Source: an optimization exercise on an open RTL-to-GDS flow (aim: small area, a short achievable clock period and few clock cycles). Production flows keep margins and buffers that such runs may drop. Where RTL was checked, it was by simulation tests only, not by an equivalence proof against the original. The series may have gaps, and a smaller design here may also do less where the tests do not look. Only the layout flow was run in runs 13 to 17 and 25; the RTL was not checked for function there.

Figure 1. Routed metal per tile (run 1).
Drawn at 2 px/um. 20 x 20 tiles, from black (low) to pale yellow (high), scaled to the fullest tile. Values are wire area over tile area, all layers added.
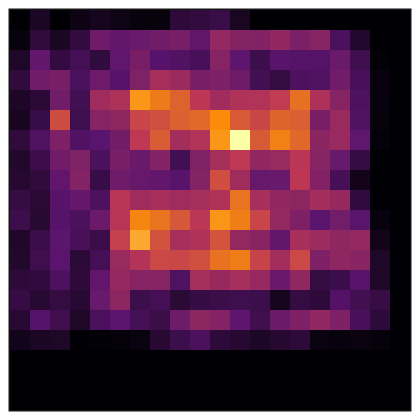
Figure 2. Routing congestion map (run 1).
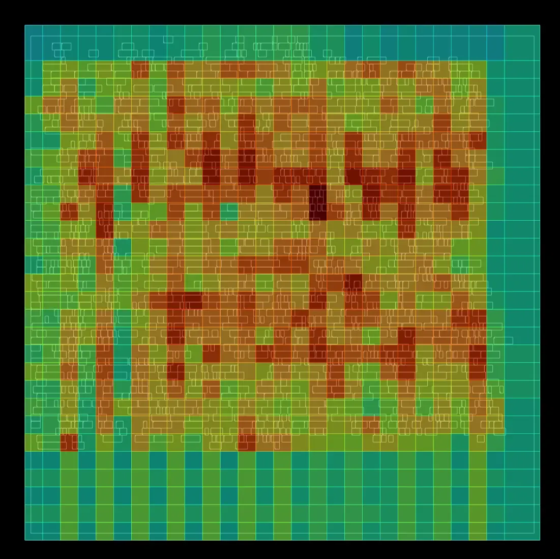
Figure 3. I/O pins on the die edge (run 1).
Drawn at 2 px/um. Pins as bars across the die edge, other pins in grey.
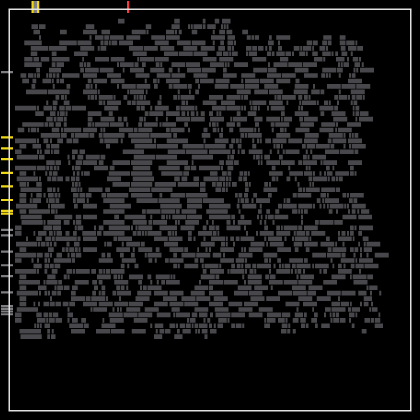
$ cat flow/config.mk
export PLATFORM = sky130hd
export DESIGN_NAME = geofence
export DESIGN_NICKNAME = geofence
export VERILOG_FILES = /design/flow/design.v
export SDC_FILE = /design/flow/constraint.sdc
export NUM_CORES = 4
export LEC_CHECK = 0
export CAP_MARGIN = 20
export CORE_MARGIN = 2
export CORE_UTILIZATION = 40
export PLACE_DENSITY = 0.6
export SETUP_SLACK_MARGIN = 5
export SLEW_MARGIN = 20
$ cat flow/constraint.sdc
create_clock -name core_clock -period 12.0 [get_ports {clk}]
set_input_delay 2.4000 -clock core_clock [delete_from_list [all_inputs] [get_ports {clk}]]
set_output_delay 2.4000 -clock core_clock [all_outputs]
set_load 0.01 [all_outputs]
$ cat flow/design.v
module geofence(clk, reset, X, Y, valid, is_inside);
input clk;
input reset;
input [9:0] X;
input [9:0] Y;
output reg valid;
output reg is_inside;
reg [3:0] phase;             
reg [9:0] px, py;            
reg sx, sy;                  
reg [9:0] mx, my;            
reg lsx, lsy, rsx, rsy;
reg [9:0] lmx, lmy, rmx, rmy;
reg ins;
wire [10:0] dx = {1'b0, X} - {1'b0, px};
wire [10:0] dy = {1'b0, Y} - {1'b0, py};
wire [9:0] ax = (dx[9:0] ^ {10{dx[10]}}) + {9'd0, dx[10]};
wire [9:0] ay = (dy[9:0] ^ {10{dy[10]}}) + {9'd0, dy[10]};
wire zx = mx == 10'd0, zy = my == 10'd0;
wire zlx = lmx == 10'd0, zly = lmy == 10'd0;
wire zrx = rmx == 10'd0, zry = rmy == 10'd0;
wire a_dn, a_dz;
xsgn ua(.a(lmx), .b(my), .c(lmy), .d(mx), .neg(a_dn), .zero(a_dz));
wire a_s1 = lsx ^ sy, a_s2 = lsy ^ sx;
wire a_nz = !(zlx || zy) || !(zly || zx);
wire an = (a_s1 == a_s2) ? (a_s1 ? !(a_dn || a_dz) : a_dn) : (a_s1 && a_nz);
wire az = (a_s1 == a_s2) ? a_dz : !a_nz;
wire ap = !an && !az;
wire b_dn, b_dz;
xsgn ub(.a(mx), .b(rmy), .c(my), .d(rmx), .neg(b_dn), .zero(b_dz));
wire b_s1 = sx ^ rsy, b_s2 = sy ^ rsx;
wire b_nz = !(zx || zry) || !(zy || zrx);
wire bn = (b_s1 == b_s2) ? (b_s1 ? !(b_dn || b_dz) : b_dn) : (b_s1 && b_nz);
wire bz = (b_s1 == b_s2) ? b_dz : !b_nz;
wire bp = !bn && !bz;
wire opp = (!zx && (sx ^ lsx)) || (!zy && (sy ^ lsy));
wire hit = (zx && zy) || (an && (bn || bz)) || (az && bn) || (az && bz && opp);
always @(posedge clk or posedge reset) begin
    if (reset) phase <= 4'd0;
    else if (phase == 4'd8) phase <= 4'd0;
    else if (phase == 4'd6 && (ins || hit)) phase <= 4'd8;   
    else phase <= phase + 4'd1;
end
always @(posedge clk) begin
    sx <= dx[10]; mx <= ax;
    sy <= dy[10]; my <= ay;
end
always @(posedge clk) begin
    if (phase == 4'd0) begin
        px <= X;
        py <= Y;
    end
    if (phase == 4'd2) begin
        lsx <= sx; lmx <= mx; lsy <= sy; lmy <= my;
        rsx <= sx; rmx <= mx; rsy <= sy; rmy <= my;
        ins <= zx && zy;
    end else if (phase >= 4'd3 && phase <= 4'd7) begin
        if (hit) ins <= 1'b1;
        if (an && bp) begin lsx <= sx; lmx <= mx; lsy <= sy; lmy <= my; end
        if (ap && bn) begin rsx <= sx; rmx <= mx; rsy <= sy; rmy <= my; end
    end
end
always @(posedge clk or posedge reset) begin
    if (reset) begin
        valid <= 1'b0;
        is_inside <= 1'b0;
    end else begin
        valid <= (phase == 4'd7) || (phase == 4'd6 && (ins || hit));
        is_inside <= (phase == 4'd6 || phase == 4'd7) && (ins || hit);
    end
end
endmodule
module xsgn(input [9:0] a, input [9:0] b, input [9:0] c, input [9:0] d, output neg, output zero);
wire t1 = (a[0] & b[9]) ^ ~(c[0] & d[9]) ^ (a[1] & b[8]);
wire t2 = ((a[0] & b[9]) & ~(c[0] & d[9])) | ((a[0] & b[9]) & (a[1] & b[8])) | (~(c[0] & d[9]) & (a[1] & b[8]));
wire t3 = (a[1] & b[9]) ^ ~(c[1] & d[9]);
wire t4 = (a[1] & b[9]) & ~(c[1] & d[9]);
wire t5 = (a[0] & b[6]) ^ ~(c[0] & d[6]) ^ (a[1] & b[5]);
wire t6 = ((a[0] & b[6]) & ~(c[0] & d[6])) | ((a[0] & b[6]) & (a[1] & b[5])) | (~(c[0] & d[6]) & (a[1] & b[5]));
wire t7 = (a[0] & b[7]) ^ ~(c[0] & d[7]) ^ (a[1] & b[6]);
wire t8 = ((a[0] & b[7]) & ~(c[0] & d[7])) | ((a[0] & b[7]) & (a[1] & b[6])) | (~(c[0] & d[7]) & (a[1] & b[6]));
wire t9 = ~(c[1] & d[6]) ^ (a[2] & b[5]) ^ ~(c[2] & d[5]);
wire t10 = (~(c[1] & d[6]) & (a[2] & b[5])) | (~(c[1] & d[6]) & ~(c[2] & d[5])) | ((a[2] & b[5]) & ~(c[2] & d[5]));
wire t11 = (a[3] & b[4]) ^ ~(c[3] & d[4]);
wire t12 = (a[3] & b[4]) & ~(c[3] & d[4]);
wire t13 = (a[0] & b[8]) ^ ~(c[0] & d[8]) ^ (a[1] & b[7]);
wire t14 = ((a[0] & b[8]) & ~(c[0] & d[8])) | ((a[0] & b[8]) & (a[1] & b[7])) | (~(c[0] & d[8]) & (a[1] & b[7]));
wire t15 = ~(c[1] & d[7]) ^ (a[2] & b[6]) ^ ~(c[2] & d[6]);
wire t16 = (~(c[1] & d[7]) & (a[2] & b[6])) | (~(c[1] & d[7]) & ~(c[2] & d[6])) | ((a[2] & b[6]) & ~(c[2] & d[6]));
wire t17 = (a[3] & b[5]) ^ ~(c[3] & d[5]) ^ (a[4] & b[4]);
wire t18 = ((a[3] & b[5]) & ~(c[3] & d[5])) | ((a[3] & b[5]) & (a[4] & b[4])) | (~(c[3] & d[5]) & (a[4] & b[4]));
wire t19 = ~(c[4] & d[4]) ^ (a[5] & b[3]) ^ ~(c[5] & d[3]);
wire t20 = (~(c[4] & d[4]) & (a[5] & b[3])) | (~(c[4] & d[4]) & ~(c[5] & d[3])) | ((a[5] & b[3]) & ~(c[5] & d[3]));
wire t21 = (a[6] & b[2]) ^ ~(c[6] & d[2]);
wire t22 = (a[6] & b[2]) & ~(c[6] & d[2]);
wire t23 = ~(c[1] & d[8]) ^ (a[2] & b[7]) ^ ~(c[2] & d[7]);
wire t24 = (~(c[1] & d[8]) & (a[2] & b[7])) | (~(c[1] & d[8]) & ~(c[2] & d[7])) | ((a[2] & b[7]) & ~(c[2] & d[7]));
wire t25 = (a[3] & b[6]) ^ ~(c[3] & d[6]) ^ (a[4] & b[5]);
wire t26 = ((a[3] & b[6]) & ~(c[3] & d[6])) | ((a[3] & b[6]) & (a[4] & b[5])) | (~(c[3] & d[6]) & (a[4] & b[5]));
wire t27 = ~(c[4] & d[5]) ^ (a[5] & b[4]) ^ ~(c[5] & d[4]);
wire t28 = (~(c[4] & d[5]) & (a[5] & b[4])) | (~(c[4] & d[5]) & ~(c[5] & d[4])) | ((a[5] & b[4]) & ~(c[5] & d[4]));
wire t29 = (a[6] & b[3]) ^ ~(c[6] & d[3]) ^ (a[7] & b[2]);
wire t30 = ((a[6] & b[3]) & ~(c[6] & d[3])) | ((a[6] & b[3]) & (a[7] & b[2])) | (~(c[6] & d[3]) & (a[7] & b[2]));
wire t31 = ~(c[7] & d[2]) ^ (a[8] & b[1]) ^ ~(c[8] & d[1]);
wire t32 = (~(c[7] & d[2]) & (a[8] & b[1])) | (~(c[7] & d[2]) & ~(c[8] & d[1])) | ((a[8] & b[1]) & ~(c[8] & d[1]));
wire t33 = (a[9] & b[0]) ^ ~(c[9] & d[0]);
wire t34 = (a[9] & b[0]) & ~(c[9] & d[0]);
wire t35 = (a[2] & b[8]) ^ ~(c[2] & d[8]) ^ (a[3] & b[7]);
wire t36 = ((a[2] & b[8]) & ~(c[2] & d[8])) | ((a[2] & b[8]) & (a[3] & b[7])) | (~(c[2] & d[8]) & (a[3] & b[7]));
wire t37 = ~(c[3] & d[7]) ^ (a[4] & b[6]) ^ ~(c[4] & d[6]);
wire t38 = (~(c[3] & d[7]) & (a[4] & b[6])) | (~(c[3] & d[7]) & ~(c[4] & d[6])) | ((a[4] & b[6]) & ~(c[4] & d[6]));
wire t39 = (a[5] & b[5]) ^ ~(c[5] & d[5]) ^ (a[6] & b[4]);
wire t40 = ((a[5] & b[5]) & ~(c[5] & d[5])) | ((a[5] & b[5]) & (a[6] & b[4])) | (~(c[5] & d[5]) & (a[6] & b[4]));
wire t41 = ~(c[6] & d[4]) ^ (a[7] & b[3]) ^ ~(c[7] & d[3]);
wire t42 = (~(c[6] & d[4]) & (a[7] & b[3])) | (~(c[6] & d[4]) & ~(c[7] & d[3])) | ((a[7] & b[3]) & ~(c[7] & d[3]));
wire t43 = (a[8] & b[2]) ^ ~(c[8] & d[2]) ^ (a[9] & b[1]);
wire t44 = ((a[8] & b[2]) & ~(c[8] & d[2])) | ((a[8] & b[2]) & (a[9] & b[1])) | (~(c[8] & d[2]) & (a[9] & b[1]));
wire t45 = ~(c[9] & d[1]) ^ 1'b1 ^ t2;
wire t46 = (~(c[9] & d[1]) & 1'b1) | (~(c[9] & d[1]) & t2) | (1'b1 & t2);
wire t47 = (a[2] & b[9]) ^ ~(c[2] & d[9]) ^ (a[3] & b[8]);
wire t48 = ((a[2] & b[9]) & ~(c[2] & d[9])) | ((a[2] & b[9]) & (a[3] & b[8])) | (~(c[2] & d[9]) & (a[3] & b[8]));
wire t49 = ~(c[3] & d[8]) ^ (a[4] & b[7]) ^ ~(c[4] & d[7]);
wire t50 = (~(c[3] & d[8]) & (a[4] & b[7])) | (~(c[3] & d[8]) & ~(c[4] & d[7])) | ((a[4] & b[7]) & ~(c[4] & d[7]));
wire t51 = (a[5] & b[6]) ^ ~(c[5] & d[6]) ^ (a[6] & b[5]);
wire t52 = ((a[5] & b[6]) & ~(c[5] & d[6])) | ((a[5] & b[6]) & (a[6] & b[5])) | (~(c[5] & d[6]) & (a[6] & b[5]));
wire t53 = ~(c[6] & d[5]) ^ (a[7] & b[4]) ^ ~(c[7] & d[4]);
wire t54 = (~(c[6] & d[5]) & (a[7] & b[4])) | (~(c[6] & d[5]) & ~(c[7] & d[4])) | ((a[7] & b[4]) & ~(c[7] & d[4]));
wire t55 = (a[8] & b[3]) ^ ~(c[8] & d[3]) ^ (a[9] & b[2]);
wire t56 = ((a[8] & b[3]) & ~(c[8] & d[3])) | ((a[8] & b[3]) & (a[9] & b[2])) | (~(c[8] & d[3]) & (a[9] & b[2]));
wire t57 = (a[3] & b[9]) ^ ~(c[3] & d[9]) ^ (a[4] & b[8]);
wire t58 = ((a[3] & b[9]) & ~(c[3] & d[9])) | ((a[3] & b[9]) & (a[4] & b[8])) | (~(c[3] & d[9]) & (a[4] & b[8]));
wire t59 = ~(c[4] & d[8]) ^ (a[5] & b[7]) ^ ~(c[5] & d[7]);
wire t60 = (~(c[4] & d[8]) & (a[5] & b[7])) | (~(c[4] & d[8]) & ~(c[5] & d[7])) | ((a[5] & b[7]) & ~(c[5] & d[7]));
wire t61 = (a[6] & b[6]) ^ ~(c[6] & d[6]) ^ (a[7] & b[5]);
wire t62 = ((a[6] & b[6]) & ~(c[6] & d[6])) | ((a[6] & b[6]) & (a[7] & b[5])) | (~(c[6] & d[6]) & (a[7] & b[5]));
wire t63 = (a[4] & b[9]) ^ ~(c[4] & d[9]) ^ (a[5] & b[8]);
wire t64 = ((a[4] & b[9]) & ~(c[4] & d[9])) | ((a[4] & b[9]) & (a[5] & b[8])) | (~(c[4] & d[9]) & (a[5] & b[8]));
wire t65 = (a[0] & b[4]) ^ ~(c[0] & d[4]) ^ (a[1] & b[3]);
wire t66 = ((a[0] & b[4]) & ~(c[0] & d[4])) | ((a[0] & b[4]) & (a[1] & b[3])) | (~(c[0] & d[4]) & (a[1] & b[3]));
wire t67 = (a[0] & b[5]) ^ ~(c[0] & d[5]) ^ (a[1] & b[4]);
wire t68 = ((a[0] & b[5]) & ~(c[0] & d[5])) | ((a[0] & b[5]) & (a[1] & b[4])) | (~(c[0] & d[5]) & (a[1] & b[4]));
wire t69 = ~(c[1] & d[4]) ^ (a[2] & b[3]) ^ ~(c[2] & d[3]);
wire t70 = (~(c[1] & d[4]) & (a[2] & b[3])) | (~(c[1] & d[4]) & ~(c[2] & d[3])) | ((a[2] & b[3]) & ~(c[2] & d[3]));
wire t71 = (a[3] & b[2]) ^ ~(c[3] & d[2]);
wire t72 = (a[3] & b[2]) & ~(c[3] & d[2]);
wire t73 = ~(c[1] & d[5]) ^ (a[2] & b[4]) ^ ~(c[2] & d[4]);
wire t74 = (~(c[1] & d[5]) & (a[2] & b[4])) | (~(c[1] & d[5]) & ~(c[2] & d[4])) | ((a[2] & b[4]) & ~(c[2] & d[4]));
wire t75 = (a[3] & b[3]) ^ ~(c[3] & d[3]) ^ (a[4] & b[2]);
wire t76 = ((a[3] & b[3]) & ~(c[3] & d[3])) | ((a[3] & b[3]) & (a[4] & b[2])) | (~(c[3] & d[3]) & (a[4] & b[2]));
wire t77 = ~(c[4] & d[2]) ^ (a[5] & b[1]) ^ ~(c[5] & d[1]);
wire t78 = (~(c[4] & d[2]) & (a[5] & b[1])) | (~(c[4] & d[2]) & ~(c[5] & d[1])) | ((a[5] & b[1]) & ~(c[5] & d[1]));
wire t79 = (a[6] & b[0]) ^ ~(c[6] & d[0]);
wire t80 = (a[6] & b[0]) & ~(c[6] & d[0]);
wire t81 = (a[4] & b[3]) ^ ~(c[4] & d[3]) ^ (a[5] & b[2]);
wire t82 = ((a[4] & b[3]) & ~(c[4] & d[3])) | ((a[4] & b[3]) & (a[5] & b[2])) | (~(c[4] & d[3]) & (a[5] & b[2]));
wire t83 = ~(c[5] & d[2]) ^ (a[6] & b[1]) ^ ~(c[6] & d[1]);
wire t84 = (~(c[5] & d[2]) & (a[6] & b[1])) | (~(c[5] & d[2]) & ~(c[6] & d[1])) | ((a[6] & b[1]) & ~(c[6] & d[1]));
wire t85 = (a[7] & b[0]) ^ ~(c[7] & d[0]) ^ 1'b1;
wire t86 = ((a[7] & b[0]) & ~(c[7] & d[0])) | ((a[7] & b[0]) & 1'b1) | (~(c[7] & d[0]) & 1'b1);
wire t87 = t6 ^ t7 ^ t9;
wire t88 = (t6 & t7) | (t6 & t9) | (t7 & t9);
wire t89 = (a[7] & b[1]) ^ ~(c[7] & d[1]) ^ (a[8] & b[0]);
wire t90 = ((a[7] & b[1]) & ~(c[7] & d[1])) | ((a[7] & b[1]) & (a[8] & b[0])) | (~(c[7] & d[1]) & (a[8] & b[0]));
wire t91 = ~(c[8] & d[0]) ^ 1'b1 ^ t8;
wire t92 = (~(c[8] & d[0]) & 1'b1) | (~(c[8] & d[0]) & t8) | (1'b1 & t8);
wire t93 = t10 ^ t12 ^ t13;
wire t94 = (t10 & t12) | (t10 & t13) | (t12 & t13);
wire t95 = t15 ^ t17 ^ t19;
wire t96 = (t15 & t17) | (t15 & t19) | (t17 & t19);
wire t97 = 1'b1 ^ t1 ^ t14;
wire t98 = (1'b1 & t1) | (1'b1 & t14) | (t1 & t14);
wire t99 = t16 ^ t18 ^ t20;
wire t100 = (t16 & t18) | (t16 & t20) | (t18 & t20);
wire t101 = t22 ^ t23 ^ t25;
wire t102 = (t22 & t23) | (t22 & t25) | (t23 & t25);
wire t103 = t27 ^ t29 ^ t31;
wire t104 = (t27 & t29) | (t27 & t31) | (t29 & t31);
wire t105 = t3 ^ t24 ^ t26;
wire t106 = (t3 & t24) | (t3 & t26) | (t24 & t26);
wire t107 = t28 ^ t30 ^ t32;
wire t108 = (t28 & t30) | (t28 & t32) | (t30 & t32);
wire t109 = t34 ^ t35 ^ t37;
wire t110 = (t34 & t35) | (t34 & t37) | (t35 & t37);
wire t111 = t39 ^ t41 ^ t43;
wire t112 = (t39 & t41) | (t39 & t43) | (t41 & t43);
wire t113 = ~(c[9] & d[2]) ^ t4 ^ t36;
wire t114 = (~(c[9] & d[2]) & t4) | (~(c[9] & d[2]) & t36) | (t4 & t36);
wire t115 = t38 ^ t40 ^ t42;
wire t116 = (t38 & t40) | (t38 & t42) | (t40 & t42);
wire t117 = t44 ^ t46 ^ t47;
wire t118 = (t44 & t46) | (t44 & t47) | (t46 & t47);
wire t119 = t49 ^ t51 ^ t53;
wire t120 = (t49 & t51) | (t49 & t53) | (t51 & t53);
wire t121 = ~(c[7] & d[5]) ^ (a[8] & b[4]) ^ ~(c[8] & d[4]);
wire t122 = (~(c[7] & d[5]) & (a[8] & b[4])) | (~(c[7] & d[5]) & ~(c[8] & d[4])) | ((a[8] & b[4]) & ~(c[8] & d[4]));
wire t123 = (a[9] & b[3]) ^ ~(c[9] & d[3]) ^ t48;
wire t124 = ((a[9] & b[3]) & ~(c[9] & d[3])) | ((a[9] & b[3]) & t48) | (~(c[9] & d[3]) & t48);
wire t125 = t50 ^ t52 ^ t54;
wire t126 = (t50 & t52) | (t50 & t54) | (t52 & t54);
wire t127 = t56 ^ t57 ^ t59;
wire t128 = (t56 & t57) | (t56 & t59) | (t57 & t59);
wire t129 = ~(c[5] & d[8]) ^ (a[6] & b[7]) ^ ~(c[6] & d[7]);
wire t130 = (~(c[5] & d[8]) & (a[6] & b[7])) | (~(c[5] & d[8]) & ~(c[6] & d[7])) | ((a[6] & b[7]) & ~(c[6] & d[7]));
wire t131 = (a[7] & b[6]) ^ ~(c[7] & d[6]) ^ (a[8] & b[5]);
wire t132 = ((a[7] & b[6]) & ~(c[7] & d[6])) | ((a[7] & b[6]) & (a[8] & b[5])) | (~(c[7] & d[6]) & (a[8] & b[5]));
wire t133 = ~(c[8] & d[5]) ^ (a[9] & b[4]) ^ ~(c[9] & d[4]);
wire t134 = (~(c[8] & d[5]) & (a[9] & b[4])) | (~(c[8] & d[5]) & ~(c[9] & d[4])) | ((a[9] & b[4]) & ~(c[9] & d[4]));
wire t135 = t58 ^ t60 ^ t62;
wire t136 = (t58 & t60) | (t58 & t62) | (t60 & t62);
wire t137 = (a[5] & b[9]) ^ ~(c[5] & d[9]) ^ (a[6] & b[8]);
wire t138 = ((a[5] & b[9]) & ~(c[5] & d[9])) | ((a[5] & b[9]) & (a[6] & b[8])) | (~(c[5] & d[9]) & (a[6] & b[8]));
wire t139 = ~(c[6] & d[8]) ^ (a[7] & b[7]) ^ ~(c[7] & d[7]);
wire t140 = (~(c[6] & d[8]) & (a[7] & b[7])) | (~(c[6] & d[8]) & ~(c[7] & d[7])) | ((a[7] & b[7]) & ~(c[7] & d[7]));
wire t141 = (a[8] & b[6]) ^ ~(c[8] & d[6]) ^ (a[9] & b[5]);
wire t142 = ((a[8] & b[6]) & ~(c[8] & d[6])) | ((a[8] & b[6]) & (a[9] & b[5])) | (~(c[8] & d[6]) & (a[9] & b[5]));
wire t143 = (a[6] & b[9]) ^ ~(c[6] & d[9]) ^ (a[7] & b[8]);
wire t144 = ((a[6] & b[9]) & ~(c[6] & d[9])) | ((a[6] & b[9]) & (a[7] & b[8])) | (~(c[6] & d[9]) & (a[7] & b[8]));
wire t145 = (a[0] & b[2]) ^ ~(c[0] & d[2]);
wire t146 = (a[0] & b[2]) & ~(c[0] & d[2]);
wire t147 = (a[0] & b[3]) ^ ~(c[0] & d[3]) ^ (a[1] & b[2]);
wire t148 = ((a[0] & b[3]) & ~(c[0] & d[3])) | ((a[0] & b[3]) & (a[1] & b[2])) | (~(c[0] & d[3]) & (a[1] & b[2]));
wire t149 = ~(c[1] & d[2]) ^ (a[2] & b[1]) ^ ~(c[2] & d[1]);
wire t150 = (~(c[1] & d[2]) & (a[2] & b[1])) | (~(c[1] & d[2]) & ~(c[2] & d[1])) | ((a[2] & b[1]) & ~(c[2] & d[1]));
wire t151 = ~(c[1] & d[3]) ^ (a[2] & b[2]) ^ ~(c[2] & d[2]);
wire t152 = (~(c[1] & d[3]) & (a[2] & b[2])) | (~(c[1] & d[3]) & ~(c[2] & d[2])) | ((a[2] & b[2]) & ~(c[2] & d[2]));
wire t153 = (a[3] & b[1]) ^ ~(c[3] & d[1]) ^ (a[4] & b[0]);
wire t154 = ((a[3] & b[1]) & ~(c[3] & d[1])) | ((a[3] & b[1]) & (a[4] & b[0])) | (~(c[3] & d[1]) & (a[4] & b[0]));
wire t155 = ~(c[4] & d[0]) ^ 1'b1;
wire t156 = ~(c[4] & d[0]) & 1'b1;
wire t157 = (a[4] & b[1]) ^ ~(c[4] & d[1]) ^ (a[5] & b[0]);
wire t158 = ((a[4] & b[1]) & ~(c[4] & d[1])) | ((a[4] & b[1]) & (a[5] & b[0])) | (~(c[4] & d[1]) & (a[5] & b[0]));
wire t159 = ~(c[5] & d[0]) ^ 1'b1 ^ t66;
wire t160 = (~(c[5] & d[0]) & 1'b1) | (~(c[5] & d[0]) & t66) | (1'b1 & t66);
wire t161 = t67 ^ t69 ^ t71;
wire t162 = (t67 & t69) | (t67 & t71) | (t69 & t71);
wire t163 = 1'b1 ^ t5 ^ t68;
wire t164 = (1'b1 & t5) | (1'b1 & t68) | (t5 & t68);
wire t165 = t70 ^ t72 ^ t73;
wire t166 = (t70 & t72) | (t70 & t73) | (t72 & t73);
wire t167 = t75 ^ t77 ^ t79;
wire t168 = (t75 & t77) | (t75 & t79) | (t77 & t79);
wire t169 = t11 ^ t74 ^ t76;
wire t170 = (t11 & t74) | (t11 & t76) | (t74 & t76);
wire t171 = t78 ^ t80 ^ t81;
wire t172 = (t78 & t80) | (t78 & t81) | (t80 & t81);
wire t173 = t83 ^ t85 ^ t87;
wire t174 = (t83 & t85) | (t83 & t87) | (t85 & t87);
wire t175 = t21 ^ t82 ^ t84;
wire t176 = (t21 & t82) | (t21 & t84) | (t82 & t84);
wire t177 = t86 ^ t88 ^ t89;
wire t178 = (t86 & t88) | (t86 & t89) | (t88 & t89);
wire t179 = t91 ^ t93 ^ t95;
wire t180 = (t91 & t93) | (t91 & t95) | (t93 & t95);
wire t181 = t33 ^ t90 ^ t92;
wire t182 = (t33 & t90) | (t33 & t92) | (t90 & t92);
wire t183 = t94 ^ t96 ^ t97;
wire t184 = (t94 & t96) | (t94 & t97) | (t96 & t97);
wire t185 = t99 ^ t101 ^ t103;
wire t186 = (t99 & t101) | (t99 & t103) | (t101 & t103);
wire t187 = t45 ^ t98 ^ t100;
wire t188 = (t45 & t98) | (t45 & t100) | (t98 & t100);
wire t189 = t102 ^ t104 ^ t105;
wire t190 = (t102 & t104) | (t102 & t105) | (t104 & t105);
wire t191 = t107 ^ t109 ^ t111;
wire t192 = (t107 & t109) | (t107 & t111) | (t109 & t111);
wire t193 = t55 ^ t106 ^ t108;
wire t194 = (t55 & t106) | (t55 & t108) | (t106 & t108);
wire t195 = t110 ^ t112 ^ t113;
wire t196 = (t110 & t112) | (t110 & t113) | (t112 & t113);
wire t197 = t115 ^ t117 ^ t119;
wire t198 = (t115 & t117) | (t115 & t119) | (t117 & t119);
wire t199 = t61 ^ t114 ^ t116;
wire t200 = (t61 & t114) | (t61 & t116) | (t114 & t116);
wire t201 = t118 ^ t120 ^ t121;
wire t202 = (t118 & t120) | (t118 & t121) | (t120 & t121);
wire t203 = t123 ^ t125 ^ t127;
wire t204 = (t123 & t125) | (t123 & t127) | (t125 & t127);
wire t205 = t63 ^ t122 ^ t124;
wire t206 = (t63 & t122) | (t63 & t124) | (t122 & t124);
wire t207 = t126 ^ t128 ^ t129;
wire t208 = (t126 & t128) | (t126 & t129) | (t128 & t129);
wire t209 = t131 ^ t133 ^ t135;
wire t210 = (t131 & t133) | (t131 & t135) | (t133 & t135);
wire t211 = ~(c[9] & d[5]) ^ t64 ^ t130;
wire t212 = (~(c[9] & d[5]) & t64) | (~(c[9] & d[5]) & t130) | (t64 & t130);
wire t213 = t132 ^ t134 ^ t136;
wire t214 = (t132 & t134) | (t132 & t136) | (t134 & t136);
wire t215 = t137 ^ t139 ^ t141;
wire t216 = (t137 & t139) | (t137 & t141) | (t139 & t141);
wire t217 = ~(c[7] & d[8]) ^ (a[8] & b[7]) ^ ~(c[8] & d[7]);
wire t218 = (~(c[7] & d[8]) & (a[8] & b[7])) | (~(c[7] & d[8]) & ~(c[8] & d[7])) | ((a[8] & b[7]) & ~(c[8] & d[7]));
wire t219 = (a[9] & b[6]) ^ ~(c[9] & d[6]) ^ t138;
wire t220 = ((a[9] & b[6]) & ~(c[9] & d[6])) | ((a[9] & b[6]) & t138) | (~(c[9] & d[6]) & t138);
wire t221 = t140 ^ t142 ^ t143;
wire t222 = (t140 & t142) | (t140 & t143) | (t142 & t143);
wire t223 = (a[7] & b[9]) ^ ~(c[7] & d[9]) ^ (a[8] & b[8]);
wire t224 = ((a[7] & b[9]) & ~(c[7] & d[9])) | ((a[7] & b[9]) & (a[8] & b[8])) | (~(c[7] & d[9]) & (a[8] & b[8]));
wire t225 = ~(c[8] & d[8]) ^ (a[9] & b[7]) ^ ~(c[9] & d[7]);
wire t226 = (~(c[8] & d[8]) & (a[9] & b[7])) | (~(c[8] & d[8]) & ~(c[9] & d[7])) | ((a[9] & b[7]) & ~(c[9] & d[7]));
wire t227 = (a[0] & b[1]) ^ ~(c[0] & d[1]);
wire t228 = (a[0] & b[1]) & ~(c[0] & d[1]);
wire t229 = (a[1] & b[1]) ^ ~(c[1] & d[1]) ^ (a[2] & b[0]);
wire t230 = ((a[1] & b[1]) & ~(c[1] & d[1])) | ((a[1] & b[1]) & (a[2] & b[0])) | (~(c[1] & d[1]) & (a[2] & b[0]));
wire t231 = ~(c[2] & d[0]) ^ 1'b1;
wire t232 = ~(c[2] & d[0]) & 1'b1;
wire t233 = (a[3] & b[0]) ^ ~(c[3] & d[0]) ^ 1'b1;
wire t234 = ((a[3] & b[0]) & ~(c[3] & d[0])) | ((a[3] & b[0]) & 1'b1) | (~(c[3] & d[0]) & 1'b1);
wire t235 = t146 ^ t147 ^ t149;
wire t236 = (t146 & t147) | (t146 & t149) | (t147 & t149);
wire t237 = t65 ^ t148 ^ t150;
wire t238 = (t65 & t148) | (t65 & t150) | (t148 & t150);
wire t239 = t151 ^ t153 ^ t155;
wire t240 = (t151 & t153) | (t151 & t155) | (t153 & t155);
wire t241 = t152 ^ t154 ^ t156;
wire t242 = (t152 & t154) | (t152 & t156) | (t154 & t156);
wire t243 = t157 ^ t159 ^ t161;
wire t244 = (t157 & t159) | (t157 & t161) | (t159 & t161);
wire t245 = t158 ^ t160 ^ t162;
wire t246 = (t158 & t160) | (t158 & t162) | (t160 & t162);
wire t247 = t163 ^ t165 ^ t167;
wire t248 = (t163 & t165) | (t163 & t167) | (t165 & t167);
wire t249 = t164 ^ t166 ^ t168;
wire t250 = (t164 & t166) | (t164 & t168) | (t166 & t168);
wire t251 = t169 ^ t171 ^ t173;
wire t252 = (t169 & t171) | (t169 & t173) | (t171 & t173);
wire t253 = t170 ^ t172 ^ t174;
wire t254 = (t170 & t172) | (t170 & t174) | (t172 & t174);
wire t255 = t175 ^ t177 ^ t179;
wire t256 = (t175 & t177) | (t175 & t179) | (t177 & t179);
wire t257 = t176 ^ t178 ^ t180;
wire t258 = (t176 & t178) | (t176 & t180) | (t178 & t180);
wire t259 = t181 ^ t183 ^ t185;
wire t260 = (t181 & t183) | (t181 & t185) | (t183 & t185);
wire t261 = t182 ^ t184 ^ t186;
wire t262 = (t182 & t184) | (t182 & t186) | (t184 & t186);
wire t263 = t187 ^ t189 ^ t191;
wire t264 = (t187 & t189) | (t187 & t191) | (t189 & t191);
wire t265 = t188 ^ t190 ^ t192;
wire t266 = (t188 & t190) | (t188 & t192) | (t190 & t192);
wire t267 = t193 ^ t195 ^ t197;
wire t268 = (t193 & t195) | (t193 & t197) | (t195 & t197);
wire t269 = t194 ^ t196 ^ t198;
wire t270 = (t194 & t196) | (t194 & t198) | (t196 & t198);
wire t271 = t199 ^ t201 ^ t203;
wire t272 = (t199 & t201) | (t199 & t203) | (t201 & t203);
wire t273 = t200 ^ t202 ^ t204;
wire t274 = (t200 & t202) | (t200 & t204) | (t202 & t204);
wire t275 = t205 ^ t207 ^ t209;
wire t276 = (t205 & t207) | (t205 & t209) | (t207 & t209);
wire t277 = t206 ^ t208 ^ t210;
wire t278 = (t206 & t208) | (t206 & t210) | (t208 & t210);
wire t279 = t211 ^ t213 ^ t215;
wire t280 = (t211 & t213) | (t211 & t215) | (t213 & t215);
wire t281 = t212 ^ t214 ^ t216;
wire t282 = (t212 & t214) | (t212 & t216) | (t214 & t216);
wire t283 = t217 ^ t219 ^ t221;
wire t284 = (t217 & t219) | (t217 & t221) | (t219 & t221);
wire t285 = t144 ^ t218 ^ t220;
wire t286 = (t144 & t218) | (t144 & t220) | (t218 & t220);
wire t287 = t222 ^ t223 ^ t225;
wire t288 = (t222 & t223) | (t222 & t225) | (t223 & t225);
wire t289 = (a[8] & b[9]) ^ ~(c[8] & d[9]) ^ (a[9] & b[8]);
wire t290 = ((a[8] & b[9]) & ~(c[8] & d[9])) | ((a[8] & b[9]) & (a[9] & b[8])) | (~(c[8] & d[9]) & (a[9] & b[8]));
wire t291 = ~(c[9] & d[8]) ^ t224 ^ t226;
wire t292 = (~(c[9] & d[8]) & t224) | (~(c[9] & d[8]) & t226) | (t224 & t226);
wire t293 = (a[1] & b[0]) ^ ~(c[1] & d[0]);
wire t294 = (a[1] & b[0]) & ~(c[1] & d[0]);
wire t295 = t145 ^ t228 ^ t229;
wire t296 = (t145 & t228) | (t145 & t229) | (t228 & t229);
wire t297 = t230 ^ t232 ^ t233;
wire t298 = (t230 & t232) | (t230 & t233) | (t232 & t233);
wire t299 = t234 ^ t236 ^ t237;
wire t300 = (t234 & t236) | (t234 & t237) | (t236 & t237);
wire t301 = t238 ^ t240 ^ t241;
wire t302 = (t238 & t240) | (t238 & t241) | (t240 & t241);
wire t303 = t242 ^ t244 ^ t245;
wire t304 = (t242 & t244) | (t242 & t245) | (t244 & t245);
wire t305 = t246 ^ t248 ^ t249;
wire t306 = (t246 & t248) | (t246 & t249) | (t248 & t249);
wire t307 = t250 ^ t252 ^ t253;
wire t308 = (t250 & t252) | (t250 & t253) | (t252 & t253);
wire t309 = t254 ^ t256 ^ t257;
wire t310 = (t254 & t256) | (t254 & t257) | (t256 & t257);
wire t311 = t258 ^ t260 ^ t261;
wire t312 = (t258 & t260) | (t258 & t261) | (t260 & t261);
wire t313 = t262 ^ t264 ^ t265;
wire t314 = (t262 & t264) | (t262 & t265) | (t264 & t265);
wire t315 = t266 ^ t268 ^ t269;
wire t316 = (t266 & t268) | (t266 & t269) | (t268 & t269);
wire t317 = t270 ^ t272 ^ t273;
wire t318 = (t270 & t272) | (t270 & t273) | (t272 & t273);
wire t319 = t274 ^ t276 ^ t277;
wire t320 = (t274 & t276) | (t274 & t277) | (t276 & t277);
wire t321 = t278 ^ t280 ^ t281;
wire t322 = (t278 & t280) | (t278 & t281) | (t280 & t281);
wire t323 = t282 ^ t284 ^ t285;
wire t324 = (t282 & t284) | (t282 & t285) | (t284 & t285);
wire t325 = t286 ^ t288 ^ t289;
wire t326 = (t286 & t288) | (t286 & t289) | (t288 & t289);
wire t327 = (a[9] & b[9]) ^ ~(c[9] & d[9]) ^ t290;
wire t328 = ((a[9] & b[9]) & ~(c[9] & d[9])) | ((a[9] & b[9]) & t290) | (~(c[9] & d[9]) & t290);
wire t329 = (a[0] & b[0]) ^ ~(c[0] & d[0]);
wire t330 = (a[0] & b[0]) & ~(c[0] & d[0]);
wire t331 = 1'b1 ^ t227 ^ t293;
wire t332 = (1'b1 & t227) | (1'b1 & t293) | (t227 & t293);
wire t333 = t231 ^ t294 ^ t295;
wire t334 = (t231 & t294) | (t231 & t295) | (t294 & t295);
wire t335 = t235 ^ t296 ^ t297;
wire t336 = (t235 & t296) | (t235 & t297) | (t296 & t297);
wire t337 = t239 ^ t298 ^ t299;
wire t338 = (t239 & t298) | (t239 & t299) | (t298 & t299);
wire t339 = t243 ^ t300 ^ t301;
wire t340 = (t243 & t300) | (t243 & t301) | (t300 & t301);
wire t341 = t247 ^ t302 ^ t303;
wire t342 = (t247 & t302) | (t247 & t303) | (t302 & t303);
wire t343 = t251 ^ t304 ^ t305;
wire t344 = (t251 & t304) | (t251 & t305) | (t304 & t305);
wire t345 = t255 ^ t306 ^ t307;
wire t346 = (t255 & t306) | (t255 & t307) | (t306 & t307);
wire t347 = t259 ^ t308 ^ t309;
wire t348 = (t259 & t308) | (t259 & t309) | (t308 & t309);
wire t349 = t263 ^ t310 ^ t311;
wire t350 = (t263 & t310) | (t263 & t311) | (t310 & t311);
wire t351 = t267 ^ t312 ^ t313;
wire t352 = (t267 & t312) | (t267 & t313) | (t312 & t313);
wire t353 = t271 ^ t314 ^ t315;
wire t354 = (t271 & t314) | (t271 & t315) | (t314 & t315);
wire t355 = t275 ^ t316 ^ t317;
wire t356 = (t275 & t316) | (t275 & t317) | (t316 & t317);
wire t357 = t279 ^ t318 ^ t319;
wire t358 = (t279 & t318) | (t279 & t319) | (t318 & t319);
wire t359 = t283 ^ t320 ^ t321;
wire t360 = (t283 & t320) | (t283 & t321) | (t320 & t321);
wire t361 = t287 ^ t322 ^ t323;
wire t362 = (t287 & t322) | (t287 & t323) | (t322 & t323);
wire t363 = t291 ^ t324 ^ t325;
wire t364 = (t291 & t324) | (t291 & t325) | (t324 & t325);
wire t365 = t292 ^ t326 ^ t327;
wire t366 = (t292 & t326) | (t292 & t327) | (t326 & t327);
wire [20:0] x = {1'b1, t328, t364, t362, t360, t358, t356, t354, t352, t350, t348, t346, t344, t342, t340, t338, t336, t334, t332, t330, 1'b1};
wire [20:0] y = {1'b0, t366, t365, t363, t361, t359, t357, t355, t353, t351, t349, t347, t345, t343, t341, t339, t337, t335, t333, t331, t329};
wire [20:0] s = x + y;
assign neg = s[20];
wire [20:0] cz = {x[19:0] | y[19:0], 1'b0};
assign zero = ~|(x ^ y ^ cz);
endmodule
$ cat flow/flow/run.sh
#!/bin/bash
# The standard layout, with one extra step between synthesis and floorplan:
# invopt.py removes the inverters that Yosys's full-adder extraction leaves between
# adders (see invopt.py). Each tool's output goes to a log of its own.
set -euo pipefail
R=orfs/results/$FLOW_PLATFORM/geofence/base
LIB=$FLOW_HOME/platforms/$FLOW_PLATFORM/lib/sky130_fd_sc_hd__tt_025C_1v80.lib
bash standard.sh synth > synth.log 2>&1
cp $R/1_2_yosys.v 1_2_yosys.synth.v
python3 flow/invopt.py $LIB 1_2_yosys.synth.v 1_2_yosys.invopt.v > invopt.log 2>&1
cp 1_2_yosys.invopt.v $R/1_2_yosys.v
bash standard.sh finish > layout.log 2>&1
$ cat flow/flow/invopt.py
#!/usr/bin/env python3
"""Polarity clean-up of a mapped sky130hd netlist (Yosys write_verilog output).

Yosys's extract_fa maps many full adders in inverted form (inverted inputs and outputs),
which leaves inverters between adders. A full adder is self-dual: FA(~a,~b,~c) gives
(~sum, ~cout). This script removes every inverter, then picks for each full adder whether
to use it inverted, and for some single-output gates whether to swap them for their
complement (and2 <-> nand2, ...), so that as few inverters as possible are needed; it
then adds one inverter per signal whose complement is still needed. The function of the
netlist and its registers are unchanged.

usage: invopt.py lib in.v out.v"""
import re, sys, random

lib_path, src, dst = sys.argv[1:4]
P = "sky130_fd_sc_hd__"

# cell areas and pin directions from the liberty file
areas, pins, cur, curpin = {}, {}, None, None
for line in open(lib_path):
    m = re.match(r'\s*cell \("(\w+)"\)', line)
    if m:
        cur = m.group(1); pins[cur] = {}; continue
    m = re.match(r'\s*area\s*:\s*([0-9.]+)', line)
    if m and cur and cur not in areas:
        areas[cur] = float(m.group(1))
    m = re.match(r'\s*pin \("(\w+)"\)', line)
    if m and cur:
        curpin = m.group(1); continue
    m = re.match(r'\s*direction\s*:\s*"?(\w+)"?', line)
    if m and cur and curpin:
        pins[cur][curpin] = m.group(1); curpin = None

PAIRS = [("and2", "nand2"), ("or2", "nor2"), ("xor2", "xnor2"), ("and3", "nand3"),
         ("or3", "nor3"), ("and4", "nand4"), ("or4", "nor4"), ("a21o", "a21oi"),
         ("o21a", "o21ai"), ("a22o", "a22oi"), ("o22a", "o22ai"), ("a211o", "a211oi"),
         ("o211a", "o211ai"), ("a31o", "a31oi"), ("o31a", "o31ai"), ("xor3", "xnor3"),
         ("buf", "inv"), ("clkbuf", "inv"), ("a221o", "a221oi"), ("o221a", "o221ai"),
         ("a41o", "a41oi"), ("o41a", "o41ai"), ("a32o", "a32oi"), ("o32a", "o32ai"),
         ("mux2", "mux2i")]
COMP = {}
for a, b in PAIRS:
    x, y = P + a + "_1", P + b + "_1"
    if x in pins and y in pins:
        ix = sorted(p for p, d in pins[x].items() if d == "input")
        iy = sorted(p for p, d in pins[y].items() if d == "input")
        ox = [p for p, d in pins[x].items() if d == "output"]
        oy = [p for p, d in pins[y].items() if d == "output"]
        if ix == iy and len(ox) == 1 and len(oy) == 1:
            if a != "clkbuf":
                COMP[y] = (x, oy[0], ox[0])
            COMP[x] = (y, ox[0], oy[0])
INV = re.compile(P + r"(inv|clkinv)_\d+$")
FA = P + "fa_1"
HA = P + "ha_1"

text = open(src).read()
mod = re.search(r"module\s+(\w+)\s*\((.*?)\);(.*)endmodule", text, re.S)
body = mod.group(3)
outputs = set()
for m in re.finditer(r"^\s*output\s+(\[[^\]]*\]\s*)?(\w+)\s*;", body, re.M):
    outputs.add(m.group(2))
inputs = set()
for m in re.finditer(r"^\s*input\s+(\[[^\]]*\]\s*)?(\w+)\s*;", body, re.M):
    inputs.add(m.group(2))

cell_re = re.compile(r"^\s*(" + P + r"\w+)\s+(\S+)\s*\((.*?)\);", re.M | re.S)
pin_re = re.compile(r"\.(\w+)\(\s*(.*?)\s*\)\s*(?:,|$)", re.S)
cells = []
for m in cell_re.finditer(body):
    t, name, conns = m.group(1), m.group(2), m.group(3)
    pc = [(p, n.strip()) for p, n in pin_re.findall(conns)]
    cells.append([t, name, pc])
if re.search(r"^\s*assign\s", body, re.M):
    sys.exit("netlist has assign statements")
other = cell_re.sub("", body)

def is_out(t, p):
    return pins[t].get(p) == "output"

# nets driven by inverters: net -> input net
inv_of = {}
for t, name, pc in cells:
    if INV.match(t):
        d = dict(pc); inv_of[d["Y"]] = d["A"]
def base(n):
    pol = 0
    while n in inv_of:
        n = inv_of[n]; pol ^= 1
    return n, pol

for o in outputs:
    if base(o)[1] or o in inv_of:
        sys.exit("output port driven by an inverter")

# variables: full adders (flip all pins) and complementable gates (flip the output)
var_of_cell = {}
driver_var = {}   # base net -> var index (its physical polarity)
nvar = 0
ctype = []
for i, (t, name, pc) in enumerate(cells):
    if INV.match(t):
        continue
    if t == FA or t in COMP or t == HA:
        var_of_cell[i] = nvar; ctype.append(t); nvar += 1
        if t != HA:
            for p, n in pc:
                if is_out(t, p):
                    driver_var[n] = var_of_cell[i]
val = [0] * nvar

# loads: (cell index, pin, base net, literal polarity, var of load or None)
loads = {}
for i, (t, name, pc) in enumerate(cells):
    if INV.match(t):
        continue
    for p, n in pc:
        if is_out(t, p):
            continue
        b, pol = base(n)
        v = var_of_cell[i] if t in (FA, HA) else None
        loads.setdefault(b, []).append((i, p, pol, v))
for o in outputs:
    loads.setdefault(o, []).append((None, o, 0, None))

sig_of_var = {}
for b in loads:
    if b in driver_var:
        sig_of_var.setdefault(driver_var[b], []).append(b)
for_var_loads = {}
for b, ls in loads.items():
    for (i, p, pol, v) in ls:
        if v is not None:
            for_var_loads.setdefault(v, set()).add(b)

inv_area = areas[P + "inv_1"]
def sig_cost(b):
    ph = val[driver_var[b]] if b in driver_var else 0
    need = False
    for (i, p, pol, v) in loads[b]:
        req = pol ^ (val[v] if v is not None else 0)
        if req != ph:
            need = True; break
    return inv_area if need else 0.0
def var_cost(v):
    t = ctype[v]
    if t == FA:
        return 0.0
    if t == HA:
        return (areas[P + "xor2_1"] + areas[P + "nor2_1"]) if val[v] else areas[t]
    return areas[COMP[t][0]] if val[v] else areas[t]
def touched(v):
    s = set(sig_of_var.get(v, [])) | for_var_loads.get(v, set())
    return s

total = sum(sig_cost(b) for b in loads) + sum(var_cost(v) for v in range(nvar))
start = total + inv_area * 0
orig = sum(areas[t] for t, n, pc in cells if INV.match(t) or t == FA or t in COMP)
order = list(range(nvar))
rng = random.Random(1)
def delta(v):
    ss = touched(v)
    before = sum(sig_cost(b) for b in ss) + var_cost(v)
    val[v] ^= 1
    after = sum(sig_cost(b) for b in ss) + var_cost(v)
    val[v] ^= 1
    return after - before
def descend():
    global total
    improved = True
    while improved:
        improved = False
        rng.shuffle(order)
        for v in order:
            d = delta(v)
            if d < -1e-9 or (d < 1e-9 and rng.random() < 0.3):
                val[v] ^= 1; total += d
                if d < -1e-9:
                    improved = True
descend()
best, best_val = total, list(val)
for it in range(300):
    for v in rng.sample(range(nvar), max(1, nvar // 30)):
        total += delta(v); val[v] ^= 1
    descend()
    if total < best - 1e-9:
        best, best_val = total, list(val)
    else:
        val[:] = best_val; total = best

# rewrite
def W(n):
    return n + " " if n.startswith("\\") else n
new_cells = []
inv_net = {}
k = 0
for b in sorted(loads):
    ph = val[driver_var[b]] if b in driver_var else 0
    for (i, p, pol, v) in loads[b]:
        req = pol ^ (val[v] if v is not None else 0)
        if req != ph and b not in inv_net:
            k += 1
            inv_net[b] = f"invopt_{k}"
            new_cells.append(f"  {P}inv_1 invopt_c{k} (\n    .A({W(b)}),\n    .Y({inv_net[b]})\n  );")
conn = {}
for b, ls in loads.items():
    ph = val[driver_var[b]] if b in driver_var else 0
    for (i, p, pol, v) in ls:
        req = pol ^ (val[v] if v is not None else 0)
        net = b if req == ph else inv_net[b]
        if i is None:
            if net != p:
                sys.exit("output port polarity")
            continue
        conn[(i, p)] = net
conn = {k: W(n) for k, n in conn.items()}
out_cells = []
for i, (t, name, pc) in enumerate(cells):
    if INV.match(t):
        continue
    if t == HA and val[var_of_cell[i]]:
        d = dict(pc)
        a, b = conn[(i, "A")], conn[(i, "B")]
        if "SUM" in d:
            out_cells.append(f"  {P}xor2_1 {name}_s (\n    .A({a}),\n    .B({b}),\n    .X({W(d['SUM'])})\n  );")
        if "COUT" in d:
            out_cells.append(f"  {P}nor2_1 {name}_c (\n    .A({a}),\n    .B({b}),\n    .Y({W(d['COUT'])})\n  );")
        continue
    nt = t
    opin = {}
    if i in var_of_cell and t != FA and val[var_of_cell[i]]:
        nt, po, pn = COMP[t]
        opin[po] = pn
    items = []
    for p, n in pc:
        if is_out(t, p):
            items.append(f"    .{opin.get(p, p)}({W(n)})")
        else:
            items.append(f"    .{p}({conn[(i, p)]})")
    out_cells.append(f"  {nt} {name} (\n" + ",\n".join(items) + "\n  );")
decl = "\n".join(f"  wire {inv_net[b]};" for b in sorted(inv_net, key=lambda b: inv_net[b]))
newbody = other.rstrip() + "\n" + decl + "\n" + "\n".join(out_cells + new_cells) + "\n"
out = text[:mod.start(3)] + newbody + text[mod.end(3):]
open(dst, "w").write(out)
ninv0 = sum(1 for t, n, pc in cells if INV.match(t))
nflip = sum(1 for v in range(nvar) if val[v] and ctype[v] in (FA, HA))
ncomp = sum(1 for v in range(nvar) if val[v] and ctype[v] != FA)
sys.stderr.write(f"invopt: inverters {ninv0} -> {k}, adders flipped {nflip}, gates swapped {ncomp}, "
                 f"area of touched cells {orig:.1f} -> {total:.1f}\n")
$ cat flow/standard.sh
#!/bin/bash
# synth_recipe.tcl (not shown) runs the flow's synth.tcl, then flattens the netlist and writes it again
# the make line also repeats each setting of config.mk as NAME=value (left out here)
make -C /OpenROAD-flow-scripts/flow DESIGN_CONFIG=/design/flow/config.mk WORK_HOME=/design/flow/orfs CLKGATE_MAP_FILE= SYNTH_SCRIPT=/design/flow/synth_recipe.tcl "${@:-finish}"
==> results_dict.tcl, run 1 <==
set metrics [dict create \
    status "no timing/DRC/antenna violations" \
    post_cts_buffers 0 \
    finalSetupViolCount 0 \
    worstPathArrival_ps 6770 \
    final_cell_area_mm2 0.0164 \
    crit_end "ins$_SDFFCE_PN1P_" \
    grt_overflow 0 \
    antenna_found_initial 0 \
    critPathSlowestCell "edfxtp_1" \
    grt_max_degree 24 \
    hold_start "sx$_DFF_P_" \
    startpoint_type "flop" \
    cp.required_ps 12050 \
    crit_start "rmy[3]$_DFFE_PP_" \
    tns_ps 0 \
    r2r_setup_slack_ps 5280 \
    slew_viol_final 0 \
    hold_buffers 0 \
    cts_root_buffer "clkbuf_16" \
    reg2reg_depth 17 \
    final.period_utilization_pct 56.0 \
    clock_sinks 93 \
    holdPathEnd "lsx$_DFFE_PP_" \
    cp_top_family "adder cells" \
    cts_buffer_depth 2 \
    routed_via_density 5.40 \
    diodes 0 \
    first_iter_violations 774 \
    routed.top_layer "met4" \
    core_mm2 0.0378 \
    crit_type "flop to flop" \
    hpwl_um 29300 \
    cp_num_buf_inv 0 \
    firstDrtPassIters 5 \
    final_common_cell "fa_1" \
    critPathMaxFanout 11 \
    drv_cap 0 \
    worstMarginPinSlew_ps 1050 \
    report.final.hold_viol_count 0 \
    multiInputGateArea_mm2 0.0123 \
    yosys_warnings 1 \
    r2r-end "ins$_SDFFCE_PN1P_" \
    start_util_pct 40.7 \
    clkSlewWorstSetupHoldPaths_ps 70 \
    wl_met1_um 16400 \
    cp_num_cells 17 \
]
Testbench counts for the RTL of run 1, summed over its fixed seeds: cycles 70,999.
Back to the opening pictures, Figure 1:
25% of the tiles are nearly empty. The fullest tile reaches 0.68. The densest ninth of the die: middle. The mean over all tiles is 0.16. 11% of the tiles are over half the peak.
routed vias: 10600
Routed WL per cell: 19.9 um
All-Layer GR Usage: 21.1%
drt total wl: 39000 um

Back to the opening pictures, Figure 2:
met1 layer usage reported by global route: 28.7%
met3 Usage GRT: 2.87%
met2 Usage GRT: 35.4%

Back to the opening pictures, Figure 3:
Key: yellow = `X` [pins 10, direction input, edge 8 left, 2 top]; red = `is_inside` [pins 1, direction output, edge top]
die height: 200 um
number of I/O port buffers: 23
die width: 200 um

==> run 1: metal layers <==
metal,track usage [%],vias to the layer above
met1,28.7,5489
met4,6.39,0
met3,2.87,75
li1,-,4637
met2,35.4,393
met5,0,-
==> run 1: what timing repair did <==
action                     CTS  global route
resized for setup            1             5
pin swaps                    1             1
setup endpoints to repair   23            51
==> run 1: layout make-up <==
| type | instances | area share (%) |
|---|---|---|
| sequential | 93 | 15.5 |
| tap | 511 | 3.90 |
| inverter | 72 | 1.65 |
| clock buffer | 9 | 1.37 |
| clock inverter | 7 | 0.603 |
| timing repair buffer | 38 | 2.09 |
| multi-input combinational | 1232 | 74.8 |
==> run 1: per-stage QoR <==
step	hold WS (ps)	instances	worst slack (ps)
after floorplan	466	1479	5560
after global placement	568	1946	5080
after detailed placement	568	1946	5000
after CTS	571	1962	5020
after global routing	581	1962	4910
final	579	1962	5280
==> run 1: state kept, by name, summed over array words and instances (netlist names), 4 cells and up <==
signal,flops
mx,10
lmx,10
lmy,10
rmx,10
phase,4
py,10
rmy,10
my,10
px,10
--- run 2 (diff from run 1) ---
--- a/flow/design.v
+++ b/flow/design.v
@@ -19,15 +19,17 @@
 wire zx = mx == 10'd0, zy = my == 10'd0;
 wire zlx = lmx == 10'd0, zly = lmy == 10'd0;
 wire zrx = rmx == 10'd0, zry = rmy == 10'd0;
-wire a_dn, a_dz;
-xsgn ua(.a(lmx), .b(my), .c(lmy), .d(mx), .neg(a_dn), .zero(a_dz));
+wire a_le, a_dn;
+xsgn ua(.a(lmx), .b(my), .c(lmy), .d(mx), .le(a_le), .lt(a_dn));
+wire a_dz = a_le && !a_dn;
 wire a_s1 = lsx ^ sy, a_s2 = lsy ^ sx;
 wire a_nz = !(zlx || zy) || !(zly || zx);
 wire an = (a_s1 == a_s2) ? (a_s1 ? !(a_dn || a_dz) : a_dn) : (a_s1 && a_nz);
 wire az = (a_s1 == a_s2) ? a_dz : !a_nz;
 wire ap = !an && !az;
-wire b_dn, b_dz;
-xsgn ub(.a(mx), .b(rmy), .c(my), .d(rmx), .neg(b_dn), .zero(b_dz));
+wire b_le, b_dn;
+xsgn ub(.a(mx), .b(rmy), .c(my), .d(rmx), .le(b_le), .lt(b_dn));
+wire b_dz = b_le && !b_dn;
 wire b_s1 = sx ^ rsy, b_s2 = sy ^ rsx;
 wire b_nz = !(zx || zry) || !(zy || zrx);
 wire bn = (b_s1 == b_s2) ? (b_s1 ? !(b_dn || b_dz) : b_dn) : (b_s1 && b_nz);
@@ -70,7 +72,7 @@
     end
 end
 endmodule
-module xsgn(input [9:0] a, input [9:0] b, input [9:0] c, input [9:0] d, output neg, output zero);
+module xsgn(input [9:0] a, input [9:0] b, input [9:0] c, input [9:0] d, output le, output lt);
 wire t1 = (a[0] & b[9]) ^ ~(c[0] & d[9]) ^ (a[1] & b[8]);
 wire t2 = ((a[0] & b[9]) & ~(c[0] & d[9])) | ((a[0] & b[9]) & (a[1] & b[8])) | (~(c[0] & d[9]) & (a[1] & b[8]));
 wire t3 = (a[1] & b[9]) ^ ~(c[1] & d[9]);
@@ -399,48 +401,85 @@
 wire t326 = (t286 & t288) | (t286 & t289) | (t288 & t289);
 wire t327 = (a[9] & b[9]) ^ ~(c[9] & d[9]) ^ t290;
 wire t328 = ((a[9] & b[9]) & ~(c[9] & d[9])) | ((a[9] & b[9]) & t290) | (~(c[9] & d[9]) & t290);
-wire t329 = (a[0] & b[0]) ^ ~(c[0] & d[0]);
-wire t330 = (a[0] & b[0]) & ~(c[0] & d[0]);
-wire t331 = 1'b1 ^ t227 ^ t293;
-wire t332 = (1'b1 & t227) | (1'b1 & t293) | (t227 & t293);
-wire t333 = t231 ^ t294 ^ t295;
-wire t334 = (t231 & t294) | (t231 & t295) | (t294 & t295);
-wire t335 = t235 ^ t296 ^ t297;
-wire t336 = (t235 & t296) | (t235 & t297) | (t296 & t297);
-wire t337 = t239 ^ t298 ^ t299;
-wire t338 = (t239 & t298) | (t239 & t299) | (t298 & t299);
-wire t339 = t243 ^ t300 ^ t301;
-wire t340 = (t243 & t300) | (t243 & t301) | (t300 & t301);
-wire t341 = t247 ^ t302 ^ t303;
-wire t342 = (t247 & t302) | (t247 & t303) | (t302 & t303);
-wire t343 = t251 ^ t304 ^ t305;
-wire t344 = (t251 & t304) | (t251 & t305) | (t304 & t305);
-wire t345 = t255 ^ t306 ^ t307;
-wire t346 = (t255 & t306) | (t255 & t307) | (t306 & t307);
-wire t347 = t259 ^ t308 ^ t309;
-wire t348 = (t259 & t308) | (t259 & t309) | (t308 & t309);
-wire t349 = t263 ^ t310 ^ t311;
-wire t350 = (t263 & t310) | (t263 & t311) | (t310 & t311);
-wire t351 = t267 ^ t312 ^ t313;
-wire t352 = (t267 & t312) | (t267 & t313) | (t312 & t313);
-wire t353 = t271 ^ t314 ^ t315;
-wire t354 = (t271 & t314) | (t271 & t315) | (t314 & t315);
-wire t355 = t275 ^ t316 ^ t317;
-wire t356 = (t275 & t316) | (t275 & t317) | (t316 & t317);
-wire t357 = t279 ^ t318 ^ t319;
-wire t358 = (t279 & t318) | (t279 & t319) | (t318 & t319);
-wire t359 = t283 ^ t320 ^ t321;
-wire t360 = (t283 & t320) | (t283 & t321) | (t320 & t321);
-wire t361 = t287 ^ t322 ^ t323;
-wire t362 = (t287 & t322) | (t287 & t323) | (t322 & t323);
-wire t363 = t291 ^ t324 ^ t325;
-wire t364 = (t291 & t324) | (t291 & t325) | (t324 & t325);
-wire t365 = t292 ^ t326 ^ t327;
-wire t366 = (t292 & t326) | (t292 & t327) | (t326 & t327);
-wire [20:0] x = {1'b1, t328, t364, t362, t360, t358, t356, t354, t352, t350, t348, t346, t344, t342, t340, t338, t336, t334, t332, t330, 1'b1};
-wire [20:0] y = {1'b0, t366, t365, t363, t361, t359, t357, t355, t353, t351, t349, t347, t345, t343, t341, t339, t337, t335, t333, t331, t329};
-wire [20:0] s = x + y;
-assign neg = s[20];
-wire [20:0] cz = {x[19:0] | y[19:0], 1'b0};
-assign zero = ~|(x ^ y ^ cz);
+wire t329 = 1'b1 ^ t227;
+wire t330 = 1'b1 & t227;
+wire t331 = t231 ^ t294 ^ t295;
+wire t332 = (t231 & t294) | (t231 & t295) | (t294 & t295);
+wire t333 = t235 ^ t296 ^ t297;
+wire t334 = (t235 & t296) | (t235 & t297) | (t296 & t297);
+wire t335 = t239 ^ t298 ^ t299;
+wire t336 = (t239 & t298) | (t239 & t299) | (t298 & t299);
+wire t337 = t243 ^ t300 ^ t301;
+wire t338 = (t243 & t300) | (t243 & t301) | (t300 & t301);
+wire t339 = t247 ^ t302 ^ t303;
+wire t340 = (t247 & t302) | (t247 & t303) | (t302 & t303);
+wire t341 = t251 ^ t304 ^ t305;
+wire t342 = (t251 & t304) | (t251 & t305) | (t304 & t305);
+wire t343 = t255 ^ t306 ^ t307;
+wire t344 = (t255 & t306) | (t255 & t307) | (t306 & t307);
+wire t345 = t259 ^ t308 ^ t309;
+wire t346 = (t259 & t308) | (t259 & t309) | (t308 & t309);
+wire t347 = t263 ^ t310 ^ t311;
+wire t348 = (t263 & t310) | (t263 & t311) | (t310 & t311);
+wire t349 = t267 ^ t312 ^ t313;
+wire t350 = (t267 & t312) | (t267 & t313) | (t312 & t313);
+wire t351 = t271 ^ t314 ^ t315;
+wire t352 = (t271 & t314) | (t271 & t315) | (t314 & t315);
+wire t353 = t275 ^ t316 ^ t317;
+wire t354 = (t275 & t316) | (t275 & t317) | (t316 & t317);
+wire t355 = t279 ^ t318 ^ t319;
+wire t356 = (t279 & t318) | (t279 & t319) | (t318 & t319);
+wire t357 = t283 ^ t320 ^ t321;
+wire t358 = (t283 & t320) | (t283 & t321) | (t320 & t321);
+wire t359 = t287 ^ t322 ^ t323;
+wire t360 = (t287 & t322) | (t287 & t323) | (t322 & t323);
+wire t361 = t291 ^ t324 ^ t325;
+wire t362 = (t291 & t324) | (t291 & t325) | (t324 & t325);
+wire t363 = t292 ^ t326 ^ t327;
+wire t364 = (t292 & t326) | (t292 & t327) | (t326 & t327);
+wire [20:0] x = {1'b1, t328, t362, t360, t358, t356, t354, t352, t350, t348, t346, t344, t342, t340, t338, t336, t334, t332, t330, t293, (a[0] & b[0])};
+wire [20:0] y = {1'b0, t364, t363, t361, t359, t357, t355, t353, t351, t349, t347, t345, t343, t341, t339, t337, t335, t333, t331, t329, ~(c[0] & d[0])};
+wire [19:0] g = x[19:0] & y[19:0];
+wire [19:0] p = x[19:0] | y[19:0];
+wire G1 = g[1] | (p[1] & g[0]);
+wire P1 = p[1] & p[0];
+wire G2 = g[4] | (p[4] & g[3]);
+wire P2 = p[4] & p[3];
+wire G3 = G2 | (P2 & g[2]);
+wire P3 = P2 & p[2];
+wire G4 = G3 | (P3 & G1);
+wire P4 = P3 & P1;
+wire G5 = g[6] | (p[6] & g[5]);
+wire P5 = p[6] & p[5];
+wire G6 = g[9] | (p[9] & g[8]);
+wire P6 = p[9] & p[8];
+wire G7 = G6 | (P6 & g[7]);
+wire P7 = P6 & p[7];
+wire G8 = G7 | (P7 & G5);
+wire P8 = P7 & P5;
+wire G9 = G8 | (P8 & G4);
+wire P9 = P8 & P4;
+wire G10 = g[11] | (p[11] & g[10]);
+wire P10 = p[11] & p[10];
+wire G11 = g[14] | (p[14] & g[13]);
+wire P11 = p[14] & p[13];
+wire G12 = G11 | (P11 & g[12]);
+wire P12 = P11 & p[12];
+wire G13 = G12 | (P12 & G10);
+wire P13 = P12 & P10;
+wire G14 = g[16] | (p[16] & g[15]);
+wire P14 = p[16] & p[15];
+wire G15 = g[19] | (p[19] & g[18]);
+wire P15 = p[19] & p[18];
+wire G16 = G15 | (P15 & g[17]);
+wire P16 = P15 & p[17];
+wire G17 = G16 | (P16 & G14);
+wire P17 = P16 & P14;
+wire G18 = G17 | (P17 & G13);
+wire P18 = P17 & P13;
+wire G19 = G18 | (P18 & G9);
+wire P19 = P18 & P9;
+wire top = x[20] ^ y[20];
+assign le = top ^ G19;
+assign lt = top ^ (G19 | P19);
 endmodule
--- a/flow/flow/run.sh
+++ b/flow/flow/run.sh
@@ -9,4 +9,4 @@
 cp $R/1_2_yosys.v 1_2_yosys.synth.v
 python3 flow/invopt.py $LIB 1_2_yosys.synth.v 1_2_yosys.invopt.v > invopt.log 2>&1
 cp 1_2_yosys.invopt.v $R/1_2_yosys.v
-bash standard.sh finish > layout.log 2>&1
+bash standard.sh "BUFFER_PORTS_ARGS=-buffer_cell sky130_fd_sc_hd__buf_1" finish > layout.log 2>&1
==> run 2 against run 1 <==
Effect of this change:
- die area fell by 4.7%
- final cell count decreased by 5.4%
- core utilization down 0.78 points
- maximum frequency down 0.75%
- design area is 5.5% lower
- register-to-register slack worse by 50 ps
- clock skew grew 2.7 ps
- global-route usage decreased by 0.37 points
- first-iteration DRC count increased by 8.3%
==> results_dict.tcl, run 2 <==
set metrics [dict create \
    routed.top_layer "met4" \
    r2r_setup_slack_ps 5230 \
    clkSlewWorstSetupHoldPaths_ps 70 \
    final.period_utilization_pct 56.4 \
    finalSetupViolCount 0 \
    buffer_area_share_pct 1.53 \
    drv_cap 0 \
    worstPathArrival_ps 6740 \
    grt_overflow 0 \
    yosys_warnings 1 \
    dpl.cell_count 1837 \
    wl_met1_um 16000 \
    clock_buffers 10 \
    signal_buffers 43 \
    slew_viol_final 0 \
    r2r-end "rmy[8]$_DFFE_PP_" \
    seq_cells 93 \
    worstMarginPinSlew_ps 889 \
    antenna_found_initial 0 \
    port_buffers 23 \
    grt.met2_usage_pct 34.6 \
    cts_root_buffer "clkbuf_16" \
    diodes 0 \
    clkCellAreaFrac_pct 1.96 \
    grt_max_degree 26 \
    firstDrtPassIters 5 \
    hold_start "sx$_DFF_P_" \
    critPathSlowestCell "dfxtp_1" \
    status "no timing/DRC/antenna violations" \
    cp_num_buf_inv 3 \
    cp_top_family "adder cells" \
    cts_buffer_depth 2 \
    hold_buffers 0 \
    hpwl_um 27300 \
]
Testbench counts for the RTL of run 2, summed over its fixed seeds: cycles 70,999.
-- run 2: worst max-delay path by stage --
| stage | start | to | depth (start not counted) |
|---|---|---|---|
| global route | my[8]$_DFF_P_ | rmx[8]$_DFFE_PP_ | 18 |
| finish | my[8]$_DFF_P_ | rmy[8]$_DFFE_PP_ | 18 |
| CTS | my[0]$_DFF_P_ | lmx[6]$_DFFE_PP_ | 17 |
| global placement | mx[0]$_DFF_P_ | lmx[9]$_DFFE_PP_ | 15 |
| detailed placement | my[0]$_DFF_P_ | lmx[4]$_DFFE_PP_ | 17 |
| floorplan | my[0]$_DFF_P_ | lmx[0]$_DFFE_PP_ | 17 |
-- run 2: what timing repair did --
action / CTS / global route
endpoints found under the setup margin: 22 / 44
buffers inserted: 0 / 3
cloned: 0 / 1
resized for setup: 1 / 5
Figure 4. Placed cells, one colour a class (run 2).
Drawn at 2 px/um.
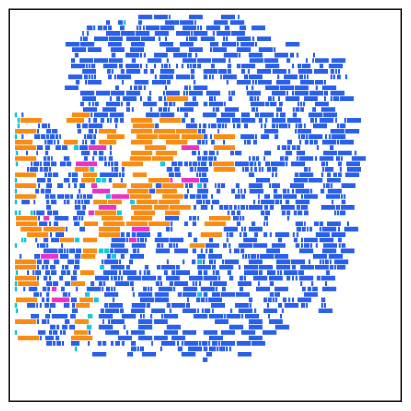
Key: magenta = clock drivers and dummy loads [cells 16, share of their area 2.0%]; cyan = other buffers and delay cells [cells 43, share of their area 1.6%]; blue = all other logic [cells 1237, share of their area 79%]; orange = flip-flops [cells 93, share of their area 17%]
fraction of area in registers: 16.4%
cell area after layout: 0.0155 mm2
Core Region: 0.0363 mm2
row cnt: 70

Figure 5. Clock nets (run 2).
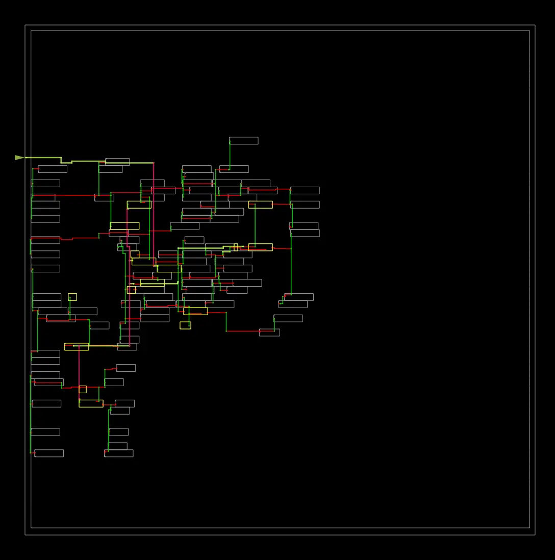
Final Skew: 11.5 ps
CTS buffer count: 9

Figure 6. Routing congestion map (run 2).
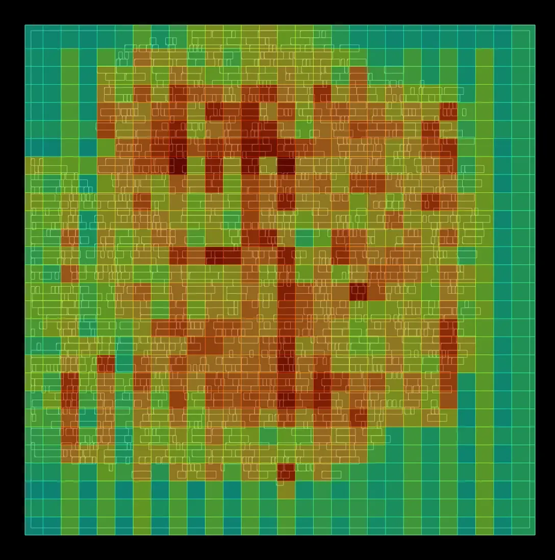
met1 layer usage reported by global route: 28.9%
Final Util: 42.6%
All-Layer GR Usage: 20.8%
GRT Max-Usage Layer: met2
met3 Usage GRT: 2.63%

Figure 7. Routed metal per tile (run 2).
Drawn at 2 px/um. 39 x 39 tiles, from black (low) to pale yellow (high), scaled to the fullest tile. Values are wire area over tile area, all layers added.
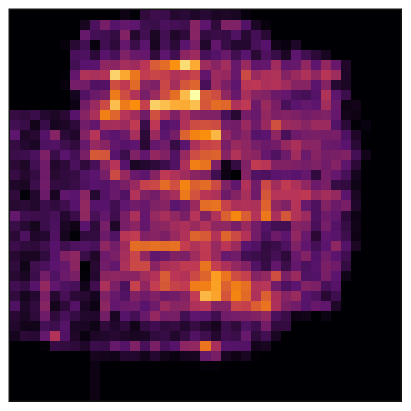
The emptiest ninth of the die: bottom right. 31% of the tiles are nearly empty. The densest ninth of the die: middle.
routed vias: 9973
drt total wl: 37200 um
Routed WL per cell: 20.0 um

--- run 3 (diff from run 2) ---
--- a/flow/flow/run.sh
+++ b/flow/flow/run.sh
@@ -9,4 +9,4 @@
 cp $R/1_2_yosys.v 1_2_yosys.synth.v
 python3 flow/invopt.py $LIB 1_2_yosys.synth.v 1_2_yosys.invopt.v > invopt.log 2>&1
 cp 1_2_yosys.invopt.v $R/1_2_yosys.v
-bash standard.sh "BUFFER_PORTS_ARGS=-buffer_cell sky130_fd_sc_hd__buf_1" finish > layout.log 2>&1
+bash standard.sh finish > layout.log 2>&1
==> run 3 against run 2 <==
Effect of this change:
- still clean
- synthesized cell count unchanged
- area after synthesis did not move
- first-iteration DRC count decreased by 15%
- design area is 0.62% higher
- largest cell class unchanged
==> results_dict.tcl, run 3 <==
set metrics [dict create \
    status "no timing/DRC/antenna violations" \
    r2r_setup_slack_ps 5450 \
    hold_start "px[0]$_DFFE_PN_" \
    routed.top_layer "met4" \
    r2r-end "lmx[0]$_DFFE_PP_" \
    first_iter_violations 711 \
    wl_met1_um 15300 \
    cts_made_buffers 9 \
    slew_viol_final 0 \
    tns_ps 0 \
    grt_util_met3_pct 3.64 \
    hpwl_um 26600 \
    routed_via_density 5.38 \
    final_common_cell "fa_1" \
    grt_max_degree 26 \
    drv_cap 0 \
    reg2reg_depth 16 \
    firstDrtPassIters 5 \
    start_util_pct 40.3 \
    cp.required_ps 12000 \
    worstPathArrival_ps 6550 \
    cp_top_family "adder cells" \
]
-- run 3: area by class of cell --
class | count | area [um2] | area share (%)
Timing Repair Buffer | 38 | 343 | 2.20
Tap cell | 468 | 586 | 3.76
Multi-Input combinational cell | 1121 | 11400 | 73.0
Clock inverter | 7 | 63.8 | 0.409
Sequential cell | 93 | 2550 | 16.4
Inverter | 116 | 435 | 2.79
Clock buffer | 9 | 225 | 1.44
-- run 3: stage by stage --
step / hold slack [ps] / worst slack [ps] / area (um2) / std cells
after floorplan: 460 / 5050 / 14600 / 1410
after global placement: 555 / 4890 / 15300 / 1835
after detailed placement: 551 / 4790 / 15300 / 1835
after CTS: 568 / 5010 / 15600 / 1851
after global routing: 579 / 5120 / 15600 / 1852
final: 563 / 5450 / 15600 / 1852
Figure 8. Clock nets (run 3).
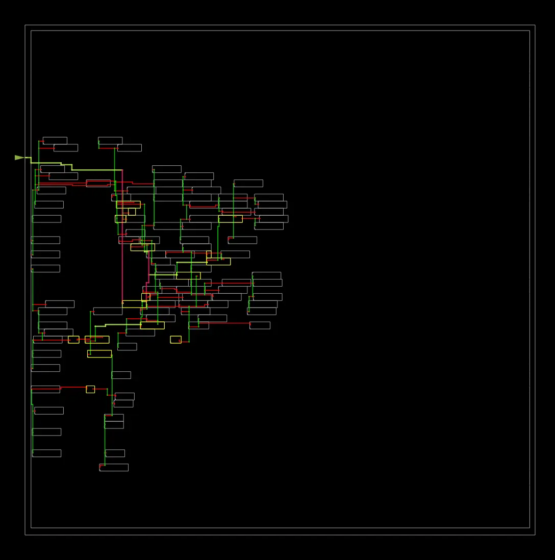
Final Skew: 10.3 ps
clock latency (worst-skew pair): 340 ps
Seq cells: 93

Figure 9. Routed metal per tile (run 3).
Drawn at 2 px/um. 39 x 39 tiles, from black (low) to pale yellow (high), scaled to the fullest tile. Values are wire area over tile area, all layers added.
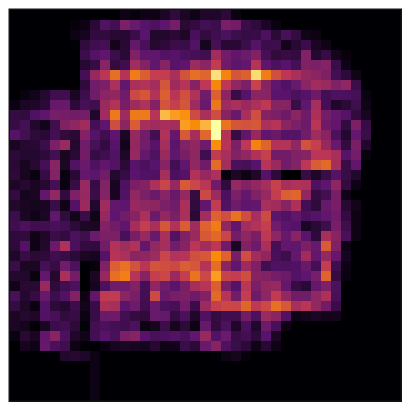
The fullest tile reaches 0.76. 30% of the tiles are nearly empty. The mean over all tiles is 0.15. The emptiest ninth of the die: bottom right. 8.5% of the tiles are over half the peak.
Routed WL per cell: 19.5 um
routed vias: 9963
All-Layer GR Usage: 20.3%
drt total wl: 36200 um

Figure 10. Routing congestion map (run 3).
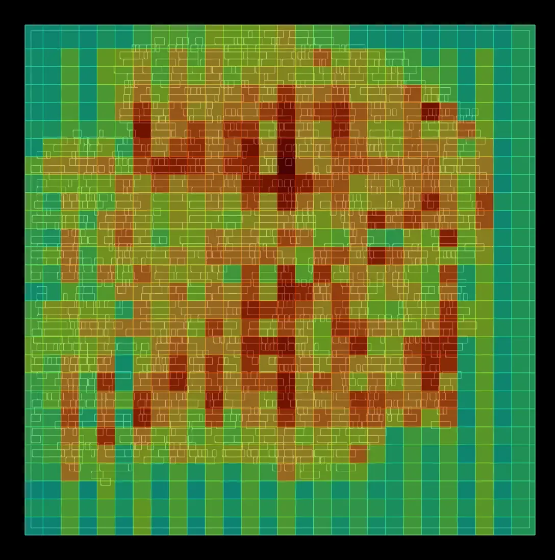
met2 Usage GRT: 33.0%
met1 layer usage reported by global route: 27.8%
Final Util: 42.9%

Figure 11. Placed cells, one colour a class (run 3).
Drawn at 2 px/um.
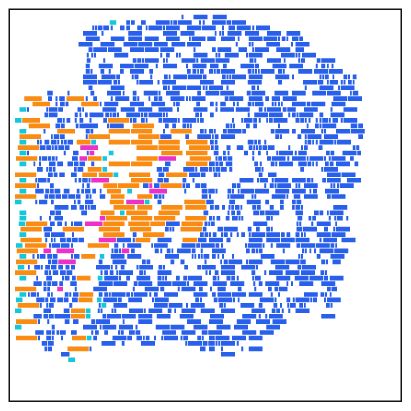
Key: magenta = clock drivers and dummy loads [cells 16, share of their area 1.9%]; orange = flip-flops [cells 93, share of their area 17%]; blue = all other logic [cells 1237, share of their area 79%]; cyan = other buffers and delay cells [cells 38, share of their area 2.3%]
cell area after layout: 0.0156 mm2
fraction of area in registers: 16.4%

--- run 4 (diff from run 3) ---
--- a/flow/config.mk
+++ b/flow/config.mk
@@ -8,6 +8,9 @@
 export CAP_MARGIN = 20
 export CORE_MARGIN = 2
 export CORE_UTILIZATION = 40
+export CTS_BUF_LIST = sky130_fd_sc_hd__clkbuf_4 sky130_fd_sc_hd__clkbuf_8
+export CTS_CLUSTER_DIAMETER = 100
+export CTS_CLUSTER_SIZE = 30
 export PLACE_DENSITY = 0.6
 export SETUP_SLACK_MARGIN = 5
 export SLEW_MARGIN = 20
==> run 4 against run 3 <==
Effect of this change:
- critical path depth did not move
- global-route usage barely moved
- sequential cell count did not move
- non-clock buffer count did not move
- critical path type unchanged
- largest cell class unchanged
==> results_dict.tcl, run 4 <==
set metrics [dict create \
    finalHoldWorstSlack_ps 566 \
    firstDrtPassIters 5 \
    final_cell_area_mm2 0.0155 \
    crit_start "rmy[9]$_DFFE_PP_" \
    cts_buffer_depth 2 \
    cts_made_buffers 9 \
    grt_overflow 0 \
    port_buffers 23 \
    reg2reg_depth 16 \
    dp_slack_ps 4790 \
    cp_num_buf_inv 1 \
    wl_met1_um 15200 \
    crit_end "lmy[8]$_DFFE_PP_" \
    timing.final.ws_setup_ps 5440 \
    cp.required_ps 12030 \
    drv_cap 0 \
    r2r-end "lmy[8]$_DFFE_PP_" \
    worstPathArrival_ps 6580 \
    diodes 0 \
    track_usage_pct 20.3 \
    worstMarginPinSlew_ps 903 \
    start_util_pct 40.3 \
    first_iter_violations 743 \
    status "no timing/DRC/antenna violations" \
    critPathSlowestCell "or4_1" \
    slew_viol_final 0 \
    grt_max_degree 26 \
    final_cells 1852 \
    startpoint_type "flop" \
    routed.top_layer "met4" \
    report.final.hold_viol_count 0 \
    cp_num_cells 16 \
    final.period_utilization_pct 54.6 \
    r2r_setup_slack_ps 5440 \
    finalSetupViolCount 0 \
    dpl.cell_count 1835 \
    routed_via_density 5.38 \
    ctsResizeCount 1 \
    cts_root_buffer "clkbuf_8" \
    postPlaceCellArea_mm2 0.0153 \
    num_rows 70 \
    cp_top_family "adder cells" \
    antenna_found_initial 0 \
    clkSlewWorstSetupHoldPaths_ps 100 \
    crit_type "flop to flop" \
    post_cts_buffers 0 \
    max_freq_ghz 0.152 \
    yosys_warnings 1 \
]
-- run 4: area by class of cell --
cell class | count | area (um2) | area share (%)
Clock buffer | 9 | 124 | 0.800
Clock inverter | 7 | 63.8 | 0.412
Inverter | 116 | 435 | 2.81
Multi-Input combinational cell | 1121 | 11400 | 73.5
Sequential cell | 93 | 2550 | 16.5
Tap cell | 468 | 586 | 3.78
Timing Repair Buffer | 38 | 343 | 2.21
-- run 4: how the worst min path moves through the flow --
| stage | startpoint | to | cells after the start |
|---|---|---|---|
| after floorplan | my[0]$_DFF_P_ | lmy[0]$_DFFE_PP_ | 0 |
| after global placement | px[0]$_DFFE_PN_ | mx[0]$_DFF_P_ | 2 |
| after detailed placement | sx$_DFF_P_ | rsx$_DFFE_PP_ | 0 |
| after CTS | sx$_DFF_P_ | lsx$_DFFE_PP_ | 0 |
| after global routing | sx$_DFF_P_ | lsx$_DFFE_PP_ | 0 |
| final | px[0]$_DFFE_PN_ | mx[0]$_DFF_P_ | 2 |
-- run 4: layer usage --
metal	vias up	track usage, %
li1	4395	-
met1	5098	27.8
met2	407	32.9
met3	71	3.66
met4	0	6.64
met5	-	0
Figure 12. Placed cells, one colour a class (run 4).
Drawn at 2 px/um.
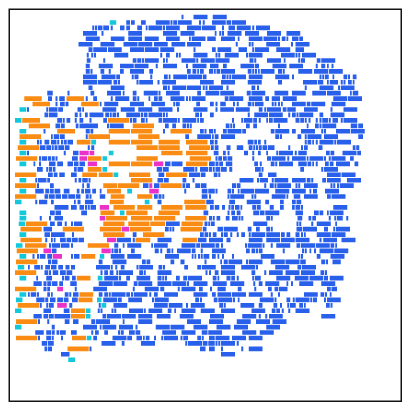
Key: blue = all other logic [cells 1237, share of their area 79%]; cyan = other buffers and delay cells [cells 38, share of their area 2.3%]; magenta = clock drivers and dummy loads [cells 16, share of their area 1.3%]; orange = flip-flops [cells 93, share of their area 17%]
fraction of area in registers: 16.5%
Final Util: 42.6%

Figure 13. I/O pins on the die edge (run 4).
Drawn at 2 px/um. Pins as bars across the die edge, other pins in grey.
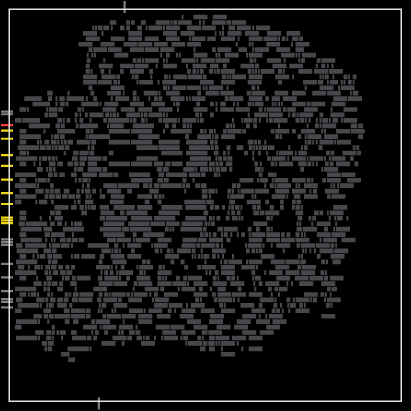
Key: red = `is_inside` [pins 1, direction output, edge left]; yellow = `X` [pins 10, direction input, edge left]
All pins by edge: 22 left, 1 bottom, 1 top.
die height: 195 um
die width: 195 um

Figure 14. Clock nets (run 4).
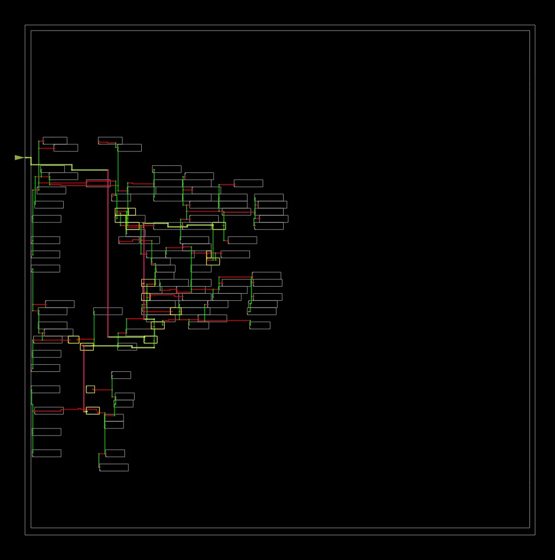
Final Skew: 12.6 ps
clock latency (worst-skew pair): 360 ps

Figure 15. Routed metal per tile (run 4).
Drawn at 2 px/um. 39 x 39 tiles, from black (low) to pale yellow (high), scaled to the fullest tile. Values are wire area over tile area, all layers added.
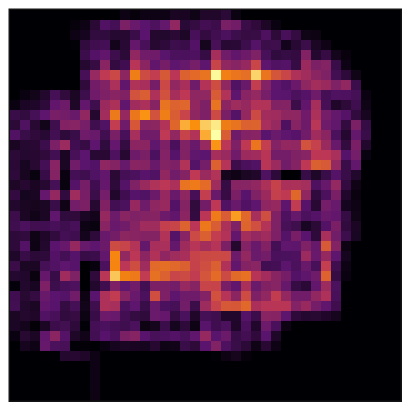
The fullest tile reaches 0.76. The mean over all tiles is 0.15. 30% of the tiles are nearly empty.
routed vias: 9971
drt total wl: 36100 um

--- run 5 (diff from run 4) ---
--- a/flow/config.mk
+++ b/flow/config.mk
@@ -5,7 +5,7 @@
 export SDC_FILE = /design/flow/constraint.sdc
 export NUM_CORES = 4
 export LEC_CHECK = 0
-export CAP_MARGIN = 20
+export CAP_MARGIN = 0
 export CORE_MARGIN = 2
 export CORE_UTILIZATION = 40
 export CTS_BUF_LIST = sky130_fd_sc_hd__clkbuf_4 sky130_fd_sc_hd__clkbuf_8
@@ -13,4 +13,4 @@
 export CTS_CLUSTER_SIZE = 30
 export PLACE_DENSITY = 0.6
 export SETUP_SLACK_MARGIN = 5
-export SLEW_MARGIN = 20
+export SLEW_MARGIN = 0
==> run 5 against run 4 <==
Effect of this change:
- final cell count is the same
- still clean
- count of clock-buffer cells in the layout unchanged
- routed wire length about the same
- design area is the same
- clock skew about the same
- sequential share of layout area unchanged
- via count is essentially flat
==> results_dict.tcl, run 5 <==
set metrics [dict create \
    status "no timing/DRC/antenna violations" \
    startpoint_type "flop" \
    cts_made_buffers 9 \
    timing.final.ws_setup_ps 5450 \
    r2r-end "lmy[3]$_DFFE_PP_" \
    final.period_utilization_pct 54.6 \
    first_iter_violations 719 \
    hpwl_um 26600 \
    final_cells 1852 \
    dpl.cell_count 1835 \
    cts_buffer_depth 2 \
    hold_buffers 0 \
    cp.required_ps 12030 \
    final_common_cell "fa_1" \
    worstMarginPinSlew_ps 904 \
    cp_num_buf_inv 1 \
    diodes 0 \
    multiInputGateArea_mm2 0.0114 \
    start_util_pct 40.3 \
    largest_class "multi-input gates" \
    die_width_um 195 \
    max_freq_ghz 0.153 \
    num_rows 70 \
    grt_util_met3_pct 3.66 \
    core_mm2 0.0363 \
    finalSetupViolCount 0 \
    seqCellArea_mm2 0.00255 \
    worstPathArrival_ps 6580 \
    final_cell_area_mm2 0.0155 \
    slew_viol_final 0 \
    wl_met1_um 15300 \
    cts_root_buffer "clkbuf_8" \
    routed_via_density 5.38 \
    clock_buffers 9 \
    clk_latency_ps 360 \
    hold_start "px[0]$_DFFE_PN_" \
    report.final.hold_viol_count 0 \
    firstDrtPassIters 5 \
    crit_type "flop to flop" \
    die_h_um 195 \
    holdPathEnd "mx[0]$_DFF_P_" \
    grt_most_used_layer "met2" \
    port_buffers 23 \
    tns_ps 0 \
    multi_input_comb_cells 1121 \
    sh_seq_area_pct 16.5 \
    inverters_excl_clock 116 \
    finalHoldWorstSlack_ps 566 \
    grt_util_met1_pct 27.8 \
    buffer_area_share_pct 2.21 \
    critPathSlowestCell "or4_1" \
    seq_cells 93 \
    reg2reg_depth 16 \
    drv_cap 0 \
    tap-cell-count 468 \
    routed.top_layer "met4" \
    grt_overflow 0 \
]
==> run 5: cell counts in the layout (fill, tap and decap cells not counted) <==
Identical to the previous run, type by type.
==> run 5: repair_timing <==
| action | CTS | global route |
|---|---|---|
| cloned | 0 | 1 |
| setup buffers | 0 | 0 |
| setup endpoints to repair | 22 | 51 |
| resized for setup | 1 | 9 |
| pin swaps | 0 | 1 |
==> run 5: worst max-delay path by stage <==
stage | from | endpoint | slack (ps) | depth (start not counted)
finish | rmy[9]$_DFFE_PP_ | lmy[3]$_DFFE_PP_ | 5450 | 16
global route | lmx[0]$_DFFE_PP_ | rmy[5]$_DFFE_PP_ | 5120 | 17
CTS | mx[3]$_DFF_P_ | rmx[8]$_DFFE_PP_ | 5000 | 16
detailed placement | mx[3]$_DFF_P_ | lmy[4]$_DFFE_PP_ | 4790 | 16
global placement | mx[3]$_DFF_P_ | lmx[6]$_DFFE_PP_ | 4890 | 16
floorplan | my[0]$_DFF_P_ | lmx[0]$_DFFE_PP_ | 5050 | 17
Figure 16. Routing congestion map (run 5).
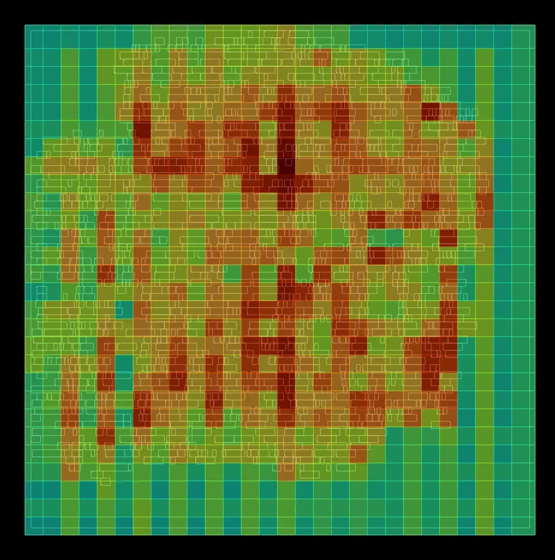
met2 Usage GRT: 32.9%
Routed WL per cell: 19.5 um

Figure 17. Clock nets (run 5).
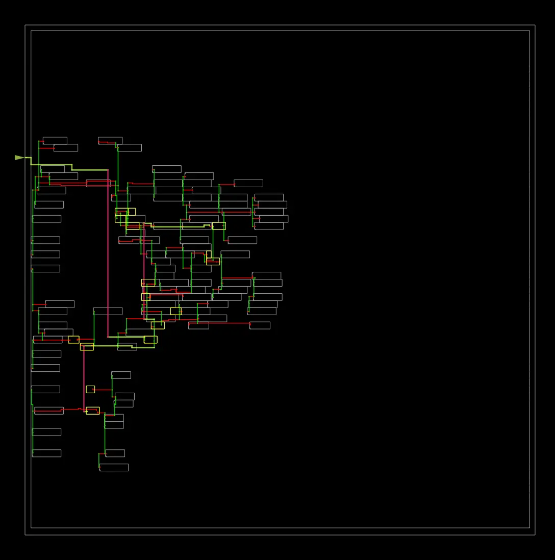
clock net sink count: 93
Final Skew: 12.8 ps

Figure 18. Routed metal per tile (run 5).
Drawn at 2 px/um. 39 x 39 tiles, from black (low) to pale yellow (high), scaled to the fullest tile. Values are wire area over tile area, all layers added.
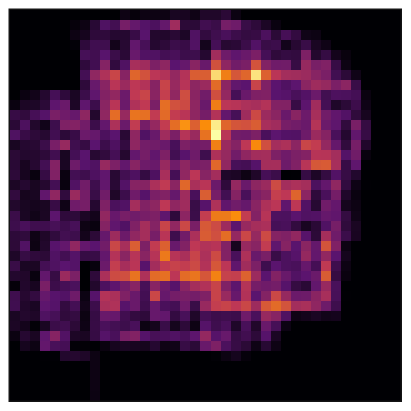
The emptiest ninth of the die: bottom right. The fullest tile reaches 0.78. 7.6% of the tiles are over half the peak.
routed vias: 9968
All-Layer GR Usage: 20.3%
drt total wl: 36100 um

Figure 19. Nets reached from selected ports (run 5).
Drawn at 2 px/um.
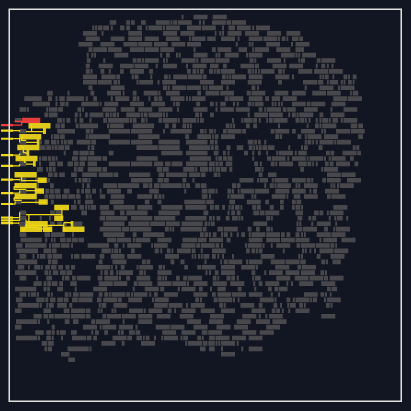
Key: yellow = `X` [bits 10, direction input, end cells 21, buffers 10, wire 218 um]; red = `is_inside` [bits 1, direction output, end cells 1, buffers 1, wire 19.9 um]
io pins: 24

--- run 6 (diff from run 5) ---
--- a/flow/flow/run.sh
+++ b/flow/flow/run.sh
@@ -9,4 +9,4 @@
 cp $R/1_2_yosys.v 1_2_yosys.synth.v
 python3 flow/invopt.py $LIB 1_2_yosys.synth.v 1_2_yosys.invopt.v > invopt.log 2>&1
 cp 1_2_yosys.invopt.v $R/1_2_yosys.v
-bash standard.sh finish > layout.log 2>&1
+bash standard.sh SETUP_SLACK_MARGIN=6 "CTS_ARGS=-sink_clustering_enable -repair_clock_nets -buf_list {sky130_fd_sc_hd__clkbuf_4 sky130_fd_sc_hd__clkbuf_8} -sink_clustering_size 30 -sink_clustering_max_diameter 100 -dont_use_dummy_load" finish > layout.log 2>&1
--- a/flow/config.mk
+++ b/flow/config.mk
@@ -5,7 +5,7 @@
 export SDC_FILE = /design/flow/constraint.sdc
 export NUM_CORES = 4
 export LEC_CHECK = 0
-export CAP_MARGIN = 0
+export CAP_MARGIN = 20
 export CORE_MARGIN = 2
 export CORE_UTILIZATION = 40
 export CTS_BUF_LIST = sky130_fd_sc_hd__clkbuf_4 sky130_fd_sc_hd__clkbuf_8
@@ -13,4 +13,4 @@
 export CTS_CLUSTER_SIZE = 30
 export PLACE_DENSITY = 0.6
 export SETUP_SLACK_MARGIN = 5
-export SLEW_MARGIN = 0
+export SLEW_MARGIN = 20
==> run 6 against run 5 <==
Effect of this change:
- still clean on timing, DRC and antenna
- clock skew rose by 23 ps
- core utilization is 2.8 points higher
- register-to-register slack improved by 310 ps
- count of clock-buffer cells in the layout did not move
- global-route usage grew 1.2 points
- final cell count is 5.0% higher
- critical path depth increased by 1
- first-iteration DRC count increased by 11%
- maximum frequency up 4.9%
==> results_dict.tcl, run 6 <==
set metrics [dict create \
    worstMarginPinSlew_ps 877 \
    post_cts_buffers 83 \
    r2r-end "phase[1]$_DFF_PP0_" \
    tns_ps 0 \
    crit_start "rmy[5]$_DFFE_PP_" \
    status "no timing/DRC/antenna violations" \
    first_iter_violations 797 \
    port_buffers 23 \
    firstDrtPassIters 7 \
    timing.final.ws_setup_ps 5750 \
    dpl.cell_count 1830 \
    finalSetupViolCount 0 \
    min_path_cells 2 \
    cts_root_buffer "clkbuf_8" \
    crit_end "phase[1]$_DFF_PP0_" \
    diodes 0 \
    finalHoldWorstSlack_ps 549 \
    ctsResizeCount 44 \
    slew_viol_final 0 \
    start_util_pct 40.3 \
    drv_cap 0 \
    hold_start "px[0]$_DFFE_PN_" \
    yosys_warnings 1 \
    dp_slack_ps 4930 \
    ioPinCount 24 \
    report.final.hold_viol_count 0 \
    cts_buffer_depth 2 \
    routed_wl_um 38900 \
    hold_buffers 0 \
]
run 6: cell type report:
cell class,instances,area (um2),share of cell area (%)
sequential,93,2580,15.7
timing repair buffer,137,1200,7.30
clock buffer,9,124,0.751
inverter,116,439,2.66
tap,468,586,3.55
multi-input combinational,1122,11600,70.1
run 6: layer usage:
metal  routed length [um]  GRT usage, %  vias to the layer above
li1                     -             -                     4599
met1                15800          28.8                     5366
met2                18900          35.6                      479
met3                 3240          4.16                       77
met4                 1030          6.59                        0
met5                    0             0                        -
run 6: worst max-delay path, stage by stage (launching register included):
cell and delay (ps):
edfxtp_1 550, and2_4 240, fa_1 510, fa_1 570, fa_2 450, fa_2 350, fa_1 470, fa_2 580
nor2_2 50, or4_4 510, or3_4 400, or4_4 430, o2111a_1 160, a21oi_2 180, a22oi_2 80, buf_6 150
o311ai_4 310, and3_1 220
Figure 20. Routing congestion map (run 6).
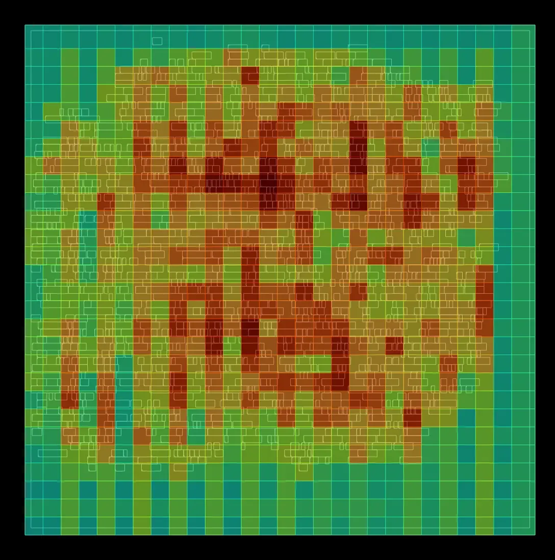
All-Layer GR Usage: 21.5%
met3 Usage GRT: 4.16%
met2 Usage GRT: 35.6%

Figure 21. Placed cells, one colour a class (run 6).
Drawn at 2 px/um.
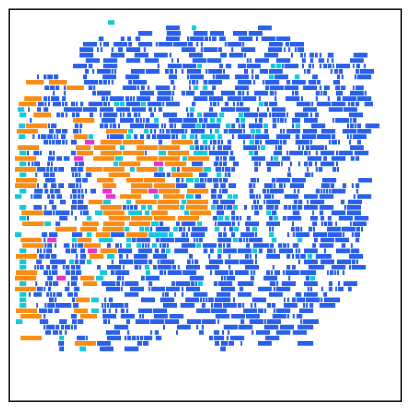
Key: blue = all other logic [cells 1238, share of their area 75%]; cyan = other buffers and delay cells [cells 137, share of their area 7.6%]; orange = flip-flops [cells 93, share of their area 16%]; magenta = cells driving clock nets [cells 9, share of their area 0.78%]
Final Util: 45.4%
cell area after layout: 0.0165 mm2
fraction of area in registers: 15.7%

Figure 22. I/O pins on the die edge (run 6).
Drawn at 2 px/um. Pins as bars across the die edge, other pins in grey.
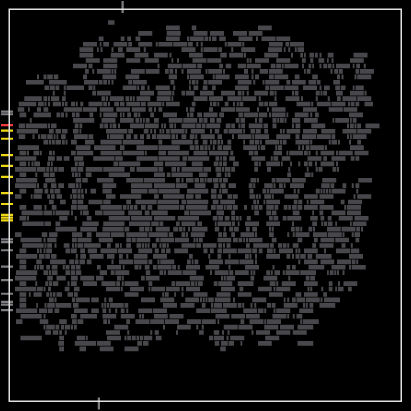
Key: red = `is_inside` [pins 1, direction output, edge left]; yellow = `X` [pins 10, direction input, edge left]

Figure 23. Nets reached from selected ports (run 6).
Drawn at 2 px/um.
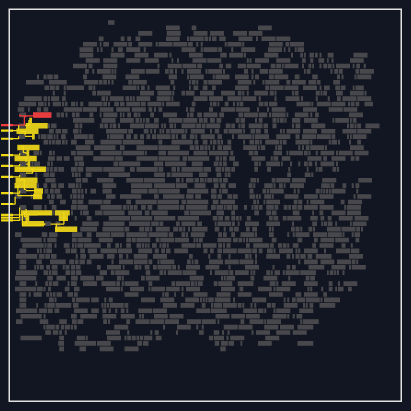
Key: red = `is_inside` [bits 1, direction output, end cells 1, buffers 1, wire 28.5 um]; yellow = `X` [bits 10, direction input, end cells 21, buffers 10, wire 194 um]

--- run 7 (diff from run 6) ---
--- a/flow/flow/run.sh
+++ b/flow/flow/run.sh
@@ -9,4 +9,4 @@
 cp $R/1_2_yosys.v 1_2_yosys.synth.v
 python3 flow/invopt.py $LIB 1_2_yosys.synth.v 1_2_yosys.invopt.v > invopt.log 2>&1
 cp 1_2_yosys.invopt.v $R/1_2_yosys.v
-bash standard.sh SETUP_SLACK_MARGIN=6 "CTS_ARGS=-sink_clustering_enable -repair_clock_nets -buf_list {sky130_fd_sc_hd__clkbuf_4 sky130_fd_sc_hd__clkbuf_8} -sink_clustering_size 30 -sink_clustering_max_diameter 100 -dont_use_dummy_load" finish > layout.log 2>&1
+bash standard.sh SETUP_SLACK_MARGIN=5.7 "CTS_ARGS=-sink_clustering_enable -repair_clock_nets -buf_list {sky130_fd_sc_hd__clkbuf_4 sky130_fd_sc_hd__clkbuf_8} -sink_clustering_size 30 -sink_clustering_max_diameter 100 -dont_use_dummy_load" finish > layout.log 2>&1
==> run 7 against run 6 <==
Effect of this change:
- critical path depth unchanged
- synthesized cell count unchanged
- via count decreased by 1.9%
- clock skew decreased by 4.2 ps
- die area unchanged
- critical endpoint is now rmx[7]$_DFFE_PP_
==> results_dict.tcl, run 7 <==
set metrics [dict create \
    status "no timing/DRC/antenna violations" \
    dpl.cell_count 1837 \
    detail_route.wl_per_cell_um 19.3 \
    slowest_delay_ps 550 \
    grt_most_used_layer "met2" \
    timing.final.ws_setup_ps 5700 \
    utilization_pct 45.2 \
    cpMostUsedCell "fa_1" \
    cp.required_ps 12110 \
    grt_overflow 0 \
    postPlaceCellArea_mm2 0.0153 \
    dp_slack_ps 5070 \
    final_common_cell "fa_1" \
    diodes 0 \
    drv_cap 0 \
    wl_met3_um 2600 \
    worstPathCellList "buf_6 -> and2_4 -> fa_1 -> fa_1 -> fa_2 -> fa_2 -> fa_1 -> fa_1 -> nor2_2 -> or4_4 -> or3_4 -> or4_1 -> o2111a_1 -> a21oi_2 -> nand3b_1 -> o21ai_4 -> clkbuf_16" \
    routed_wl_um 37600 \
    wl_met1_um 15900 \
    start_util_pct 40.3 \
    final_cells 1943 \
    ctsResizeCount 17 \
    clock_sinks 93 \
    cts_made_buffers 9 \
    port_buffers 23 \
    critPathMaxFanout 5 \
    routed.top_layer "met4" \
    report.final.hold_viol_count 0 \
    routed_via_density 5.31 \
    yosys_warnings 1 \
    grt_max_degree 26 \
    wl_met2_um 18300 \
    post_cts_buffers 64 \
    hold_buffers 0 \
    via_count 10300 \
    die_h_um 195 \
    hpwl_um 26700 \
    num_rows 70 \
    worstMarginPinSlew_ps 962 \
    final_cell_area_mm2 0.0164 \
    worstPathArrival_ps 6400 \
    final.period_utilization_pct 52.5 \
    tns_ps 0 \
    ioPinCount 24 \
    cts_buffer_depth 2 \
    die_width_um 195 \
    finalHoldWorstSlack_ps 539 \
]
run 7: worst paths after layout:
path                                  start             endpoint  slack, ps  depth (start not counted)
max                        rmy[5]$_DFFE_PP_     rmx[7]$_DFFE_PP_       5700                         17
min reg2reg                 px[0]$_DFFE_PN_        mx[0]$_DFF_P_        540                          2
min                         px[0]$_DFFE_PN_        mx[0]$_DFF_P_        540                          2
max reg2reg                rmy[5]$_DFFE_PP_     rmx[7]$_DFFE_PP_       5700                         17
max in group asynchronous             reset   phase[2]$_DFF_PP0_       9550                          2
min in group asynchronous             reset  is_inside$_DFF_PP0_       2260                          2
run 7: critical path, delay by kind of cell, from the launching register on:
kind	cells	cell delay [ps]
flops	1	460
simple gates	6	1890
fa+ha+maj	6	2850
compound gates	3	480
buf+inv	2	360
run 7: final cells by class:
| class | count | area [um2] | share of cell area (%) |
|---|---|---|---|
| Tap cell | 468 | 586 | 3.56 |
| Multi-Input combinational cell | 1122 | 11500 | 70.1 |
| Sequential cell | 93 | 2550 | 15.6 |
| Inverter | 116 | 435 | 2.65 |
| Timing Repair Buffer | 135 | 1220 | 7.40 |
| Clock buffer | 9 | 124 | 0.754 |
Figure 24. I/O pins on the die edge (run 7).
Drawn at 2 px/um. Pins as bars across the die edge, other pins in grey.
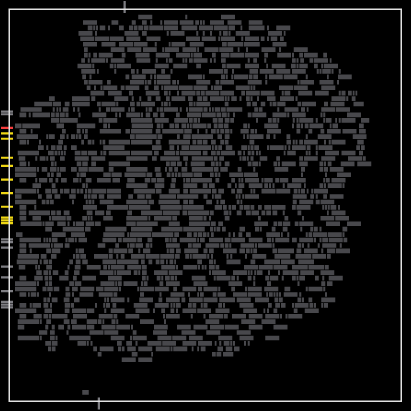
Key: yellow = `X` [pins 10, direction input, edge left]; red = `is_inside` [pins 1, direction output, edge left]

Figure 25. Routing congestion map (run 7).
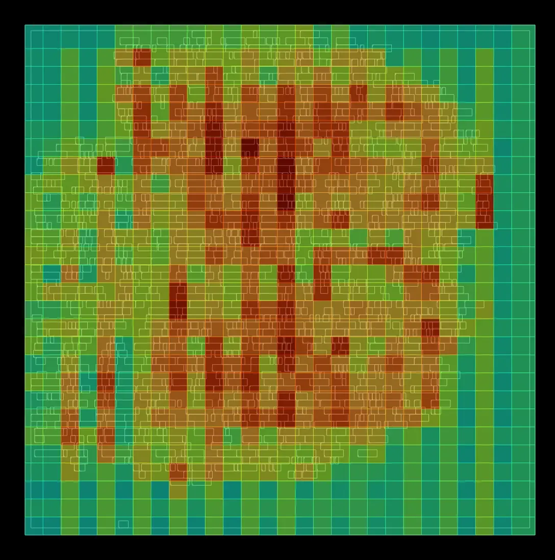
met3 Usage GRT: 2.88%
met1 layer usage reported by global route: 28.5%
All-Layer GR Usage: 20.9%
met2 Usage GRT: 34.9%

Figure 26. Nets reached from selected ports (run 7).
Drawn at 2 px/um.
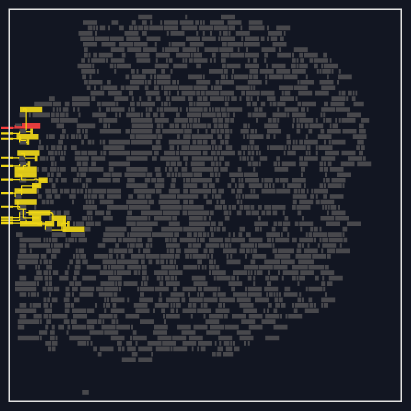
Key: red = `is_inside` [bits 1, direction output, end cells 1, buffers 1, wire 18.9 um]; yellow = `X` [bits 10, direction input, end cells 21, buffers 10, wire 205 um]

Figure 27. Clock nets (run 7).
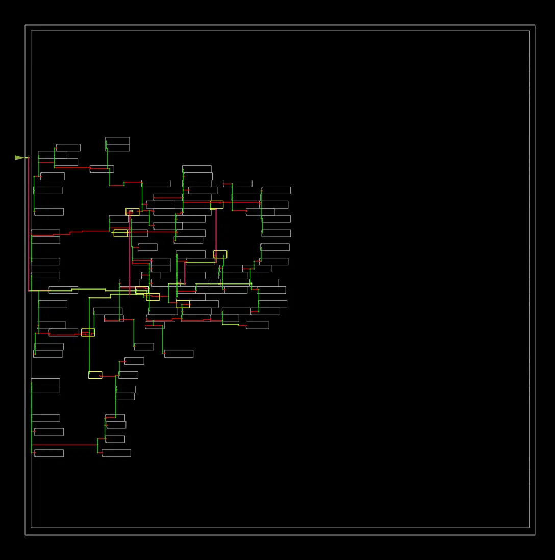
clock buf count: 9
Final Skew: 31.7 ps

--- run 8 (diff from run 7) ---
--- a/flow/flow/run.sh
+++ b/flow/flow/run.sh
@@ -9,4 +9,4 @@
 cp $R/1_2_yosys.v 1_2_yosys.synth.v
 python3 flow/invopt.py $LIB 1_2_yosys.synth.v 1_2_yosys.invopt.v > invopt.log 2>&1
 cp 1_2_yosys.invopt.v $R/1_2_yosys.v
-bash standard.sh SETUP_SLACK_MARGIN=5.7 "CTS_ARGS=-sink_clustering_enable -repair_clock_nets -buf_list {sky130_fd_sc_hd__clkbuf_4 sky130_fd_sc_hd__clkbuf_8} -sink_clustering_size 30 -sink_clustering_max_diameter 100 -dont_use_dummy_load" finish > layout.log 2>&1
+bash standard.sh "CTS_ARGS=-sink_clustering_enable -repair_clock_nets -buf_list {sky130_fd_sc_hd__clkbuf_4 sky130_fd_sc_hd__clkbuf_8} -sink_clustering_size 30 -sink_clustering_max_diameter 100 -dont_use_dummy_load" finish > layout.log 2>&1
--- a/flow/config.mk
+++ b/flow/config.mk
@@ -12,5 +12,5 @@
 export CTS_CLUSTER_DIAMETER = 100
 export CTS_CLUSTER_SIZE = 30
 export PLACE_DENSITY = 0.6
-export SETUP_SLACK_MARGIN = 5
+export SETUP_SLACK_MARGIN = 4.5
 export SLEW_MARGIN = 20
==> run 8 against run 7 <==
Effect of this change:
- highest routed layer unchanged
- sequential share of layout area is 0.95 points higher
- count of clock-buffer cells in the layout did not move
- clock skew fell by 2.3 ps
- area after synthesis did not move
- maximum frequency shrank 10%
- non-clock buffer count decreased by 97
- core utilization is 2.8 points lower
- sequential cell count unchanged
- final cell count fell by 5.1%
==> results_dict.tcl, run 8 <==
set metrics [dict create \
    status "no timing/DRC/antenna violations" \
    slew_viol_final 0 \
    diodes 0 \
    port_buffers 23 \
    critPathMaxFanout 23 \
    cpMostUsedCell "fa_1" \
    startpoint_type "flop" \
    post_cts_buffers 0 \
    cts_buffer_depth 2 \
    min_path_cells 2 \
    yosys_warnings 1 \
    max_freq_ghz 0.142 \
    die_width_um 195 \
    firstDrtPassIters 5 \
    report.final.hold_viol_count 0 \
    tns_ps 0 \
    reg2reg_depth 15 \
    grt_overflow 0 \
    timing.final.ws_setup_ps 4970 \
    cp_num_cells 15 \
    grt_most_used_layer "met2" \
    clock_sinks 93 \
    cp_top_family "adder cells" \
    clk_latency_ps 360 \
    wl_met1_um 15200 \
    die_h_um 195 \
    cp.required_ps 12000 \
    grt_max_degree 26 \
    routed_via_density 5.38 \
    worstPathArrival_ps 7030 \
    r2r_setup_slack_ps 4970 \
    first_iter_violations 671 \
    final.period_utilization_pct 58.6 \
    core_mm2 0.0363 \
    cts_made_buffers 9 \
    postPlaceCellArea_mm2 0.0153 \
    routed.top_layer "met4" \
    cts_root_buffer "clkbuf_8" \
    critPathSlowestCell "dfxtp_1" \
    worstMarginPinSlew_ps 1010 \
    wl_met3_um 2630 \
    dp_slack_ps 4790 \
]
==> run 8: changes by cell type in the layout (fill, tap and decap cells not counted), moves of 4 or more <==
| cell | delta |
|---|---|
| fa_2 | -14 |
| dfxtp_1 | +4 |
| buf_4 | -72 |
| buf_12 | -5 |
| fa_1 | +14 |
| buf_6 | -15 |
==> run 8: final timing paths <==
check / from / to
worst min-delay path: px[0]$_DFFE_PN_ / mx[0]$_DFF_P_
worst max register to register: mx[2]$_DFF_P_ / lmy[5]$_DFFE_PP_
worst min register to register: px[0]$_DFFE_PN_ / mx[0]$_DFF_P_
worst max-delay path: mx[2]$_DFF_P_ / lmy[5]$_DFFE_PP_
min in group asynchronous: reset / is_inside$_DFF_PP0_
max in group asynchronous: reset / phase[2]$_DFF_PP0_
==> run 8: metrics by stage <==
step	instances	hold WS, ps
global route	1844	567
global placement	1835	555
detailed placement	1835	551
floorplan	1410	460
CTS	1844	559
finish	1844	557
==> run 8: cell type report <==
cell class	count	area (um2)	share of cell area, %
multi-input combinational	1120	11400	73.8
sequential	93	2540	16.5
tap	468	586	3.80
inverter	116	435	2.83
timing repair buffer	38	343	2.23
clock buffer	9	124	0.804
Figure 28. Routing congestion map (run 8).
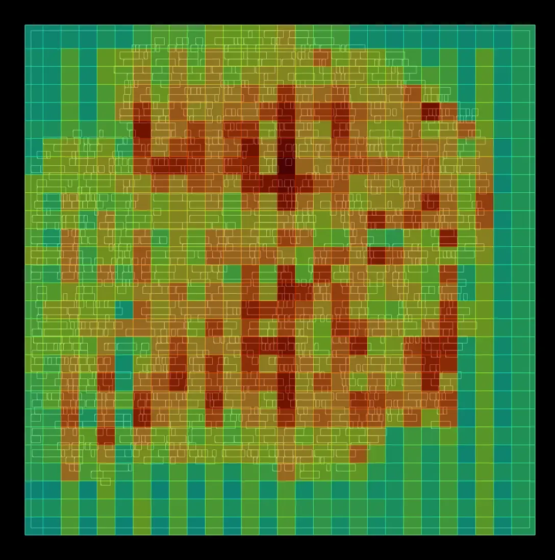
met2 Usage GRT: 32.9%
Routed WL per cell: 19.5 um
Final Util: 42.4%
All-Layer GR Usage: 20.3%
met1 layer usage reported by global route: 27.8%

Figure 29. I/O pins on the die edge (run 8).
Drawn at 2 px/um. Pins as bars across the die edge, other pins in grey.
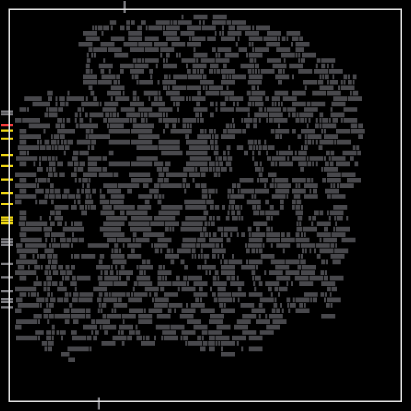
Key: yellow = `X` [pins 10, direction input, edge left]; red = `is_inside` [pins 1, direction output, edge left]

Figure 30. Clock nets (run 8).
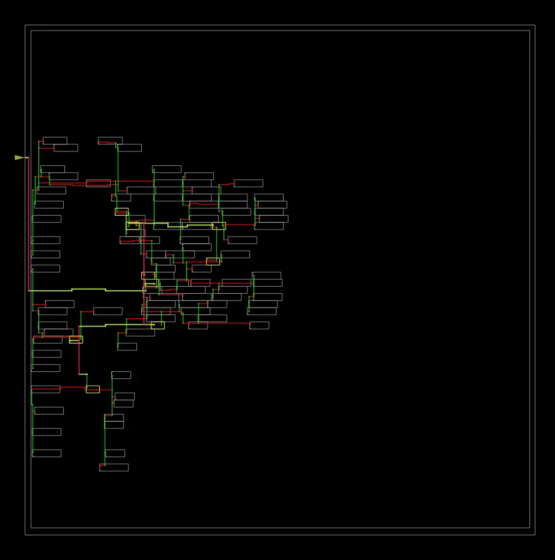
Final Skew: 29.3 ps

Figure 31. Routed metal per tile (run 8).
Drawn at 2 px/um. 39 x 39 tiles, from black (low) to pale yellow (high), scaled to the fullest tile. Values are wire area over tile area, all layers added.
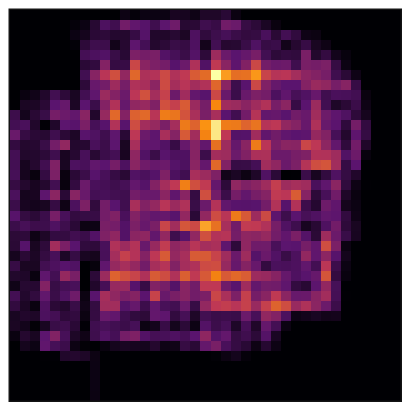
6.8% of the tiles are over half the peak. The mean over all tiles is 0.15. The fullest tile reaches 0.81.
routed vias: 9929
drt total wl: 36000 um

--- run 9 (diff from run 8) ---
--- a/flow/config.mk
+++ b/flow/config.mk
@@ -12,5 +12,5 @@
 export CTS_CLUSTER_DIAMETER = 100
 export CTS_CLUSTER_SIZE = 30
 export PLACE_DENSITY = 0.6
-export SETUP_SLACK_MARGIN = 4.5
+export SETUP_SLACK_MARGIN = 4
 export SLEW_MARGIN = 20
==> run 9 against run 8 <==
Effect of this change:
- still clean on timing, DRC and antenna
- synthesized cell count unchanged
- hold slack is essentially flat
- sequential cell count stayed put
- maximum frequency down 3.1%
- clock skew decreased by 1.8 ps
- via count up 0.13%
==> results_dict.tcl, run 9 <==
set metrics [dict create \
    status "no timing/DRC/antenna violations" \
    finalHoldWorstSlack_ps 557 \
    cts_buffer_depth 2 \
    reg2reg_from "mx[3]$_DFF_P_" \
    ctsResizeCount 0 \
    cts_root_buffer "clkbuf_8" \
    r2r-end "lmy[5]$_DFFE_PP_" \
    cts_made_buffers 9 \
    hpwl_um 26600 \
    hold_buffers 0 \
    holdPathEnd "mx[0]$_DFF_P_" \
    finalSetupViolCount 0 \
    routed_wl_um 36000 \
    clkSlewWorstSetupHoldPaths_ps 90 \
    firstDrtPassIters 5 \
    routed_via_density 5.39 \
    final_common_cell "fa_1" \
    die_h_um 195 \
    worstMarginPinSlew_ps 1070 \
    grt_max_degree 26 \
    core_mm2 0.0363 \
    die_width_um 195 \
    tns_ps 0 \
    ioPinCount 24 \
    port_buffers 23 \
    start_util_pct 40.3 \
    grt.met2_usage_pct 32.9 \
    report.final.hold_viol_count 0 \
    postPlaceCellArea_mm2 0.0153 \
    startpoint_type "flop" \
    final_cells 1844 \
    r2r_setup_slack_ps 4740 \
    num_rows 70 \
    slew_viol_final 0 \
]
==> run 9: cell count changes in the layout (fill, tap and decap cells not counted) <==
cell,before,now
o21ai_2,0,1
o21ai_4,2,1
==> run 9: layout make-up <==
cell class | instances | area, um2
multi-input combinational | 1120 | 11400
fill | 3412 | 21000
sequential | 93 | 2540
timing repair buffer | 38 | 343
inverter | 116 | 435
clock buffer | 9 | 124
tap | 468 | 586
==> run 9: critical path: stages, from the launching register on <==
cell and delay (ps):
dfxtp_1 990, nand2_1 180, fa_1 480, fa_1 510, fa_1 570, inv_1 60, fa_1 390, fa_1 480
fa_1 520, nor2_1 80, a221o_1 290, a31o_2 260, a311o_1 380, a2111oi_0 580, o22ai_1 220, o21ai_2 880
==> run 9: per-layer routing <==
layer	vias up	wire (um)
met4	0	989
li1	4385	-
met5	-	0
met3	75	2900
met2	397	17200
met1	5085	14900
Figure 32. Placed cells, one colour a class (run 9).
Drawn at 2 px/um.
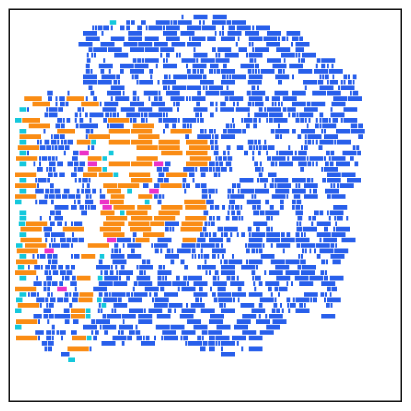
Key: blue = all other logic [cells 1236, share of their area 80%]; magenta = cells driving clock nets [cells 9, share of their area 0.84%]; cyan = other buffers and delay cells [cells 38, share of their area 2.3%]; orange = flip-flops [cells 93, share of their area 17%]
Final Util: 42.4%
fraction of area in registers: 16.5%
cell area after layout: 0.0154 mm2

Figure 33. Routing congestion map (run 9).
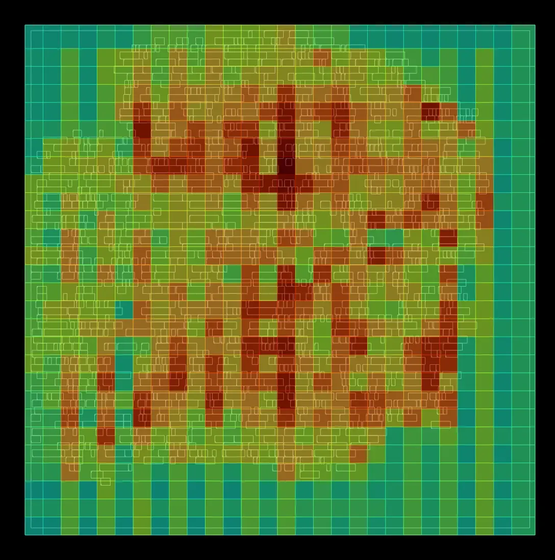
met3 Usage GRT: 3.71%
Routed WL per cell: 19.5 um

Figure 34. Clock nets (run 9).
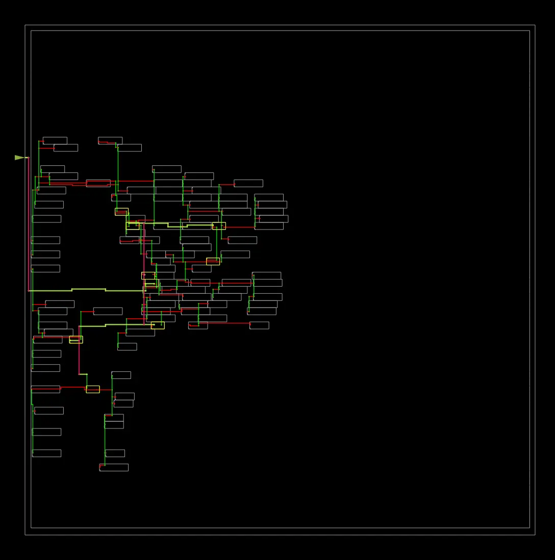
Final Skew: 27.5 ps

Figure 35. Nets reached from selected ports (run 9).
Drawn at 2 px/um.
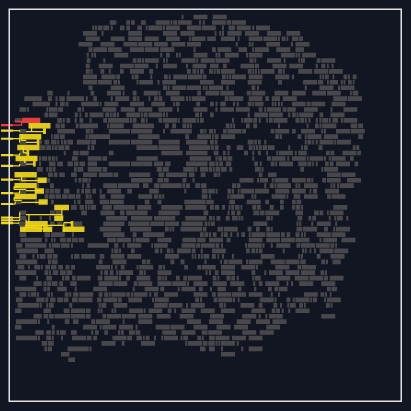
Key: red = `is_inside` [bits 1, direction output, end cells 1, buffers 1, wire 19.9 um]; yellow = `X` [bits 10, direction input, end cells 21, buffers 10, wire 218 um]

--- run 10 (diff from run 9) ---
--- a/flow/config.mk
+++ b/flow/config.mk
@@ -12,5 +12,5 @@
 export CTS_CLUSTER_DIAMETER = 100
 export CTS_CLUSTER_SIZE = 30
 export PLACE_DENSITY = 0.6
-export SETUP_SLACK_MARGIN = 4
+export SETUP_SLACK_MARGIN = 5
 export SLEW_MARGIN = 20
==> run 10 against run 9 <==
Effect of this change:
- sequential cell count is the same
- critical path depth is 1 higher
- routed wire length grew 0.44%
- register-to-register slack better by 730 ps
- global-route usage about the same
- critical path type unchanged
- non-clock buffer count is the same
==> results_dict.tcl, run 10 <==
set metrics [dict create \
    timing.final.ws_setup_ps 5470 \
    r2r-end "lmy[5]$_DFFE_PP_" \
    reg2reg_depth 16 \
    max_freq_ghz 0.153 \
    crit_type "flop to flop" \
    clk_latency_ps 360 \
    crit_start "rmy[9]$_DFFE_PP_" \
    crit_end "lmy[5]$_DFFE_PP_" \
    ioPinCount 24 \
    hpwl_um 26600 \
    yosys_warnings 1 \
    tns_ps 0 \
    nFillCells 3409 \
    diodes 0 \
    hold_start "px[0]$_DFFE_PN_" \
    cp.required_ps 12030 \
    die_h_um 195 \
    worstMarginPinSlew_ps 909 \
    multiInputGateArea_mm2 0.0114 \
    finalSetupViolCount 0 \
    clkSlewWorstSetupHoldPaths_ps 90 \
    seqCellArea_mm2 0.00255 \
    r2r_setup_slack_ps 5470 \
    die_width_um 195 \
    dp_slack_ps 4790 \
    slew_viol_final 0 \
    ctsResizeCount 2 \
    finalHoldWorstSlack_ps 557 \
    cts_root_buffer "clkbuf_8" \
    min_path_cells 2 \
    dpl.cell_count 1835 \
    routed_wl_um 36100 \
    cts_made_buffers 9 \
    num_rows 70 \
    report.final.hold_viol_count 0 \
    final_common_cell "fa_1" \
    core_mm2 0.0363 \
    grt_most_used_layer "met2" \
    status "no timing/DRC/antenna violations" \
    startpoint_type "flop" \
    start_util_pct 40.3 \
    hold_buffers 0 \
    reg2reg_from "rmy[9]$_DFFE_PP_" \
    firstDrtPassIters 5 \
    critPathMaxFanout 11 \
    grt_util_met1_pct 27.7 \
    first_iter_violations 770 \
    post_cts_buffers 0 \
    cts_buffer_depth 2 \
    drv_cap 0 \
    grt.met2_usage_pct 32.9 \
    holdPathEnd "mx[0]$_DFF_P_" \
]
==> run 10: layout make-up <==
| class | count | area share [%] |
|---|---|---|
| Multi-Input combinational cell | 1122 | 73.8 |
| Sequential cell | 93 | 16.5 |
| Tap cell | 468 | 3.79 |
| Inverter | 116 | 2.82 |
| Timing Repair Buffer | 38 | 2.22 |
| Clock buffer | 9 | 0.802 |
==> run 10: critical path, cell delays in order, from the launching register on <==
cell,delay [ps]
edfxtp_1,590
and2_1,270
fa_1,500
fa_1,460
fa_1,460
fa_1,470
fa_1,420
inv_1,80
fa_1,420
a22o_1,210
a211oi_1,450
o2111ai_1,380
or4_1,600
o2111a_1,160
a21oi_2,160
nand2_1,170
o21ai_4,390
==> run 10: per-layer routing <==
layer | routed length, um | part of all wire, %
met3 | 2460 | 6.8
met1 | 15400 | 43
met5 | 0 | 0
met2 | 17300 | 48
met4 | 996 | 2.8
Figure 36. I/O pins on the die edge (run 10).
Drawn at 2 px/um. Pins as bars across the die edge, other pins in grey.
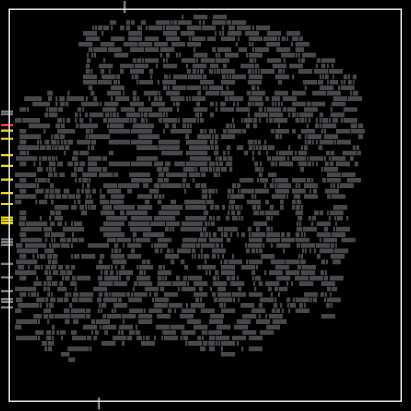
Key: red = `is_inside` [pins 1, direction output, edge left]; yellow = `X` [pins 10, direction input, edge left]

Figure 37. Placed cells, one colour a class (run 10).
Drawn at 2 px/um.
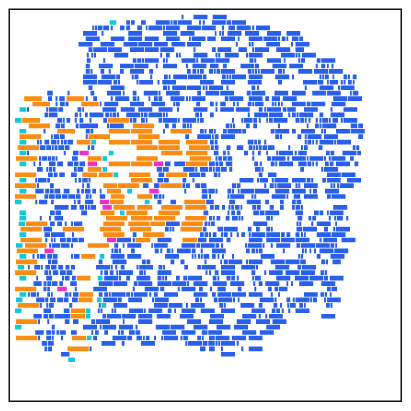
Key: magenta = cells driving clock nets [cells 9, share of their area 0.83%]; blue = all other logic [cells 1238, share of their area 80%]; cyan = other buffers and delay cells [cells 38, share of their area 2.3%]; orange = flip-flops [cells 93, share of their area 17%]
cell area after layout: 0.0154 mm2
Final Util: 42.5%

Figure 38. Clock nets (run 10).
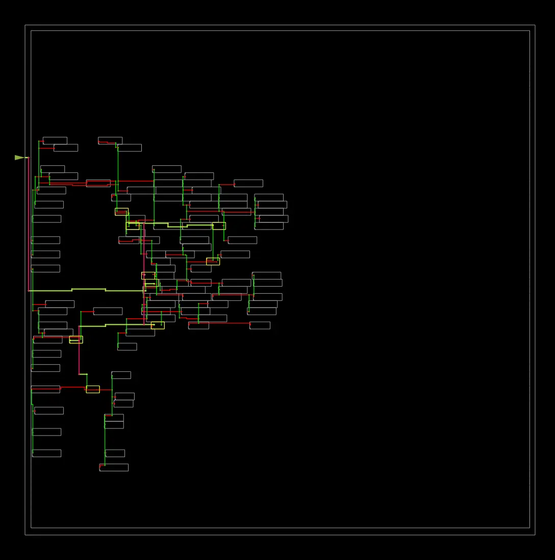
Final Skew: 27.2 ps

Figure 39. Routing congestion map (run 10).
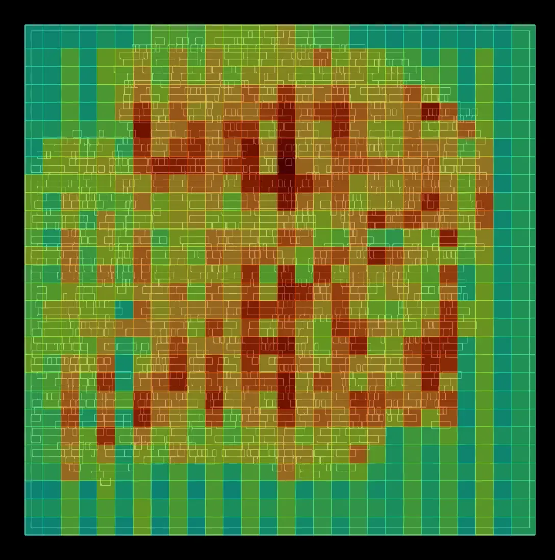
Routed WL per cell: 19.6 um
met3 Usage GRT: 3.94%
All-Layer GR Usage: 20.3%

--- run 11 (diff from run 10) ---
--- a/flow/flow/invopt.py
+++ b/flow/flow/invopt.py
@@ -39,16 +39,17 @@
          ("a41o", "a41oi"), ("o41a", "o41ai"), ("a32o", "a32oi"), ("o32a", "o32ai"),
          ("mux2", "mux2i")]
 COMP = {}
-for a, b in PAIRS:
-    x, y = P + a + "_1", P + b + "_1"
+for a, b, d in [(a, b, d) for a, b in PAIRS for d in ("_4", "_2", "_1")] + \
+        [(b, a, d) for a, b in PAIRS for d in ("_4", "_2", "_1")]:
+    x, y = P + a + d, P + b + "_1"
+    if a == "inv":
+        continue
     if x in pins and y in pins:
         ix = sorted(p for p, d in pins[x].items() if d == "input")
         iy = sorted(p for p, d in pins[y].items() if d == "input")
         ox = [p for p, d in pins[x].items() if d == "output"]
         oy = [p for p, d in pins[y].items() if d == "output"]
         if ix == iy and len(ox) == 1 and len(oy) == 1:
-            if a != "clkbuf":
-                COMP[y] = (x, oy[0], ox[0])
             COMP[x] = (y, ox[0], oy[0])
 INV = re.compile(P + r"(inv|clkinv)_\d+$")
 FA = P + "fa_1"
==> run 11 against run 10 <==
Effect of this change:
- routed wire length grew 0.98%
- non-clock buffer count grew 2
- count of clock-buffer cells in the layout is the same
- final cell count shrank 0.76%
==> results_dict.tcl, run 11 <==
set metrics [dict create \
    status "no timing/DRC/antenna violations" \
    grt_max_degree 26 \
    cts_root_buffer "clkbuf_8" \
    via_count 9898 \
    die_width_um 195 \
    crit_type "flop to flop" \
    postPlaceCellArea_mm2 0.0152 \
    routed_wl_um 36500 \
    crit_end "lsy$_DFFE_PP_" \
    reg2reg_from "mx[9]$_DFF_P_" \
    clock_sinks 93 \
    worstPathArrival_ps 6700 \
    max_freq_ghz 0.150 \
    hpwl_um 27300 \
    holdPathEnd "rsx$_DFFE_PP_" \
    reg2reg_depth 16 \
    finalSetupViolCount 0 \
    hold_start "sx$_DFF_P_" \
    min_path_cells 0 \
    die_h_um 195 \
    dp_slack_ps 4740 \
    track_usage_pct 20.4 \
    r2r_setup_slack_ps 5330 \
    clkSlewWorstSetupHoldPaths_ps 90 \
    grt_overflow 0 \
    drv_cap 0 \
    dpl.cell_count 1822 \
    cts_buffer_depth 2 \
    timing.final.ws_setup_ps 5330 \
    first_iter_violations 831 \
    cts_made_buffers 9 \
    final.period_utilization_pct 55.6 \
]
run 11: metal layers:
layer	track usage (%)	share of wire, %
met1	27.7	42
met2	34.1	48
met4	6.33	2.9
met3	3.06	6.5
met5	0	0
run 11: timing repair:
item,4_1_cts,5_1_grt
pin swaps,0,1
setup buffers,0,0
gates cloned,0,1
endpoints found under the setup margin,44,45
gates resized for setup,5,3
run 11: area by class of cell:
type,count,area (um2)
clock buffer,9,124
timing repair buffer,40,358
sequential,93,2550
tap,461,577
inverter,107,402
multi-input combinational,1122,11400
fill,3467,20300
run 11: worst max-delay path, stage by stage, from the launching register on:
cell and delay, ps:
dfxtp_1 760, buf_4 330, and2_1 160, fa_1 430
fa_1 410, fa_1 440, fa_1 430, fa_1 540
inv_1 50, fa_1 470, a222oi_1 390, o2111ai_1 380
or4_1 630, o2111a_1 160, a21oi_2 160, nand2_1 180
o21ai_4 400
Figure 40. Placed cells, one colour a class (run 11).
Drawn at 2 px/um.
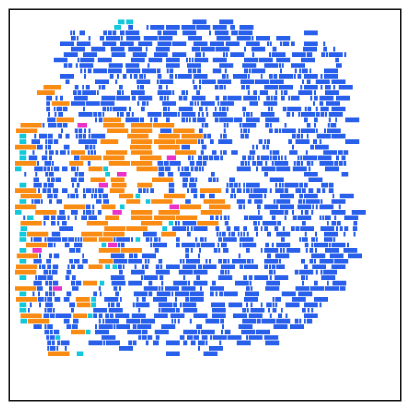
Key: orange = flip-flops [cells 93, share of their area 17%]; cyan = other buffers and delay cells [cells 40, share of their area 2.4%]; blue = all other logic [cells 1229, share of their area 80%]; magenta = cells driving clock nets [cells 9, share of their area 0.84%]
Core Region: 0.0357 mm2
row cnt: 69
cell area after layout: 0.0154 mm2
fraction of area in registers: 16.6%
Final Util: 43.1%

Figure 41. Nets reached from selected ports (run 11).
Drawn at 2 px/um.
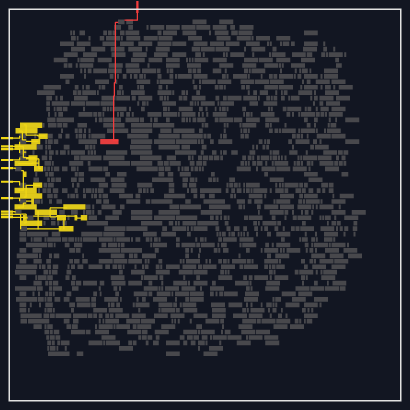
Key: yellow = `X` [bits 10, direction input, end cells 22, buffers 10, wire 245 um]; red = `is_inside` [bits 1, direction output, end cells 1, buffers 1, wire 75.1 um]

Figure 42. Clock nets (run 11).
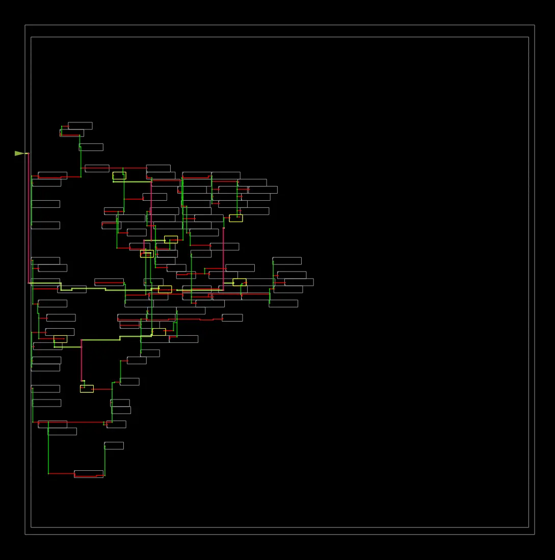
clock latency (worst-skew pair): 370 ps
Final Skew: 26.0 ps

Figure 43. Routing congestion map (run 11).
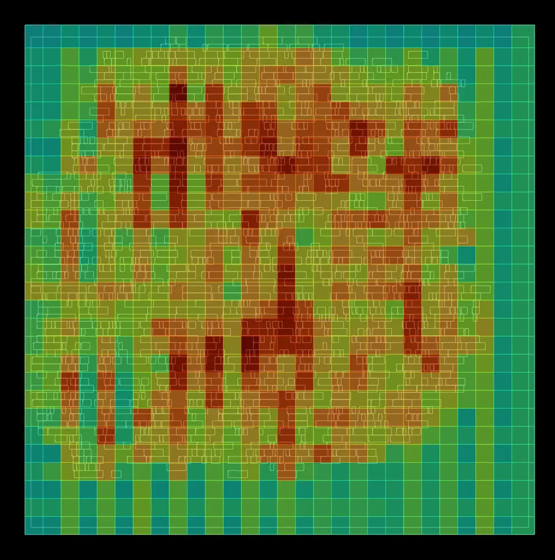
Routed WL per cell: 19.9 um
met1 layer usage reported by global route: 27.7%

--- run 12 (diff from run 11) ---
--- a/flow/flow/run.sh
+++ b/flow/flow/run.sh
@@ -9,4 +9,4 @@
 cp $R/1_2_yosys.v 1_2_yosys.synth.v
 python3 flow/invopt.py $LIB 1_2_yosys.synth.v 1_2_yosys.invopt.v > invopt.log 2>&1
 cp 1_2_yosys.invopt.v $R/1_2_yosys.v
-bash standard.sh "CTS_ARGS=-sink_clustering_enable -repair_clock_nets -buf_list {sky130_fd_sc_hd__clkbuf_4 sky130_fd_sc_hd__clkbuf_8} -sink_clustering_size 30 -sink_clustering_max_diameter 100 -dont_use_dummy_load" finish > layout.log 2>&1
+bash standard.sh "BUFFER_PORTS_ARGS=-buffer_cell sky130_fd_sc_hd__buf_1" "CTS_ARGS=-sink_clustering_enable -repair_clock_nets -buf_list {sky130_fd_sc_hd__clkbuf_4 sky130_fd_sc_hd__clkbuf_8} -sink_clustering_size 30 -sink_clustering_max_diameter 100 -dont_use_dummy_load" finish > layout.log 2>&1
==> run 12 against run 11 <==
Effect of this change:
- area after synthesis stayed put
- sequential cell count stayed put
- clock skew is 3.8 ps higher
- hold slack worse by 1.8 ps
- non-clock buffer count stayed put
- die area stayed put
- final cell count stayed put
- sequential share of layout area is 0.14 points higher
==> results_dict.tcl, run 12 <==
set metrics [dict create \
    die_h_um 195 \
    clkSlewWorstSetupHoldPaths_ps 90 \
    multi_input_area_share_pct 74.7 \
    startpoint_type "flop" \
    finalHoldWorstSlack_ps 564 \
    cp.required_ps 11970 \
    cts_buffer_depth 2 \
    grt_most_used_layer "met2" \
    nFillCells 3435 \
    first_iter_violations 876 \
    diodes 0 \
    yosys_warnings 1 \
    cp_num_cells 17 \
    cts_made_buffers 9 \
    wl_met1_um 15500 \
    critPathMaxFanout 22 \
    critPathSlowestCell "dfxtp_1" \
    max_freq_ghz 0.150 \
    reg2reg_depth 17 \
    start_util_pct 40.8 \
    track_usage_pct 20.0 \
    clkCellAreaFrac_pct 0.812 \
    buffer_area_share_pct 1.40 \
    routed.top_layer "met4" \
    cp_num_buf_inv 2 \
    report.final.hold_viol_count 0 \
    firstDrtPassIters 5 \
    inverters_excl_clock 107 \
    wl_met2_um 17400 \
    hpwl_um 27300 \
    crit_start "mx[6]$_DFF_P_" \
    hold_buffers 0 \
    status "no timing/DRC/antenna violations" \
]
-- run 12: cell types whose count changed in the layout (fill, tap and decap cells not counted) --
cell,change
a2111oi_0,-1
a2111oi_1,+1
buf_1,+23
clkdlybuf4s50_1,-23
dfxtp_1,+2
dfxtp_2,-2
-- run 12: metrics by stage --
step	instance area, um2	instances	setup slack (ps)
finish	15200	1832	5350
global route	15200	1832	5010
CTS	15200	1831	5050
detailed placement	15100	1822	4780
global placement	15100	1822	4970
floorplan	14600	1402	5200
-- run 12: how the worst max path moves through the flow --
| stage | endpoint |
|---|---|
| after floorplan | lmx[0]$_DFFE_PP_ |
| after global placement | lmx[8]$_DFFE_PP_ |
| after detailed placement | lmx[8]$_DFFE_PP_ |
| final | rmy[5]$_DFFE_PP_ |
| after global routing | rmy[8]$_DFFE_PP_ |
| after CTS | lmx[9]$_DFFE_PP_ |
-- run 12: repair_timing --
action	CTS	global route
gates resized for setup	3	4
gates cloned	0	1
pin swaps	0	1
setup endpoints to repair	32	48
Figure 44. Placed cells, one colour a class (run 12).
Drawn at 2 px/um.
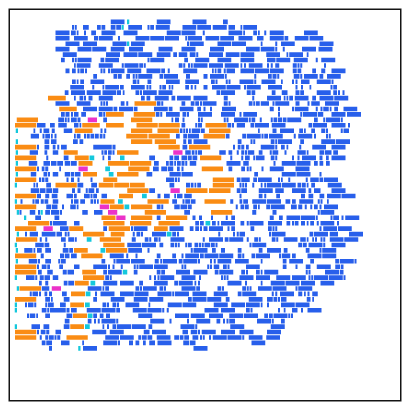
Key: blue = all other logic [cells 1229, share of their area 80%]; orange = flip-flops [cells 93, share of their area 17%]; cyan = other buffers and delay cells [cells 40, share of their area 1.5%]; magenta = cells driving clock nets [cells 9, share of their area 0.84%]
cell area after layout: 0.0152 mm2
Final Util: 42.7%
fraction of area in registers: 16.7%

Figure 45. Clock nets (run 12).
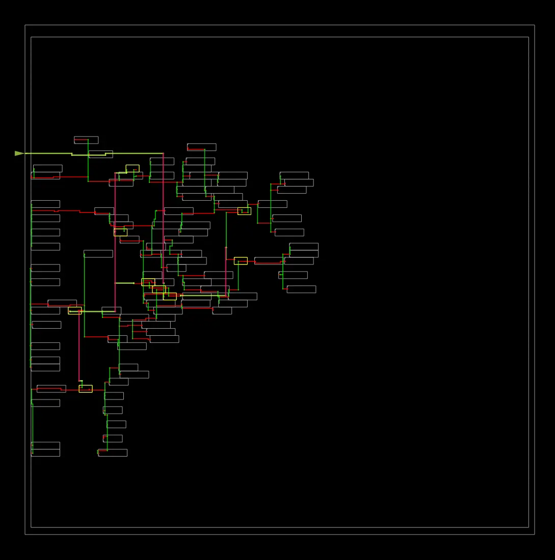
Final Skew: 29.8 ps
clock latency (worst-skew pair): 360 ps

Figure 46. Routed metal per tile (run 12).
Drawn at 2 px/um. 39 x 39 tiles, from black (low) to pale yellow (high), scaled to the fullest tile. Values are wire area over tile area, all layers added.
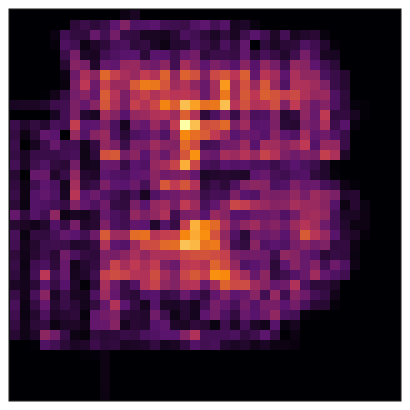
The mean over all tiles is 0.15. The emptiest ninth of the die: bottom right. The fullest tile reaches 0.80. The densest ninth of the die: middle.
Routed WL per cell: 19.7 um
routed vias: 9844
drt total wl: 36100 um

Figure 47. Nets reached from selected ports (run 12).
Drawn at 2 px/um.
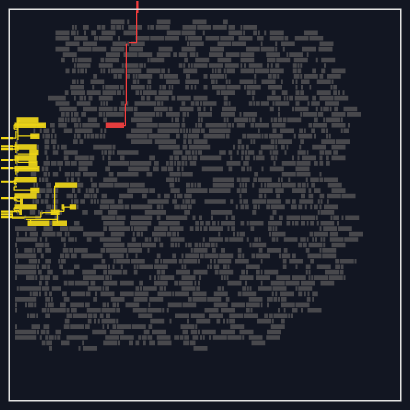
Key: red = `is_inside` [bits 1, direction output, end cells 1, buffers 1, wire 62.9 um]; yellow = `X` [bits 10, direction input, end cells 22, buffers 10, wire 227 um]

--- run 13 (diff from run 12) ---
--- a/flow/design.v
+++ b/flow/design.v
@@ -19,24 +19,22 @@
 wire zx = mx == 10'd0, zy = my == 10'd0;
 wire zlx = lmx == 10'd0, zly = lmy == 10'd0;
 wire zrx = rmx == 10'd0, zry = rmy == 10'd0;
-wire a_le, a_dn;
-xsgn ua(.a(lmx), .b(my), .c(lmy), .d(mx), .le(a_le), .lt(a_dn));
-wire a_dz = a_le && !a_dn;
+wire a_le, a_lt;              
+xsgn ua(.a(lmx), .b(my), .c(lmy), .d(mx), .le(a_le), .lt(a_lt));
 wire a_s1 = lsx ^ sy, a_s2 = lsy ^ sx;
 wire a_nz = !(zlx || zy) || !(zly || zx);
-wire an = (a_s1 == a_s2) ? (a_s1 ? !(a_dn || a_dz) : a_dn) : (a_s1 && a_nz);
-wire az = (a_s1 == a_s2) ? a_dz : !a_nz;
-wire ap = !an && !az;
-wire b_le, b_dn;
-xsgn ub(.a(mx), .b(rmy), .c(my), .d(rmx), .le(b_le), .lt(b_dn));
-wire b_dz = b_le && !b_dn;
+wire an  = (a_s1 == a_s2) ? (a_s1 ? !a_le : a_lt) : (a_s1 && a_nz);    
+wire anz = (a_s1 == a_s2) ? (a_s1 ? !a_lt : a_le) : (a_s1 || !a_nz);   
+wire b_le, b_lt;
+xsgn ub(.a(mx), .b(rmy), .c(my), .d(rmx), .le(b_le), .lt(b_lt));
 wire b_s1 = sx ^ rsy, b_s2 = sy ^ rsx;
 wire b_nz = !(zx || zry) || !(zy || zrx);
-wire bn = (b_s1 == b_s2) ? (b_s1 ? !(b_dn || b_dz) : b_dn) : (b_s1 && b_nz);
-wire bz = (b_s1 == b_s2) ? b_dz : !b_nz;
-wire bp = !bn && !bz;
+wire bn  = (b_s1 == b_s2) ? (b_s1 ? !b_le : b_lt) : (b_s1 && b_nz);
+wire bnz = (b_s1 == b_s2) ? (b_s1 ? !b_lt : b_le) : (b_s1 || !b_nz);
 wire opp = (!zx && (sx ^ lsx)) || (!zy && (sy ^ lsy));
-wire hit = (zx && zy) || (an && (bn || bz)) || (az && bn) || (az && bz && opp);
+wire hit = (zx && zy) || (an && bnz) || (anz && bn) || (anz && !an && bnz && !bn && opp);
+wire newl = an && !bnz;       
+wire newr = !anz && bn;       
 always @(posedge clk or posedge reset) begin
     if (reset) phase <= 4'd0;
     else if (phase == 4'd8) phase <= 4'd0;
@@ -58,8 +56,8 @@
         ins <= zx && zy;
     end else if (phase >= 4'd3 && phase <= 4'd7) begin
         if (hit) ins <= 1'b1;
-        if (an && bp) begin lsx <= sx; lmx <= mx; lsy <= sy; lmy <= my; end
-        if (ap && bn) begin rsx <= sx; rmx <= mx; rsy <= sy; rmy <= my; end
+        if (newl) begin lsx <= sx; lmx <= mx; lsy <= sy; lmy <= my; end
+        if (newr) begin rsx <= sx; rmx <= mx; rsy <= sy; rmy <= my; end
     end
 end
 always @(posedge clk or posedge reset) begin
--- a/flow/flow/run.sh
+++ b/flow/flow/run.sh
@@ -9,4 +9,4 @@
 cp $R/1_2_yosys.v 1_2_yosys.synth.v
 python3 flow/invopt.py $LIB 1_2_yosys.synth.v 1_2_yosys.invopt.v > invopt.log 2>&1
 cp 1_2_yosys.invopt.v $R/1_2_yosys.v
-bash standard.sh "BUFFER_PORTS_ARGS=-buffer_cell sky130_fd_sc_hd__buf_1" "CTS_ARGS=-sink_clustering_enable -repair_clock_nets -buf_list {sky130_fd_sc_hd__clkbuf_4 sky130_fd_sc_hd__clkbuf_8} -sink_clustering_size 30 -sink_clustering_max_diameter 100 -dont_use_dummy_load" finish > layout.log 2>&1
+bash standard.sh finish > layout.log 2>&1
--- a/flow/flow/invopt.py
+++ b/flow/flow/invopt.py
@@ -39,17 +39,16 @@
          ("a41o", "a41oi"), ("o41a", "o41ai"), ("a32o", "a32oi"), ("o32a", "o32ai"),
          ("mux2", "mux2i")]
 COMP = {}
-for a, b, d in [(a, b, d) for a, b in PAIRS for d in ("_4", "_2", "_1")] + \
-        [(b, a, d) for a, b in PAIRS for d in ("_4", "_2", "_1")]:
-    x, y = P + a + d, P + b + "_1"
-    if a == "inv":
-        continue
+for a, b in PAIRS:
+    x, y = P + a + "_1", P + b + "_1"
     if x in pins and y in pins:
         ix = sorted(p for p, d in pins[x].items() if d == "input")
         iy = sorted(p for p, d in pins[y].items() if d == "input")
         ox = [p for p, d in pins[x].items() if d == "output"]
         oy = [p for p, d in pins[y].items() if d == "output"]
         if ix == iy and len(ox) == 1 and len(oy) == 1:
+            if a != "clkbuf":
+                COMP[y] = (x, oy[0], ox[0])
             COMP[x] = (y, ox[0], oy[0])
 INV = re.compile(P + r"(inv|clkinv)_\d+$")
 FA = P + "fa_1"
--- a/flow/config.mk
+++ b/flow/config.mk
@@ -8,9 +8,6 @@
 export CAP_MARGIN = 20
 export CORE_MARGIN = 2
 export CORE_UTILIZATION = 40
-export CTS_BUF_LIST = sky130_fd_sc_hd__clkbuf_4 sky130_fd_sc_hd__clkbuf_8
-export CTS_CLUSTER_DIAMETER = 100
-export CTS_CLUSTER_SIZE = 30
 export PLACE_DENSITY = 0.6
 export SETUP_SLACK_MARGIN = 5
 export SLEW_MARGIN = 20
==> run 13 against run 12 <==
Effect of this change:
- non-clock buffer count grew 12
- maximum frequency shrank 0.51%
- synthesized cell count grew 1.1%
- hold slack gained 25 ps
- via count grew 2.3%
- count of clock-buffer cells in the layout grew 2
- clock skew shrank 15 ps
- still clean
- final cell count grew 2.1%
- area after synthesis grew 0.22%
- first-iteration DRC count shrank 13%
- core utilization grew 0.65 points
- register-to-register slack lost 30 ps
==> results_dict.tcl, run 13 <==
set metrics [dict create \
    postPlaceCellArea_mm2 0.0153 \
    final_cells 1870 \
    status "no timing/DRC/antenna violations" \
    wl_met1_um 14900 \
    report.final.hold_viol_count 0 \
    port_buffers 23 \
    cp.required_ps 12060 \
    clk_latency_ps 350 \
    worstPathArrival_ps 6740 \
    cts_root_buffer "clkbuf_16" \
    worstPathCellList "buf_4 -> nand2_1 -> fa_1 -> fa_1 -> inv_1 -> fa_1 -> fa_1 -> fa_1 -> inv_1 -> fa_1 -> a22oi_1 -> nand3_1 -> a2111oi_4 -> o21ai_0 -> o211a_1 -> mux2i_1 -> a22oi_1 -> or3_2 -> a21oi_4 -> buf_12" \
    critPathMaxFanout 15 \
    grt_overflow 0 \
    clkSlewWorstSetupHoldPaths_ps 70 \
    yosys_warnings 1 \
    reg2reg_from "my[1]$_DFF_P_" \
    cp_num_buf_inv 4 \
    startpoint_type "flop" \
    routed.top_layer "met4" \
    final.period_utilization_pct 55.7 \
    diodes 0 \
    cp_top_family "adder cells" \
    min_path_cells 0 \
    firstDrtPassIters 5 \
    wl_met3_um 2960 \
    r2r-end "rmx[0]$_DFFE_PP_" \
    hold_buffers 0 \
    core_mm2 0.0363 \
    track_usage_pct 21.1 \
    start_util_pct 40.2 \
    dpl.cell_count 1846 \
    nFillCells 3407 \
    max_freq_ghz 0.150 \
    cts_made_buffers 9 \
]
==> run 13: worst max path at each step <==
stage	start	to	slack (ps)	cells past startpoint
2_1_floorplan	mx[0]$_DFF_P_	lmx[0]$_DFFE_PP_	5020	17
3_3_place_gp	mx[8]$_DFF_P_	rmy[6]$_DFFE_PP_	4190	17
3_5_place_dp	mx[8]$_DFF_P_	rmy[3]$_DFFE_PP_	3930	17
4_1_cts	rmx[7]$_DFFE_PP_	rmx[0]$_DFFE_PP_	5030	15
5_1_grt	my[1]$_DFF_P_	rmx[0]$_DFFE_PP_	5070	20
6_report	my[1]$_DFF_P_	rmx[0]$_DFFE_PP_	5320	20
==> run 13: metal layers <==
metal  vias to the layer above  global-route usage, %
met1                      5188                   27.1
met4                         0                   6.36
li1                       4429                      -
met2                       385                   36.1
met3                        67                   4.13
met5                         -                      0
==> run 13: cell type report <==
class,instances,area [um2],share of cell area (%)
multi-input combinational,1130,11400,72.5
sequential,93,2550,16.2
timing repair buffer,52,473,3.00
clock inverter,5,47.5,0.302
inverter,111,417,2.65
clock buffer,11,254,1.61
tap,468,586,3.72
Figure 48. Clock nets (run 13).
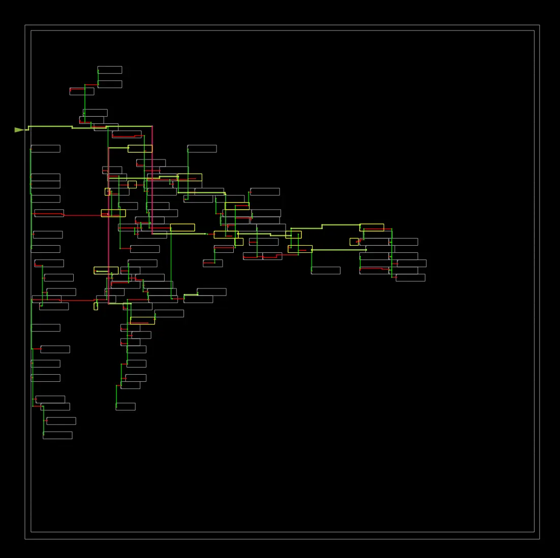
Final Skew: 14.5 ps
clock buf count: 11

Figure 49. Placed cells, one colour a class (run 13).
Drawn at 2 px/um.
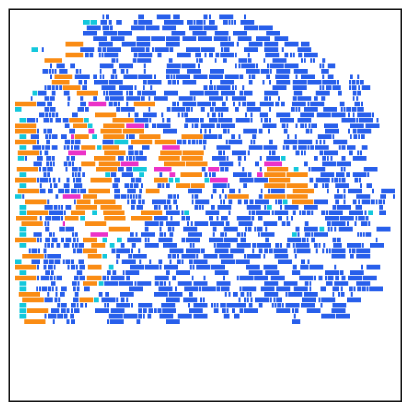
Key: orange = flip-flops [cells 93, share of their area 17%]; magenta = clock drivers and dummy loads [cells 16, share of their area 2.0%]; blue = all other logic [cells 1241, share of their area 78%]; cyan = other buffers and delay cells [cells 52, share of their area 3.1%]
fraction of area in registers: 16.2%
Final Util: 43.3%
row cnt: 70
cell area after layout: 0.0157 mm2

Figure 50. I/O pins on the die edge (run 13).
Drawn at 2 px/um. Pins as bars across the die edge, other pins in grey.
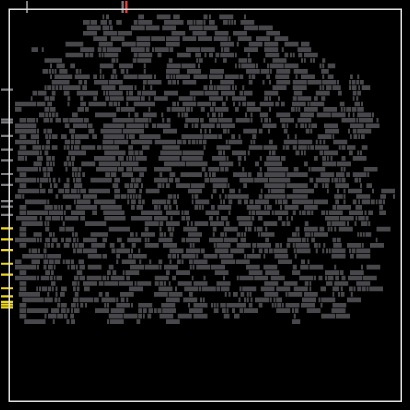
Key: red = `is_inside` [pins 1, direction output, edge top]; yellow = `X` [pins 10, direction input, edge left]
All pins by edge: 21 left, 3 top.
die height: 195 um
die width: 195 um

Figure 51. Routed metal per tile (run 13).
Drawn at 2 px/um. 39 x 39 tiles, from black (low) to pale yellow (high), scaled to the fullest tile. Values are wire area over tile area, all layers added.
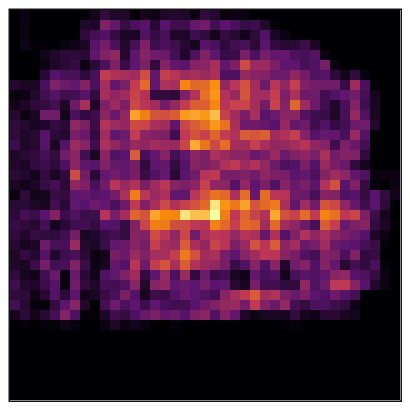
The mean over all tiles is 0.16. 9.0% of the tiles are over half the peak. The fullest tile reaches 0.78. 30% of the tiles are nearly empty.
routed vias: 10100
Routed WL per cell: 20.1 um
drt total wl: 37500 um

--- run 14 (diff from run 13) ---
--- a/flow/flow/run.sh
+++ b/flow/flow/run.sh
@@ -9,4 +9,4 @@
 cp $R/1_2_yosys.v 1_2_yosys.synth.v
 python3 flow/invopt.py $LIB 1_2_yosys.synth.v 1_2_yosys.invopt.v > invopt.log 2>&1
 cp 1_2_yosys.invopt.v $R/1_2_yosys.v
-bash standard.sh finish > layout.log 2>&1
+bash standard.sh "CTS_ARGS=-sink_clustering_enable -repair_clock_nets -buf_list {sky130_fd_sc_hd__clkbuf_4 sky130_fd_sc_hd__clkbuf_8} -sink_clustering_size 30 -sink_clustering_max_diameter 100 -dont_use_dummy_load" finish > layout.log 2>&1
--- a/flow/config.mk
+++ b/flow/config.mk
@@ -8,6 +8,9 @@
 export CAP_MARGIN = 20
 export CORE_MARGIN = 2
 export CORE_UTILIZATION = 40
+export CTS_BUF_LIST = sky130_fd_sc_hd__clkbuf_4 sky130_fd_sc_hd__clkbuf_8
+export CTS_CLUSTER_DIAMETER = 100
+export CTS_CLUSTER_SIZE = 30
 export PLACE_DENSITY = 0.6
 export SETUP_SLACK_MARGIN = 5
 export SLEW_MARGIN = 20
==> run 14 against run 13 <==
Effect of this change:
- register-to-register slack is essentially flat
- sequential cell count is the same
- clock skew grew 17 ps
- final cell count shrank 0.27%
- critical path depth is the same
- critical endpoint is now rsx$_DFFE_PP_
==> results_dict.tcl, run 14 <==
set metrics [dict create \
    crit_start "my[1]$_DFF_P_" \
    cts_root_buffer "clkbuf_8" \
    reg2reg_depth 20 \
    hold_start "sx$_DFF_P_" \
    wl_met2_um 18600 \
    diodes 0 \
    post_cts_buffers 0 \
    worstMarginPinSlew_ps 637 \
    r2r_setup_slack_ps 5310 \
    status "no timing/DRC/antenna violations" \
    hold_buffers 0 \
    final.period_utilization_pct 55.7 \
    grt_most_used_layer "met2" \
    hpwl_um 27600 \
    die_h_um 195 \
    routed.top_layer "met4" \
    routabilityCongestion 0.859 \
    yosys_warnings 1 \
    tns_ps 0 \
    drv_cap 0 \
    first_iter_violations 786 \
    ctsResizeCount 6 \
    cp.required_ps 12080 \
    num_rows 70 \
    crit_end "rsx$_DFFE_PP_" \
    report.final.hold_viol_count 0 \
    start_util_pct 40.2 \
    reg2reg_from "my[1]$_DFF_P_" \
    slew_viol_final 0 \
    ioPinCount 24 \
    r2r-end "rsx$_DFFE_PP_" \
    clkSlewWorstSetupHoldPaths_ps 90 \
    nFillCells 3425 \
    firstDrtPassIters 6 \
    critPathMaxFanout 15 \
    core_mm2 0.0363 \
    die_width_um 195 \
    startpoint_type "flop" \
    crit_type "flop to flop" \
    antenna_found_initial 0 \
    port_buffers 23 \
    wl_met1_um 15200 \
    clock_sinks 93 \
    seqCellArea_mm2 0.00255 \
    holdPathEnd "lsx$_DFFE_PP_" \
    final_common_cell "fa_1" \
    multiInputGateArea_mm2 0.0114 \
    min_path_cells 0 \
]
run 14: worst max-delay path, stage by stage, from the launching register on:
cell and delay (ps):
dfxtp_1 560, buf_4 310, nand2_1 100, fa_1 420, fa_1 550, inv_1 80, fa_1 470, fa_1 400
fa_1 510, inv_1 50, fa_1 450, a22oi_1 240, nand3_1 150, a2111oi_4 380, o21ai_0 180, o211a_1 320
mux2i_1 180, a22oi_1 100, or3_2 570, a21oi_4 220, buf_4 170
run 14: final cells by class:
| cell class | count | area share, % |
|---|---|---|
| repair buffers | 54 | 3.13 |
| flip-flops and latches | 93 | 16.4 |
| inverters | 111 | 2.67 |
| multi-input cells | 1130 | 73.3 |
| well taps | 468 | 3.76 |
| clock buffers | 9 | 0.795 |
run 14: per-stage QoR:
stage               cell area [um2]  hold slack [ps]  instances  worst slack [ps]
global placement              15300              576       1846              4190
global route                  15600              617       1865              5070
detailed placement            15300              585       1846              3930
floorplan                     14600              466       1417              5020
CTS                           15500              598       1856              5010
finish                        15600              594       1865              5310
Figure 52. Placed cells, one colour a class (run 14).
Drawn at 2 px/um.
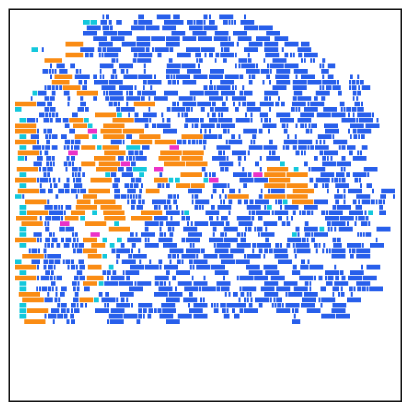
Key: magenta = cells driving clock nets [cells 9, share of their area 0.83%]; blue = all other logic [cells 1241, share of their area 79%]; cyan = other buffers and delay cells [cells 54, share of their area 3.3%]; orange = flip-flops [cells 93, share of their area 17%]
Final Util: 42.9%
fraction of area in registers: 16.4%

Figure 53. Routed metal per tile (run 14).
Drawn at 2 px/um. 39 x 39 tiles, from black (low) to pale yellow (high), scaled to the fullest tile. Values are wire area over tile area, all layers added.
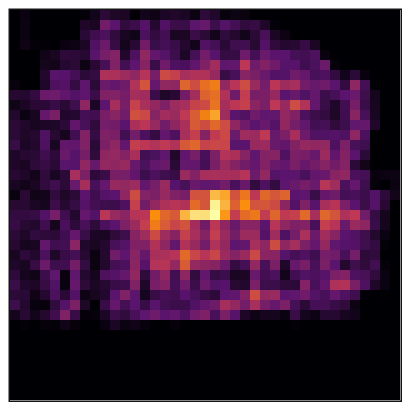
30% of the tiles are nearly empty. The densest ninth of the die: middle. The mean over all tiles is 0.16. 6.1% of the tiles are over half the peak. The fullest tile reaches 0.85.
routed vias: 10100
All-Layer GR Usage: 21.0%
drt total wl: 37400 um
Routed WL per cell: 20.0 um

Figure 54. Clock nets (run 14).
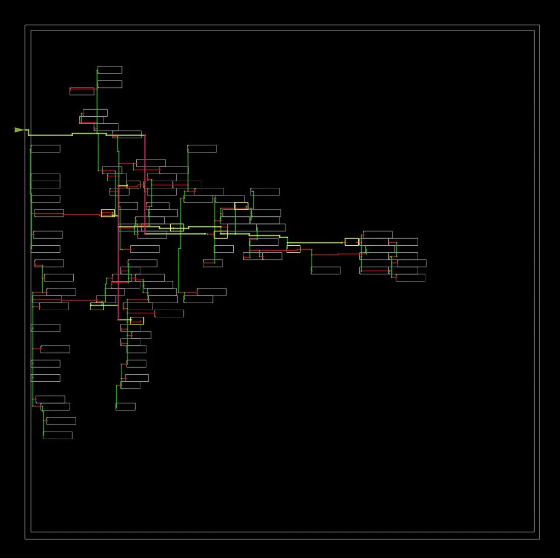
Final Skew: 31.2 ps
clock buf count: 9

Figure 55. Routing congestion map (run 14).
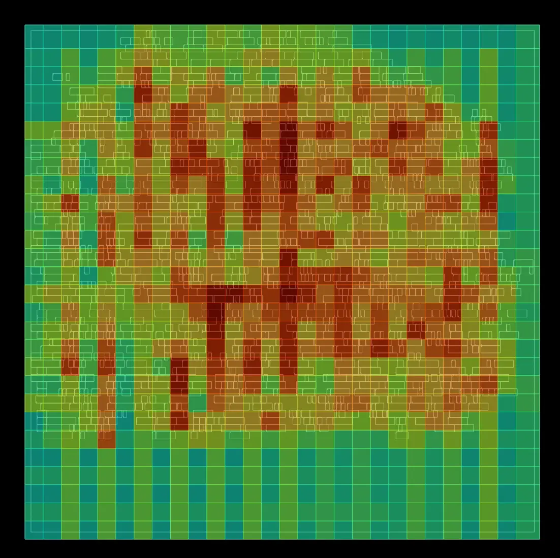
met3 Usage GRT: 4.08%
met2 Usage GRT: 36.1%
met1 layer usage reported by global route: 27.0%

--- run 15 (diff from run 14) ---
--- a/flow/design.v
+++ b/flow/design.v
@@ -8,9 +8,10 @@
 reg [3:0] phase;             
 reg [9:0] px, py;            
 reg sx, sy;                  
-reg [9:0] mx, my;            
+reg [9:0] mxn, my;           
 reg lsx, lsy, rsx, rsy;
-reg [9:0] lmx, lmy, rmx, rmy;
+reg [9:0] lmx, lmyn, rmx, rmyn;    
+wire [9:0] mx = ~mxn, lmy = ~lmyn, rmy = ~rmyn;
 reg ins;
 wire [10:0] dx = {1'b0, X} - {1'b0, px};
 wire [10:0] dy = {1'b0, Y} - {1'b0, py};
@@ -42,7 +43,7 @@
     else phase <= phase + 4'd1;
 end
 always @(posedge clk) begin
-    sx <= dx[10]; mx <= ax;
+    sx <= dx[10]; mxn <= ~ax;
     sy <= dy[10]; my <= ay;
 end
 always @(posedge clk) begin
@@ -51,13 +52,13 @@
         py <= Y;
     end
     if (phase == 4'd2) begin
-        lsx <= sx; lmx <= mx; lsy <= sy; lmy <= my;
-        rsx <= sx; rmx <= mx; rsy <= sy; rmy <= my;
+        lsx <= sx; lmx <= mx; lsy <= sy; lmyn <= ~my;
+        rsx <= sx; rmx <= mx; rsy <= sy; rmyn <= ~my;
         ins <= zx && zy;
     end else if (phase >= 4'd3 && phase <= 4'd7) begin
         if (hit) ins <= 1'b1;
-        if (newl) begin lsx <= sx; lmx <= mx; lsy <= sy; lmy <= my; end
-        if (newr) begin rsx <= sx; rmx <= mx; rsy <= sy; rmy <= my; end
+        if (newl) begin lsx <= sx; lmx <= mx; lsy <= sy; lmyn <= ~my; end
+        if (newr) begin rsx <= sx; rmx <= mx; rsy <= sy; rmyn <= ~my; end
     end
 end
 always @(posedge clk or posedge reset) begin
--- a/flow/flow/invopt.py
+++ b/flow/flow/invopt.py
@@ -39,16 +39,17 @@
          ("a41o", "a41oi"), ("o41a", "o41ai"), ("a32o", "a32oi"), ("o32a", "o32ai"),
          ("mux2", "mux2i")]
 COMP = {}
-for a, b in PAIRS:
-    x, y = P + a + "_1", P + b + "_1"
+for a, b, d in [(a, b, d) for a, b in PAIRS for d in ("_4", "_2", "_1")] + \
+        [(b, a, d) for a, b in PAIRS for d in ("_4", "_2", "_1")]:
+    x, y = P + a + d, P + b + "_1"
+    if a == "inv":
+        continue
     if x in pins and y in pins:
         ix = sorted(p for p, d in pins[x].items() if d == "input")
         iy = sorted(p for p, d in pins[y].items() if d == "input")
         ox = [p for p, d in pins[x].items() if d == "output"]
         oy = [p for p, d in pins[y].items() if d == "output"]
         if ix == iy and len(ox) == 1 and len(oy) == 1:
-            if a != "clkbuf":
-                COMP[y] = (x, oy[0], ox[0])
             COMP[x] = (y, ox[0], oy[0])
 INV = re.compile(P + r"(inv|clkinv)_\d+$")
 FA = P + "fa_1"
==> run 15 against run 14 <==
Effect of this change:
- setup slack worse by 47 ps
- die area is 0.70% lower
- sequential cell count stayed put
- via count is 3.5% higher
- still clean
- global-route usage is 0.76 points higher
==> results_dict.tcl, run 15 <==
set metrics [dict create \
    holdPathEnd "my[0]$_DFF_P_" \
    cts_made_buffers 9 \
    multi_input_area_share_pct 72.4 \
    r2r_setup_slack_ps 5270 \
    drv_cap 0 \
    ctsResizeCount 13 \
    timing.final.ws_setup_ps 5270 \
    dpl.cell_count 1892 \
    critPathMaxFanout 22 \
    clkCellAreaFrac_pct 0.804 \
    wl_met1_um 15200 \
    crit_type "flop to flop" \
    signal_buffers 41 \
    grt_max_degree 23 \
    min_path_cells 3 \
    final_common_cell "fa_1" \
    cts_root_buffer "clkbuf_8" \
    wl_met3_um 3060 \
    multi_input_comb_cells 1145 \
    clock_sinks 93 \
    hold_buffers 0 \
    r2r-end "lmx[2]$_DFFE_PP_" \
    worstPathArrival_ps 6780 \
    antenna_found_initial 0 \
    cp.required_ps 12050 \
    utilization_pct 43.2 \
    slew_viol_final 0 \
    port_buffers 23 \
    dp_slack_ps 4480 \
    status "no timing/DRC/antenna violations" \
    firstDrtPassIters 7 \
    diodes 0 \
    postPlaceCellArea_mm2 0.0152 \
    yosys_warnings 1 \
    buffer_area_share_pct 2.42 \
    routabilityCongestion 0.863 \
    grt_overflow 0 \
    multiInputGateArea_mm2 0.0112 \
]
==> run 15: worst max-delay path, stage by stage (launching register included) <==
cell and delay [ps]:
dfxtp_2 580, inv_1 170, clkinvlp_4 260, nand2_1 120, fa_1 450, fa_1 420
fa_1 480, fa_1 520, inv_1 50, fa_1 390, fa_1 470, a22o_1 220
a221o_1 350, nor3_2 280, o21ai_1 220, o211ai_2 300, o21a_1 170, mux2i_1 100
or3_1 410, a21oi_2 160, buf_6 250
==> run 15: worst max path at each step <==
stage                         to            from  cells past startpoint
3_5_place_dp   lmyn[0]$_DFFE_PP_   my[3]$_DFF_P_                     20
2_1_floorplan   lmx[0]$_DFFE_PP_  mxn[0]$_DFF_P_                     16
6_report        lmx[2]$_DFFE_PP_   my[6]$_DFF_P_                     20
5_1_grt         rmx[0]$_DFFE_PP_   my[9]$_DFF_P_                     22
3_3_place_gp   lmyn[0]$_DFFE_PP_   my[3]$_DFF_P_                     20
4_1_cts        lmyn[2]$_DFFE_PP_   my[1]$_DFF_P_                     16
==> run 15: layer usage <==
layer | vias up | global-route usage, %
met3 | 119 | 4.03
li1 | 4530 | -
met1 | 5307 | 27.6
met2 | 461 | 36.8
met4 | 0 | 8.69
met5 | - | 0
Figure 56. Routing congestion map (run 15).
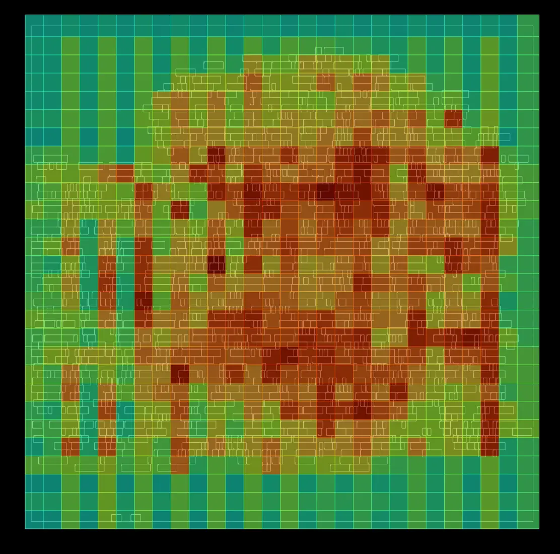
met3 Usage GRT: 4.03%
met2 Usage GRT: 36.8%

Figure 57. Clock nets (run 15).
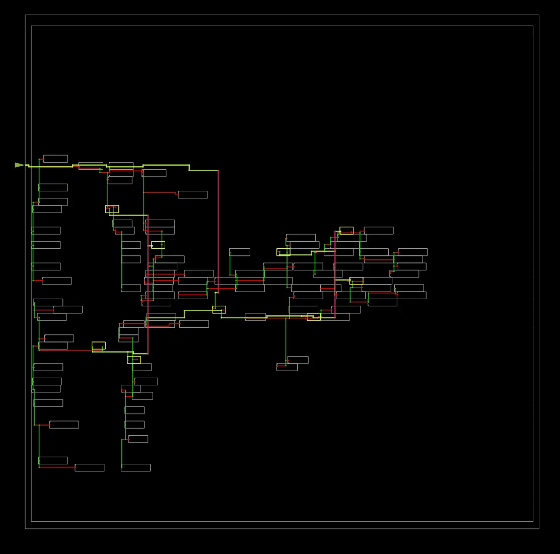
Final Skew: 29.7 ps
clock latency (worst-skew pair): 380 ps

Figure 58. I/O pins on the die edge (run 15).
Drawn at 2 px/um. Pins as bars across the die edge, other pins in grey.
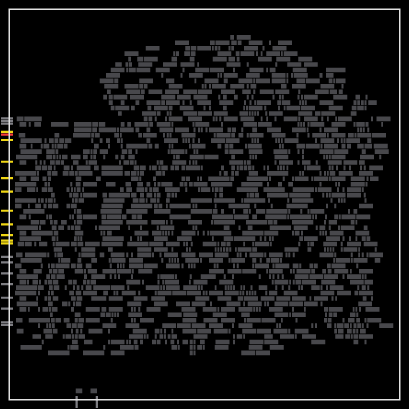
Key: red = `is_inside` [pins 1, direction output, edge left]; yellow = `X` [pins 10, direction input, edge left]
All pins by edge: 22 left, 2 bottom.
die width: 195 um
die height: 195 um

Figure 59. Routed metal per tile (run 15).
Drawn at 2 px/um. 39 x 39 tiles, from black (low) to pale yellow (high), scaled to the fullest tile. Values are wire area over tile area, all layers added.
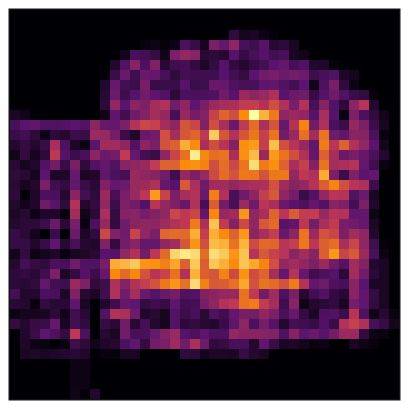
29% of the tiles are nearly empty. The emptiest ninth of the die: top left. The densest ninth of the die: middle. The mean over all tiles is 0.17. 14% of the tiles are over half the peak. The fullest tile reaches 0.74.
drt total wl: 38900 um
All-Layer GR Usage: 21.7%
Routed WL per cell: 20.4 um
routed vias: 10400

--- run 16 (diff from run 15) ---
--- a/flow/flow/run.sh
+++ b/flow/flow/run.sh
@@ -9,4 +9,4 @@
 cp $R/1_2_yosys.v 1_2_yosys.synth.v
 python3 flow/invopt.py $LIB 1_2_yosys.synth.v 1_2_yosys.invopt.v > invopt.log 2>&1
 cp 1_2_yosys.invopt.v $R/1_2_yosys.v
-bash standard.sh "CTS_ARGS=-sink_clustering_enable -repair_clock_nets -buf_list {sky130_fd_sc_hd__clkbuf_4 sky130_fd_sc_hd__clkbuf_8} -sink_clustering_size 30 -sink_clustering_max_diameter 100 -dont_use_dummy_load" finish > layout.log 2>&1
+bash standard.sh finish > layout.log 2>&1
--- a/flow/config.mk
+++ b/flow/config.mk
@@ -8,9 +8,6 @@
 export CAP_MARGIN = 20
 export CORE_MARGIN = 2
 export CORE_UTILIZATION = 40
-export CTS_BUF_LIST = sky130_fd_sc_hd__clkbuf_4 sky130_fd_sc_hd__clkbuf_8
-export CTS_CLUSTER_DIAMETER = 100
-export CTS_CLUSTER_SIZE = 30
 export PLACE_DENSITY = 0.6
 export SETUP_SLACK_MARGIN = 5
 export SLEW_MARGIN = 20
==> run 16 against run 15 <==
Effect of this change:
- sequential share of layout area shrank 0.19 points
- global-route usage is essentially flat
- register-to-register slack lost 70 ps
- via count grew 0.51%
- hold slack lost 17 ps
- synthesized cell count is the same
- largest cell class unchanged
==> results_dict.tcl, run 16 <==
set metrics [dict create \
    status "no timing/DRC/antenna violations" \
    routabilityCongestion 0.863 \
    cts_buffer_depth 2 \
    r2r-end "lmyn[2]$_DFFE_PP_" \
    slowest_delay_ps 590 \
    drv_cap 0 \
    num_rows 69 \
    die_width_um 195 \
    slew_viol_final 0 \
    cts_made_buffers 9 \
    finalSetupViolCount 0 \
    critPathSlowestCell "dfxtp_2" \
    timing.final.ws_setup_ps 5200 \
    final.period_utilization_pct 56.7 \
    first_iter_violations 806 \
    grt.met2_usage_pct 36.9 \
    cp.required_ps 12030 \
    max_freq_ghz 0.147 \
    r2r_setup_slack_ps 5200 \
    wl_met2_um 19100 \
    crit_end "lmyn[2]$_DFFE_PP_" \
    report.final.hold_viol_count 0 \
    cp_num_buf_inv 4 \
    clkSlewWorstSetupHoldPaths_ps 70 \
    grt_overflow 0 \
    clock_skew_ps 10.1 \
    start_util_pct 40.7 \
    hpwl_um 29300 \
    reg2reg_depth 20 \
    core_mm2 0.0357 \
    wl_met3_um 3110 \
    worstPathCellList "inv_1 -> clkinvlp_4 -> nor2_1 -> fa_1 -> fa_1 -> fa_1 -> fa_1 -> inv_1 -> fa_1 -> fa_1 -> a22o_1 -> a221o_1 -> nor3_2 -> o21ai_1 -> o211ai_2 -> o21a_1 -> mux2i_1 -> or3_1 -> a21oi_2 -> buf_6" \
    diodes 0 \
    grt_most_used_layer "met2" \
    dp_slack_ps 4480 \
    crit_type "flop to flop" \
    ioPinCount 24 \
    cp_num_cells 20 \
    worstMarginPinSlew_ps 697 \
    worstPathArrival_ps 6830 \
    wl_met1_um 15200 \
    firstDrtPassIters 4 \
    hold_buffers 0 \
    clock_sinks 93 \
    grt_util_met1_pct 27.6 \
    startpoint_type "flop" \
    cpMostUsedCell "fa_1" \
    final_cells 1912 \
    grt_util_met3_pct 3.96 \
    dpl.cell_count 1892 \
    reg2reg_from "mxn[4]$_DFF_P_" \
]
-- run 16: what timing repair did --
item / CTS / global route
setup buffers: 0 / 4
setup endpoints to repair: 51 / 45
gates resized for setup: 13 / 8
-- run 16: layout make-up --
cell class / instances / area (um2)
Clock inverter: 5 / 36.3
Timing Repair Buffer: 41 / 373
Tap cell: 461 / 577
Clock buffer: 11 / 264
Sequential cell: 93 / 2560
Fill cell: 3435 / 20100
Inverter: 156 / 612
Multi-Input combinational cell: 1145 / 11200
-- run 16: worst min path at each step --
stage | from | end | cells after the start
floorplan | px[0]$_DFFE_PN_ | mxn[0]$_DFF_P_ | 1
global placement | px[0]$_DFFE_PN_ | mxn[0]$_DFF_P_ | 1
detailed placement | px[0]$_DFFE_PN_ | mxn[0]$_DFF_P_ | 1
CTS | px[0]$_DFFE_PN_ | mxn[0]$_DFF_P_ | 1
global route | px[0]$_DFFE_PN_ | mxn[0]$_DFF_P_ | 1
finish | sx$_DFF_P_ | lsx$_DFFE_PP_ | 0
-- run 16: metrics by stage --
stage                     hold slack (ps)  instance area [um2]
after global placement                557                15200
final                                 590                15600
after global routing                  601                15600
after floorplan                       458                14500
after CTS                             586                15500
after detailed placement              559                15200
Figure 60. Routed metal per tile (run 16).
Drawn at 2 px/um. 39 x 39 tiles, from black (low) to pale yellow (high), scaled to the fullest tile. Values are wire area over tile area, all layers added.
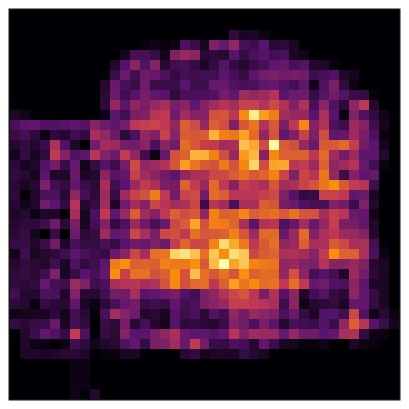
The densest ninth of the die: middle. The mean over all tiles is 0.17. 16% of the tiles are over half the peak. The emptiest ninth of the die: top left. The fullest tile reaches 0.73.
All-Layer GR Usage: 21.7%
drt total wl: 38900 um
routed vias: 10500
Routed WL per cell: 20.4 um

Figure 61. Nets reached from selected ports (run 16).
Drawn at 2 px/um.
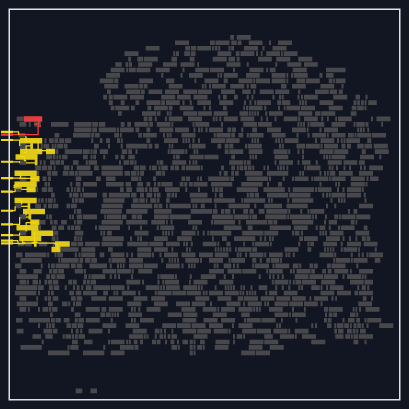
Key: yellow = `X` [bits 10, direction input, end cells 21, buffers 10, wire 174 um]; red = `is_inside` [bits 1, direction output, end cells 1, buffers 1, wire 25.6 um]

Figure 62. I/O pins on the die edge (run 16).
Drawn at 2 px/um. Pins as bars across the die edge, other pins in grey.
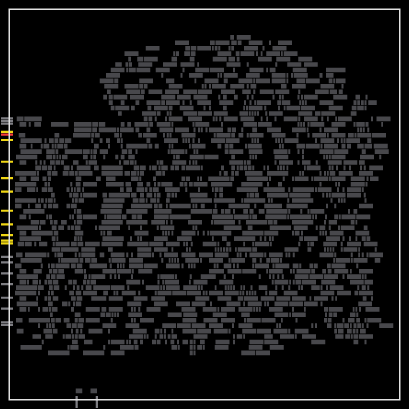
Key: yellow = `X` [pins 10, direction input, edge left]; red = `is_inside` [pins 1, direction output, edge left]
All pins by edge: 22 left, 2 bottom.

Figure 63. Clock nets (run 16).
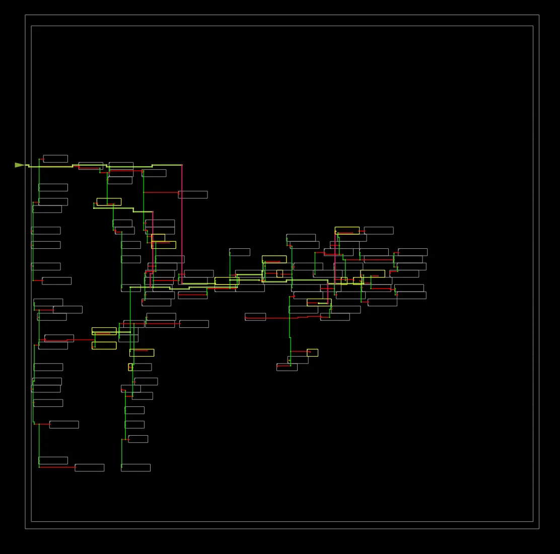
clock latency (worst-skew pair): 350 ps

--- run 17 (diff from run 16) ---
--- a/flow/flow/run.sh
+++ b/flow/flow/run.sh
@@ -9,4 +9,4 @@
 cp $R/1_2_yosys.v 1_2_yosys.synth.v
 python3 flow/invopt.py $LIB 1_2_yosys.synth.v 1_2_yosys.invopt.v > invopt.log 2>&1
 cp 1_2_yosys.invopt.v $R/1_2_yosys.v
-bash standard.sh finish > layout.log 2>&1
+bash standard.sh "CTS_ARGS=-sink_clustering_enable -repair_clock_nets -buf_list {sky130_fd_sc_hd__clkbuf_4 sky130_fd_sc_hd__clkbuf_8} -sink_clustering_size 30 -sink_clustering_max_diameter 100 -dont_use_dummy_load" finish > layout.log 2>&1
--- a/flow/flow/invopt.py
+++ b/flow/flow/invopt.py
@@ -180,15 +180,22 @@
                     improved = True
 descend()
 best, best_val = total, list(val)
-for it in range(300):
-    for v in rng.sample(range(nvar), max(1, nvar // 30)):
-        total += delta(v); val[v] ^= 1
-    descend()
-    if total < best - 1e-9:
-        best, best_val = total, list(val)
-    else:
-        val[:] = best_val; total = best
-
+# simulated annealing over single flips, then a final descent from the best state
+import math, os
+steps = int(os.environ.get("SA_STEPS", "3000000"))
+t0, t1 = 3.0, 0.05
+for it in range(steps):
+    T = t0 * (t1 / t0) ** (it / steps)
+    v = rng.randrange(nvar)
+    d = delta(v)
+    if d < 1e-9 or rng.random() < math.exp(-d / T):
+        val[v] ^= 1
+        total += d
+        if total < best - 1e-9:
+            best, best_val = total, list(val)
+val[:] = best_val
+total = best
+descend()
 # rewrite
 def W(n):
     return n + " " if n.startswith("\\") else n
--- a/flow/config.mk
+++ b/flow/config.mk
@@ -8,6 +8,9 @@
 export CAP_MARGIN = 20
 export CORE_MARGIN = 2
 export CORE_UTILIZATION = 40
+export CTS_BUF_LIST = sky130_fd_sc_hd__clkbuf_4 sky130_fd_sc_hd__clkbuf_8
+export CTS_CLUSTER_DIAMETER = 100
+export CTS_CLUSTER_SIZE = 30
 export PLACE_DENSITY = 0.6
 export SETUP_SLACK_MARGIN = 5
 export SLEW_MARGIN = 20
==> run 17 against run 16 <==
Effect of this change:
- final cell count is 0.89% lower
- sequential share of layout area is 0.50 points higher
- critical path depth stayed put
- register-to-register slack better by 100 ps
- sequential cell count stayed put
- setup slack better by 100 ps
- first-iteration DRC count is 4.1% lower
- area after synthesis is 1.6% lower
- synthesized cell count is 0.62% lower
- critical endpoint is now lmyn[6]$_DFFE_PP_
- design area is 2.5% lower
==> results_dict.tcl, run 17 <==
set metrics [dict create \
    drv_cap 0 \
    routed_wl_um 37800 \
    tns_ps 0 \
    cp_num_cells 20 \
    worstPathCellList "inv_1 -> clkinvlp_4 -> nand2_1 -> fa_1 -> fa_1 -> fa_1 -> fa_1 -> fa_1 -> fa_1 -> inv_1 -> a22o_1 -> a221o_1 -> nor3_2 -> o21ai_2 -> o211ai_2 -> o21a_1 -> mux2i_1 -> or3_1 -> a21oi_2 -> buf_6" \
    hold_start "px[0]$_DFFE_PN_" \
    cpMostUsedCell "fa_1" \
    crit_type "flop to flop" \
    cts_root_buffer "clkbuf_8" \
    dp_slack_ps 4350 \
    post_cts_buffers 0 \
    hpwl_um 28600 \
    diodes 0 \
    holdPathEnd "mxn[0]$_DFF_P_" \
    final.period_utilization_pct 55.8 \
    num_rows 69 \
    cp_num_buf_inv 4 \
    critPathSlowestCell "dfxtp_4" \
    worstPathArrival_ps 6730 \
    report.final.hold_viol_count 0 \
    grt_overflow 0 \
    worstMarginPinSlew_ps 910 \
    hold_buffers 0 \
    clkSlewWorstSetupHoldPaths_ps 100 \
    status "no timing/DRC/antenna violations" \
    r2r-end "lmyn[6]$_DFFE_PP_" \
    detail_route.wl_per_cell_um 20.0 \
    yosys_warnings 1 \
    max_freq_ghz 0.149 \
    grt_max_degree 23 \
    finalSetupViolCount 0 \
    r2r_setup_slack_ps 5300 \
    first_iter_violations 773 \
    via_count 10400 \
    ioPinCount 24 \
]
==> run 17: area by class of cell <==
type | count | area [um2]
well taps | 461 | 577
multi-input cells | 1149 | 11000
repair buffers | 42 | 389
flip-flops and latches | 93 | 2570
clock buffers | 9 | 124
fillers | 3406 | 20200
inverters | 141 | 559
==> run 17: per-stage QoR <==
stage               std cells  area [um2]
global route             1895       15200
finish                   1895       15200
floorplan                1454       14300
detailed placement       1880       14900
CTS                      1889       15100
global placement         1880       14900
==> run 17: layer usage <==
| metal | routed length, um | up-vias | track usage (%) |
|---|---|---|---|
| met3 | 3410 | 99 | 3.87 |
| met4 | 1420 | 0 | 7.90 |
| met2 | 18400 | 487 | 36.5 |
| met1 | 14700 | 5273 | 28.3 |
| li1 | - | 4512 | - |
| met5 | 0 | - | 0 |
Figure 64. Placed cells, one colour a class (run 17).
Drawn at 2 px/um.
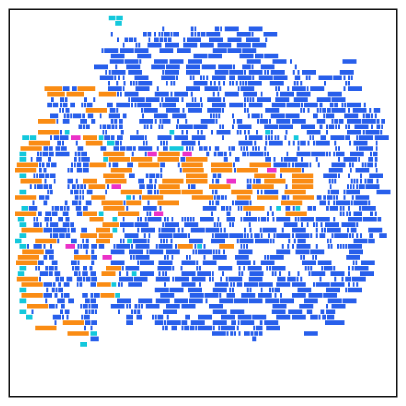
Key: magenta = cells driving clock nets [cells 9, share of their area 0.85%]; cyan = other buffers and delay cells [cells 42, share of their area 2.7%]; orange = flip-flops [cells 93, share of their area 18%]; blue = all other logic [cells 1290, share of their area 79%]
Core Region: 0.0354 mm2
Final Util: 42.9%
fraction of area in registers: 16.9%

Figure 65. Clock nets (run 17).
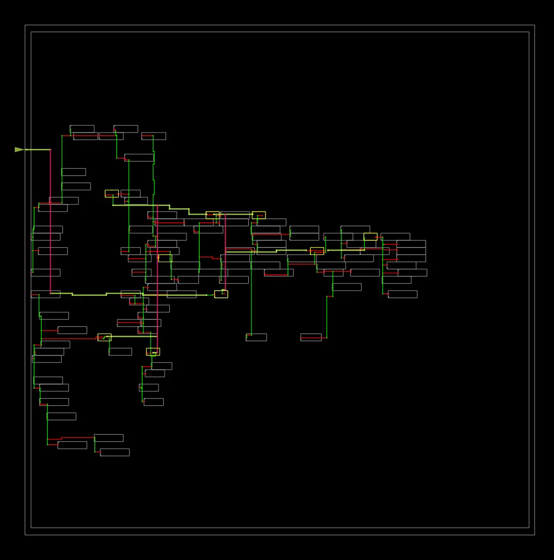
clock latency (worst-skew pair): 380 ps
Final Skew: 39.1 ps

Figure 66. Routing congestion map (run 17).
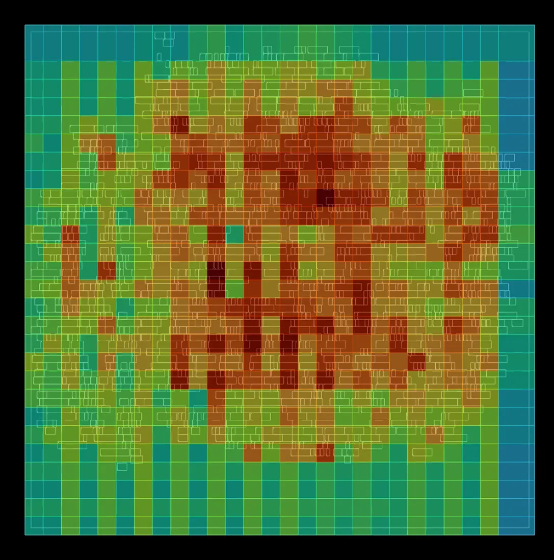
met2 Usage GRT: 36.5%
All-Layer GR Usage: 21.8%
met3 Usage GRT: 3.87%

Figure 67. I/O pins on the die edge (run 17).
Drawn at 2 px/um. Pins as bars across the die edge, other pins in grey.
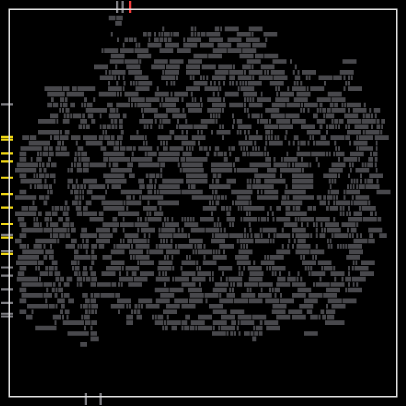
Key: yellow = `X` [pins 10, direction input, edge left]; red = `is_inside` [pins 1, direction output, edge top]
die height: 193 um
die width: 193 um

--- run 18 (diff from run 17) ---
--- a/flow/design.v
+++ b/flow/design.v
@@ -8,42 +8,46 @@
 reg [3:0] phase;             
 reg [9:0] px, py;            
 reg sx, sy;                  
-reg [9:0] mxn, my;           
+reg [9:0] mx, my;            
 reg lsx, lsy, rsx, rsy;
-reg [9:0] lmx, lmyn, rmx, rmyn;    
-wire [9:0] mx = ~mxn, lmy = ~lmyn, rmy = ~rmyn;
+reg [9:0] lmx, lmy, rmx, rmy;
 reg ins;
+reg [3:0] hp;                
 wire [10:0] dx = {1'b0, X} - {1'b0, px};
 wire [10:0] dy = {1'b0, Y} - {1'b0, py};
 wire [9:0] ax = (dx[9:0] ^ {10{dx[10]}}) + {9'd0, dx[10]};
 wire [9:0] ay = (dy[9:0] ^ {10{dy[10]}}) + {9'd0, dy[10]};
+wire [3:0] side = {dy[10], !dy[10] && dy != 11'd0, dx[10], !dx[10] && dx != 11'd0};
+wire early_out = |(hp & side);
 wire zx = mx == 10'd0, zy = my == 10'd0;
 wire zlx = lmx == 10'd0, zly = lmy == 10'd0;
 wire zrx = rmx == 10'd0, zry = rmy == 10'd0;
-wire a_le, a_lt;              
-xsgn ua(.a(lmx), .b(my), .c(lmy), .d(mx), .le(a_le), .lt(a_lt));
+wire a_le, a_dn;
+xsgn ua(.a(lmx), .b(my), .c(lmy), .d(mx), .le(a_le), .lt(a_dn));
+wire a_dz = a_le && !a_dn;
 wire a_s1 = lsx ^ sy, a_s2 = lsy ^ sx;
 wire a_nz = !(zlx || zy) || !(zly || zx);
-wire an  = (a_s1 == a_s2) ? (a_s1 ? !a_le : a_lt) : (a_s1 && a_nz);    
-wire anz = (a_s1 == a_s2) ? (a_s1 ? !a_lt : a_le) : (a_s1 || !a_nz);   
-wire b_le, b_lt;
-xsgn ub(.a(mx), .b(rmy), .c(my), .d(rmx), .le(b_le), .lt(b_lt));
+wire an = (a_s1 == a_s2) ? (a_s1 ? !(a_dn || a_dz) : a_dn) : (a_s1 && a_nz);
+wire az = (a_s1 == a_s2) ? a_dz : !a_nz;
+wire ap = !an && !az;
+wire b_le, b_dn;
+xsgn ub(.a(mx), .b(rmy), .c(my), .d(rmx), .le(b_le), .lt(b_dn));
+wire b_dz = b_le && !b_dn;
 wire b_s1 = sx ^ rsy, b_s2 = sy ^ rsx;
 wire b_nz = !(zx || zry) || !(zy || zrx);
-wire bn  = (b_s1 == b_s2) ? (b_s1 ? !b_le : b_lt) : (b_s1 && b_nz);
-wire bnz = (b_s1 == b_s2) ? (b_s1 ? !b_lt : b_le) : (b_s1 || !b_nz);
+wire bn = (b_s1 == b_s2) ? (b_s1 ? !(b_dn || b_dz) : b_dn) : (b_s1 && b_nz);
+wire bz = (b_s1 == b_s2) ? b_dz : !b_nz;
+wire bp = !bn && !bz;
 wire opp = (!zx && (sx ^ lsx)) || (!zy && (sy ^ lsy));
-wire hit = (zx && zy) || (an && bnz) || (anz && bn) || (anz && !an && bnz && !bn && opp);
-wire newl = an && !bnz;       
-wire newr = !anz && bn;       
+wire hit = (zx && zy) || (an && (bn || bz)) || (az && bn) || (az && bz && opp);
 always @(posedge clk or posedge reset) begin
     if (reset) phase <= 4'd0;
     else if (phase == 4'd8) phase <= 4'd0;
-    else if (phase == 4'd6 && (ins || hit)) phase <= 4'd8;   
+    else if (phase == 4'd6 && (ins || hit || early_out)) phase <= 4'd8;   
     else phase <= phase + 4'd1;
 end
 always @(posedge clk) begin
-    sx <= dx[10]; mxn <= ~ax;
+    sx <= dx[10]; mx <= ax;
     sy <= dy[10]; my <= ay;
 end
 always @(posedge clk) begin
@@ -51,14 +55,16 @@
         px <= X;
         py <= Y;
     end
+    if (phase == 4'd1) hp <= side;
+    else if (phase <= 4'd5) hp <= hp & side;
     if (phase == 4'd2) begin
-        lsx <= sx; lmx <= mx; lsy <= sy; lmyn <= ~my;
-        rsx <= sx; rmx <= mx; rsy <= sy; rmyn <= ~my;
+        lsx <= sx; lmx <= mx; lsy <= sy; lmy <= my;
+        rsx <= sx; rmx <= mx; rsy <= sy; rmy <= my;
         ins <= zx && zy;
     end else if (phase >= 4'd3 && phase <= 4'd7) begin
         if (hit) ins <= 1'b1;
-        if (newl) begin lsx <= sx; lmx <= mx; lsy <= sy; lmyn <= ~my; end
-        if (newr) begin rsx <= sx; rmx <= mx; rsy <= sy; rmyn <= ~my; end
+        if (an && bp) begin lsx <= sx; lmx <= mx; lsy <= sy; lmy <= my; end
+        if (ap && bn) begin rsx <= sx; rmx <= mx; rsy <= sy; rmy <= my; end
     end
 end
 always @(posedge clk or posedge reset) begin
@@ -66,7 +72,7 @@
         valid <= 1'b0;
         is_inside <= 1'b0;
     end else begin
-        valid <= (phase == 4'd7) || (phase == 4'd6 && (ins || hit));
+        valid <= (phase == 4'd7) || (phase == 4'd6 && (ins || hit || early_out));
         is_inside <= (phase == 4'd6 || phase == 4'd7) && (ins || hit);
     end
 end
==> run 18 against run 17 <==
Effect of this change:
- still clean
- sequential cell count increased by 4
- routed wire length up 0.53%
- setup slack better by 8.4 ps
==> results_dict.tcl, run 18 <==
set metrics [dict create \
    final_cells 1875 \
    worstPathCellList "and2_1 -> fa_1 -> fa_1 -> fa_1 -> fa_1 -> fa_1 -> fa_1 -> inv_1 -> nor2_1 -> a2111oi_2 -> nor3b_1 -> a221o_1 -> a2111o_1 -> o31ai_1 -> or4_1 -> a21oi_4" \
    die_width_um 197 \
    drv_cap 0 \
    cp.required_ps 12050 \
    reg2reg_from "rmx[7]$_DFFE_PP_" \
    ioPinCount 24 \
    port_buffers 23 \
    routed_via_density 5.51 \
    crit_end "lmx[5]$_DFFE_PP_" \
    grt_overflow 0 \
    first_iter_violations 692 \
    report.final.hold_viol_count 0 \
    r2r_setup_slack_ps 5310 \
    tns_ps 0 \
    status "no timing/DRC/antenna violations" \
    cts_buffer_depth 2 \
    antenna_found_initial 0 \
    seqCellArea_mm2 0.00267 \
    cts_root_buffer "clkbuf_8" \
    r2r-end "lmx[5]$_DFFE_PP_" \
    worstPathArrival_ps 6740 \
    grt_max_degree 26 \
    utilization_pct 42.9 \
    crit_type "flop to flop" \
    slew_viol_final 0 \
    yosys_warnings 1 \
]
Testbench counts for the RTL of run 18, summed over its fixed seeds: cycles 65,240.
-- run 18: changes by cell type in the layout (fill, tap and decap cells not counted), moves of 8 or more --
cell and delta:
xor2_1 -8, and2_1 +197, a21o_1 -8, inv_1 -38, nand4_1 -10, nor3_1 -8
o21ai_0 -8, nand3_1 +14, nor4_1 +12, clkinvlp_4 -8, nor2_1 -187
-- run 18: layout make-up --
type / instances / area share [%]
clock buffer: 9 / 0.788
tap: 468 / 3.73
multi-input combinational: 1159 / 73.5
inverter: 95 / 2.27
timing repair buffer: 47 / 2.69
sequential: 97 / 17.0
-- run 18: critical path, delay by kind of cell, from the launching register on --
family                   cells  cell delay [ps]
AO/OA/AOI/OAI                5             1420
adder cells (fa/ha/maj)      6             2900
buffers and inverters        1              110
flip-flops                   1              620
AND/OR/NAND/NOR              4             1320
-- run 18: per-layer routing --
layer  up-vias  track usage, %  part of all wire (%)
met4         0            5.37                   2.3
met5         -               0                     0
met3        70            3.22                   6.3
li1       4535               -                     -
met2       381            35.4                    49
met1      5350            28.3                    43
-- run 18: repair_timing --
item	CTS	global route
resized for setup	7	6
setup endpoints to repair	44	44
setup buffers	0	8
pin swaps	1	2
gates cloned	1	1
Figure 68. Placed cells, one colour a class (run 18).
Drawn at 2 px/um.
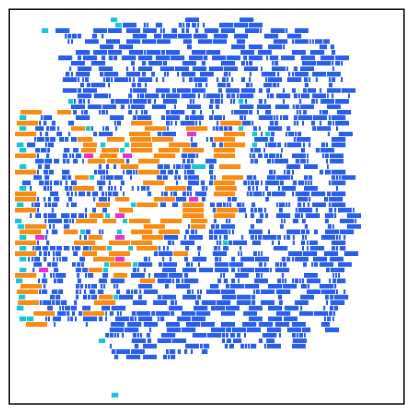
Key: blue = all other logic [cells 1254, share of their area 79%]; magenta = cells driving clock nets [cells 9, share of their area 0.82%]; orange = flip-flops [cells 97, share of their area 18%]; cyan = other buffers and delay cells [cells 47, share of their area 2.8%]
cell area after layout: 0.0157 mm2
fraction of area in registers: 17.0%
Core Region: 0.0366 mm2

Figure 69. Clock nets (run 18).
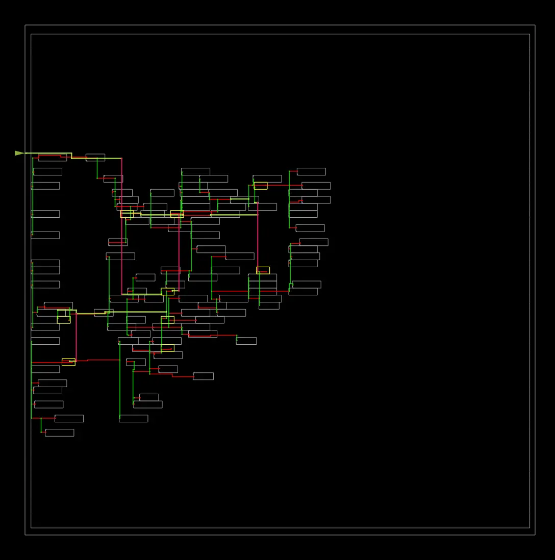
Final Skew: 33.6 ps
Seq cells: 97
clock net sink count: 97

Figure 70. Routed metal per tile (run 18).
Drawn at 2 px/um. 39 x 39 tiles, from black (low) to pale yellow (high), scaled to the fullest tile. Values are wire area over tile area, all layers added.
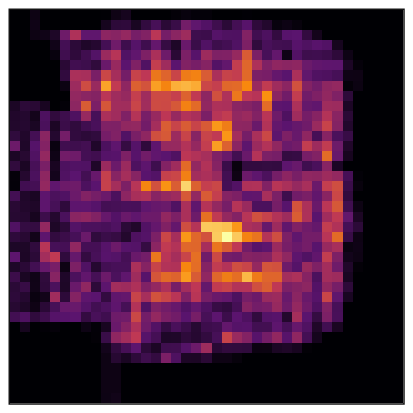
The fullest tile reaches 0.71. 30% of the tiles are nearly empty. The densest ninth of the die: middle. The emptiest ninth of the die: bottom right. 11% of the tiles are over half the peak. The mean over all tiles is 0.16.
drt total wl: 38000 um
All-Layer GR Usage: 20.9%
routed vias: 10300
Routed WL per cell: 20.3 um

Figure 71. Nets reached from selected ports (run 18).
Drawn at 2 px/um.
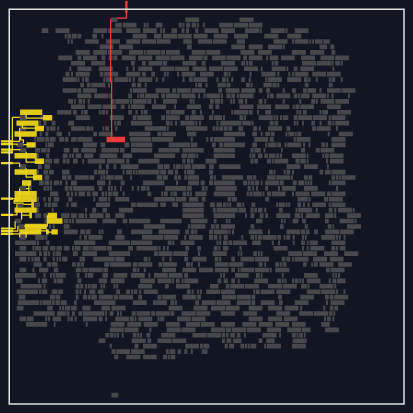
Key: yellow = `X` [bits 10, direction input, end cells 22, buffers 10, wire 231 um]; red = `is_inside` [bits 1, direction output, end cells 1, buffers 1, wire 75.9 um]

--- run 19 (diff from run 18) ---
--- a/flow/flow/run.sh
+++ b/flow/flow/run.sh
@@ -9,4 +9,4 @@
 cp $R/1_2_yosys.v 1_2_yosys.synth.v
 python3 flow/invopt.py $LIB 1_2_yosys.synth.v 1_2_yosys.invopt.v > invopt.log 2>&1
 cp 1_2_yosys.invopt.v $R/1_2_yosys.v
-bash standard.sh "CTS_ARGS=-sink_clustering_enable -repair_clock_nets -buf_list {sky130_fd_sc_hd__clkbuf_4 sky130_fd_sc_hd__clkbuf_8} -sink_clustering_size 30 -sink_clustering_max_diameter 100 -dont_use_dummy_load" finish > layout.log 2>&1
+bash standard.sh "CTS_ARGS=-sink_clustering_enable -repair_clock_nets -buf_list {sky130_fd_sc_hd__clkbuf_4 sky130_fd_sc_hd__clkbuf_8} -sink_clustering_size 20 -sink_clustering_max_diameter 60 -dont_use_dummy_load" finish > layout.log 2>&1
--- a/flow/config.mk
+++ b/flow/config.mk
@@ -9,8 +9,8 @@
 export CORE_MARGIN = 2
 export CORE_UTILIZATION = 40
 export CTS_BUF_LIST = sky130_fd_sc_hd__clkbuf_4 sky130_fd_sc_hd__clkbuf_8
-export CTS_CLUSTER_DIAMETER = 100
-export CTS_CLUSTER_SIZE = 30
+export CTS_CLUSTER_DIAMETER = 60
+export CTS_CLUSTER_SIZE = 20
 export PLACE_DENSITY = 0.6
 export SETUP_SLACK_MARGIN = 5
 export SLEW_MARGIN = 20
==> run 19 against run 18 <==
Effect of this change:
- first-iteration DRC count stayed put
- hold slack unchanged
- design area unchanged
- count of clock-buffer cells in the layout is the same
- still clean
- routed wire length unchanged
- final cell count unchanged
- setup slack did not move
==> results_dict.tcl, run 19 <==
set metrics [dict create \
    status "no timing/DRC/antenna violations" \
    cts_root_buffer "clkbuf_8" \
    tns_ps 0 \
    grt_overflow 0 \
    clock_sinks 97 \
    hpwl_um 27900 \
    antenna_found_initial 0 \
    slew_viol_final 0 \
    hold_start "sx$_DFF_P_" \
    cp.required_ps 12050 \
    drv_cap 0 \
    crit_type "flop to flop" \
    crit_start "rmx[7]$_DFFE_PP_" \
    ioPinCount 24 \
    finalHoldWorstSlack_ps 550 \
    yosys_warnings 1 \
    track_usage_pct 20.9 \
    dpl.cell_count 1856 \
    routed_via_density 5.51 \
    hold_buffers 0 \
    final_cells 1875 \
    routabilityCongestion 0.854 \
    post_cts_buffers 0 \
    num_rows 70 \
    clkSlewWorstSetupHoldPaths_ps 100 \
    report.final.hold_viol_count 0 \
    start_util_pct 40.5 \
    diodes 0 \
    cts_buffer_depth 2 \
    cpMostUsedCell "fa_1" \
    worstPathArrival_ps 6740 \
    first_iter_violations 692 \
]
-- run 19: path summary, 6_finish.rpt --
check                                endpoint  slack [ps]  cells past startpoint
max                          lmx[5]$_DFFE_PP_        5310                     16
min                             rsx$_DFFE_PP_         550                      0
max reg2reg                  lmx[5]$_DFFE_PP_        5310                     16
min in group asynchronous     valid$_DFF_PP0_        2340                      2
min reg2reg                     rsx$_DFFE_PP_         550                      0
max in group asynchronous  phase[2]$_DFF_PP0_        9450                      2
-- run 19: final cells by class --
type	count	area, um2
Timing Repair Buffer	47	423
Multi-Input combinational cell	1159	11600
Inverter	95	357
Sequential cell	97	2670
Fill cell	3462	20900
Clock buffer	9	124
Tap cell	468	586
-- run 19: per-layer routing --
metal | global-route usage (%) | wire, um | up-vias
met5 | 0 | 0 | -
met1 | 28.3 | 16200 | 5350
met2 | 35.4 | 18600 | 381
met4 | 5.37 | 871 | 0
li1 | - | - | 4535
met3 | 3.22 | 2390 | 70
Figure 72. I/O pins on the die edge (run 19).
Drawn at 2 px/um. Pins as bars across the die edge, other pins in grey.
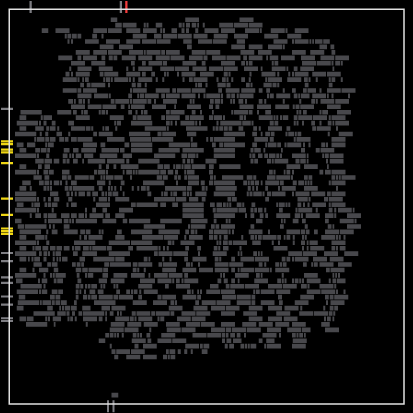
Key: red = `is_inside` [pins 1, direction output, edge top]; yellow = `X` [pins 10, direction input, edge left]
All pins by edge: 19 left, 3 top, 2 bottom.
die height: 197 um
die width: 197 um

Figure 73. Routing congestion map (run 19).
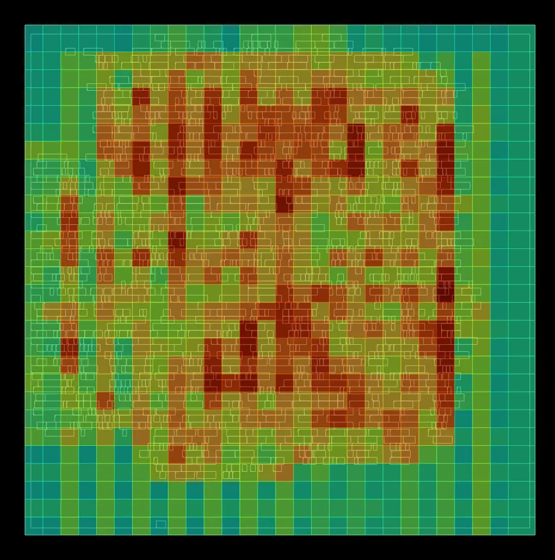
met2 Usage GRT: 35.4%
met3 Usage GRT: 3.22%
met1 layer usage reported by global route: 28.3%
Final Util: 42.9%

--- run 20 (diff from run 19) ---
--- a/flow/flow/run.sh
+++ b/flow/flow/run.sh
@@ -9,4 +9,4 @@
 cp $R/1_2_yosys.v 1_2_yosys.synth.v
 python3 flow/invopt.py $LIB 1_2_yosys.synth.v 1_2_yosys.invopt.v > invopt.log 2>&1
 cp 1_2_yosys.invopt.v $R/1_2_yosys.v
-bash standard.sh "CTS_ARGS=-sink_clustering_enable -repair_clock_nets -buf_list {sky130_fd_sc_hd__clkbuf_4 sky130_fd_sc_hd__clkbuf_8} -sink_clustering_size 20 -sink_clustering_max_diameter 60 -dont_use_dummy_load" finish > layout.log 2>&1
+bash standard.sh "CTS_ARGS=-sink_clustering_enable -repair_clock_nets -buf_list {sky130_fd_sc_hd__clkbuf_4 sky130_fd_sc_hd__clkbuf_8} -sink_clustering_size 30 -sink_clustering_max_diameter 100 -dont_use_dummy_load" finish > layout.log 2>&1
--- a/flow/flow/invopt.py
+++ b/flow/flow/invopt.py
@@ -39,17 +39,16 @@
          ("a41o", "a41oi"), ("o41a", "o41ai"), ("a32o", "a32oi"), ("o32a", "o32ai"),
          ("mux2", "mux2i")]
 COMP = {}
-for a, b, d in [(a, b, d) for a, b in PAIRS for d in ("_4", "_2", "_1")] + \
-        [(b, a, d) for a, b in PAIRS for d in ("_4", "_2", "_1")]:
-    x, y = P + a + d, P + b + "_1"
-    if a == "inv":
-        continue
+for a, b in PAIRS:
+    x, y = P + a + "_1", P + b + "_1"
     if x in pins and y in pins:
         ix = sorted(p for p, d in pins[x].items() if d == "input")
         iy = sorted(p for p, d in pins[y].items() if d == "input")
         ox = [p for p, d in pins[x].items() if d == "output"]
         oy = [p for p, d in pins[y].items() if d == "output"]
         if ix == iy and len(ox) == 1 and len(oy) == 1:
+            if a != "clkbuf":
+                COMP[y] = (x, oy[0], ox[0])
             COMP[x] = (y, ox[0], oy[0])
 INV = re.compile(P + r"(inv|clkinv)_\d+$")
 FA = P + "fa_1"
@@ -180,22 +179,15 @@
                     improved = True
 descend()
 best, best_val = total, list(val)
-# simulated annealing over single flips, then a final descent from the best state
-import math, os
-steps = int(os.environ.get("SA_STEPS", "3000000"))
-t0, t1 = 3.0, 0.05
-for it in range(steps):
-    T = t0 * (t1 / t0) ** (it / steps)
-    v = rng.randrange(nvar)
-    d = delta(v)
-    if d < 1e-9 or rng.random() < math.exp(-d / T):
-        val[v] ^= 1
-        total += d
-        if total < best - 1e-9:
-            best, best_val = total, list(val)
-val[:] = best_val
-total = best
-descend()
+for it in range(300):
+    for v in rng.sample(range(nvar), max(1, nvar // 30)):
+        total += delta(v); val[v] ^= 1
+    descend()
+    if total < best - 1e-9:
+        best, best_val = total, list(val)
+    else:
+        val[:] = best_val; total = best
+
 # rewrite
 def W(n):
     return n + " " if n.startswith("\\") else n
--- a/flow/config.mk
+++ b/flow/config.mk
@@ -9,8 +9,8 @@
 export CORE_MARGIN = 2
 export CORE_UTILIZATION = 40
 export CTS_BUF_LIST = sky130_fd_sc_hd__clkbuf_4 sky130_fd_sc_hd__clkbuf_8
-export CTS_CLUSTER_DIAMETER = 60
-export CTS_CLUSTER_SIZE = 20
+export CTS_CLUSTER_DIAMETER = 100
+export CTS_CLUSTER_SIZE = 30
 export PLACE_DENSITY = 0.6
 export SETUP_SLACK_MARGIN = 5
 export SLEW_MARGIN = 20
==> run 20 against run 19 <==
Effect of this change:
- still clean
- register-to-register slack lost 80 ps
- die area grew 0.61%
- final cell count grew 0.75%
- maximum frequency shrank 1.2%
- routed wire length grew 1.1%
- sequential share of layout area shrank 0.14 points
- design area grew 0.86%
- first-iteration DRC count grew 22%
- clock skew grew 12 ps
- largest cell class unchanged
==> results_dict.tcl, run 20 <==
set metrics [dict create \
    drv_cap 0 \
    antenna_found_initial 0 \
    tap-cell-count 468 \
    tns_ps 0 \
    hpwl_um 28600 \
    final.period_utilization_pct 56.4 \
    slowest_delay_ps 640 \
    slew_viol_final 0 \
    reg2reg_from "my[5]$_DFF_P_" \
    seq_cells 97 \
    critPathMaxFanout 15 \
    finalSetupViolCount 0 \
    nFillCells 3451 \
    clkSlewWorstSetupHoldPaths_ps 100 \
    worstMarginPinSlew_ps 962 \
    post_cts_buffers 0 \
    cpMostUsedCell "fa_1" \
    clock_sinks 97 \
    buffer_area_share_pct 2.86 \
    routabilityCongestion 0.845 \
    crit_start "my[5]$_DFF_P_" \
    clk_latency_ps 390 \
    worstPathCellList "buf_4 -> and2_1 -> fa_1 -> fa_1 -> fa_1 -> fa_1 -> fa_1 -> fa_1 -> inv_1 -> a2111o_1 -> o221a_1 -> o31ai_2 -> a211o_2 -> mux2_1 -> o21ai_1 -> or4_1 -> a21oi_4 -> buf_4" \
    r2r-end "lsy$_DFFE_PP_" \
    yosys_warnings 1 \
    wl_met2_um 18300 \
    cp_top_family "adder cells" \
    cts_made_buffers 9 \
    via_count 10300 \
    cp_num_buf_inv 3 \
    hold_buffers 0 \
    sh_seq_area_pct 16.9 \
    cp_num_cells 18 \
    clock_skew_ps 46.1 \
    grt_most_used_layer "met2" \
    port_buffers 23 \
    start_util_pct 40.7 \
    crit_end "lsy$_DFFE_PP_" \
    multi_input_comb_cells 1161 \
    status "no timing/DRC/antenna violations" \
    routed_via_density 5.46 \
    max_freq_ghz 0.148 \
]
run 20: how the worst min path moves through the flow:
stage                         start               end  slack [ps]  depth (start not counted)
floorplan             mx[0]$_DFF_P_  lmx[0]$_DFFE_PP_         460                          0
global placement    hp[1]$_DFFE_PP_   hp[1]$_DFFE_PP_         550                          2
detailed placement  hp[1]$_DFFE_PP_   hp[1]$_DFFE_PP_         570                          2
CTS                      sx$_DFF_P_     lsx$_DFFE_PP_         550                          0
global route             sx$_DFF_P_     rsx$_DFFE_PP_         570                          0
finish                   sx$_DFF_P_     rsx$_DFFE_PP_         560                          0
run 20: through the flow:
step,cell area (um2),hold WS (ps),utilization [%],std cells,setup slack [ps]
CTS,15700,553,42.8,1883,5080
floorplan,14900,459,-,1448,5250
finish,15900,556,43.2,1889,5230
global placement,15600,554,42.4,1873,4490
global route,15900,569,43.2,1889,5000
detailed placement,15600,568,42.4,1873,4220
Figure 74. Nets reached from selected ports (run 20).
Drawn at 2 px/um.
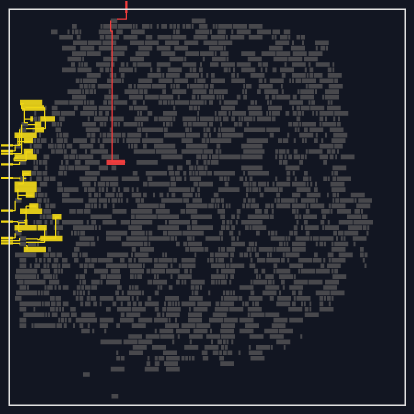
Key: red = `is_inside` [bits 1, direction output, end cells 1, buffers 1, wire 86.8 um]; yellow = `X` [bits 10, direction input, end cells 22, buffers 10, wire 252 um]

Figure 75. Routed metal per tile (run 20).
Drawn at 2 px/um. 39 x 39 tiles, from black (low) to pale yellow (high), scaled to the fullest tile. Values are wire area over tile area, all layers added.
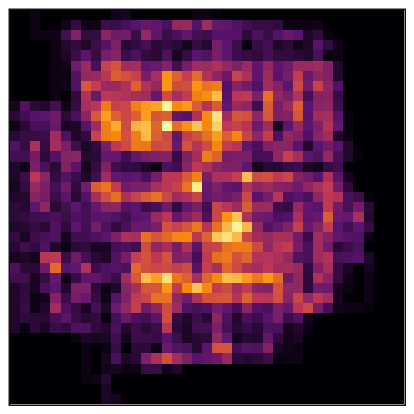
27% of the tiles are nearly empty. The mean over all tiles is 0.16. The densest ninth of the die: middle.
Routed WL per cell: 20.4 um
drt total wl: 38500 um
All-Layer GR Usage: 21.2%

Figure 76. I/O pins on the die edge (run 20).
Drawn at 2 px/um. Pins as bars across the die edge, other pins in grey.
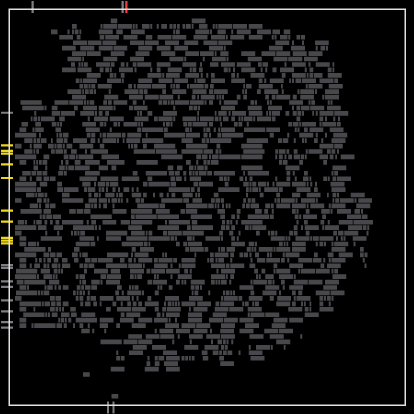
Key: yellow = `X` [pins 10, direction input, edge left]; red = `is_inside` [pins 1, direction output, edge top]
All pins by edge: 19 left, 3 top, 2 bottom.
die height: 197 um
die width: 197 um

Figure 77. Routing congestion map (run 20).
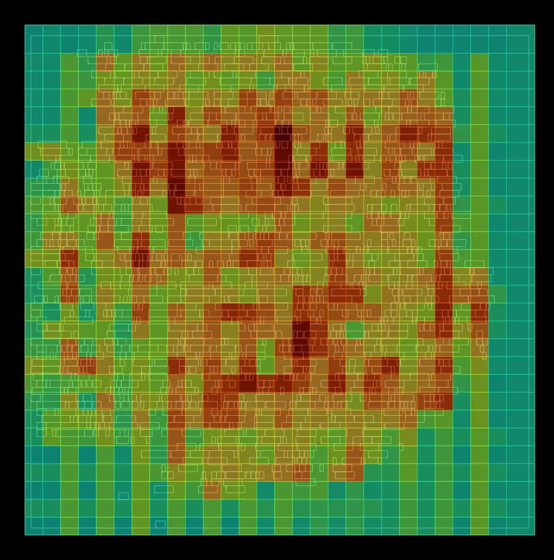
Final Util: 43.2%
met3 Usage GRT: 2.92%
met1 layer usage reported by global route: 29.0%
met2 Usage GRT: 35.3%

--- run 21 (diff from run 20) ---
--- a/flow/design.v
+++ b/flow/design.v
@@ -5,33 +5,43 @@
 input [9:0] Y;
 output reg valid;
 output reg is_inside;
-reg [3:0] phase;             
+reg [3:0] t;
 reg [9:0] px, py;            
+reg [19:0] buf0, buf1, buf2;   
 reg sx, sy;                  
 reg [9:0] mx, my;            
 reg lsx, lsy, rsx, rsy;
 reg [9:0] lmx, lmy, rmx, rmy;
 reg ins;
 reg [3:0] hp;                
-wire [10:0] dx = {1'b0, X} - {1'b0, px};
-wire [10:0] dy = {1'b0, Y} - {1'b0, py};
+reg [12:0] ahx, ahy, bhx, bhy;   
+reg aglo, aplo, bglo, bplo;
+wire s0 = t == 4'd2 || t == 4'd3 || t == 4'd5 || t == 4'd7 || t == 4'd9 || t == 4'd11;
+wire s2 = t == 4'd5 || t == 4'd7 || t == 4'd9 || t == 4'd11 || t == 4'd13;
+wire [19:0] vin = (t == 4'd2 || t == 4'd7) ? buf0 : (t == 4'd3 || t == 4'd9) ? buf1 : buf2;
+wire [10:0] dx = {1'b0, vin[19:10]} - {1'b0, px};
+wire [10:0] dy = {1'b0, vin[9:0]} - {1'b0, py};
 wire [9:0] ax = (dx[9:0] ^ {10{dx[10]}}) + {9'd0, dx[10]};
 wire [9:0] ay = (dy[9:0] ^ {10{dy[10]}}) + {9'd0, dy[10]};
-wire [3:0] side = {dy[10], !dy[10] && dy != 11'd0, dx[10], !dx[10] && dx != 11'd0};
+wire [3:0] side = {Y < py, Y > py, X < px, X > px};
 wire early_out = |(hp & side);
 wire zx = mx == 10'd0, zy = my == 10'd0;
 wire zlx = lmx == 10'd0, zly = lmy == 10'd0;
 wire zrx = rmx == 10'd0, zry = rmy == 10'd0;
-wire a_le, a_dn;
-xsgn ua(.a(lmx), .b(my), .c(lmy), .d(mx), .le(a_le), .lt(a_dn));
+wire [12:0] ahx_d, ahy_d;
+wire aglo_d, aplo_d, a_le, a_dn;
+xs1 ua1(.a(lmx), .b(my), .c(lmy), .d(mx), .hx(ahx_d), .hy(ahy_d), .glo(aglo_d), .plo(aplo_d));
+xs2 ua2(.hx(ahx), .hy(ahy), .glo(aglo), .plo(aplo), .le(a_le), .lt(a_dn));
 wire a_dz = a_le && !a_dn;
 wire a_s1 = lsx ^ sy, a_s2 = lsy ^ sx;
 wire a_nz = !(zlx || zy) || !(zly || zx);
 wire an = (a_s1 == a_s2) ? (a_s1 ? !(a_dn || a_dz) : a_dn) : (a_s1 && a_nz);
 wire az = (a_s1 == a_s2) ? a_dz : !a_nz;
 wire ap = !an && !az;
-wire b_le, b_dn;
-xsgn ub(.a(mx), .b(rmy), .c(my), .d(rmx), .le(b_le), .lt(b_dn));
+wire [12:0] bhx_d, bhy_d;
+wire bglo_d, bplo_d, b_le, b_dn;
+xs1 ub1(.a(mx), .b(rmy), .c(my), .d(rmx), .hx(bhx_d), .hy(bhy_d), .glo(bglo_d), .plo(bplo_d));
+xs2 ub2(.hx(bhx), .hy(bhy), .glo(bglo), .plo(bplo), .le(b_le), .lt(b_dn));
 wire b_dz = b_le && !b_dn;
 wire b_s1 = sx ^ rsy, b_s2 = sy ^ rsx;
 wire b_nz = !(zx || zry) || !(zy || zrx);
@@ -40,28 +50,36 @@
 wire bp = !bn && !bz;
 wire opp = (!zx && (sx ^ lsx)) || (!zy && (sy ^ lsy));
 wire hit = (zx && zy) || (an && (bn || bz)) || (az && bn) || (az && bz && opp);
+wire early = t == 4'd6 && (ins || early_out);
+wire last = s2 && t != 4'd5 && (ins || hit || t == 4'd13);
 always @(posedge clk or posedge reset) begin
-    if (reset) phase <= 4'd0;
-    else if (phase == 4'd8) phase <= 4'd0;
-    else if (phase == 4'd6 && (ins || hit || early_out)) phase <= 4'd8;   
-    else phase <= phase + 4'd1;
+    if (reset) t <= 4'd0;
+    else if (valid) t <= 4'd0;
+    else t <= t + 4'd1;
 end
 always @(posedge clk) begin
-    sx <= dx[10]; mx <= ax;
-    sy <= dy[10]; my <= ay;
+    ahx <= ahx_d; ahy <= ahy_d; aglo <= aglo_d; aplo <= aplo_d;
+    bhx <= bhx_d; bhy <= bhy_d; bglo <= bglo_d; bplo <= bplo_d;
+    if (s0) begin
+        sx <= dx[10]; mx <= ax;
+        sy <= dy[10]; my <= ay;
+    end
 end
 always @(posedge clk) begin
-    if (phase == 4'd0) begin
+    if (t == 4'd0) begin
         px <= X;
         py <= Y;
     end
-    if (phase == 4'd1) hp <= side;
-    else if (phase <= 4'd5) hp <= hp & side;
-    if (phase == 4'd2) begin
+    if (t == 4'd1 || t == 4'd4) buf0 <= {X, Y};
+    if (t == 4'd2 || t == 4'd5) buf1 <= {X, Y};
+    if (t == 4'd3 || t == 4'd6) buf2 <= {X, Y};
+    if (t == 4'd1) hp <= side;
+    else if (t <= 4'd5) hp <= hp & side;
+    if (t == 4'd3) begin
         lsx <= sx; lmx <= mx; lsy <= sy; lmy <= my;
         rsx <= sx; rmx <= mx; rsy <= sy; rmy <= my;
         ins <= zx && zy;
-    end else if (phase >= 4'd3 && phase <= 4'd7) begin
+    end else if (s2) begin
         if (hit) ins <= 1'b1;
         if (an && bp) begin lsx <= sx; lmx <= mx; lsy <= sy; lmy <= my; end
         if (ap && bn) begin rsx <= sx; rmx <= mx; rsy <= sy; rmy <= my; end
@@ -72,12 +90,13 @@
         valid <= 1'b0;
         is_inside <= 1'b0;
     end else begin
-        valid <= (phase == 4'd7) || (phase == 4'd6 && (ins || hit || early_out));
-        is_inside <= (phase == 4'd6 || phase == 4'd7) && (ins || hit);
+        valid <= !valid && (early || last);
+        is_inside <= early ? ins : (ins || hit);
     end
 end
 endmodule
-module xsgn(input [9:0] a, input [9:0] b, input [9:0] c, input [9:0] d, output le, output lt);
+module xs1(input [9:0] a, input [9:0] b, input [9:0] c, input [9:0] d,
+           output [12:0] hx, output [12:0] hy, output glo, output plo);
 wire t1 = (a[0] & b[9]) ^ ~(c[0] & d[9]) ^ (a[1] & b[8]);
 wire t2 = ((a[0] & b[9]) & ~(c[0] & d[9])) | ((a[0] & b[9]) & (a[1] & b[8])) | (~(c[0] & d[9]) & (a[1] & b[8]));
 wire t3 = (a[1] & b[9]) ^ ~(c[1] & d[9]);
@@ -444,47 +463,55 @@
 wire t364 = (t292 & t326) | (t292 & t327) | (t326 & t327);
 wire [20:0] x = {1'b1, t328, t362, t360, t358, t356, t354, t352, t350, t348, t346, t344, t342, t340, t338, t336, t334, t332, t330, t293, (a[0] & b[0])};
 wire [20:0] y = {1'b0, t364, t363, t361, t359, t357, t355, t353, t351, t349, t347, t345, t343, t341, t339, t337, t335, t333, t331, t329, ~(c[0] & d[0])};
-wire [19:0] g = x[19:0] & y[19:0];
-wire [19:0] p = x[19:0] | y[19:0];
-wire G1 = g[1] | (p[1] & g[0]);
-wire P1 = p[1] & p[0];
-wire G2 = g[4] | (p[4] & g[3]);
-wire P2 = p[4] & p[3];
-wire G3 = G2 | (P2 & g[2]);
-wire P3 = P2 & p[2];
-wire G4 = G3 | (P3 & G1);
-wire P4 = P3 & P1;
-wire G5 = g[6] | (p[6] & g[5]);
-wire P5 = p[6] & p[5];
-wire G6 = g[9] | (p[9] & g[8]);
-wire P6 = p[9] & p[8];
-wire G7 = G6 | (P6 & g[7]);
-wire P7 = P6 & p[7];
-wire G8 = G7 | (P7 & G5);
-wire P8 = P7 & P5;
-wire G9 = G8 | (P8 & G4);
-wire P9 = P8 & P4;
-wire G10 = g[11] | (p[11] & g[10]);
-wire P10 = p[11] & p[10];
-wire G11 = g[14] | (p[14] & g[13]);
-wire P11 = p[14] & p[13];
-wire G12 = G11 | (P11 & g[12]);
-wire P12 = P11 & p[12];
-wire G13 = G12 | (P12 & G10);
-wire P13 = P12 & P10;
-wire G14 = g[16] | (p[16] & g[15]);
-wire P14 = p[16] & p[15];
-wire G15 = g[19] | (p[19] & g[18]);
-wire P15 = p[19] & p[18];
-wire G16 = G15 | (P15 & g[17]);
-wire P16 = P15 & p[17];
-wire G17 = G16 | (P16 & G14);
-wire P17 = P16 & P14;
-wire G18 = G17 | (P17 & G13);
-wire P18 = P17 & P13;
-wire G19 = G18 | (P18 & G9);
-wire P19 = P18 & P9;
-wire top = x[20] ^ y[20];
-assign le = top ^ G19;
-assign lt = top ^ (G19 | P19);
+assign hx = x[20:8];
+assign hy = y[20:8];
+wire [7:0] g = x[7:0] & y[7:0];
+wire [7:0] p = x[7:0] | y[7:0];
+wire lG1 = g[1] | (p[1] & g[0]);
+wire lP1 = p[1] & p[0];
+wire lG2 = g[3] | (p[3] & g[2]);
+wire lP2 = p[3] & p[2];
+wire lG3 = lG2 | (lP2 & lG1);
+wire lP3 = lP2 & lP1;
+wire lG4 = g[5] | (p[5] & g[4]);
+wire lP4 = p[5] & p[4];
+wire lG5 = g[7] | (p[7] & g[6]);
+wire lP5 = p[7] & p[6];
+wire lG6 = lG5 | (lP5 & lG4);
+wire lP6 = lP5 & lP4;
+wire lG7 = lG6 | (lP6 & lG3);
+wire lP7 = lP6 & lP3;
+assign glo = lG7;
+assign plo = lP7;
+endmodule
+module xs2(input [12:0] hx, input [12:0] hy, input glo, input plo, output le, output lt);
+wire [11:0] g = hx[11:0] & hy[11:0];
+wire [11:0] p = hx[11:0] | hy[11:0];
+wire hG1 = g[2] | (p[2] & g[1]);
+wire hP1 = p[2] & p[1];
+wire hG2 = hG1 | (hP1 & g[0]);
+wire hP2 = hP1 & p[0];
+wire hG3 = g[5] | (p[5] & g[4]);
+wire hP3 = p[5] & p[4];
+wire hG4 = hG3 | (hP3 & g[3]);
+wire hP4 = hP3 & p[3];
+wire hG5 = hG4 | (hP4 & hG2);
+wire hP5 = hP4 & hP2;
+wire hG6 = g[8] | (p[8] & g[7]);
+wire hP6 = p[8] & p[7];
+wire hG7 = hG6 | (hP6 & g[6]);
+wire hP7 = hP6 & p[6];
+wire hG8 = g[11] | (p[11] & g[10]);
+wire hP8 = p[11] & p[10];
+wire hG9 = hG8 | (hP8 & g[9]);
+wire hP9 = hP8 & p[9];
+wire hG10 = hG9 | (hP9 & hG7);
+wire hP10 = hP9 & hP7;
+wire hG11 = hG10 | (hP10 & hG5);
+wire hP11 = hP10 & hP5;
+wire top = hx[12] ^ hy[12];
+wire gall = hG11 | (hP11 & glo);
+wire pall = hP11 & plo;
+assign le = top ^ gall;
+assign lt = top ^ (gall | pall);
 endmodule
--- a/flow/flow/run.sh
+++ b/flow/flow/run.sh
@@ -9,4 +9,4 @@
 cp $R/1_2_yosys.v 1_2_yosys.synth.v
 python3 flow/invopt.py $LIB 1_2_yosys.synth.v 1_2_yosys.invopt.v > invopt.log 2>&1
 cp 1_2_yosys.invopt.v $R/1_2_yosys.v
-bash standard.sh "CTS_ARGS=-sink_clustering_enable -repair_clock_nets -buf_list {sky130_fd_sc_hd__clkbuf_4 sky130_fd_sc_hd__clkbuf_8} -sink_clustering_size 30 -sink_clustering_max_diameter 100 -dont_use_dummy_load" finish > layout.log 2>&1
+bash standard.sh "CTS_ARGS=-sink_clustering_enable -repair_clock_nets -buf_list {sky130_fd_sc_hd__clkbuf_4 sky130_fd_sc_hd__clkbuf_8} -sink_clustering_size 20 -sink_clustering_max_diameter 60 -dont_use_dummy_load" finish > layout.log 2>&1
--- a/flow/flow/invopt.py
+++ b/flow/flow/invopt.py
@@ -39,16 +39,17 @@
          ("a41o", "a41oi"), ("o41a", "o41ai"), ("a32o", "a32oi"), ("o32a", "o32ai"),
          ("mux2", "mux2i")]
 COMP = {}
-for a, b in PAIRS:
-    x, y = P + a + "_1", P + b + "_1"
+for a, b, d in [(a, b, d) for a, b in PAIRS for d in ("_4", "_2", "_1")] + \
+        [(b, a, d) for a, b in PAIRS for d in ("_4", "_2", "_1")]:
+    x, y = P + a + d, P + b + "_1"
+    if a == "inv":
+        continue
     if x in pins and y in pins:
         ix = sorted(p for p, d in pins[x].items() if d == "input")
         iy = sorted(p for p, d in pins[y].items() if d == "input")
         ox = [p for p, d in pins[x].items() if d == "output"]
         oy = [p for p, d in pins[y].items() if d == "output"]
         if ix == iy and len(ox) == 1 and len(oy) == 1:
-            if a != "clkbuf":
-                COMP[y] = (x, oy[0], ox[0])
             COMP[x] = (y, ox[0], oy[0])
 INV = re.compile(P + r"(inv|clkinv)_\d+$")
 FA = P + "fa_1"
@@ -179,15 +180,22 @@
                     improved = True
 descend()
 best, best_val = total, list(val)
-for it in range(300):
-    for v in rng.sample(range(nvar), max(1, nvar // 30)):
-        total += delta(v); val[v] ^= 1
-    descend()
-    if total < best - 1e-9:
-        best, best_val = total, list(val)
-    else:
-        val[:] = best_val; total = best
-
+# simulated annealing over single flips, then a final descent from the best state
+import math, os
+steps = int(os.environ.get("SA_STEPS", "3000000"))
+t0, t1 = 3.0, 0.05
+for it in range(steps):
+    T = t0 * (t1 / t0) ** (it / steps)
+    v = rng.randrange(nvar)
+    d = delta(v)
+    if d < 1e-9 or rng.random() < math.exp(-d / T):
+        val[v] ^= 1
+        total += d
+        if total < best - 1e-9:
+            best, best_val = total, list(val)
+val[:] = best_val
+total = best
+descend()
 # rewrite
 def W(n):
     return n + " " if n.startswith("\\") else n
--- a/flow/config.mk
+++ b/flow/config.mk
@@ -9,8 +9,8 @@
 export CORE_MARGIN = 2
 export CORE_UTILIZATION = 40
 export CTS_BUF_LIST = sky130_fd_sc_hd__clkbuf_4 sky130_fd_sc_hd__clkbuf_8
-export CTS_CLUSTER_DIAMETER = 100
-export CTS_CLUSTER_SIZE = 30
+export CTS_CLUSTER_DIAMETER = 60
+export CTS_CLUSTER_SIZE = 20
 export PLACE_DENSITY = 0.6
 export SETUP_SLACK_MARGIN = 5
 export SLEW_MARGIN = 20
==> run 21 against run 20 <==
Effect of this change:
- routed wire length increased by 12%
- design area increased by 26%
- core utilization decreased by 0.25 points
- via count increased by 16%
- register-to-register slack improved by 1600 ps
- clock skew increased by 80 ps
- area after synthesis increased by 25%
- final cell count increased by 19%
- sequential cell count increased by 112
==> results_dict.tcl, run 21 <==
set metrics [dict create \
    crit_end "my[8]$_DFFE_PP_" \
    slew_viol_final 0 \
    routed_via_density 5.32 \
    status "no timing/DRC/antenna violations" \
    port_buffers 23 \
    max_freq_ghz 0.194 \
    cp_top_family "compound AO/OA/AOI/OAI gates" \
    startpoint_type "flop" \
    worstMarginPinSlew_ps 1020 \
    ioPinCount 24 \
    hold_buffers 0 \
    grt_overflow 0 \
    antenna_found_initial 0 \
    cts_root_buffer "clkbuf_8" \
    grt_pass1_wl_um 71300 \
    critPathMaxFanout 20 \
    first_iter_violations 721 \
    final_cells 2252 \
    cts_buffer_depth 3 \
    crit_start "t[1]$_DFF_PP0_" \
    report.final.hold_viol_count 0 \
    slowest_delay_ps 450 \
    clk_latency_ps 640 \
    dpl.cell_count 2228 \
    worstPathArrival_ps 5500 \
    nFillCells 4309 \
    cpMostUsedCell "inv_1" \
    clock_skew_ps 127 \
    min_path_cells 1 \
    finalSetupViolCount 0 \
    grt_max_degree 41 \
    holdPathEnd "t[2]$_DFF_PP0_" \
    cp.required_ps 12330 \
    crit_type "flop to flop" \
    yosys_warnings 1 \
    diodes 0 \
    cp_num_buf_inv 4 \
    cts_made_buffers 24 \
    reg2reg_depth 21 \
    tns_ps 0 \
    final_common_cell "fa_1" \
    area_growth_pct 6.39 \
    r2r_setup_slack_ps 6840 \
    reg2reg_from "t[1]$_DFF_PP0_" \
    firstDrtPassIters 5 \
    top_regs "buf0: 20 flops, buf1: 20 flops, buf2: 20 flops" \
    cp_num_cells 21 \
    clock_sinks 209 \
    r2r-end "my[8]$_DFFE_PP_" \
    start_util_pct 40.4 \
    ctsResizeCount 0 \
    critPathSlowestCell "o21a_1" \
    drv_cap 0 \
    final.period_utilization_pct 43.0 \
    routabilityCongestion 0.815 \
    post_cts_buffers 0 \
    clkSlewWorstSetupHoldPaths_ps 90 \
]
Testbench counts for the RTL of run 21, summed over its fixed seeds: cycles 75,647.
-- run 21: metrics by stage --
step / setup WS, ps / util, % / hold WS, ps / area (um2)
global route: 6310 / 43.0 / 602 / 19900
floorplan: 7690 / - / 461 / 18700
CTS: 6800 / 42.9 / 572 / 19900
global placement: 6970 / 42.2 / 536 / 19600
finish: 6840 / 43.0 / 574 / 19900
detailed placement: 6820 / 42.2 / 547 / 19600
-- run 21: area by class of cell --
type	instances	area, um2	area share [%]
Sequential cell	209	5730	28.8
Multi-Input combinational cell	1282	12400	62.1
Inverter	82	308	1.55
Timing Repair Buffer	48	418	2.10
Tap cell	607	759	3.81
Clock buffer	24	330	1.66
-- run 21: routing by layer --
layer | routed length, um | GRT usage [%] | vias up
li1 | - | - | 5406
met1 | 18000 | 25.0 | 6167
met2 | 21500 | 32.6 | 332
met3 | 2440 | 2.83 | 81
met4 | 1310 | 5.64 | 0
met5 | 0 | 0 | -
Figure 78. Nets reached from selected ports (run 21).
Drawn at 2 px/um.
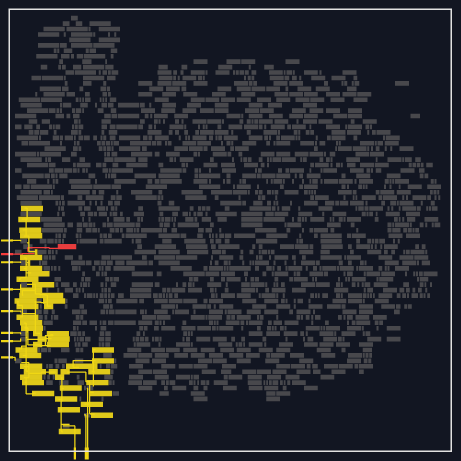
Key: red = `is_inside` [bits 1, direction output, end cells 1, buffers 1, wire 38.2 um]; yellow = `X` [bits 10, direction input, end cells 50, buffers 10, wire 469 um]

Figure 79. Routed metal per tile (run 21).
Drawn at 1.5 px/um. 22 x 22 tiles, from black (low) to pale yellow (high), scaled to the fullest tile. Values are wire area over tile area, all layers added.
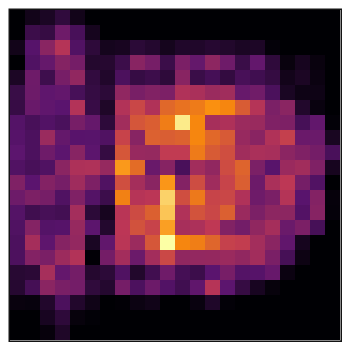
12% of the tiles are over half the peak. The densest ninth of the die: middle. The mean over all tiles is 0.14. The fullest tile reaches 0.58. 24% of the tiles are nearly empty.
Routed WL per cell: 19.2 um
routed vias: 12000
All-Layer GR Usage: 19.0%
drt total wl: 43300 um

Figure 80. I/O pins on the die edge (run 21).
Drawn at 2 px/um. Pins as bars across the die edge, other pins in grey.
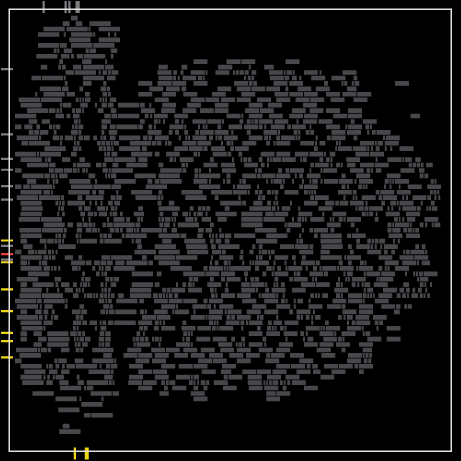
Key: yellow = `X` [pins 10, direction input, edge 7 left, 3 bottom]; red = `is_inside` [pins 1, direction output, edge left]
All pins by edge: 16 left, 5 top, 3 bottom.
die width: 220 um
die height: 220 um

Figure 81. Placed cells, one colour a class (run 21).
Drawn at 2 px/um.
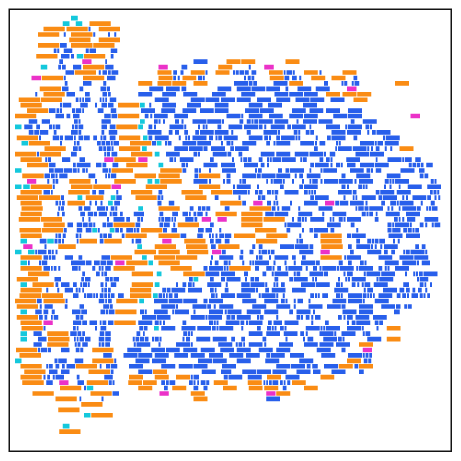
Key: blue = all other logic [cells 1364, share of their area 66%]; cyan = other buffers and delay cells [cells 48, share of their area 2.2%]; magenta = cells driving clock nets [cells 24, share of their area 1.7%]; orange = flip-flops [cells 209, share of their area 30%]
fraction of area in registers: 28.8%
cell area after layout: 0.0199 mm2
row cnt: 79
Core Region: 0.0464 mm2

--- run 22 (diff from run 21) ---
--- a/flow/flow/run.sh
+++ b/flow/flow/run.sh
@@ -9,4 +9,4 @@
 cp $R/1_2_yosys.v 1_2_yosys.synth.v
 python3 flow/invopt.py $LIB 1_2_yosys.synth.v 1_2_yosys.invopt.v > invopt.log 2>&1
 cp 1_2_yosys.invopt.v $R/1_2_yosys.v
-bash standard.sh "CTS_ARGS=-sink_clustering_enable -repair_clock_nets -buf_list {sky130_fd_sc_hd__clkbuf_4 sky130_fd_sc_hd__clkbuf_8} -sink_clustering_size 20 -sink_clustering_max_diameter 60 -dont_use_dummy_load" finish > layout.log 2>&1
+bash standard.sh SETUP_SLACK_MARGIN=8 "CTS_ARGS=-sink_clustering_enable -repair_clock_nets -buf_list {sky130_fd_sc_hd__clkbuf_4 sky130_fd_sc_hd__clkbuf_8} -sink_clustering_size 20 -sink_clustering_max_diameter 60 -dont_use_dummy_load" finish > layout.log 2>&1
==> run 22 against run 21 <==
Effect of this change:
- non-clock buffer count rose by 143
- clock skew shrank 13 ps
- largest cell class unchanged
- global-route usage rose by 1.3 points
- routed wire length is 12% higher
- hold slack lost 73 ps
- still clean on timing, DRC and antenna
==> results_dict.tcl, run 22 <==
set metrics [dict create \
    status "no timing/DRC/antenna violations" \
    core_mm2 0.0464 \
    startpoint_type "flop" \
    detail_route.wl_per_cell_um 20.2 \
    critPathMaxFanout 3 \
    cts_made_buffers 24 \
    dp_slack_ps 6920 \
    worstPathArrival_ps 4450 \
    top_regs "buf0: 20 flops, buf1: 20 flops, buf2: 20 flops" \
    timing.final.ws_setup_ps 7960 \
    dpl.cell_count 2228 \
    critPathSlowestCell "fa_1" \
    cp_num_buf_inv 2 \
    die_h_um 220 \
    slew_viol_final 0 \
    final.period_utilization_pct 33.7 \
    final_common_cell "fa_1" \
    grt_most_used_layer "met2" \
    finalSetupViolCount 0 \
    yosys_warnings 1 \
    report.final.hold_viol_count 0 \
    cp_top_family "adder cells" \
    final_cell_area_mm2 0.0220 \
    finalHoldWorstSlack_ps 502 \
    diodes 0 \
    postPlaceCellArea_mm2 0.0197 \
    antenna_found_initial 1 \
    cpMostUsedCell "fa_1" \
    firstDrtPassIters 7 \
    clkSlewWorstSetupHoldPaths_ps 90 \
    grt_pass1_wl_um 75600 \
]
-- run 22: final cells by class --
cell class	instances	area, um2
well taps	607	759
flip-flops and latches	209	5730
inverters	82	315
fillers	4094	24300
multi-input cells	1282	13000
clock buffers	24	330
repair buffers	191	1920
-- run 22: timing repair --
item | in CTS | in global routing
gates resized for setup | 106 | 145
buffers inserted | 63 | 69
pin swaps | 33 | 97
endpoints found under the setup margin | 58 | 36
gates cloned | 7 | 4
-- run 22: final timing paths --
| kind | start | endpoint | cells past startpoint | slack [ps] |
|---|---|---|---|---|
| max | my[3]$_DFFE_PP_ | aglo$_DFF_P_ | 12 | 7960 |
| min | valid$_DFF_PP0_ | t[0]$_DFF_PP0_ | 1 | 500 |
| max reg2reg | my[3]$_DFFE_PP_ | aglo$_DFF_P_ | 12 | 7960 |
| min reg2reg | valid$_DFF_PP0_ | t[0]$_DFF_PP0_ | 1 | 500 |
| max in group asynchronous | reset | t[3]$_DFF_PP0_ | 2 | 9750 |
| min in group asynchronous | reset | t[0]$_DFF_PP0_ | 2 | 1990 |
-- run 22: routing by layer --
metal  up-vias  routed length (um)
met5         -                   9
met3       114                3510
met1      6584               18900
li1       5690                   -
met2       454               24200
met4         2                1760
Figure 82. Nets reached from selected ports (run 22).
Drawn at 2 px/um.
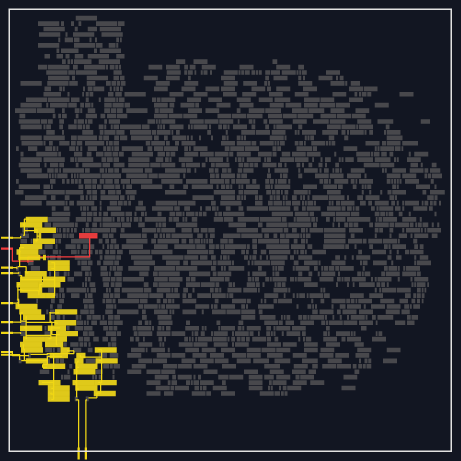
Key: yellow = `X` [bits 10, direction input, end cells 50, buffers 10, wire 481 um]; red = `is_inside` [bits 1, direction output, end cells 1, buffers 1, wire 64.6 um]

Figure 83. Routed metal per tile (run 22).
Drawn at 1.5 px/um. 22 x 22 tiles, from black (low) to pale yellow (high), scaled to the fullest tile. Values are wire area over tile area, all layers added.
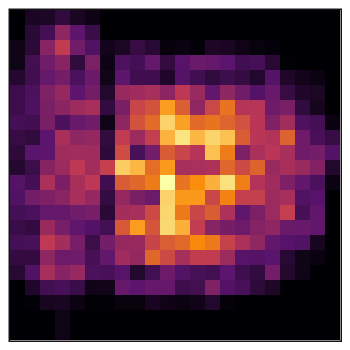
The fullest tile reaches 0.63. 24% of the tiles are nearly empty. The emptiest ninth of the die: bottom right. The mean over all tiles is 0.16. The densest ninth of the die: middle.
All-Layer GR Usage: 20.3%
drt total wl: 48400 um

Figure 84. Clock nets (run 22).
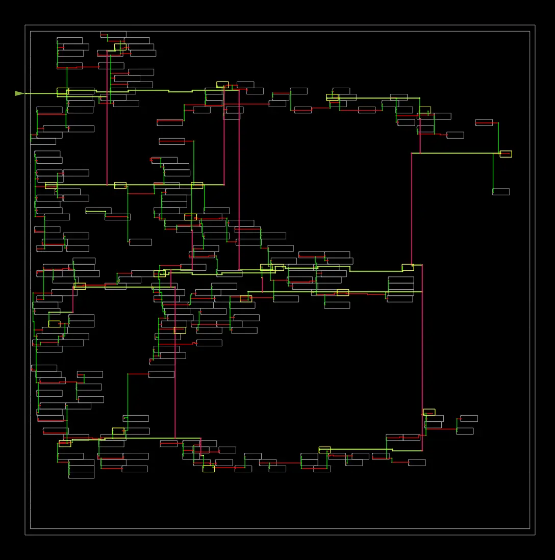
Final Skew: 114 ps
clock latency (worst-skew pair): 640 ps
clock buf count: 24
Seq cells: 209
clock net sink count: 209

Figure 85. Routing congestion map (run 22).
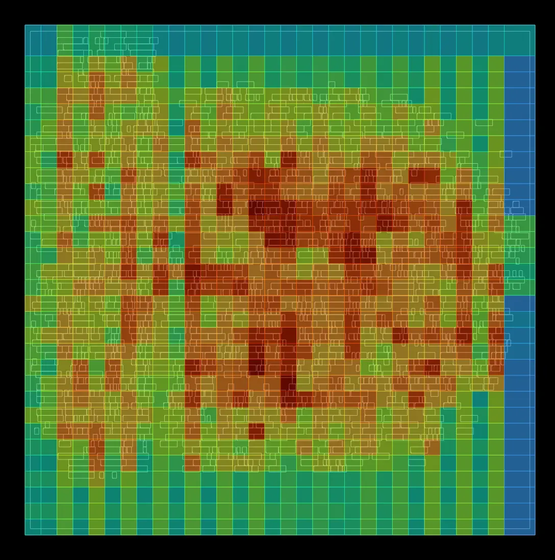
Final Util: 47.5%
met2 Usage GRT: 34.4%
met3 Usage GRT: 3.37%

--- run 23 (diff from run 22) ---
--- a/flow/flow/run.sh
+++ b/flow/flow/run.sh
@@ -9,4 +9,4 @@
 cp $R/1_2_yosys.v 1_2_yosys.synth.v
 python3 flow/invopt.py $LIB 1_2_yosys.synth.v 1_2_yosys.invopt.v > invopt.log 2>&1
 cp 1_2_yosys.invopt.v $R/1_2_yosys.v
-bash standard.sh SETUP_SLACK_MARGIN=8 "CTS_ARGS=-sink_clustering_enable -repair_clock_nets -buf_list {sky130_fd_sc_hd__clkbuf_4 sky130_fd_sc_hd__clkbuf_8} -sink_clustering_size 20 -sink_clustering_max_diameter 60 -dont_use_dummy_load" finish > layout.log 2>&1
+bash standard.sh SETUP_SLACK_MARGIN=8.5 "CTS_ARGS=-sink_clustering_enable -repair_clock_nets -buf_list {sky130_fd_sc_hd__clkbuf_4 sky130_fd_sc_hd__clkbuf_8} -sink_clustering_size 20 -sink_clustering_max_diameter 60 -dont_use_dummy_load" finish > layout.log 2>&1
==> run 23 against run 22 <==
Effect of this change:
- synthesized cell count unchanged
- first-iteration DRC count decreased by 8.1%
- critical path depth increased by 10
- routed wire length increased by 4.6%
- critical path type unchanged
- via count increased by 3.2%
- hold slack improved by 86 ps
- setup slack got worse by 19 ps
- highest routed layer unchanged
==> results_dict.tcl, run 23 <==
set metrics [dict create \
    grt_most_used_layer "met2" \
    grt.met2_usage_pct 35.6 \
    antenna_found_initial 0 \
    postPlaceCellArea_mm2 0.0200 \
    startpoint_type "flop" \
    cpMostUsedCell "ha_4" \
    finalSetupViolCount 0 \
    reg2reg_from "t[0]$_DFF_PP0_" \
    report.final.hold_viol_count 0 \
    worstPathCellList "buf_6 -> ha_4 -> nand2_4 -> a21oi_4 -> buf_12 -> buf_4 -> mux2i_1 -> o21ai_0 -> ha_1 -> and3_1 -> a21oi_2 -> a31oi_4 -> a21o_1 -> nand2_2 -> nand2b_4 -> inv_8 -> xnor2_4 -> ha_4 -> nand4_1 -> nor3_2 -> o22ai_2 -> xnor2_1" \
    routed_wl_um 50600 \
    core_mm2 0.0464 \
    port_buffers 23 \
    critPathSlowestCell "dfrtp_2" \
    cts_buffer_depth 3 \
    final_cells 2473 \
    grt_overflow 0 \
    cts_made_buffers 27 \
    dp_slack_ps 7030 \
    multiInputGateArea_mm2 0.0136 \
    final.period_utilization_pct 33.9 \
    cts_root_buffer "clkbuf_8" \
    routabilityCongestion 0.808 \
    clkSlewWorstSetupHoldPaths_ps 90 \
    final_cell_area_mm2 0.0236 \
    drv_cap 0 \
    clock_sinks 209 \
    finalHoldWorstSlack_ps 588 \
    yosys_warnings 1 \
    dpl.cell_count 2230 \
    num_rows 79 \
    status "no timing/DRC/antenna violations" \
    cp_top_family "compound AO/OA/AOI/OAI gates" \
    slowest_delay_ps 440 \
    tns_ps 0 \
    slew_viol_final 0 \
    worstPathArrival_ps 4400 \
]
[run 23: final timing paths]
kind,slack [ps],endpoint,depth (start not counted)
setup / recovery,7940,mx[8]$_DFFE_PP_,22
hold / removal,590,hp[1]$_DFFE_PP_,2
setup reg to reg,7940,mx[8]$_DFFE_PP_,22
hold reg to reg,590,hp[1]$_DFFE_PP_,2
max in group asynchronous,9800,t[3]$_DFF_PP0_,2
min in group asynchronous,1970,is_inside$_DFF_PP0_,2
[run 23: metal layers]
metal / wire [um] / vias up
met5: 92 / -
met4: 2410 / 2
met3: 4010 / 153
met2: 24500 / 511
met1: 19600 / 6721
li1: - / 5866
[run 23: layout make-up]
class                   instances  area share (%)
inverters                      82            1.34
flip-flops and latches        209            24.3
clock buffers                  27            1.58
repair buffers                266            11.9
well taps                     607            3.22
multi-input cells            1282            57.6
[run 23: timing repair]
item,in CTS,in global routing
cloned,12,4
pin swaps,142,113
gates resized for setup,291,114
setup buffers,141,59
hold buffers,0,0
setup endpoints to repair,73,91
Figure 86. I/O pins on the die edge (run 23).
Drawn at 2 px/um. Pins as bars across the die edge, other pins in grey.
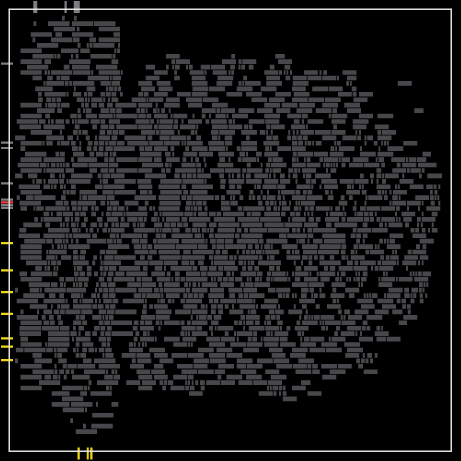
Key: yellow = `X` [pins 10, direction input, edge 7 left, 3 bottom]; red = `is_inside` [pins 1, direction output, edge left]

Figure 87. Routed metal per tile (run 23).
Drawn at 1.5 px/um. 22 x 22 tiles, from black (low) to pale yellow (high), scaled to the fullest tile. Values are wire area over tile area, all layers added.
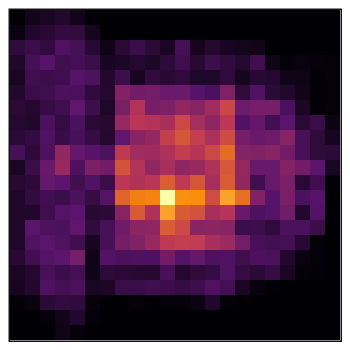
7.0% of the tiles are over half the peak. The emptiest ninth of the die: bottom right. The densest ninth of the die: middle. The mean over all tiles is 0.18. The fullest tile reaches 0.96.
routed vias: 13300
Routed WL per cell: 20.5 um

Figure 88. Routing congestion map (run 23).
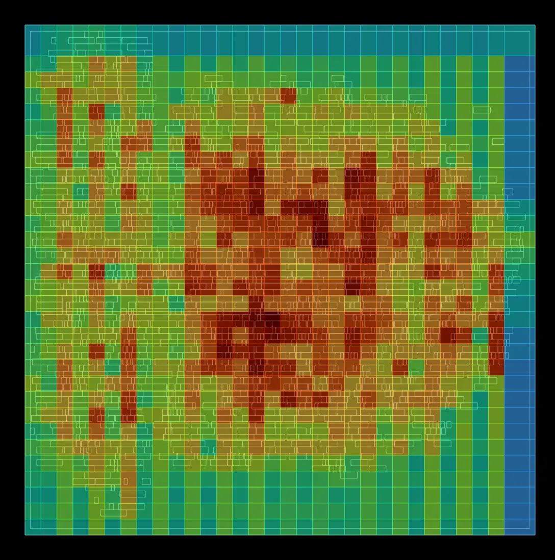
Final Util: 50.8%
met1 layer usage reported by global route: 26.3%
met3 Usage GRT: 4.87%
All-Layer GR Usage: 21.2%

Figure 89. Clock nets (run 23).
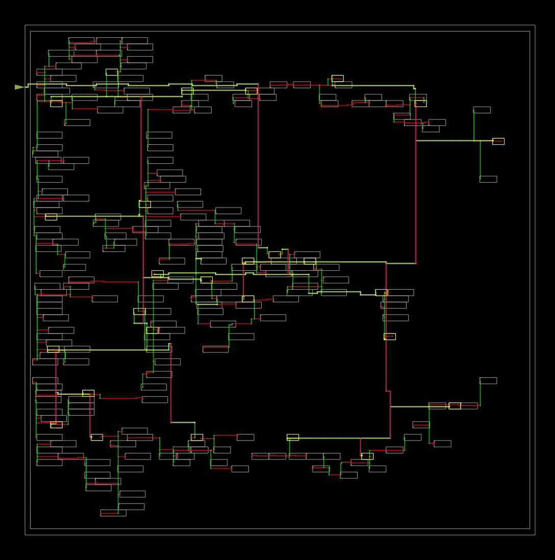
clock buf count: 27
Final Skew: 107 ps
clock latency (worst-skew pair): 650 ps

--- run 24 (diff from run 23) ---
--- a/flow/flow/run.sh
+++ b/flow/flow/run.sh
@@ -9,4 +9,4 @@
 cp $R/1_2_yosys.v 1_2_yosys.synth.v
 python3 flow/invopt.py $LIB 1_2_yosys.synth.v 1_2_yosys.invopt.v > invopt.log 2>&1
 cp 1_2_yosys.invopt.v $R/1_2_yosys.v
-bash standard.sh SETUP_SLACK_MARGIN=8.5 "CTS_ARGS=-sink_clustering_enable -repair_clock_nets -buf_list {sky130_fd_sc_hd__clkbuf_4 sky130_fd_sc_hd__clkbuf_8} -sink_clustering_size 20 -sink_clustering_max_diameter 60 -dont_use_dummy_load" finish > layout.log 2>&1
+bash standard.sh SETUP_SLACK_MARGIN=7.5 "CTS_ARGS=-sink_clustering_enable -repair_clock_nets -buf_list {sky130_fd_sc_hd__clkbuf_4 sky130_fd_sc_hd__clkbuf_8} -sink_clustering_size 20 -sink_clustering_max_diameter 60 -dont_use_dummy_load" finish > layout.log 2>&1
==> run 24 against run 23 <==
Effect of this change:
- sequential share of layout area up 4.0 points
- critical path depth down 10
- count of clock-buffer cells in the layout down 3
- synthesized cell count unchanged
- design area down 14%
- setup slack worse by 290 ps
- clock skew up 22 ps
- die area unchanged
- area after synthesis unchanged
==> results_dict.tcl, run 24 <==
set metrics [dict create \
    finalHoldWorstSlack_ps 574 \
    cp_top_family "compound AO/OA/AOI/OAI gates" \
    status "no timing/DRC/antenna violations" \
    crit_type "input port to flop" \
    critPathSlowestCell "clkdlybuf4s50_1" \
    signal_buffers 61 \
    multi_input_area_share_pct 61.8 \
    antenna_found_initial 0 \
    ioPinCount 24 \
    cp_num_buf_inv 2 \
    cp.required_ps 12580 \
    start_util_pct 40.4 \
    wl_met2_um 21900 \
    clock_buffers 24 \
    nFillCells 4285 \
    multi_input_comb_cells 1282 \
    port_buffers 23 \
    wl_met1_um 18200 \
    cts_root_buffer "clkbuf_8" \
    yosys_warnings 1 \
    inverters_excl_clock 82 \
    slew_viol_final 0 \
    area_growth_pct 8.16 \
    core_mm2 0.0464 \
    critPathMaxFanout 5 \
    hold_buffers 0 \
    grt_most_used_layer "met2" \
    drv_cap 0 \
    grt_util_met1_pct 25.1 \
    top_regs "buf0: 20 flops, buf1: 20 flops, buf2: 20 flops" \
    grt_pass1_wl_um 71800 \
    seq_cells 209 \
    wl_met3_um 2410 \
    routed_via_density 5.33 \
]
run 24: final timing paths:
kind / start / end / slack (ps) / depth (start not counted)
worst min-delay path: valid$_DFF_PP0_ / t[0]$_DFF_PP0_ / 570 / 1
max in group asynchronous: reset / t[3]$_DFF_PP0_ / 9760 / 2
worst max register to register: my[4]$_DFFE_PP_ / aglo$_DFF_P_ / 7760 / 12
worst max-delay path: X[3] / valid$_DFF_PP0_ / 7650 / 12
worst min register to register: valid$_DFF_PP0_ / t[0]$_DFF_PP0_ / 570 / 1
min in group asynchronous: reset / t[3]$_DFF_PP0_ / 2010 / 2
run 24: timing repair:
item / 4_1_cts / 5_1_grt
gates resized for setup: 20 / 20
cloned: 1 / 1
buffers inserted: 3 / 8
pin swaps: 2 / 7
endpoints found under the setup margin: 14 / 14
run 24: through the flow:
stage,area (um2),instances
CTS,20000,2256
global route,20200,2265
floorplan,18700,1664
finish,20200,2265
global placement,19600,2228
detailed placement,19600,2228
Figure 90. I/O pins on the die edge (run 24).
Drawn at 2 px/um. Pins as bars across the die edge, other pins in grey.
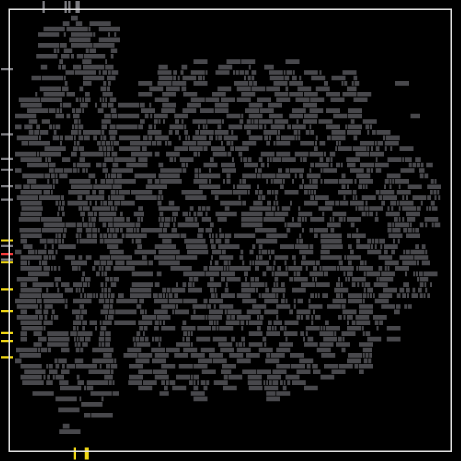
Key: yellow = `X` [pins 10, direction input, edge 7 left, 3 bottom]; red = `is_inside` [pins 1, direction output, edge left]

Figure 91. Placed cells, one colour a class (run 24).
Drawn at 2 px/um.
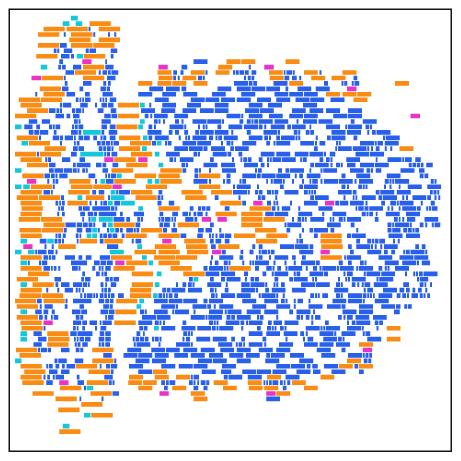
Key: magenta = cells driving clock nets [cells 24, share of their area 1.7%]; orange = flip-flops [cells 209, share of their area 29%]; blue = all other logic [cells 1364, share of their area 66%]; cyan = other buffers and delay cells [cells 61, share of their area 3.1%]
Final Util: 43.7%
cell area after layout: 0.0202 mm2
fraction of area in registers: 28.3%

Figure 92. Nets reached from selected ports (run 24).
Drawn at 2 px/um.
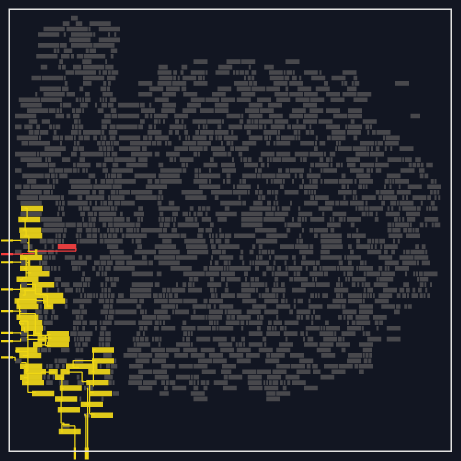
Key: red = `is_inside` [bits 1, direction output, end cells 1, buffers 1, wire 37.5 um]; yellow = `X` [bits 10, direction input, end cells 50, buffers 10, wire 475 um]

Figure 93. Routed metal per tile (run 24).
Drawn at 1.5 px/um. 22 x 22 tiles, from black (low) to pale yellow (high), scaled to the fullest tile. Values are wire area over tile area, all layers added.
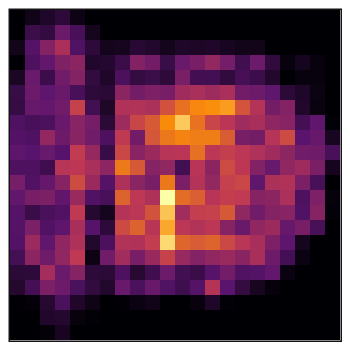
24% of the tiles are nearly empty. The mean over all tiles is 0.15. The fullest tile reaches 0.60. The densest ninth of the die: middle.
routed vias: 12100
All-Layer GR Usage: 19.1%
Routed WL per cell: 19.4 um

--- run 25 (diff from run 24) ---
--- a/flow/design.v
+++ b/flow/design.v
@@ -14,6 +14,7 @@
 reg [9:0] lmx, lmy, rmx, rmy;
 reg ins;
 reg [3:0] hp;                
+reg [3:0] qo;                
 reg [12:0] ahx, ahy, bhx, bhy;   
 reg aglo, aplo, bglo, bplo;
 wire s0 = t == 4'd2 || t == 4'd3 || t == 4'd5 || t == 4'd7 || t == 4'd9 || t == 4'd11;
@@ -25,6 +26,8 @@
 wire [9:0] ay = (dy[9:0] ^ {10{dy[10]}}) + {9'd0, dy[10]};
 wire [3:0] side = {Y < py, Y > py, X < px, X > px};
 wire early_out = |(hp & side);
+wire [3:0] quad = {side[0] & side[3], side[1] & side[3], side[1] & side[2], side[0] & side[2]};
+wire early_in = &(qo | quad);
 wire zx = mx == 10'd0, zy = my == 10'd0;
 wire zlx = lmx == 10'd0, zly = lmy == 10'd0;
 wire zrx = rmx == 10'd0, zry = rmy == 10'd0;
@@ -50,7 +53,7 @@
 wire bp = !bn && !bz;
 wire opp = (!zx && (sx ^ lsx)) || (!zy && (sy ^ lsy));
 wire hit = (zx && zy) || (an && (bn || bz)) || (az && bn) || (az && bz && opp);
-wire early = t == 4'd6 && (ins || early_out);
+wire early = t == 4'd6 && (ins || early_in || early_out);
 wire last = s2 && t != 4'd5 && (ins || hit || t == 4'd13);
 always @(posedge clk or posedge reset) begin
     if (reset) t <= 4'd0;
@@ -73,8 +76,8 @@
     if (t == 4'd1 || t == 4'd4) buf0 <= {X, Y};
     if (t == 4'd2 || t == 4'd5) buf1 <= {X, Y};
     if (t == 4'd3 || t == 4'd6) buf2 <= {X, Y};
-    if (t == 4'd1) hp <= side;
-    else if (t <= 4'd5) hp <= hp & side;
+    if (t == 4'd1) begin hp <= side; qo <= quad; end
+    else if (t <= 4'd5) begin hp <= hp & side; qo <= qo | quad; end
     if (t == 4'd3) begin
         lsx <= sx; lmx <= mx; lsy <= sy; lmy <= my;
         rsx <= sx; rmx <= mx; rsy <= sy; rmy <= my;
@@ -91,7 +94,7 @@
         is_inside <= 1'b0;
     end else begin
         valid <= !valid && (early || last);
-        is_inside <= early ? ins : (ins || hit);
+        is_inside <= early ? (ins || early_in) : (ins || hit);
     end
 end
 endmodule
==> run 25 against run 24 <==
Effect of this change:
- routed wire length up 5.2%
- core utilization grew 0.29 points
- register-to-register slack about the same
==> results_dict.tcl, run 25 <==
set metrics [dict create \
    status "no timing/DRC/antenna violations" \
    hold_buffers 0 \
    holdPathEnd "hp[3]$_DFFE_PP_" \
    ctsResizeCount 18 \
    post_cts_buffers 10 \
    cts_made_buffers 22 \
    clock_sinks 213 \
    dpl.cell_count 2245 \
    dp_slack_ps 6570 \
    hpwl_um 32100 \
    num_rows 79 \
    tns_ps 0 \
    yosys_warnings 1 \
    grt_max_degree 41 \
    cts_buffer_depth 3 \
    report.final.hold_viol_count 0 \
    grt_overflow 0 \
    utilization_pct 44.0 \
    final_cells 2286 \
    finalHoldWorstSlack_ps 571 \
    worstPathArrival_ps 5010 \
    crit_end "valid$_DFF_PP0_" \
    finalSetupViolCount 0 \
    reg2reg_depth 10 \
    clkSlewWorstSetupHoldPaths_ps 120 \
    routabilityCongestion 0.841 \
    crit_type "input port to flop" \
    worstMarginPinSlew_ps 1060 \
    max_freq_ghz 0.224 \
    critPathMaxFanout 5 \
    clk_latency_ps 640 \
    postPlaceCellArea_mm2 0.0199 \
    ioPinCount 24 \
    drv_cap 0 \
    routed_via_density 5.41 \
    final_cell_area_mm2 0.0205 \
    timing.final.ws_setup_ps 7540 \
    top_regs "buf0: 20 flops, buf1: 20 flops, buf2: 20 flops" \
    final_common_cell "fa_1" \
    clock_skew_ps 144 \
    antenna_found_initial 0 \
    min_path_cells 1 \
]
run 25: area by class of cell:
class	count	area [um2]
fillers	4330	26100
multi-input cells	1290	12600
flip-flops and latches	213	5850
well taps	607	759
repair buffers	67	632
inverters	87	330
clock buffers	22	303
run 25: worst max-delay path: stages:
cell and delay, ps:
clkdlybuf4s50_1 480, ha_1 240, a221o_1 390, a2111oi_4 350
buf_4 190, inv_1 60, o41a_1 380, a211oi_2 300
a311oi_2 70, o32ai_1 130
run 25: layer usage:
metal  share of wire (%)  vias to the layer above  GRT usage, %
li1                    -                     5532             -
met1                  41                     6380          25.3
met2                  50                      373          33.5
met3                 6.2                       73          3.59
met4                 2.6                        0          5.06
met5                   0                        -             0
Figure 94. Nets reached from selected ports (run 25).
Drawn at 2 px/um.
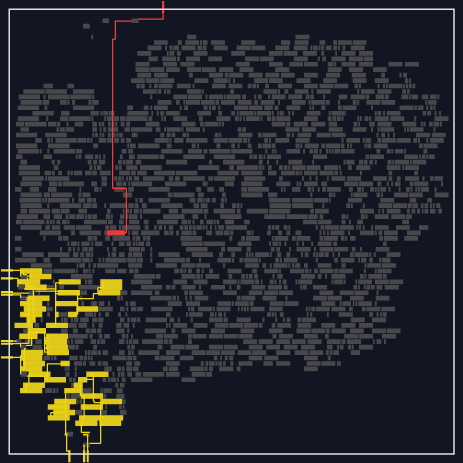
Key: red = `is_inside` [bits 1, direction output, end cells 1, buffers 1, wire 140 um]; yellow = `X` [bits 10, direction input, end cells 50, buffers 10, wire 489 um]

Figure 95. Routed metal per tile (run 25).
Drawn at 1.5 px/um. 22 x 22 tiles, from black (low) to pale yellow (high), scaled to the fullest tile. Values are wire area over tile area, all layers added.
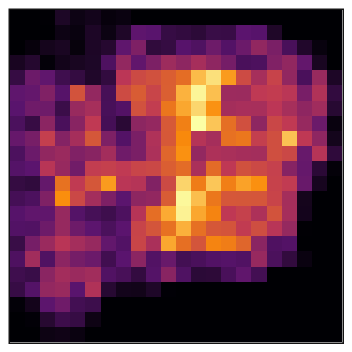
22% of the tiles are over half the peak. The mean over all tiles is 0.15. The fullest tile reaches 0.52. The densest ninth of the die: middle.
routed vias: 12400
Routed WL per cell: 20.2 um
drt total wl: 46300 um
All-Layer GR Usage: 19.5%

Figure 96. I/O pins on the die edge (run 25).
Drawn at 2 px/um. Pins as bars across the die edge, other pins in grey.
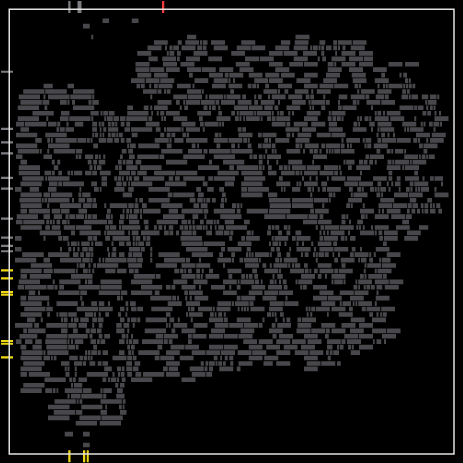
Key: red = `is_inside` [pins 1, direction output, edge top]; yellow = `X` [pins 10, direction input, edge 7 left, 3 bottom]
die width: 222 um
die height: 222 um

Figure 97. Placed cells, one colour a class (run 25).
Drawn at 2 px/um.
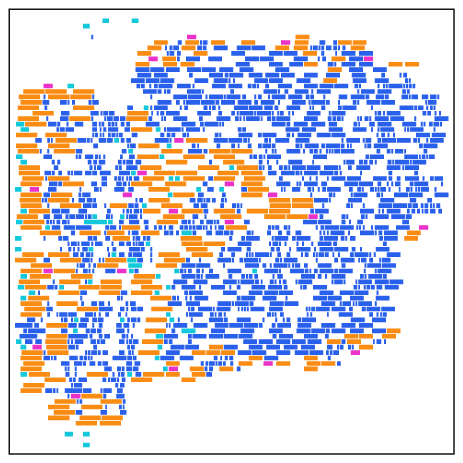
Key: blue = all other logic [cells 1377, share of their area 66%]; cyan = other buffers and delay cells [cells 67, share of their area 3.2%]; magenta = cells driving clock nets [cells 22, share of their area 1.5%]; orange = flip-flops [cells 213, share of their area 30%]
Core Region: 0.0467 mm2
fraction of area in registers: 28.5%

static timing again, ports no longer ideal:
How much do the figures lean on ideal ports? The routed layouts below were timed once more, with nothing changed but the port constraints.
Step 1: set_driving_cell puts a clkbuf_16 on clk and a buf_2 on each other input, an assumption about the parent block.
Step 2 adds t to the input delays and takes it off the output delays; t is the mean of the earliest and latest rising clock arrival at the registers after step 1. Input paths then give back, and output paths get back, about the clock's delay inside the block.
a / b / c = no drivers / after step 1 / after step 2; a / b = the first two.
run | t (ns) | slack for setup (ns) | pins driven straight from the clock port
run 1 | 0.384 | 5.278 / 5.278 / 5.278 | 1
run 2 | 0.374 | 5.227 / 5.227 / 5.227 | 1
run 3 | 0.371 | 5.446 / 5.446 / 5.446 | 1
run 4 | 0.397 | 5.442 / 5.442 / 5.442 | 1
run 5 | 0.397 | 5.447 / 5.447 / 5.447 | 1
run 6 | 0.367 | 5.754 / 5.754 / 5.754 | 1
run 7 | 0.374 | 5.704 / 5.704 / 5.678 | 1
run 8 | 0.376 | 4.970 / 4.970 / 4.970 | 1
run 9 | 0.374 | 4.743 / 4.743 / 4.743 | 1
run 10 | 0.376 | 5.469 / 5.469 / 5.469 | 1
run 11 | 0.384 | 5.326 / 5.326 / 5.326 | 1
run 12 | 0.382 | 5.353 / 5.353 / 5.353 | 1
run 13 | 0.386 | 5.319 / 5.319 / 5.319 | 1
run 14 | 0.383 | 5.313 / 5.313 / 5.313 | 1
run 15 | 0.410 | 5.266 / 5.266 / 5.266 | 1
run 16 | 0.390 | 5.199 / 5.199 / 5.199 | 1
run 17 | 0.398 | 5.303 / 5.303 / 5.303 | 1
run 18 | 0.399 | 5.311 / 5.311 / 5.311 | 1
run 19 | 0.399 | 5.311 / 5.311 / 5.311 | 1
run 20 | 0.398 | 5.231 / 5.231 / 5.231 | 1
run 21 | 0.631 | 6.836 / 6.836 / 6.836 | 1
run 22 | 0.635 | 7.956 / 7.956 / 7.470 | 1
run 23 | 0.642 | 7.937 / 7.937 / 7.589 | 1
run 24 | 0.628 | 7.647 / 7.675 / 7.046 | 1
run 25 | 0.614 | 7.538 / 7.566 / 6.952 | 1
After both steps every run listed still meets setup and hold. For run 24, which loses most, drivers alone change the setup slack by +0.028 ns; drivers and shift together by -0.601 ns.
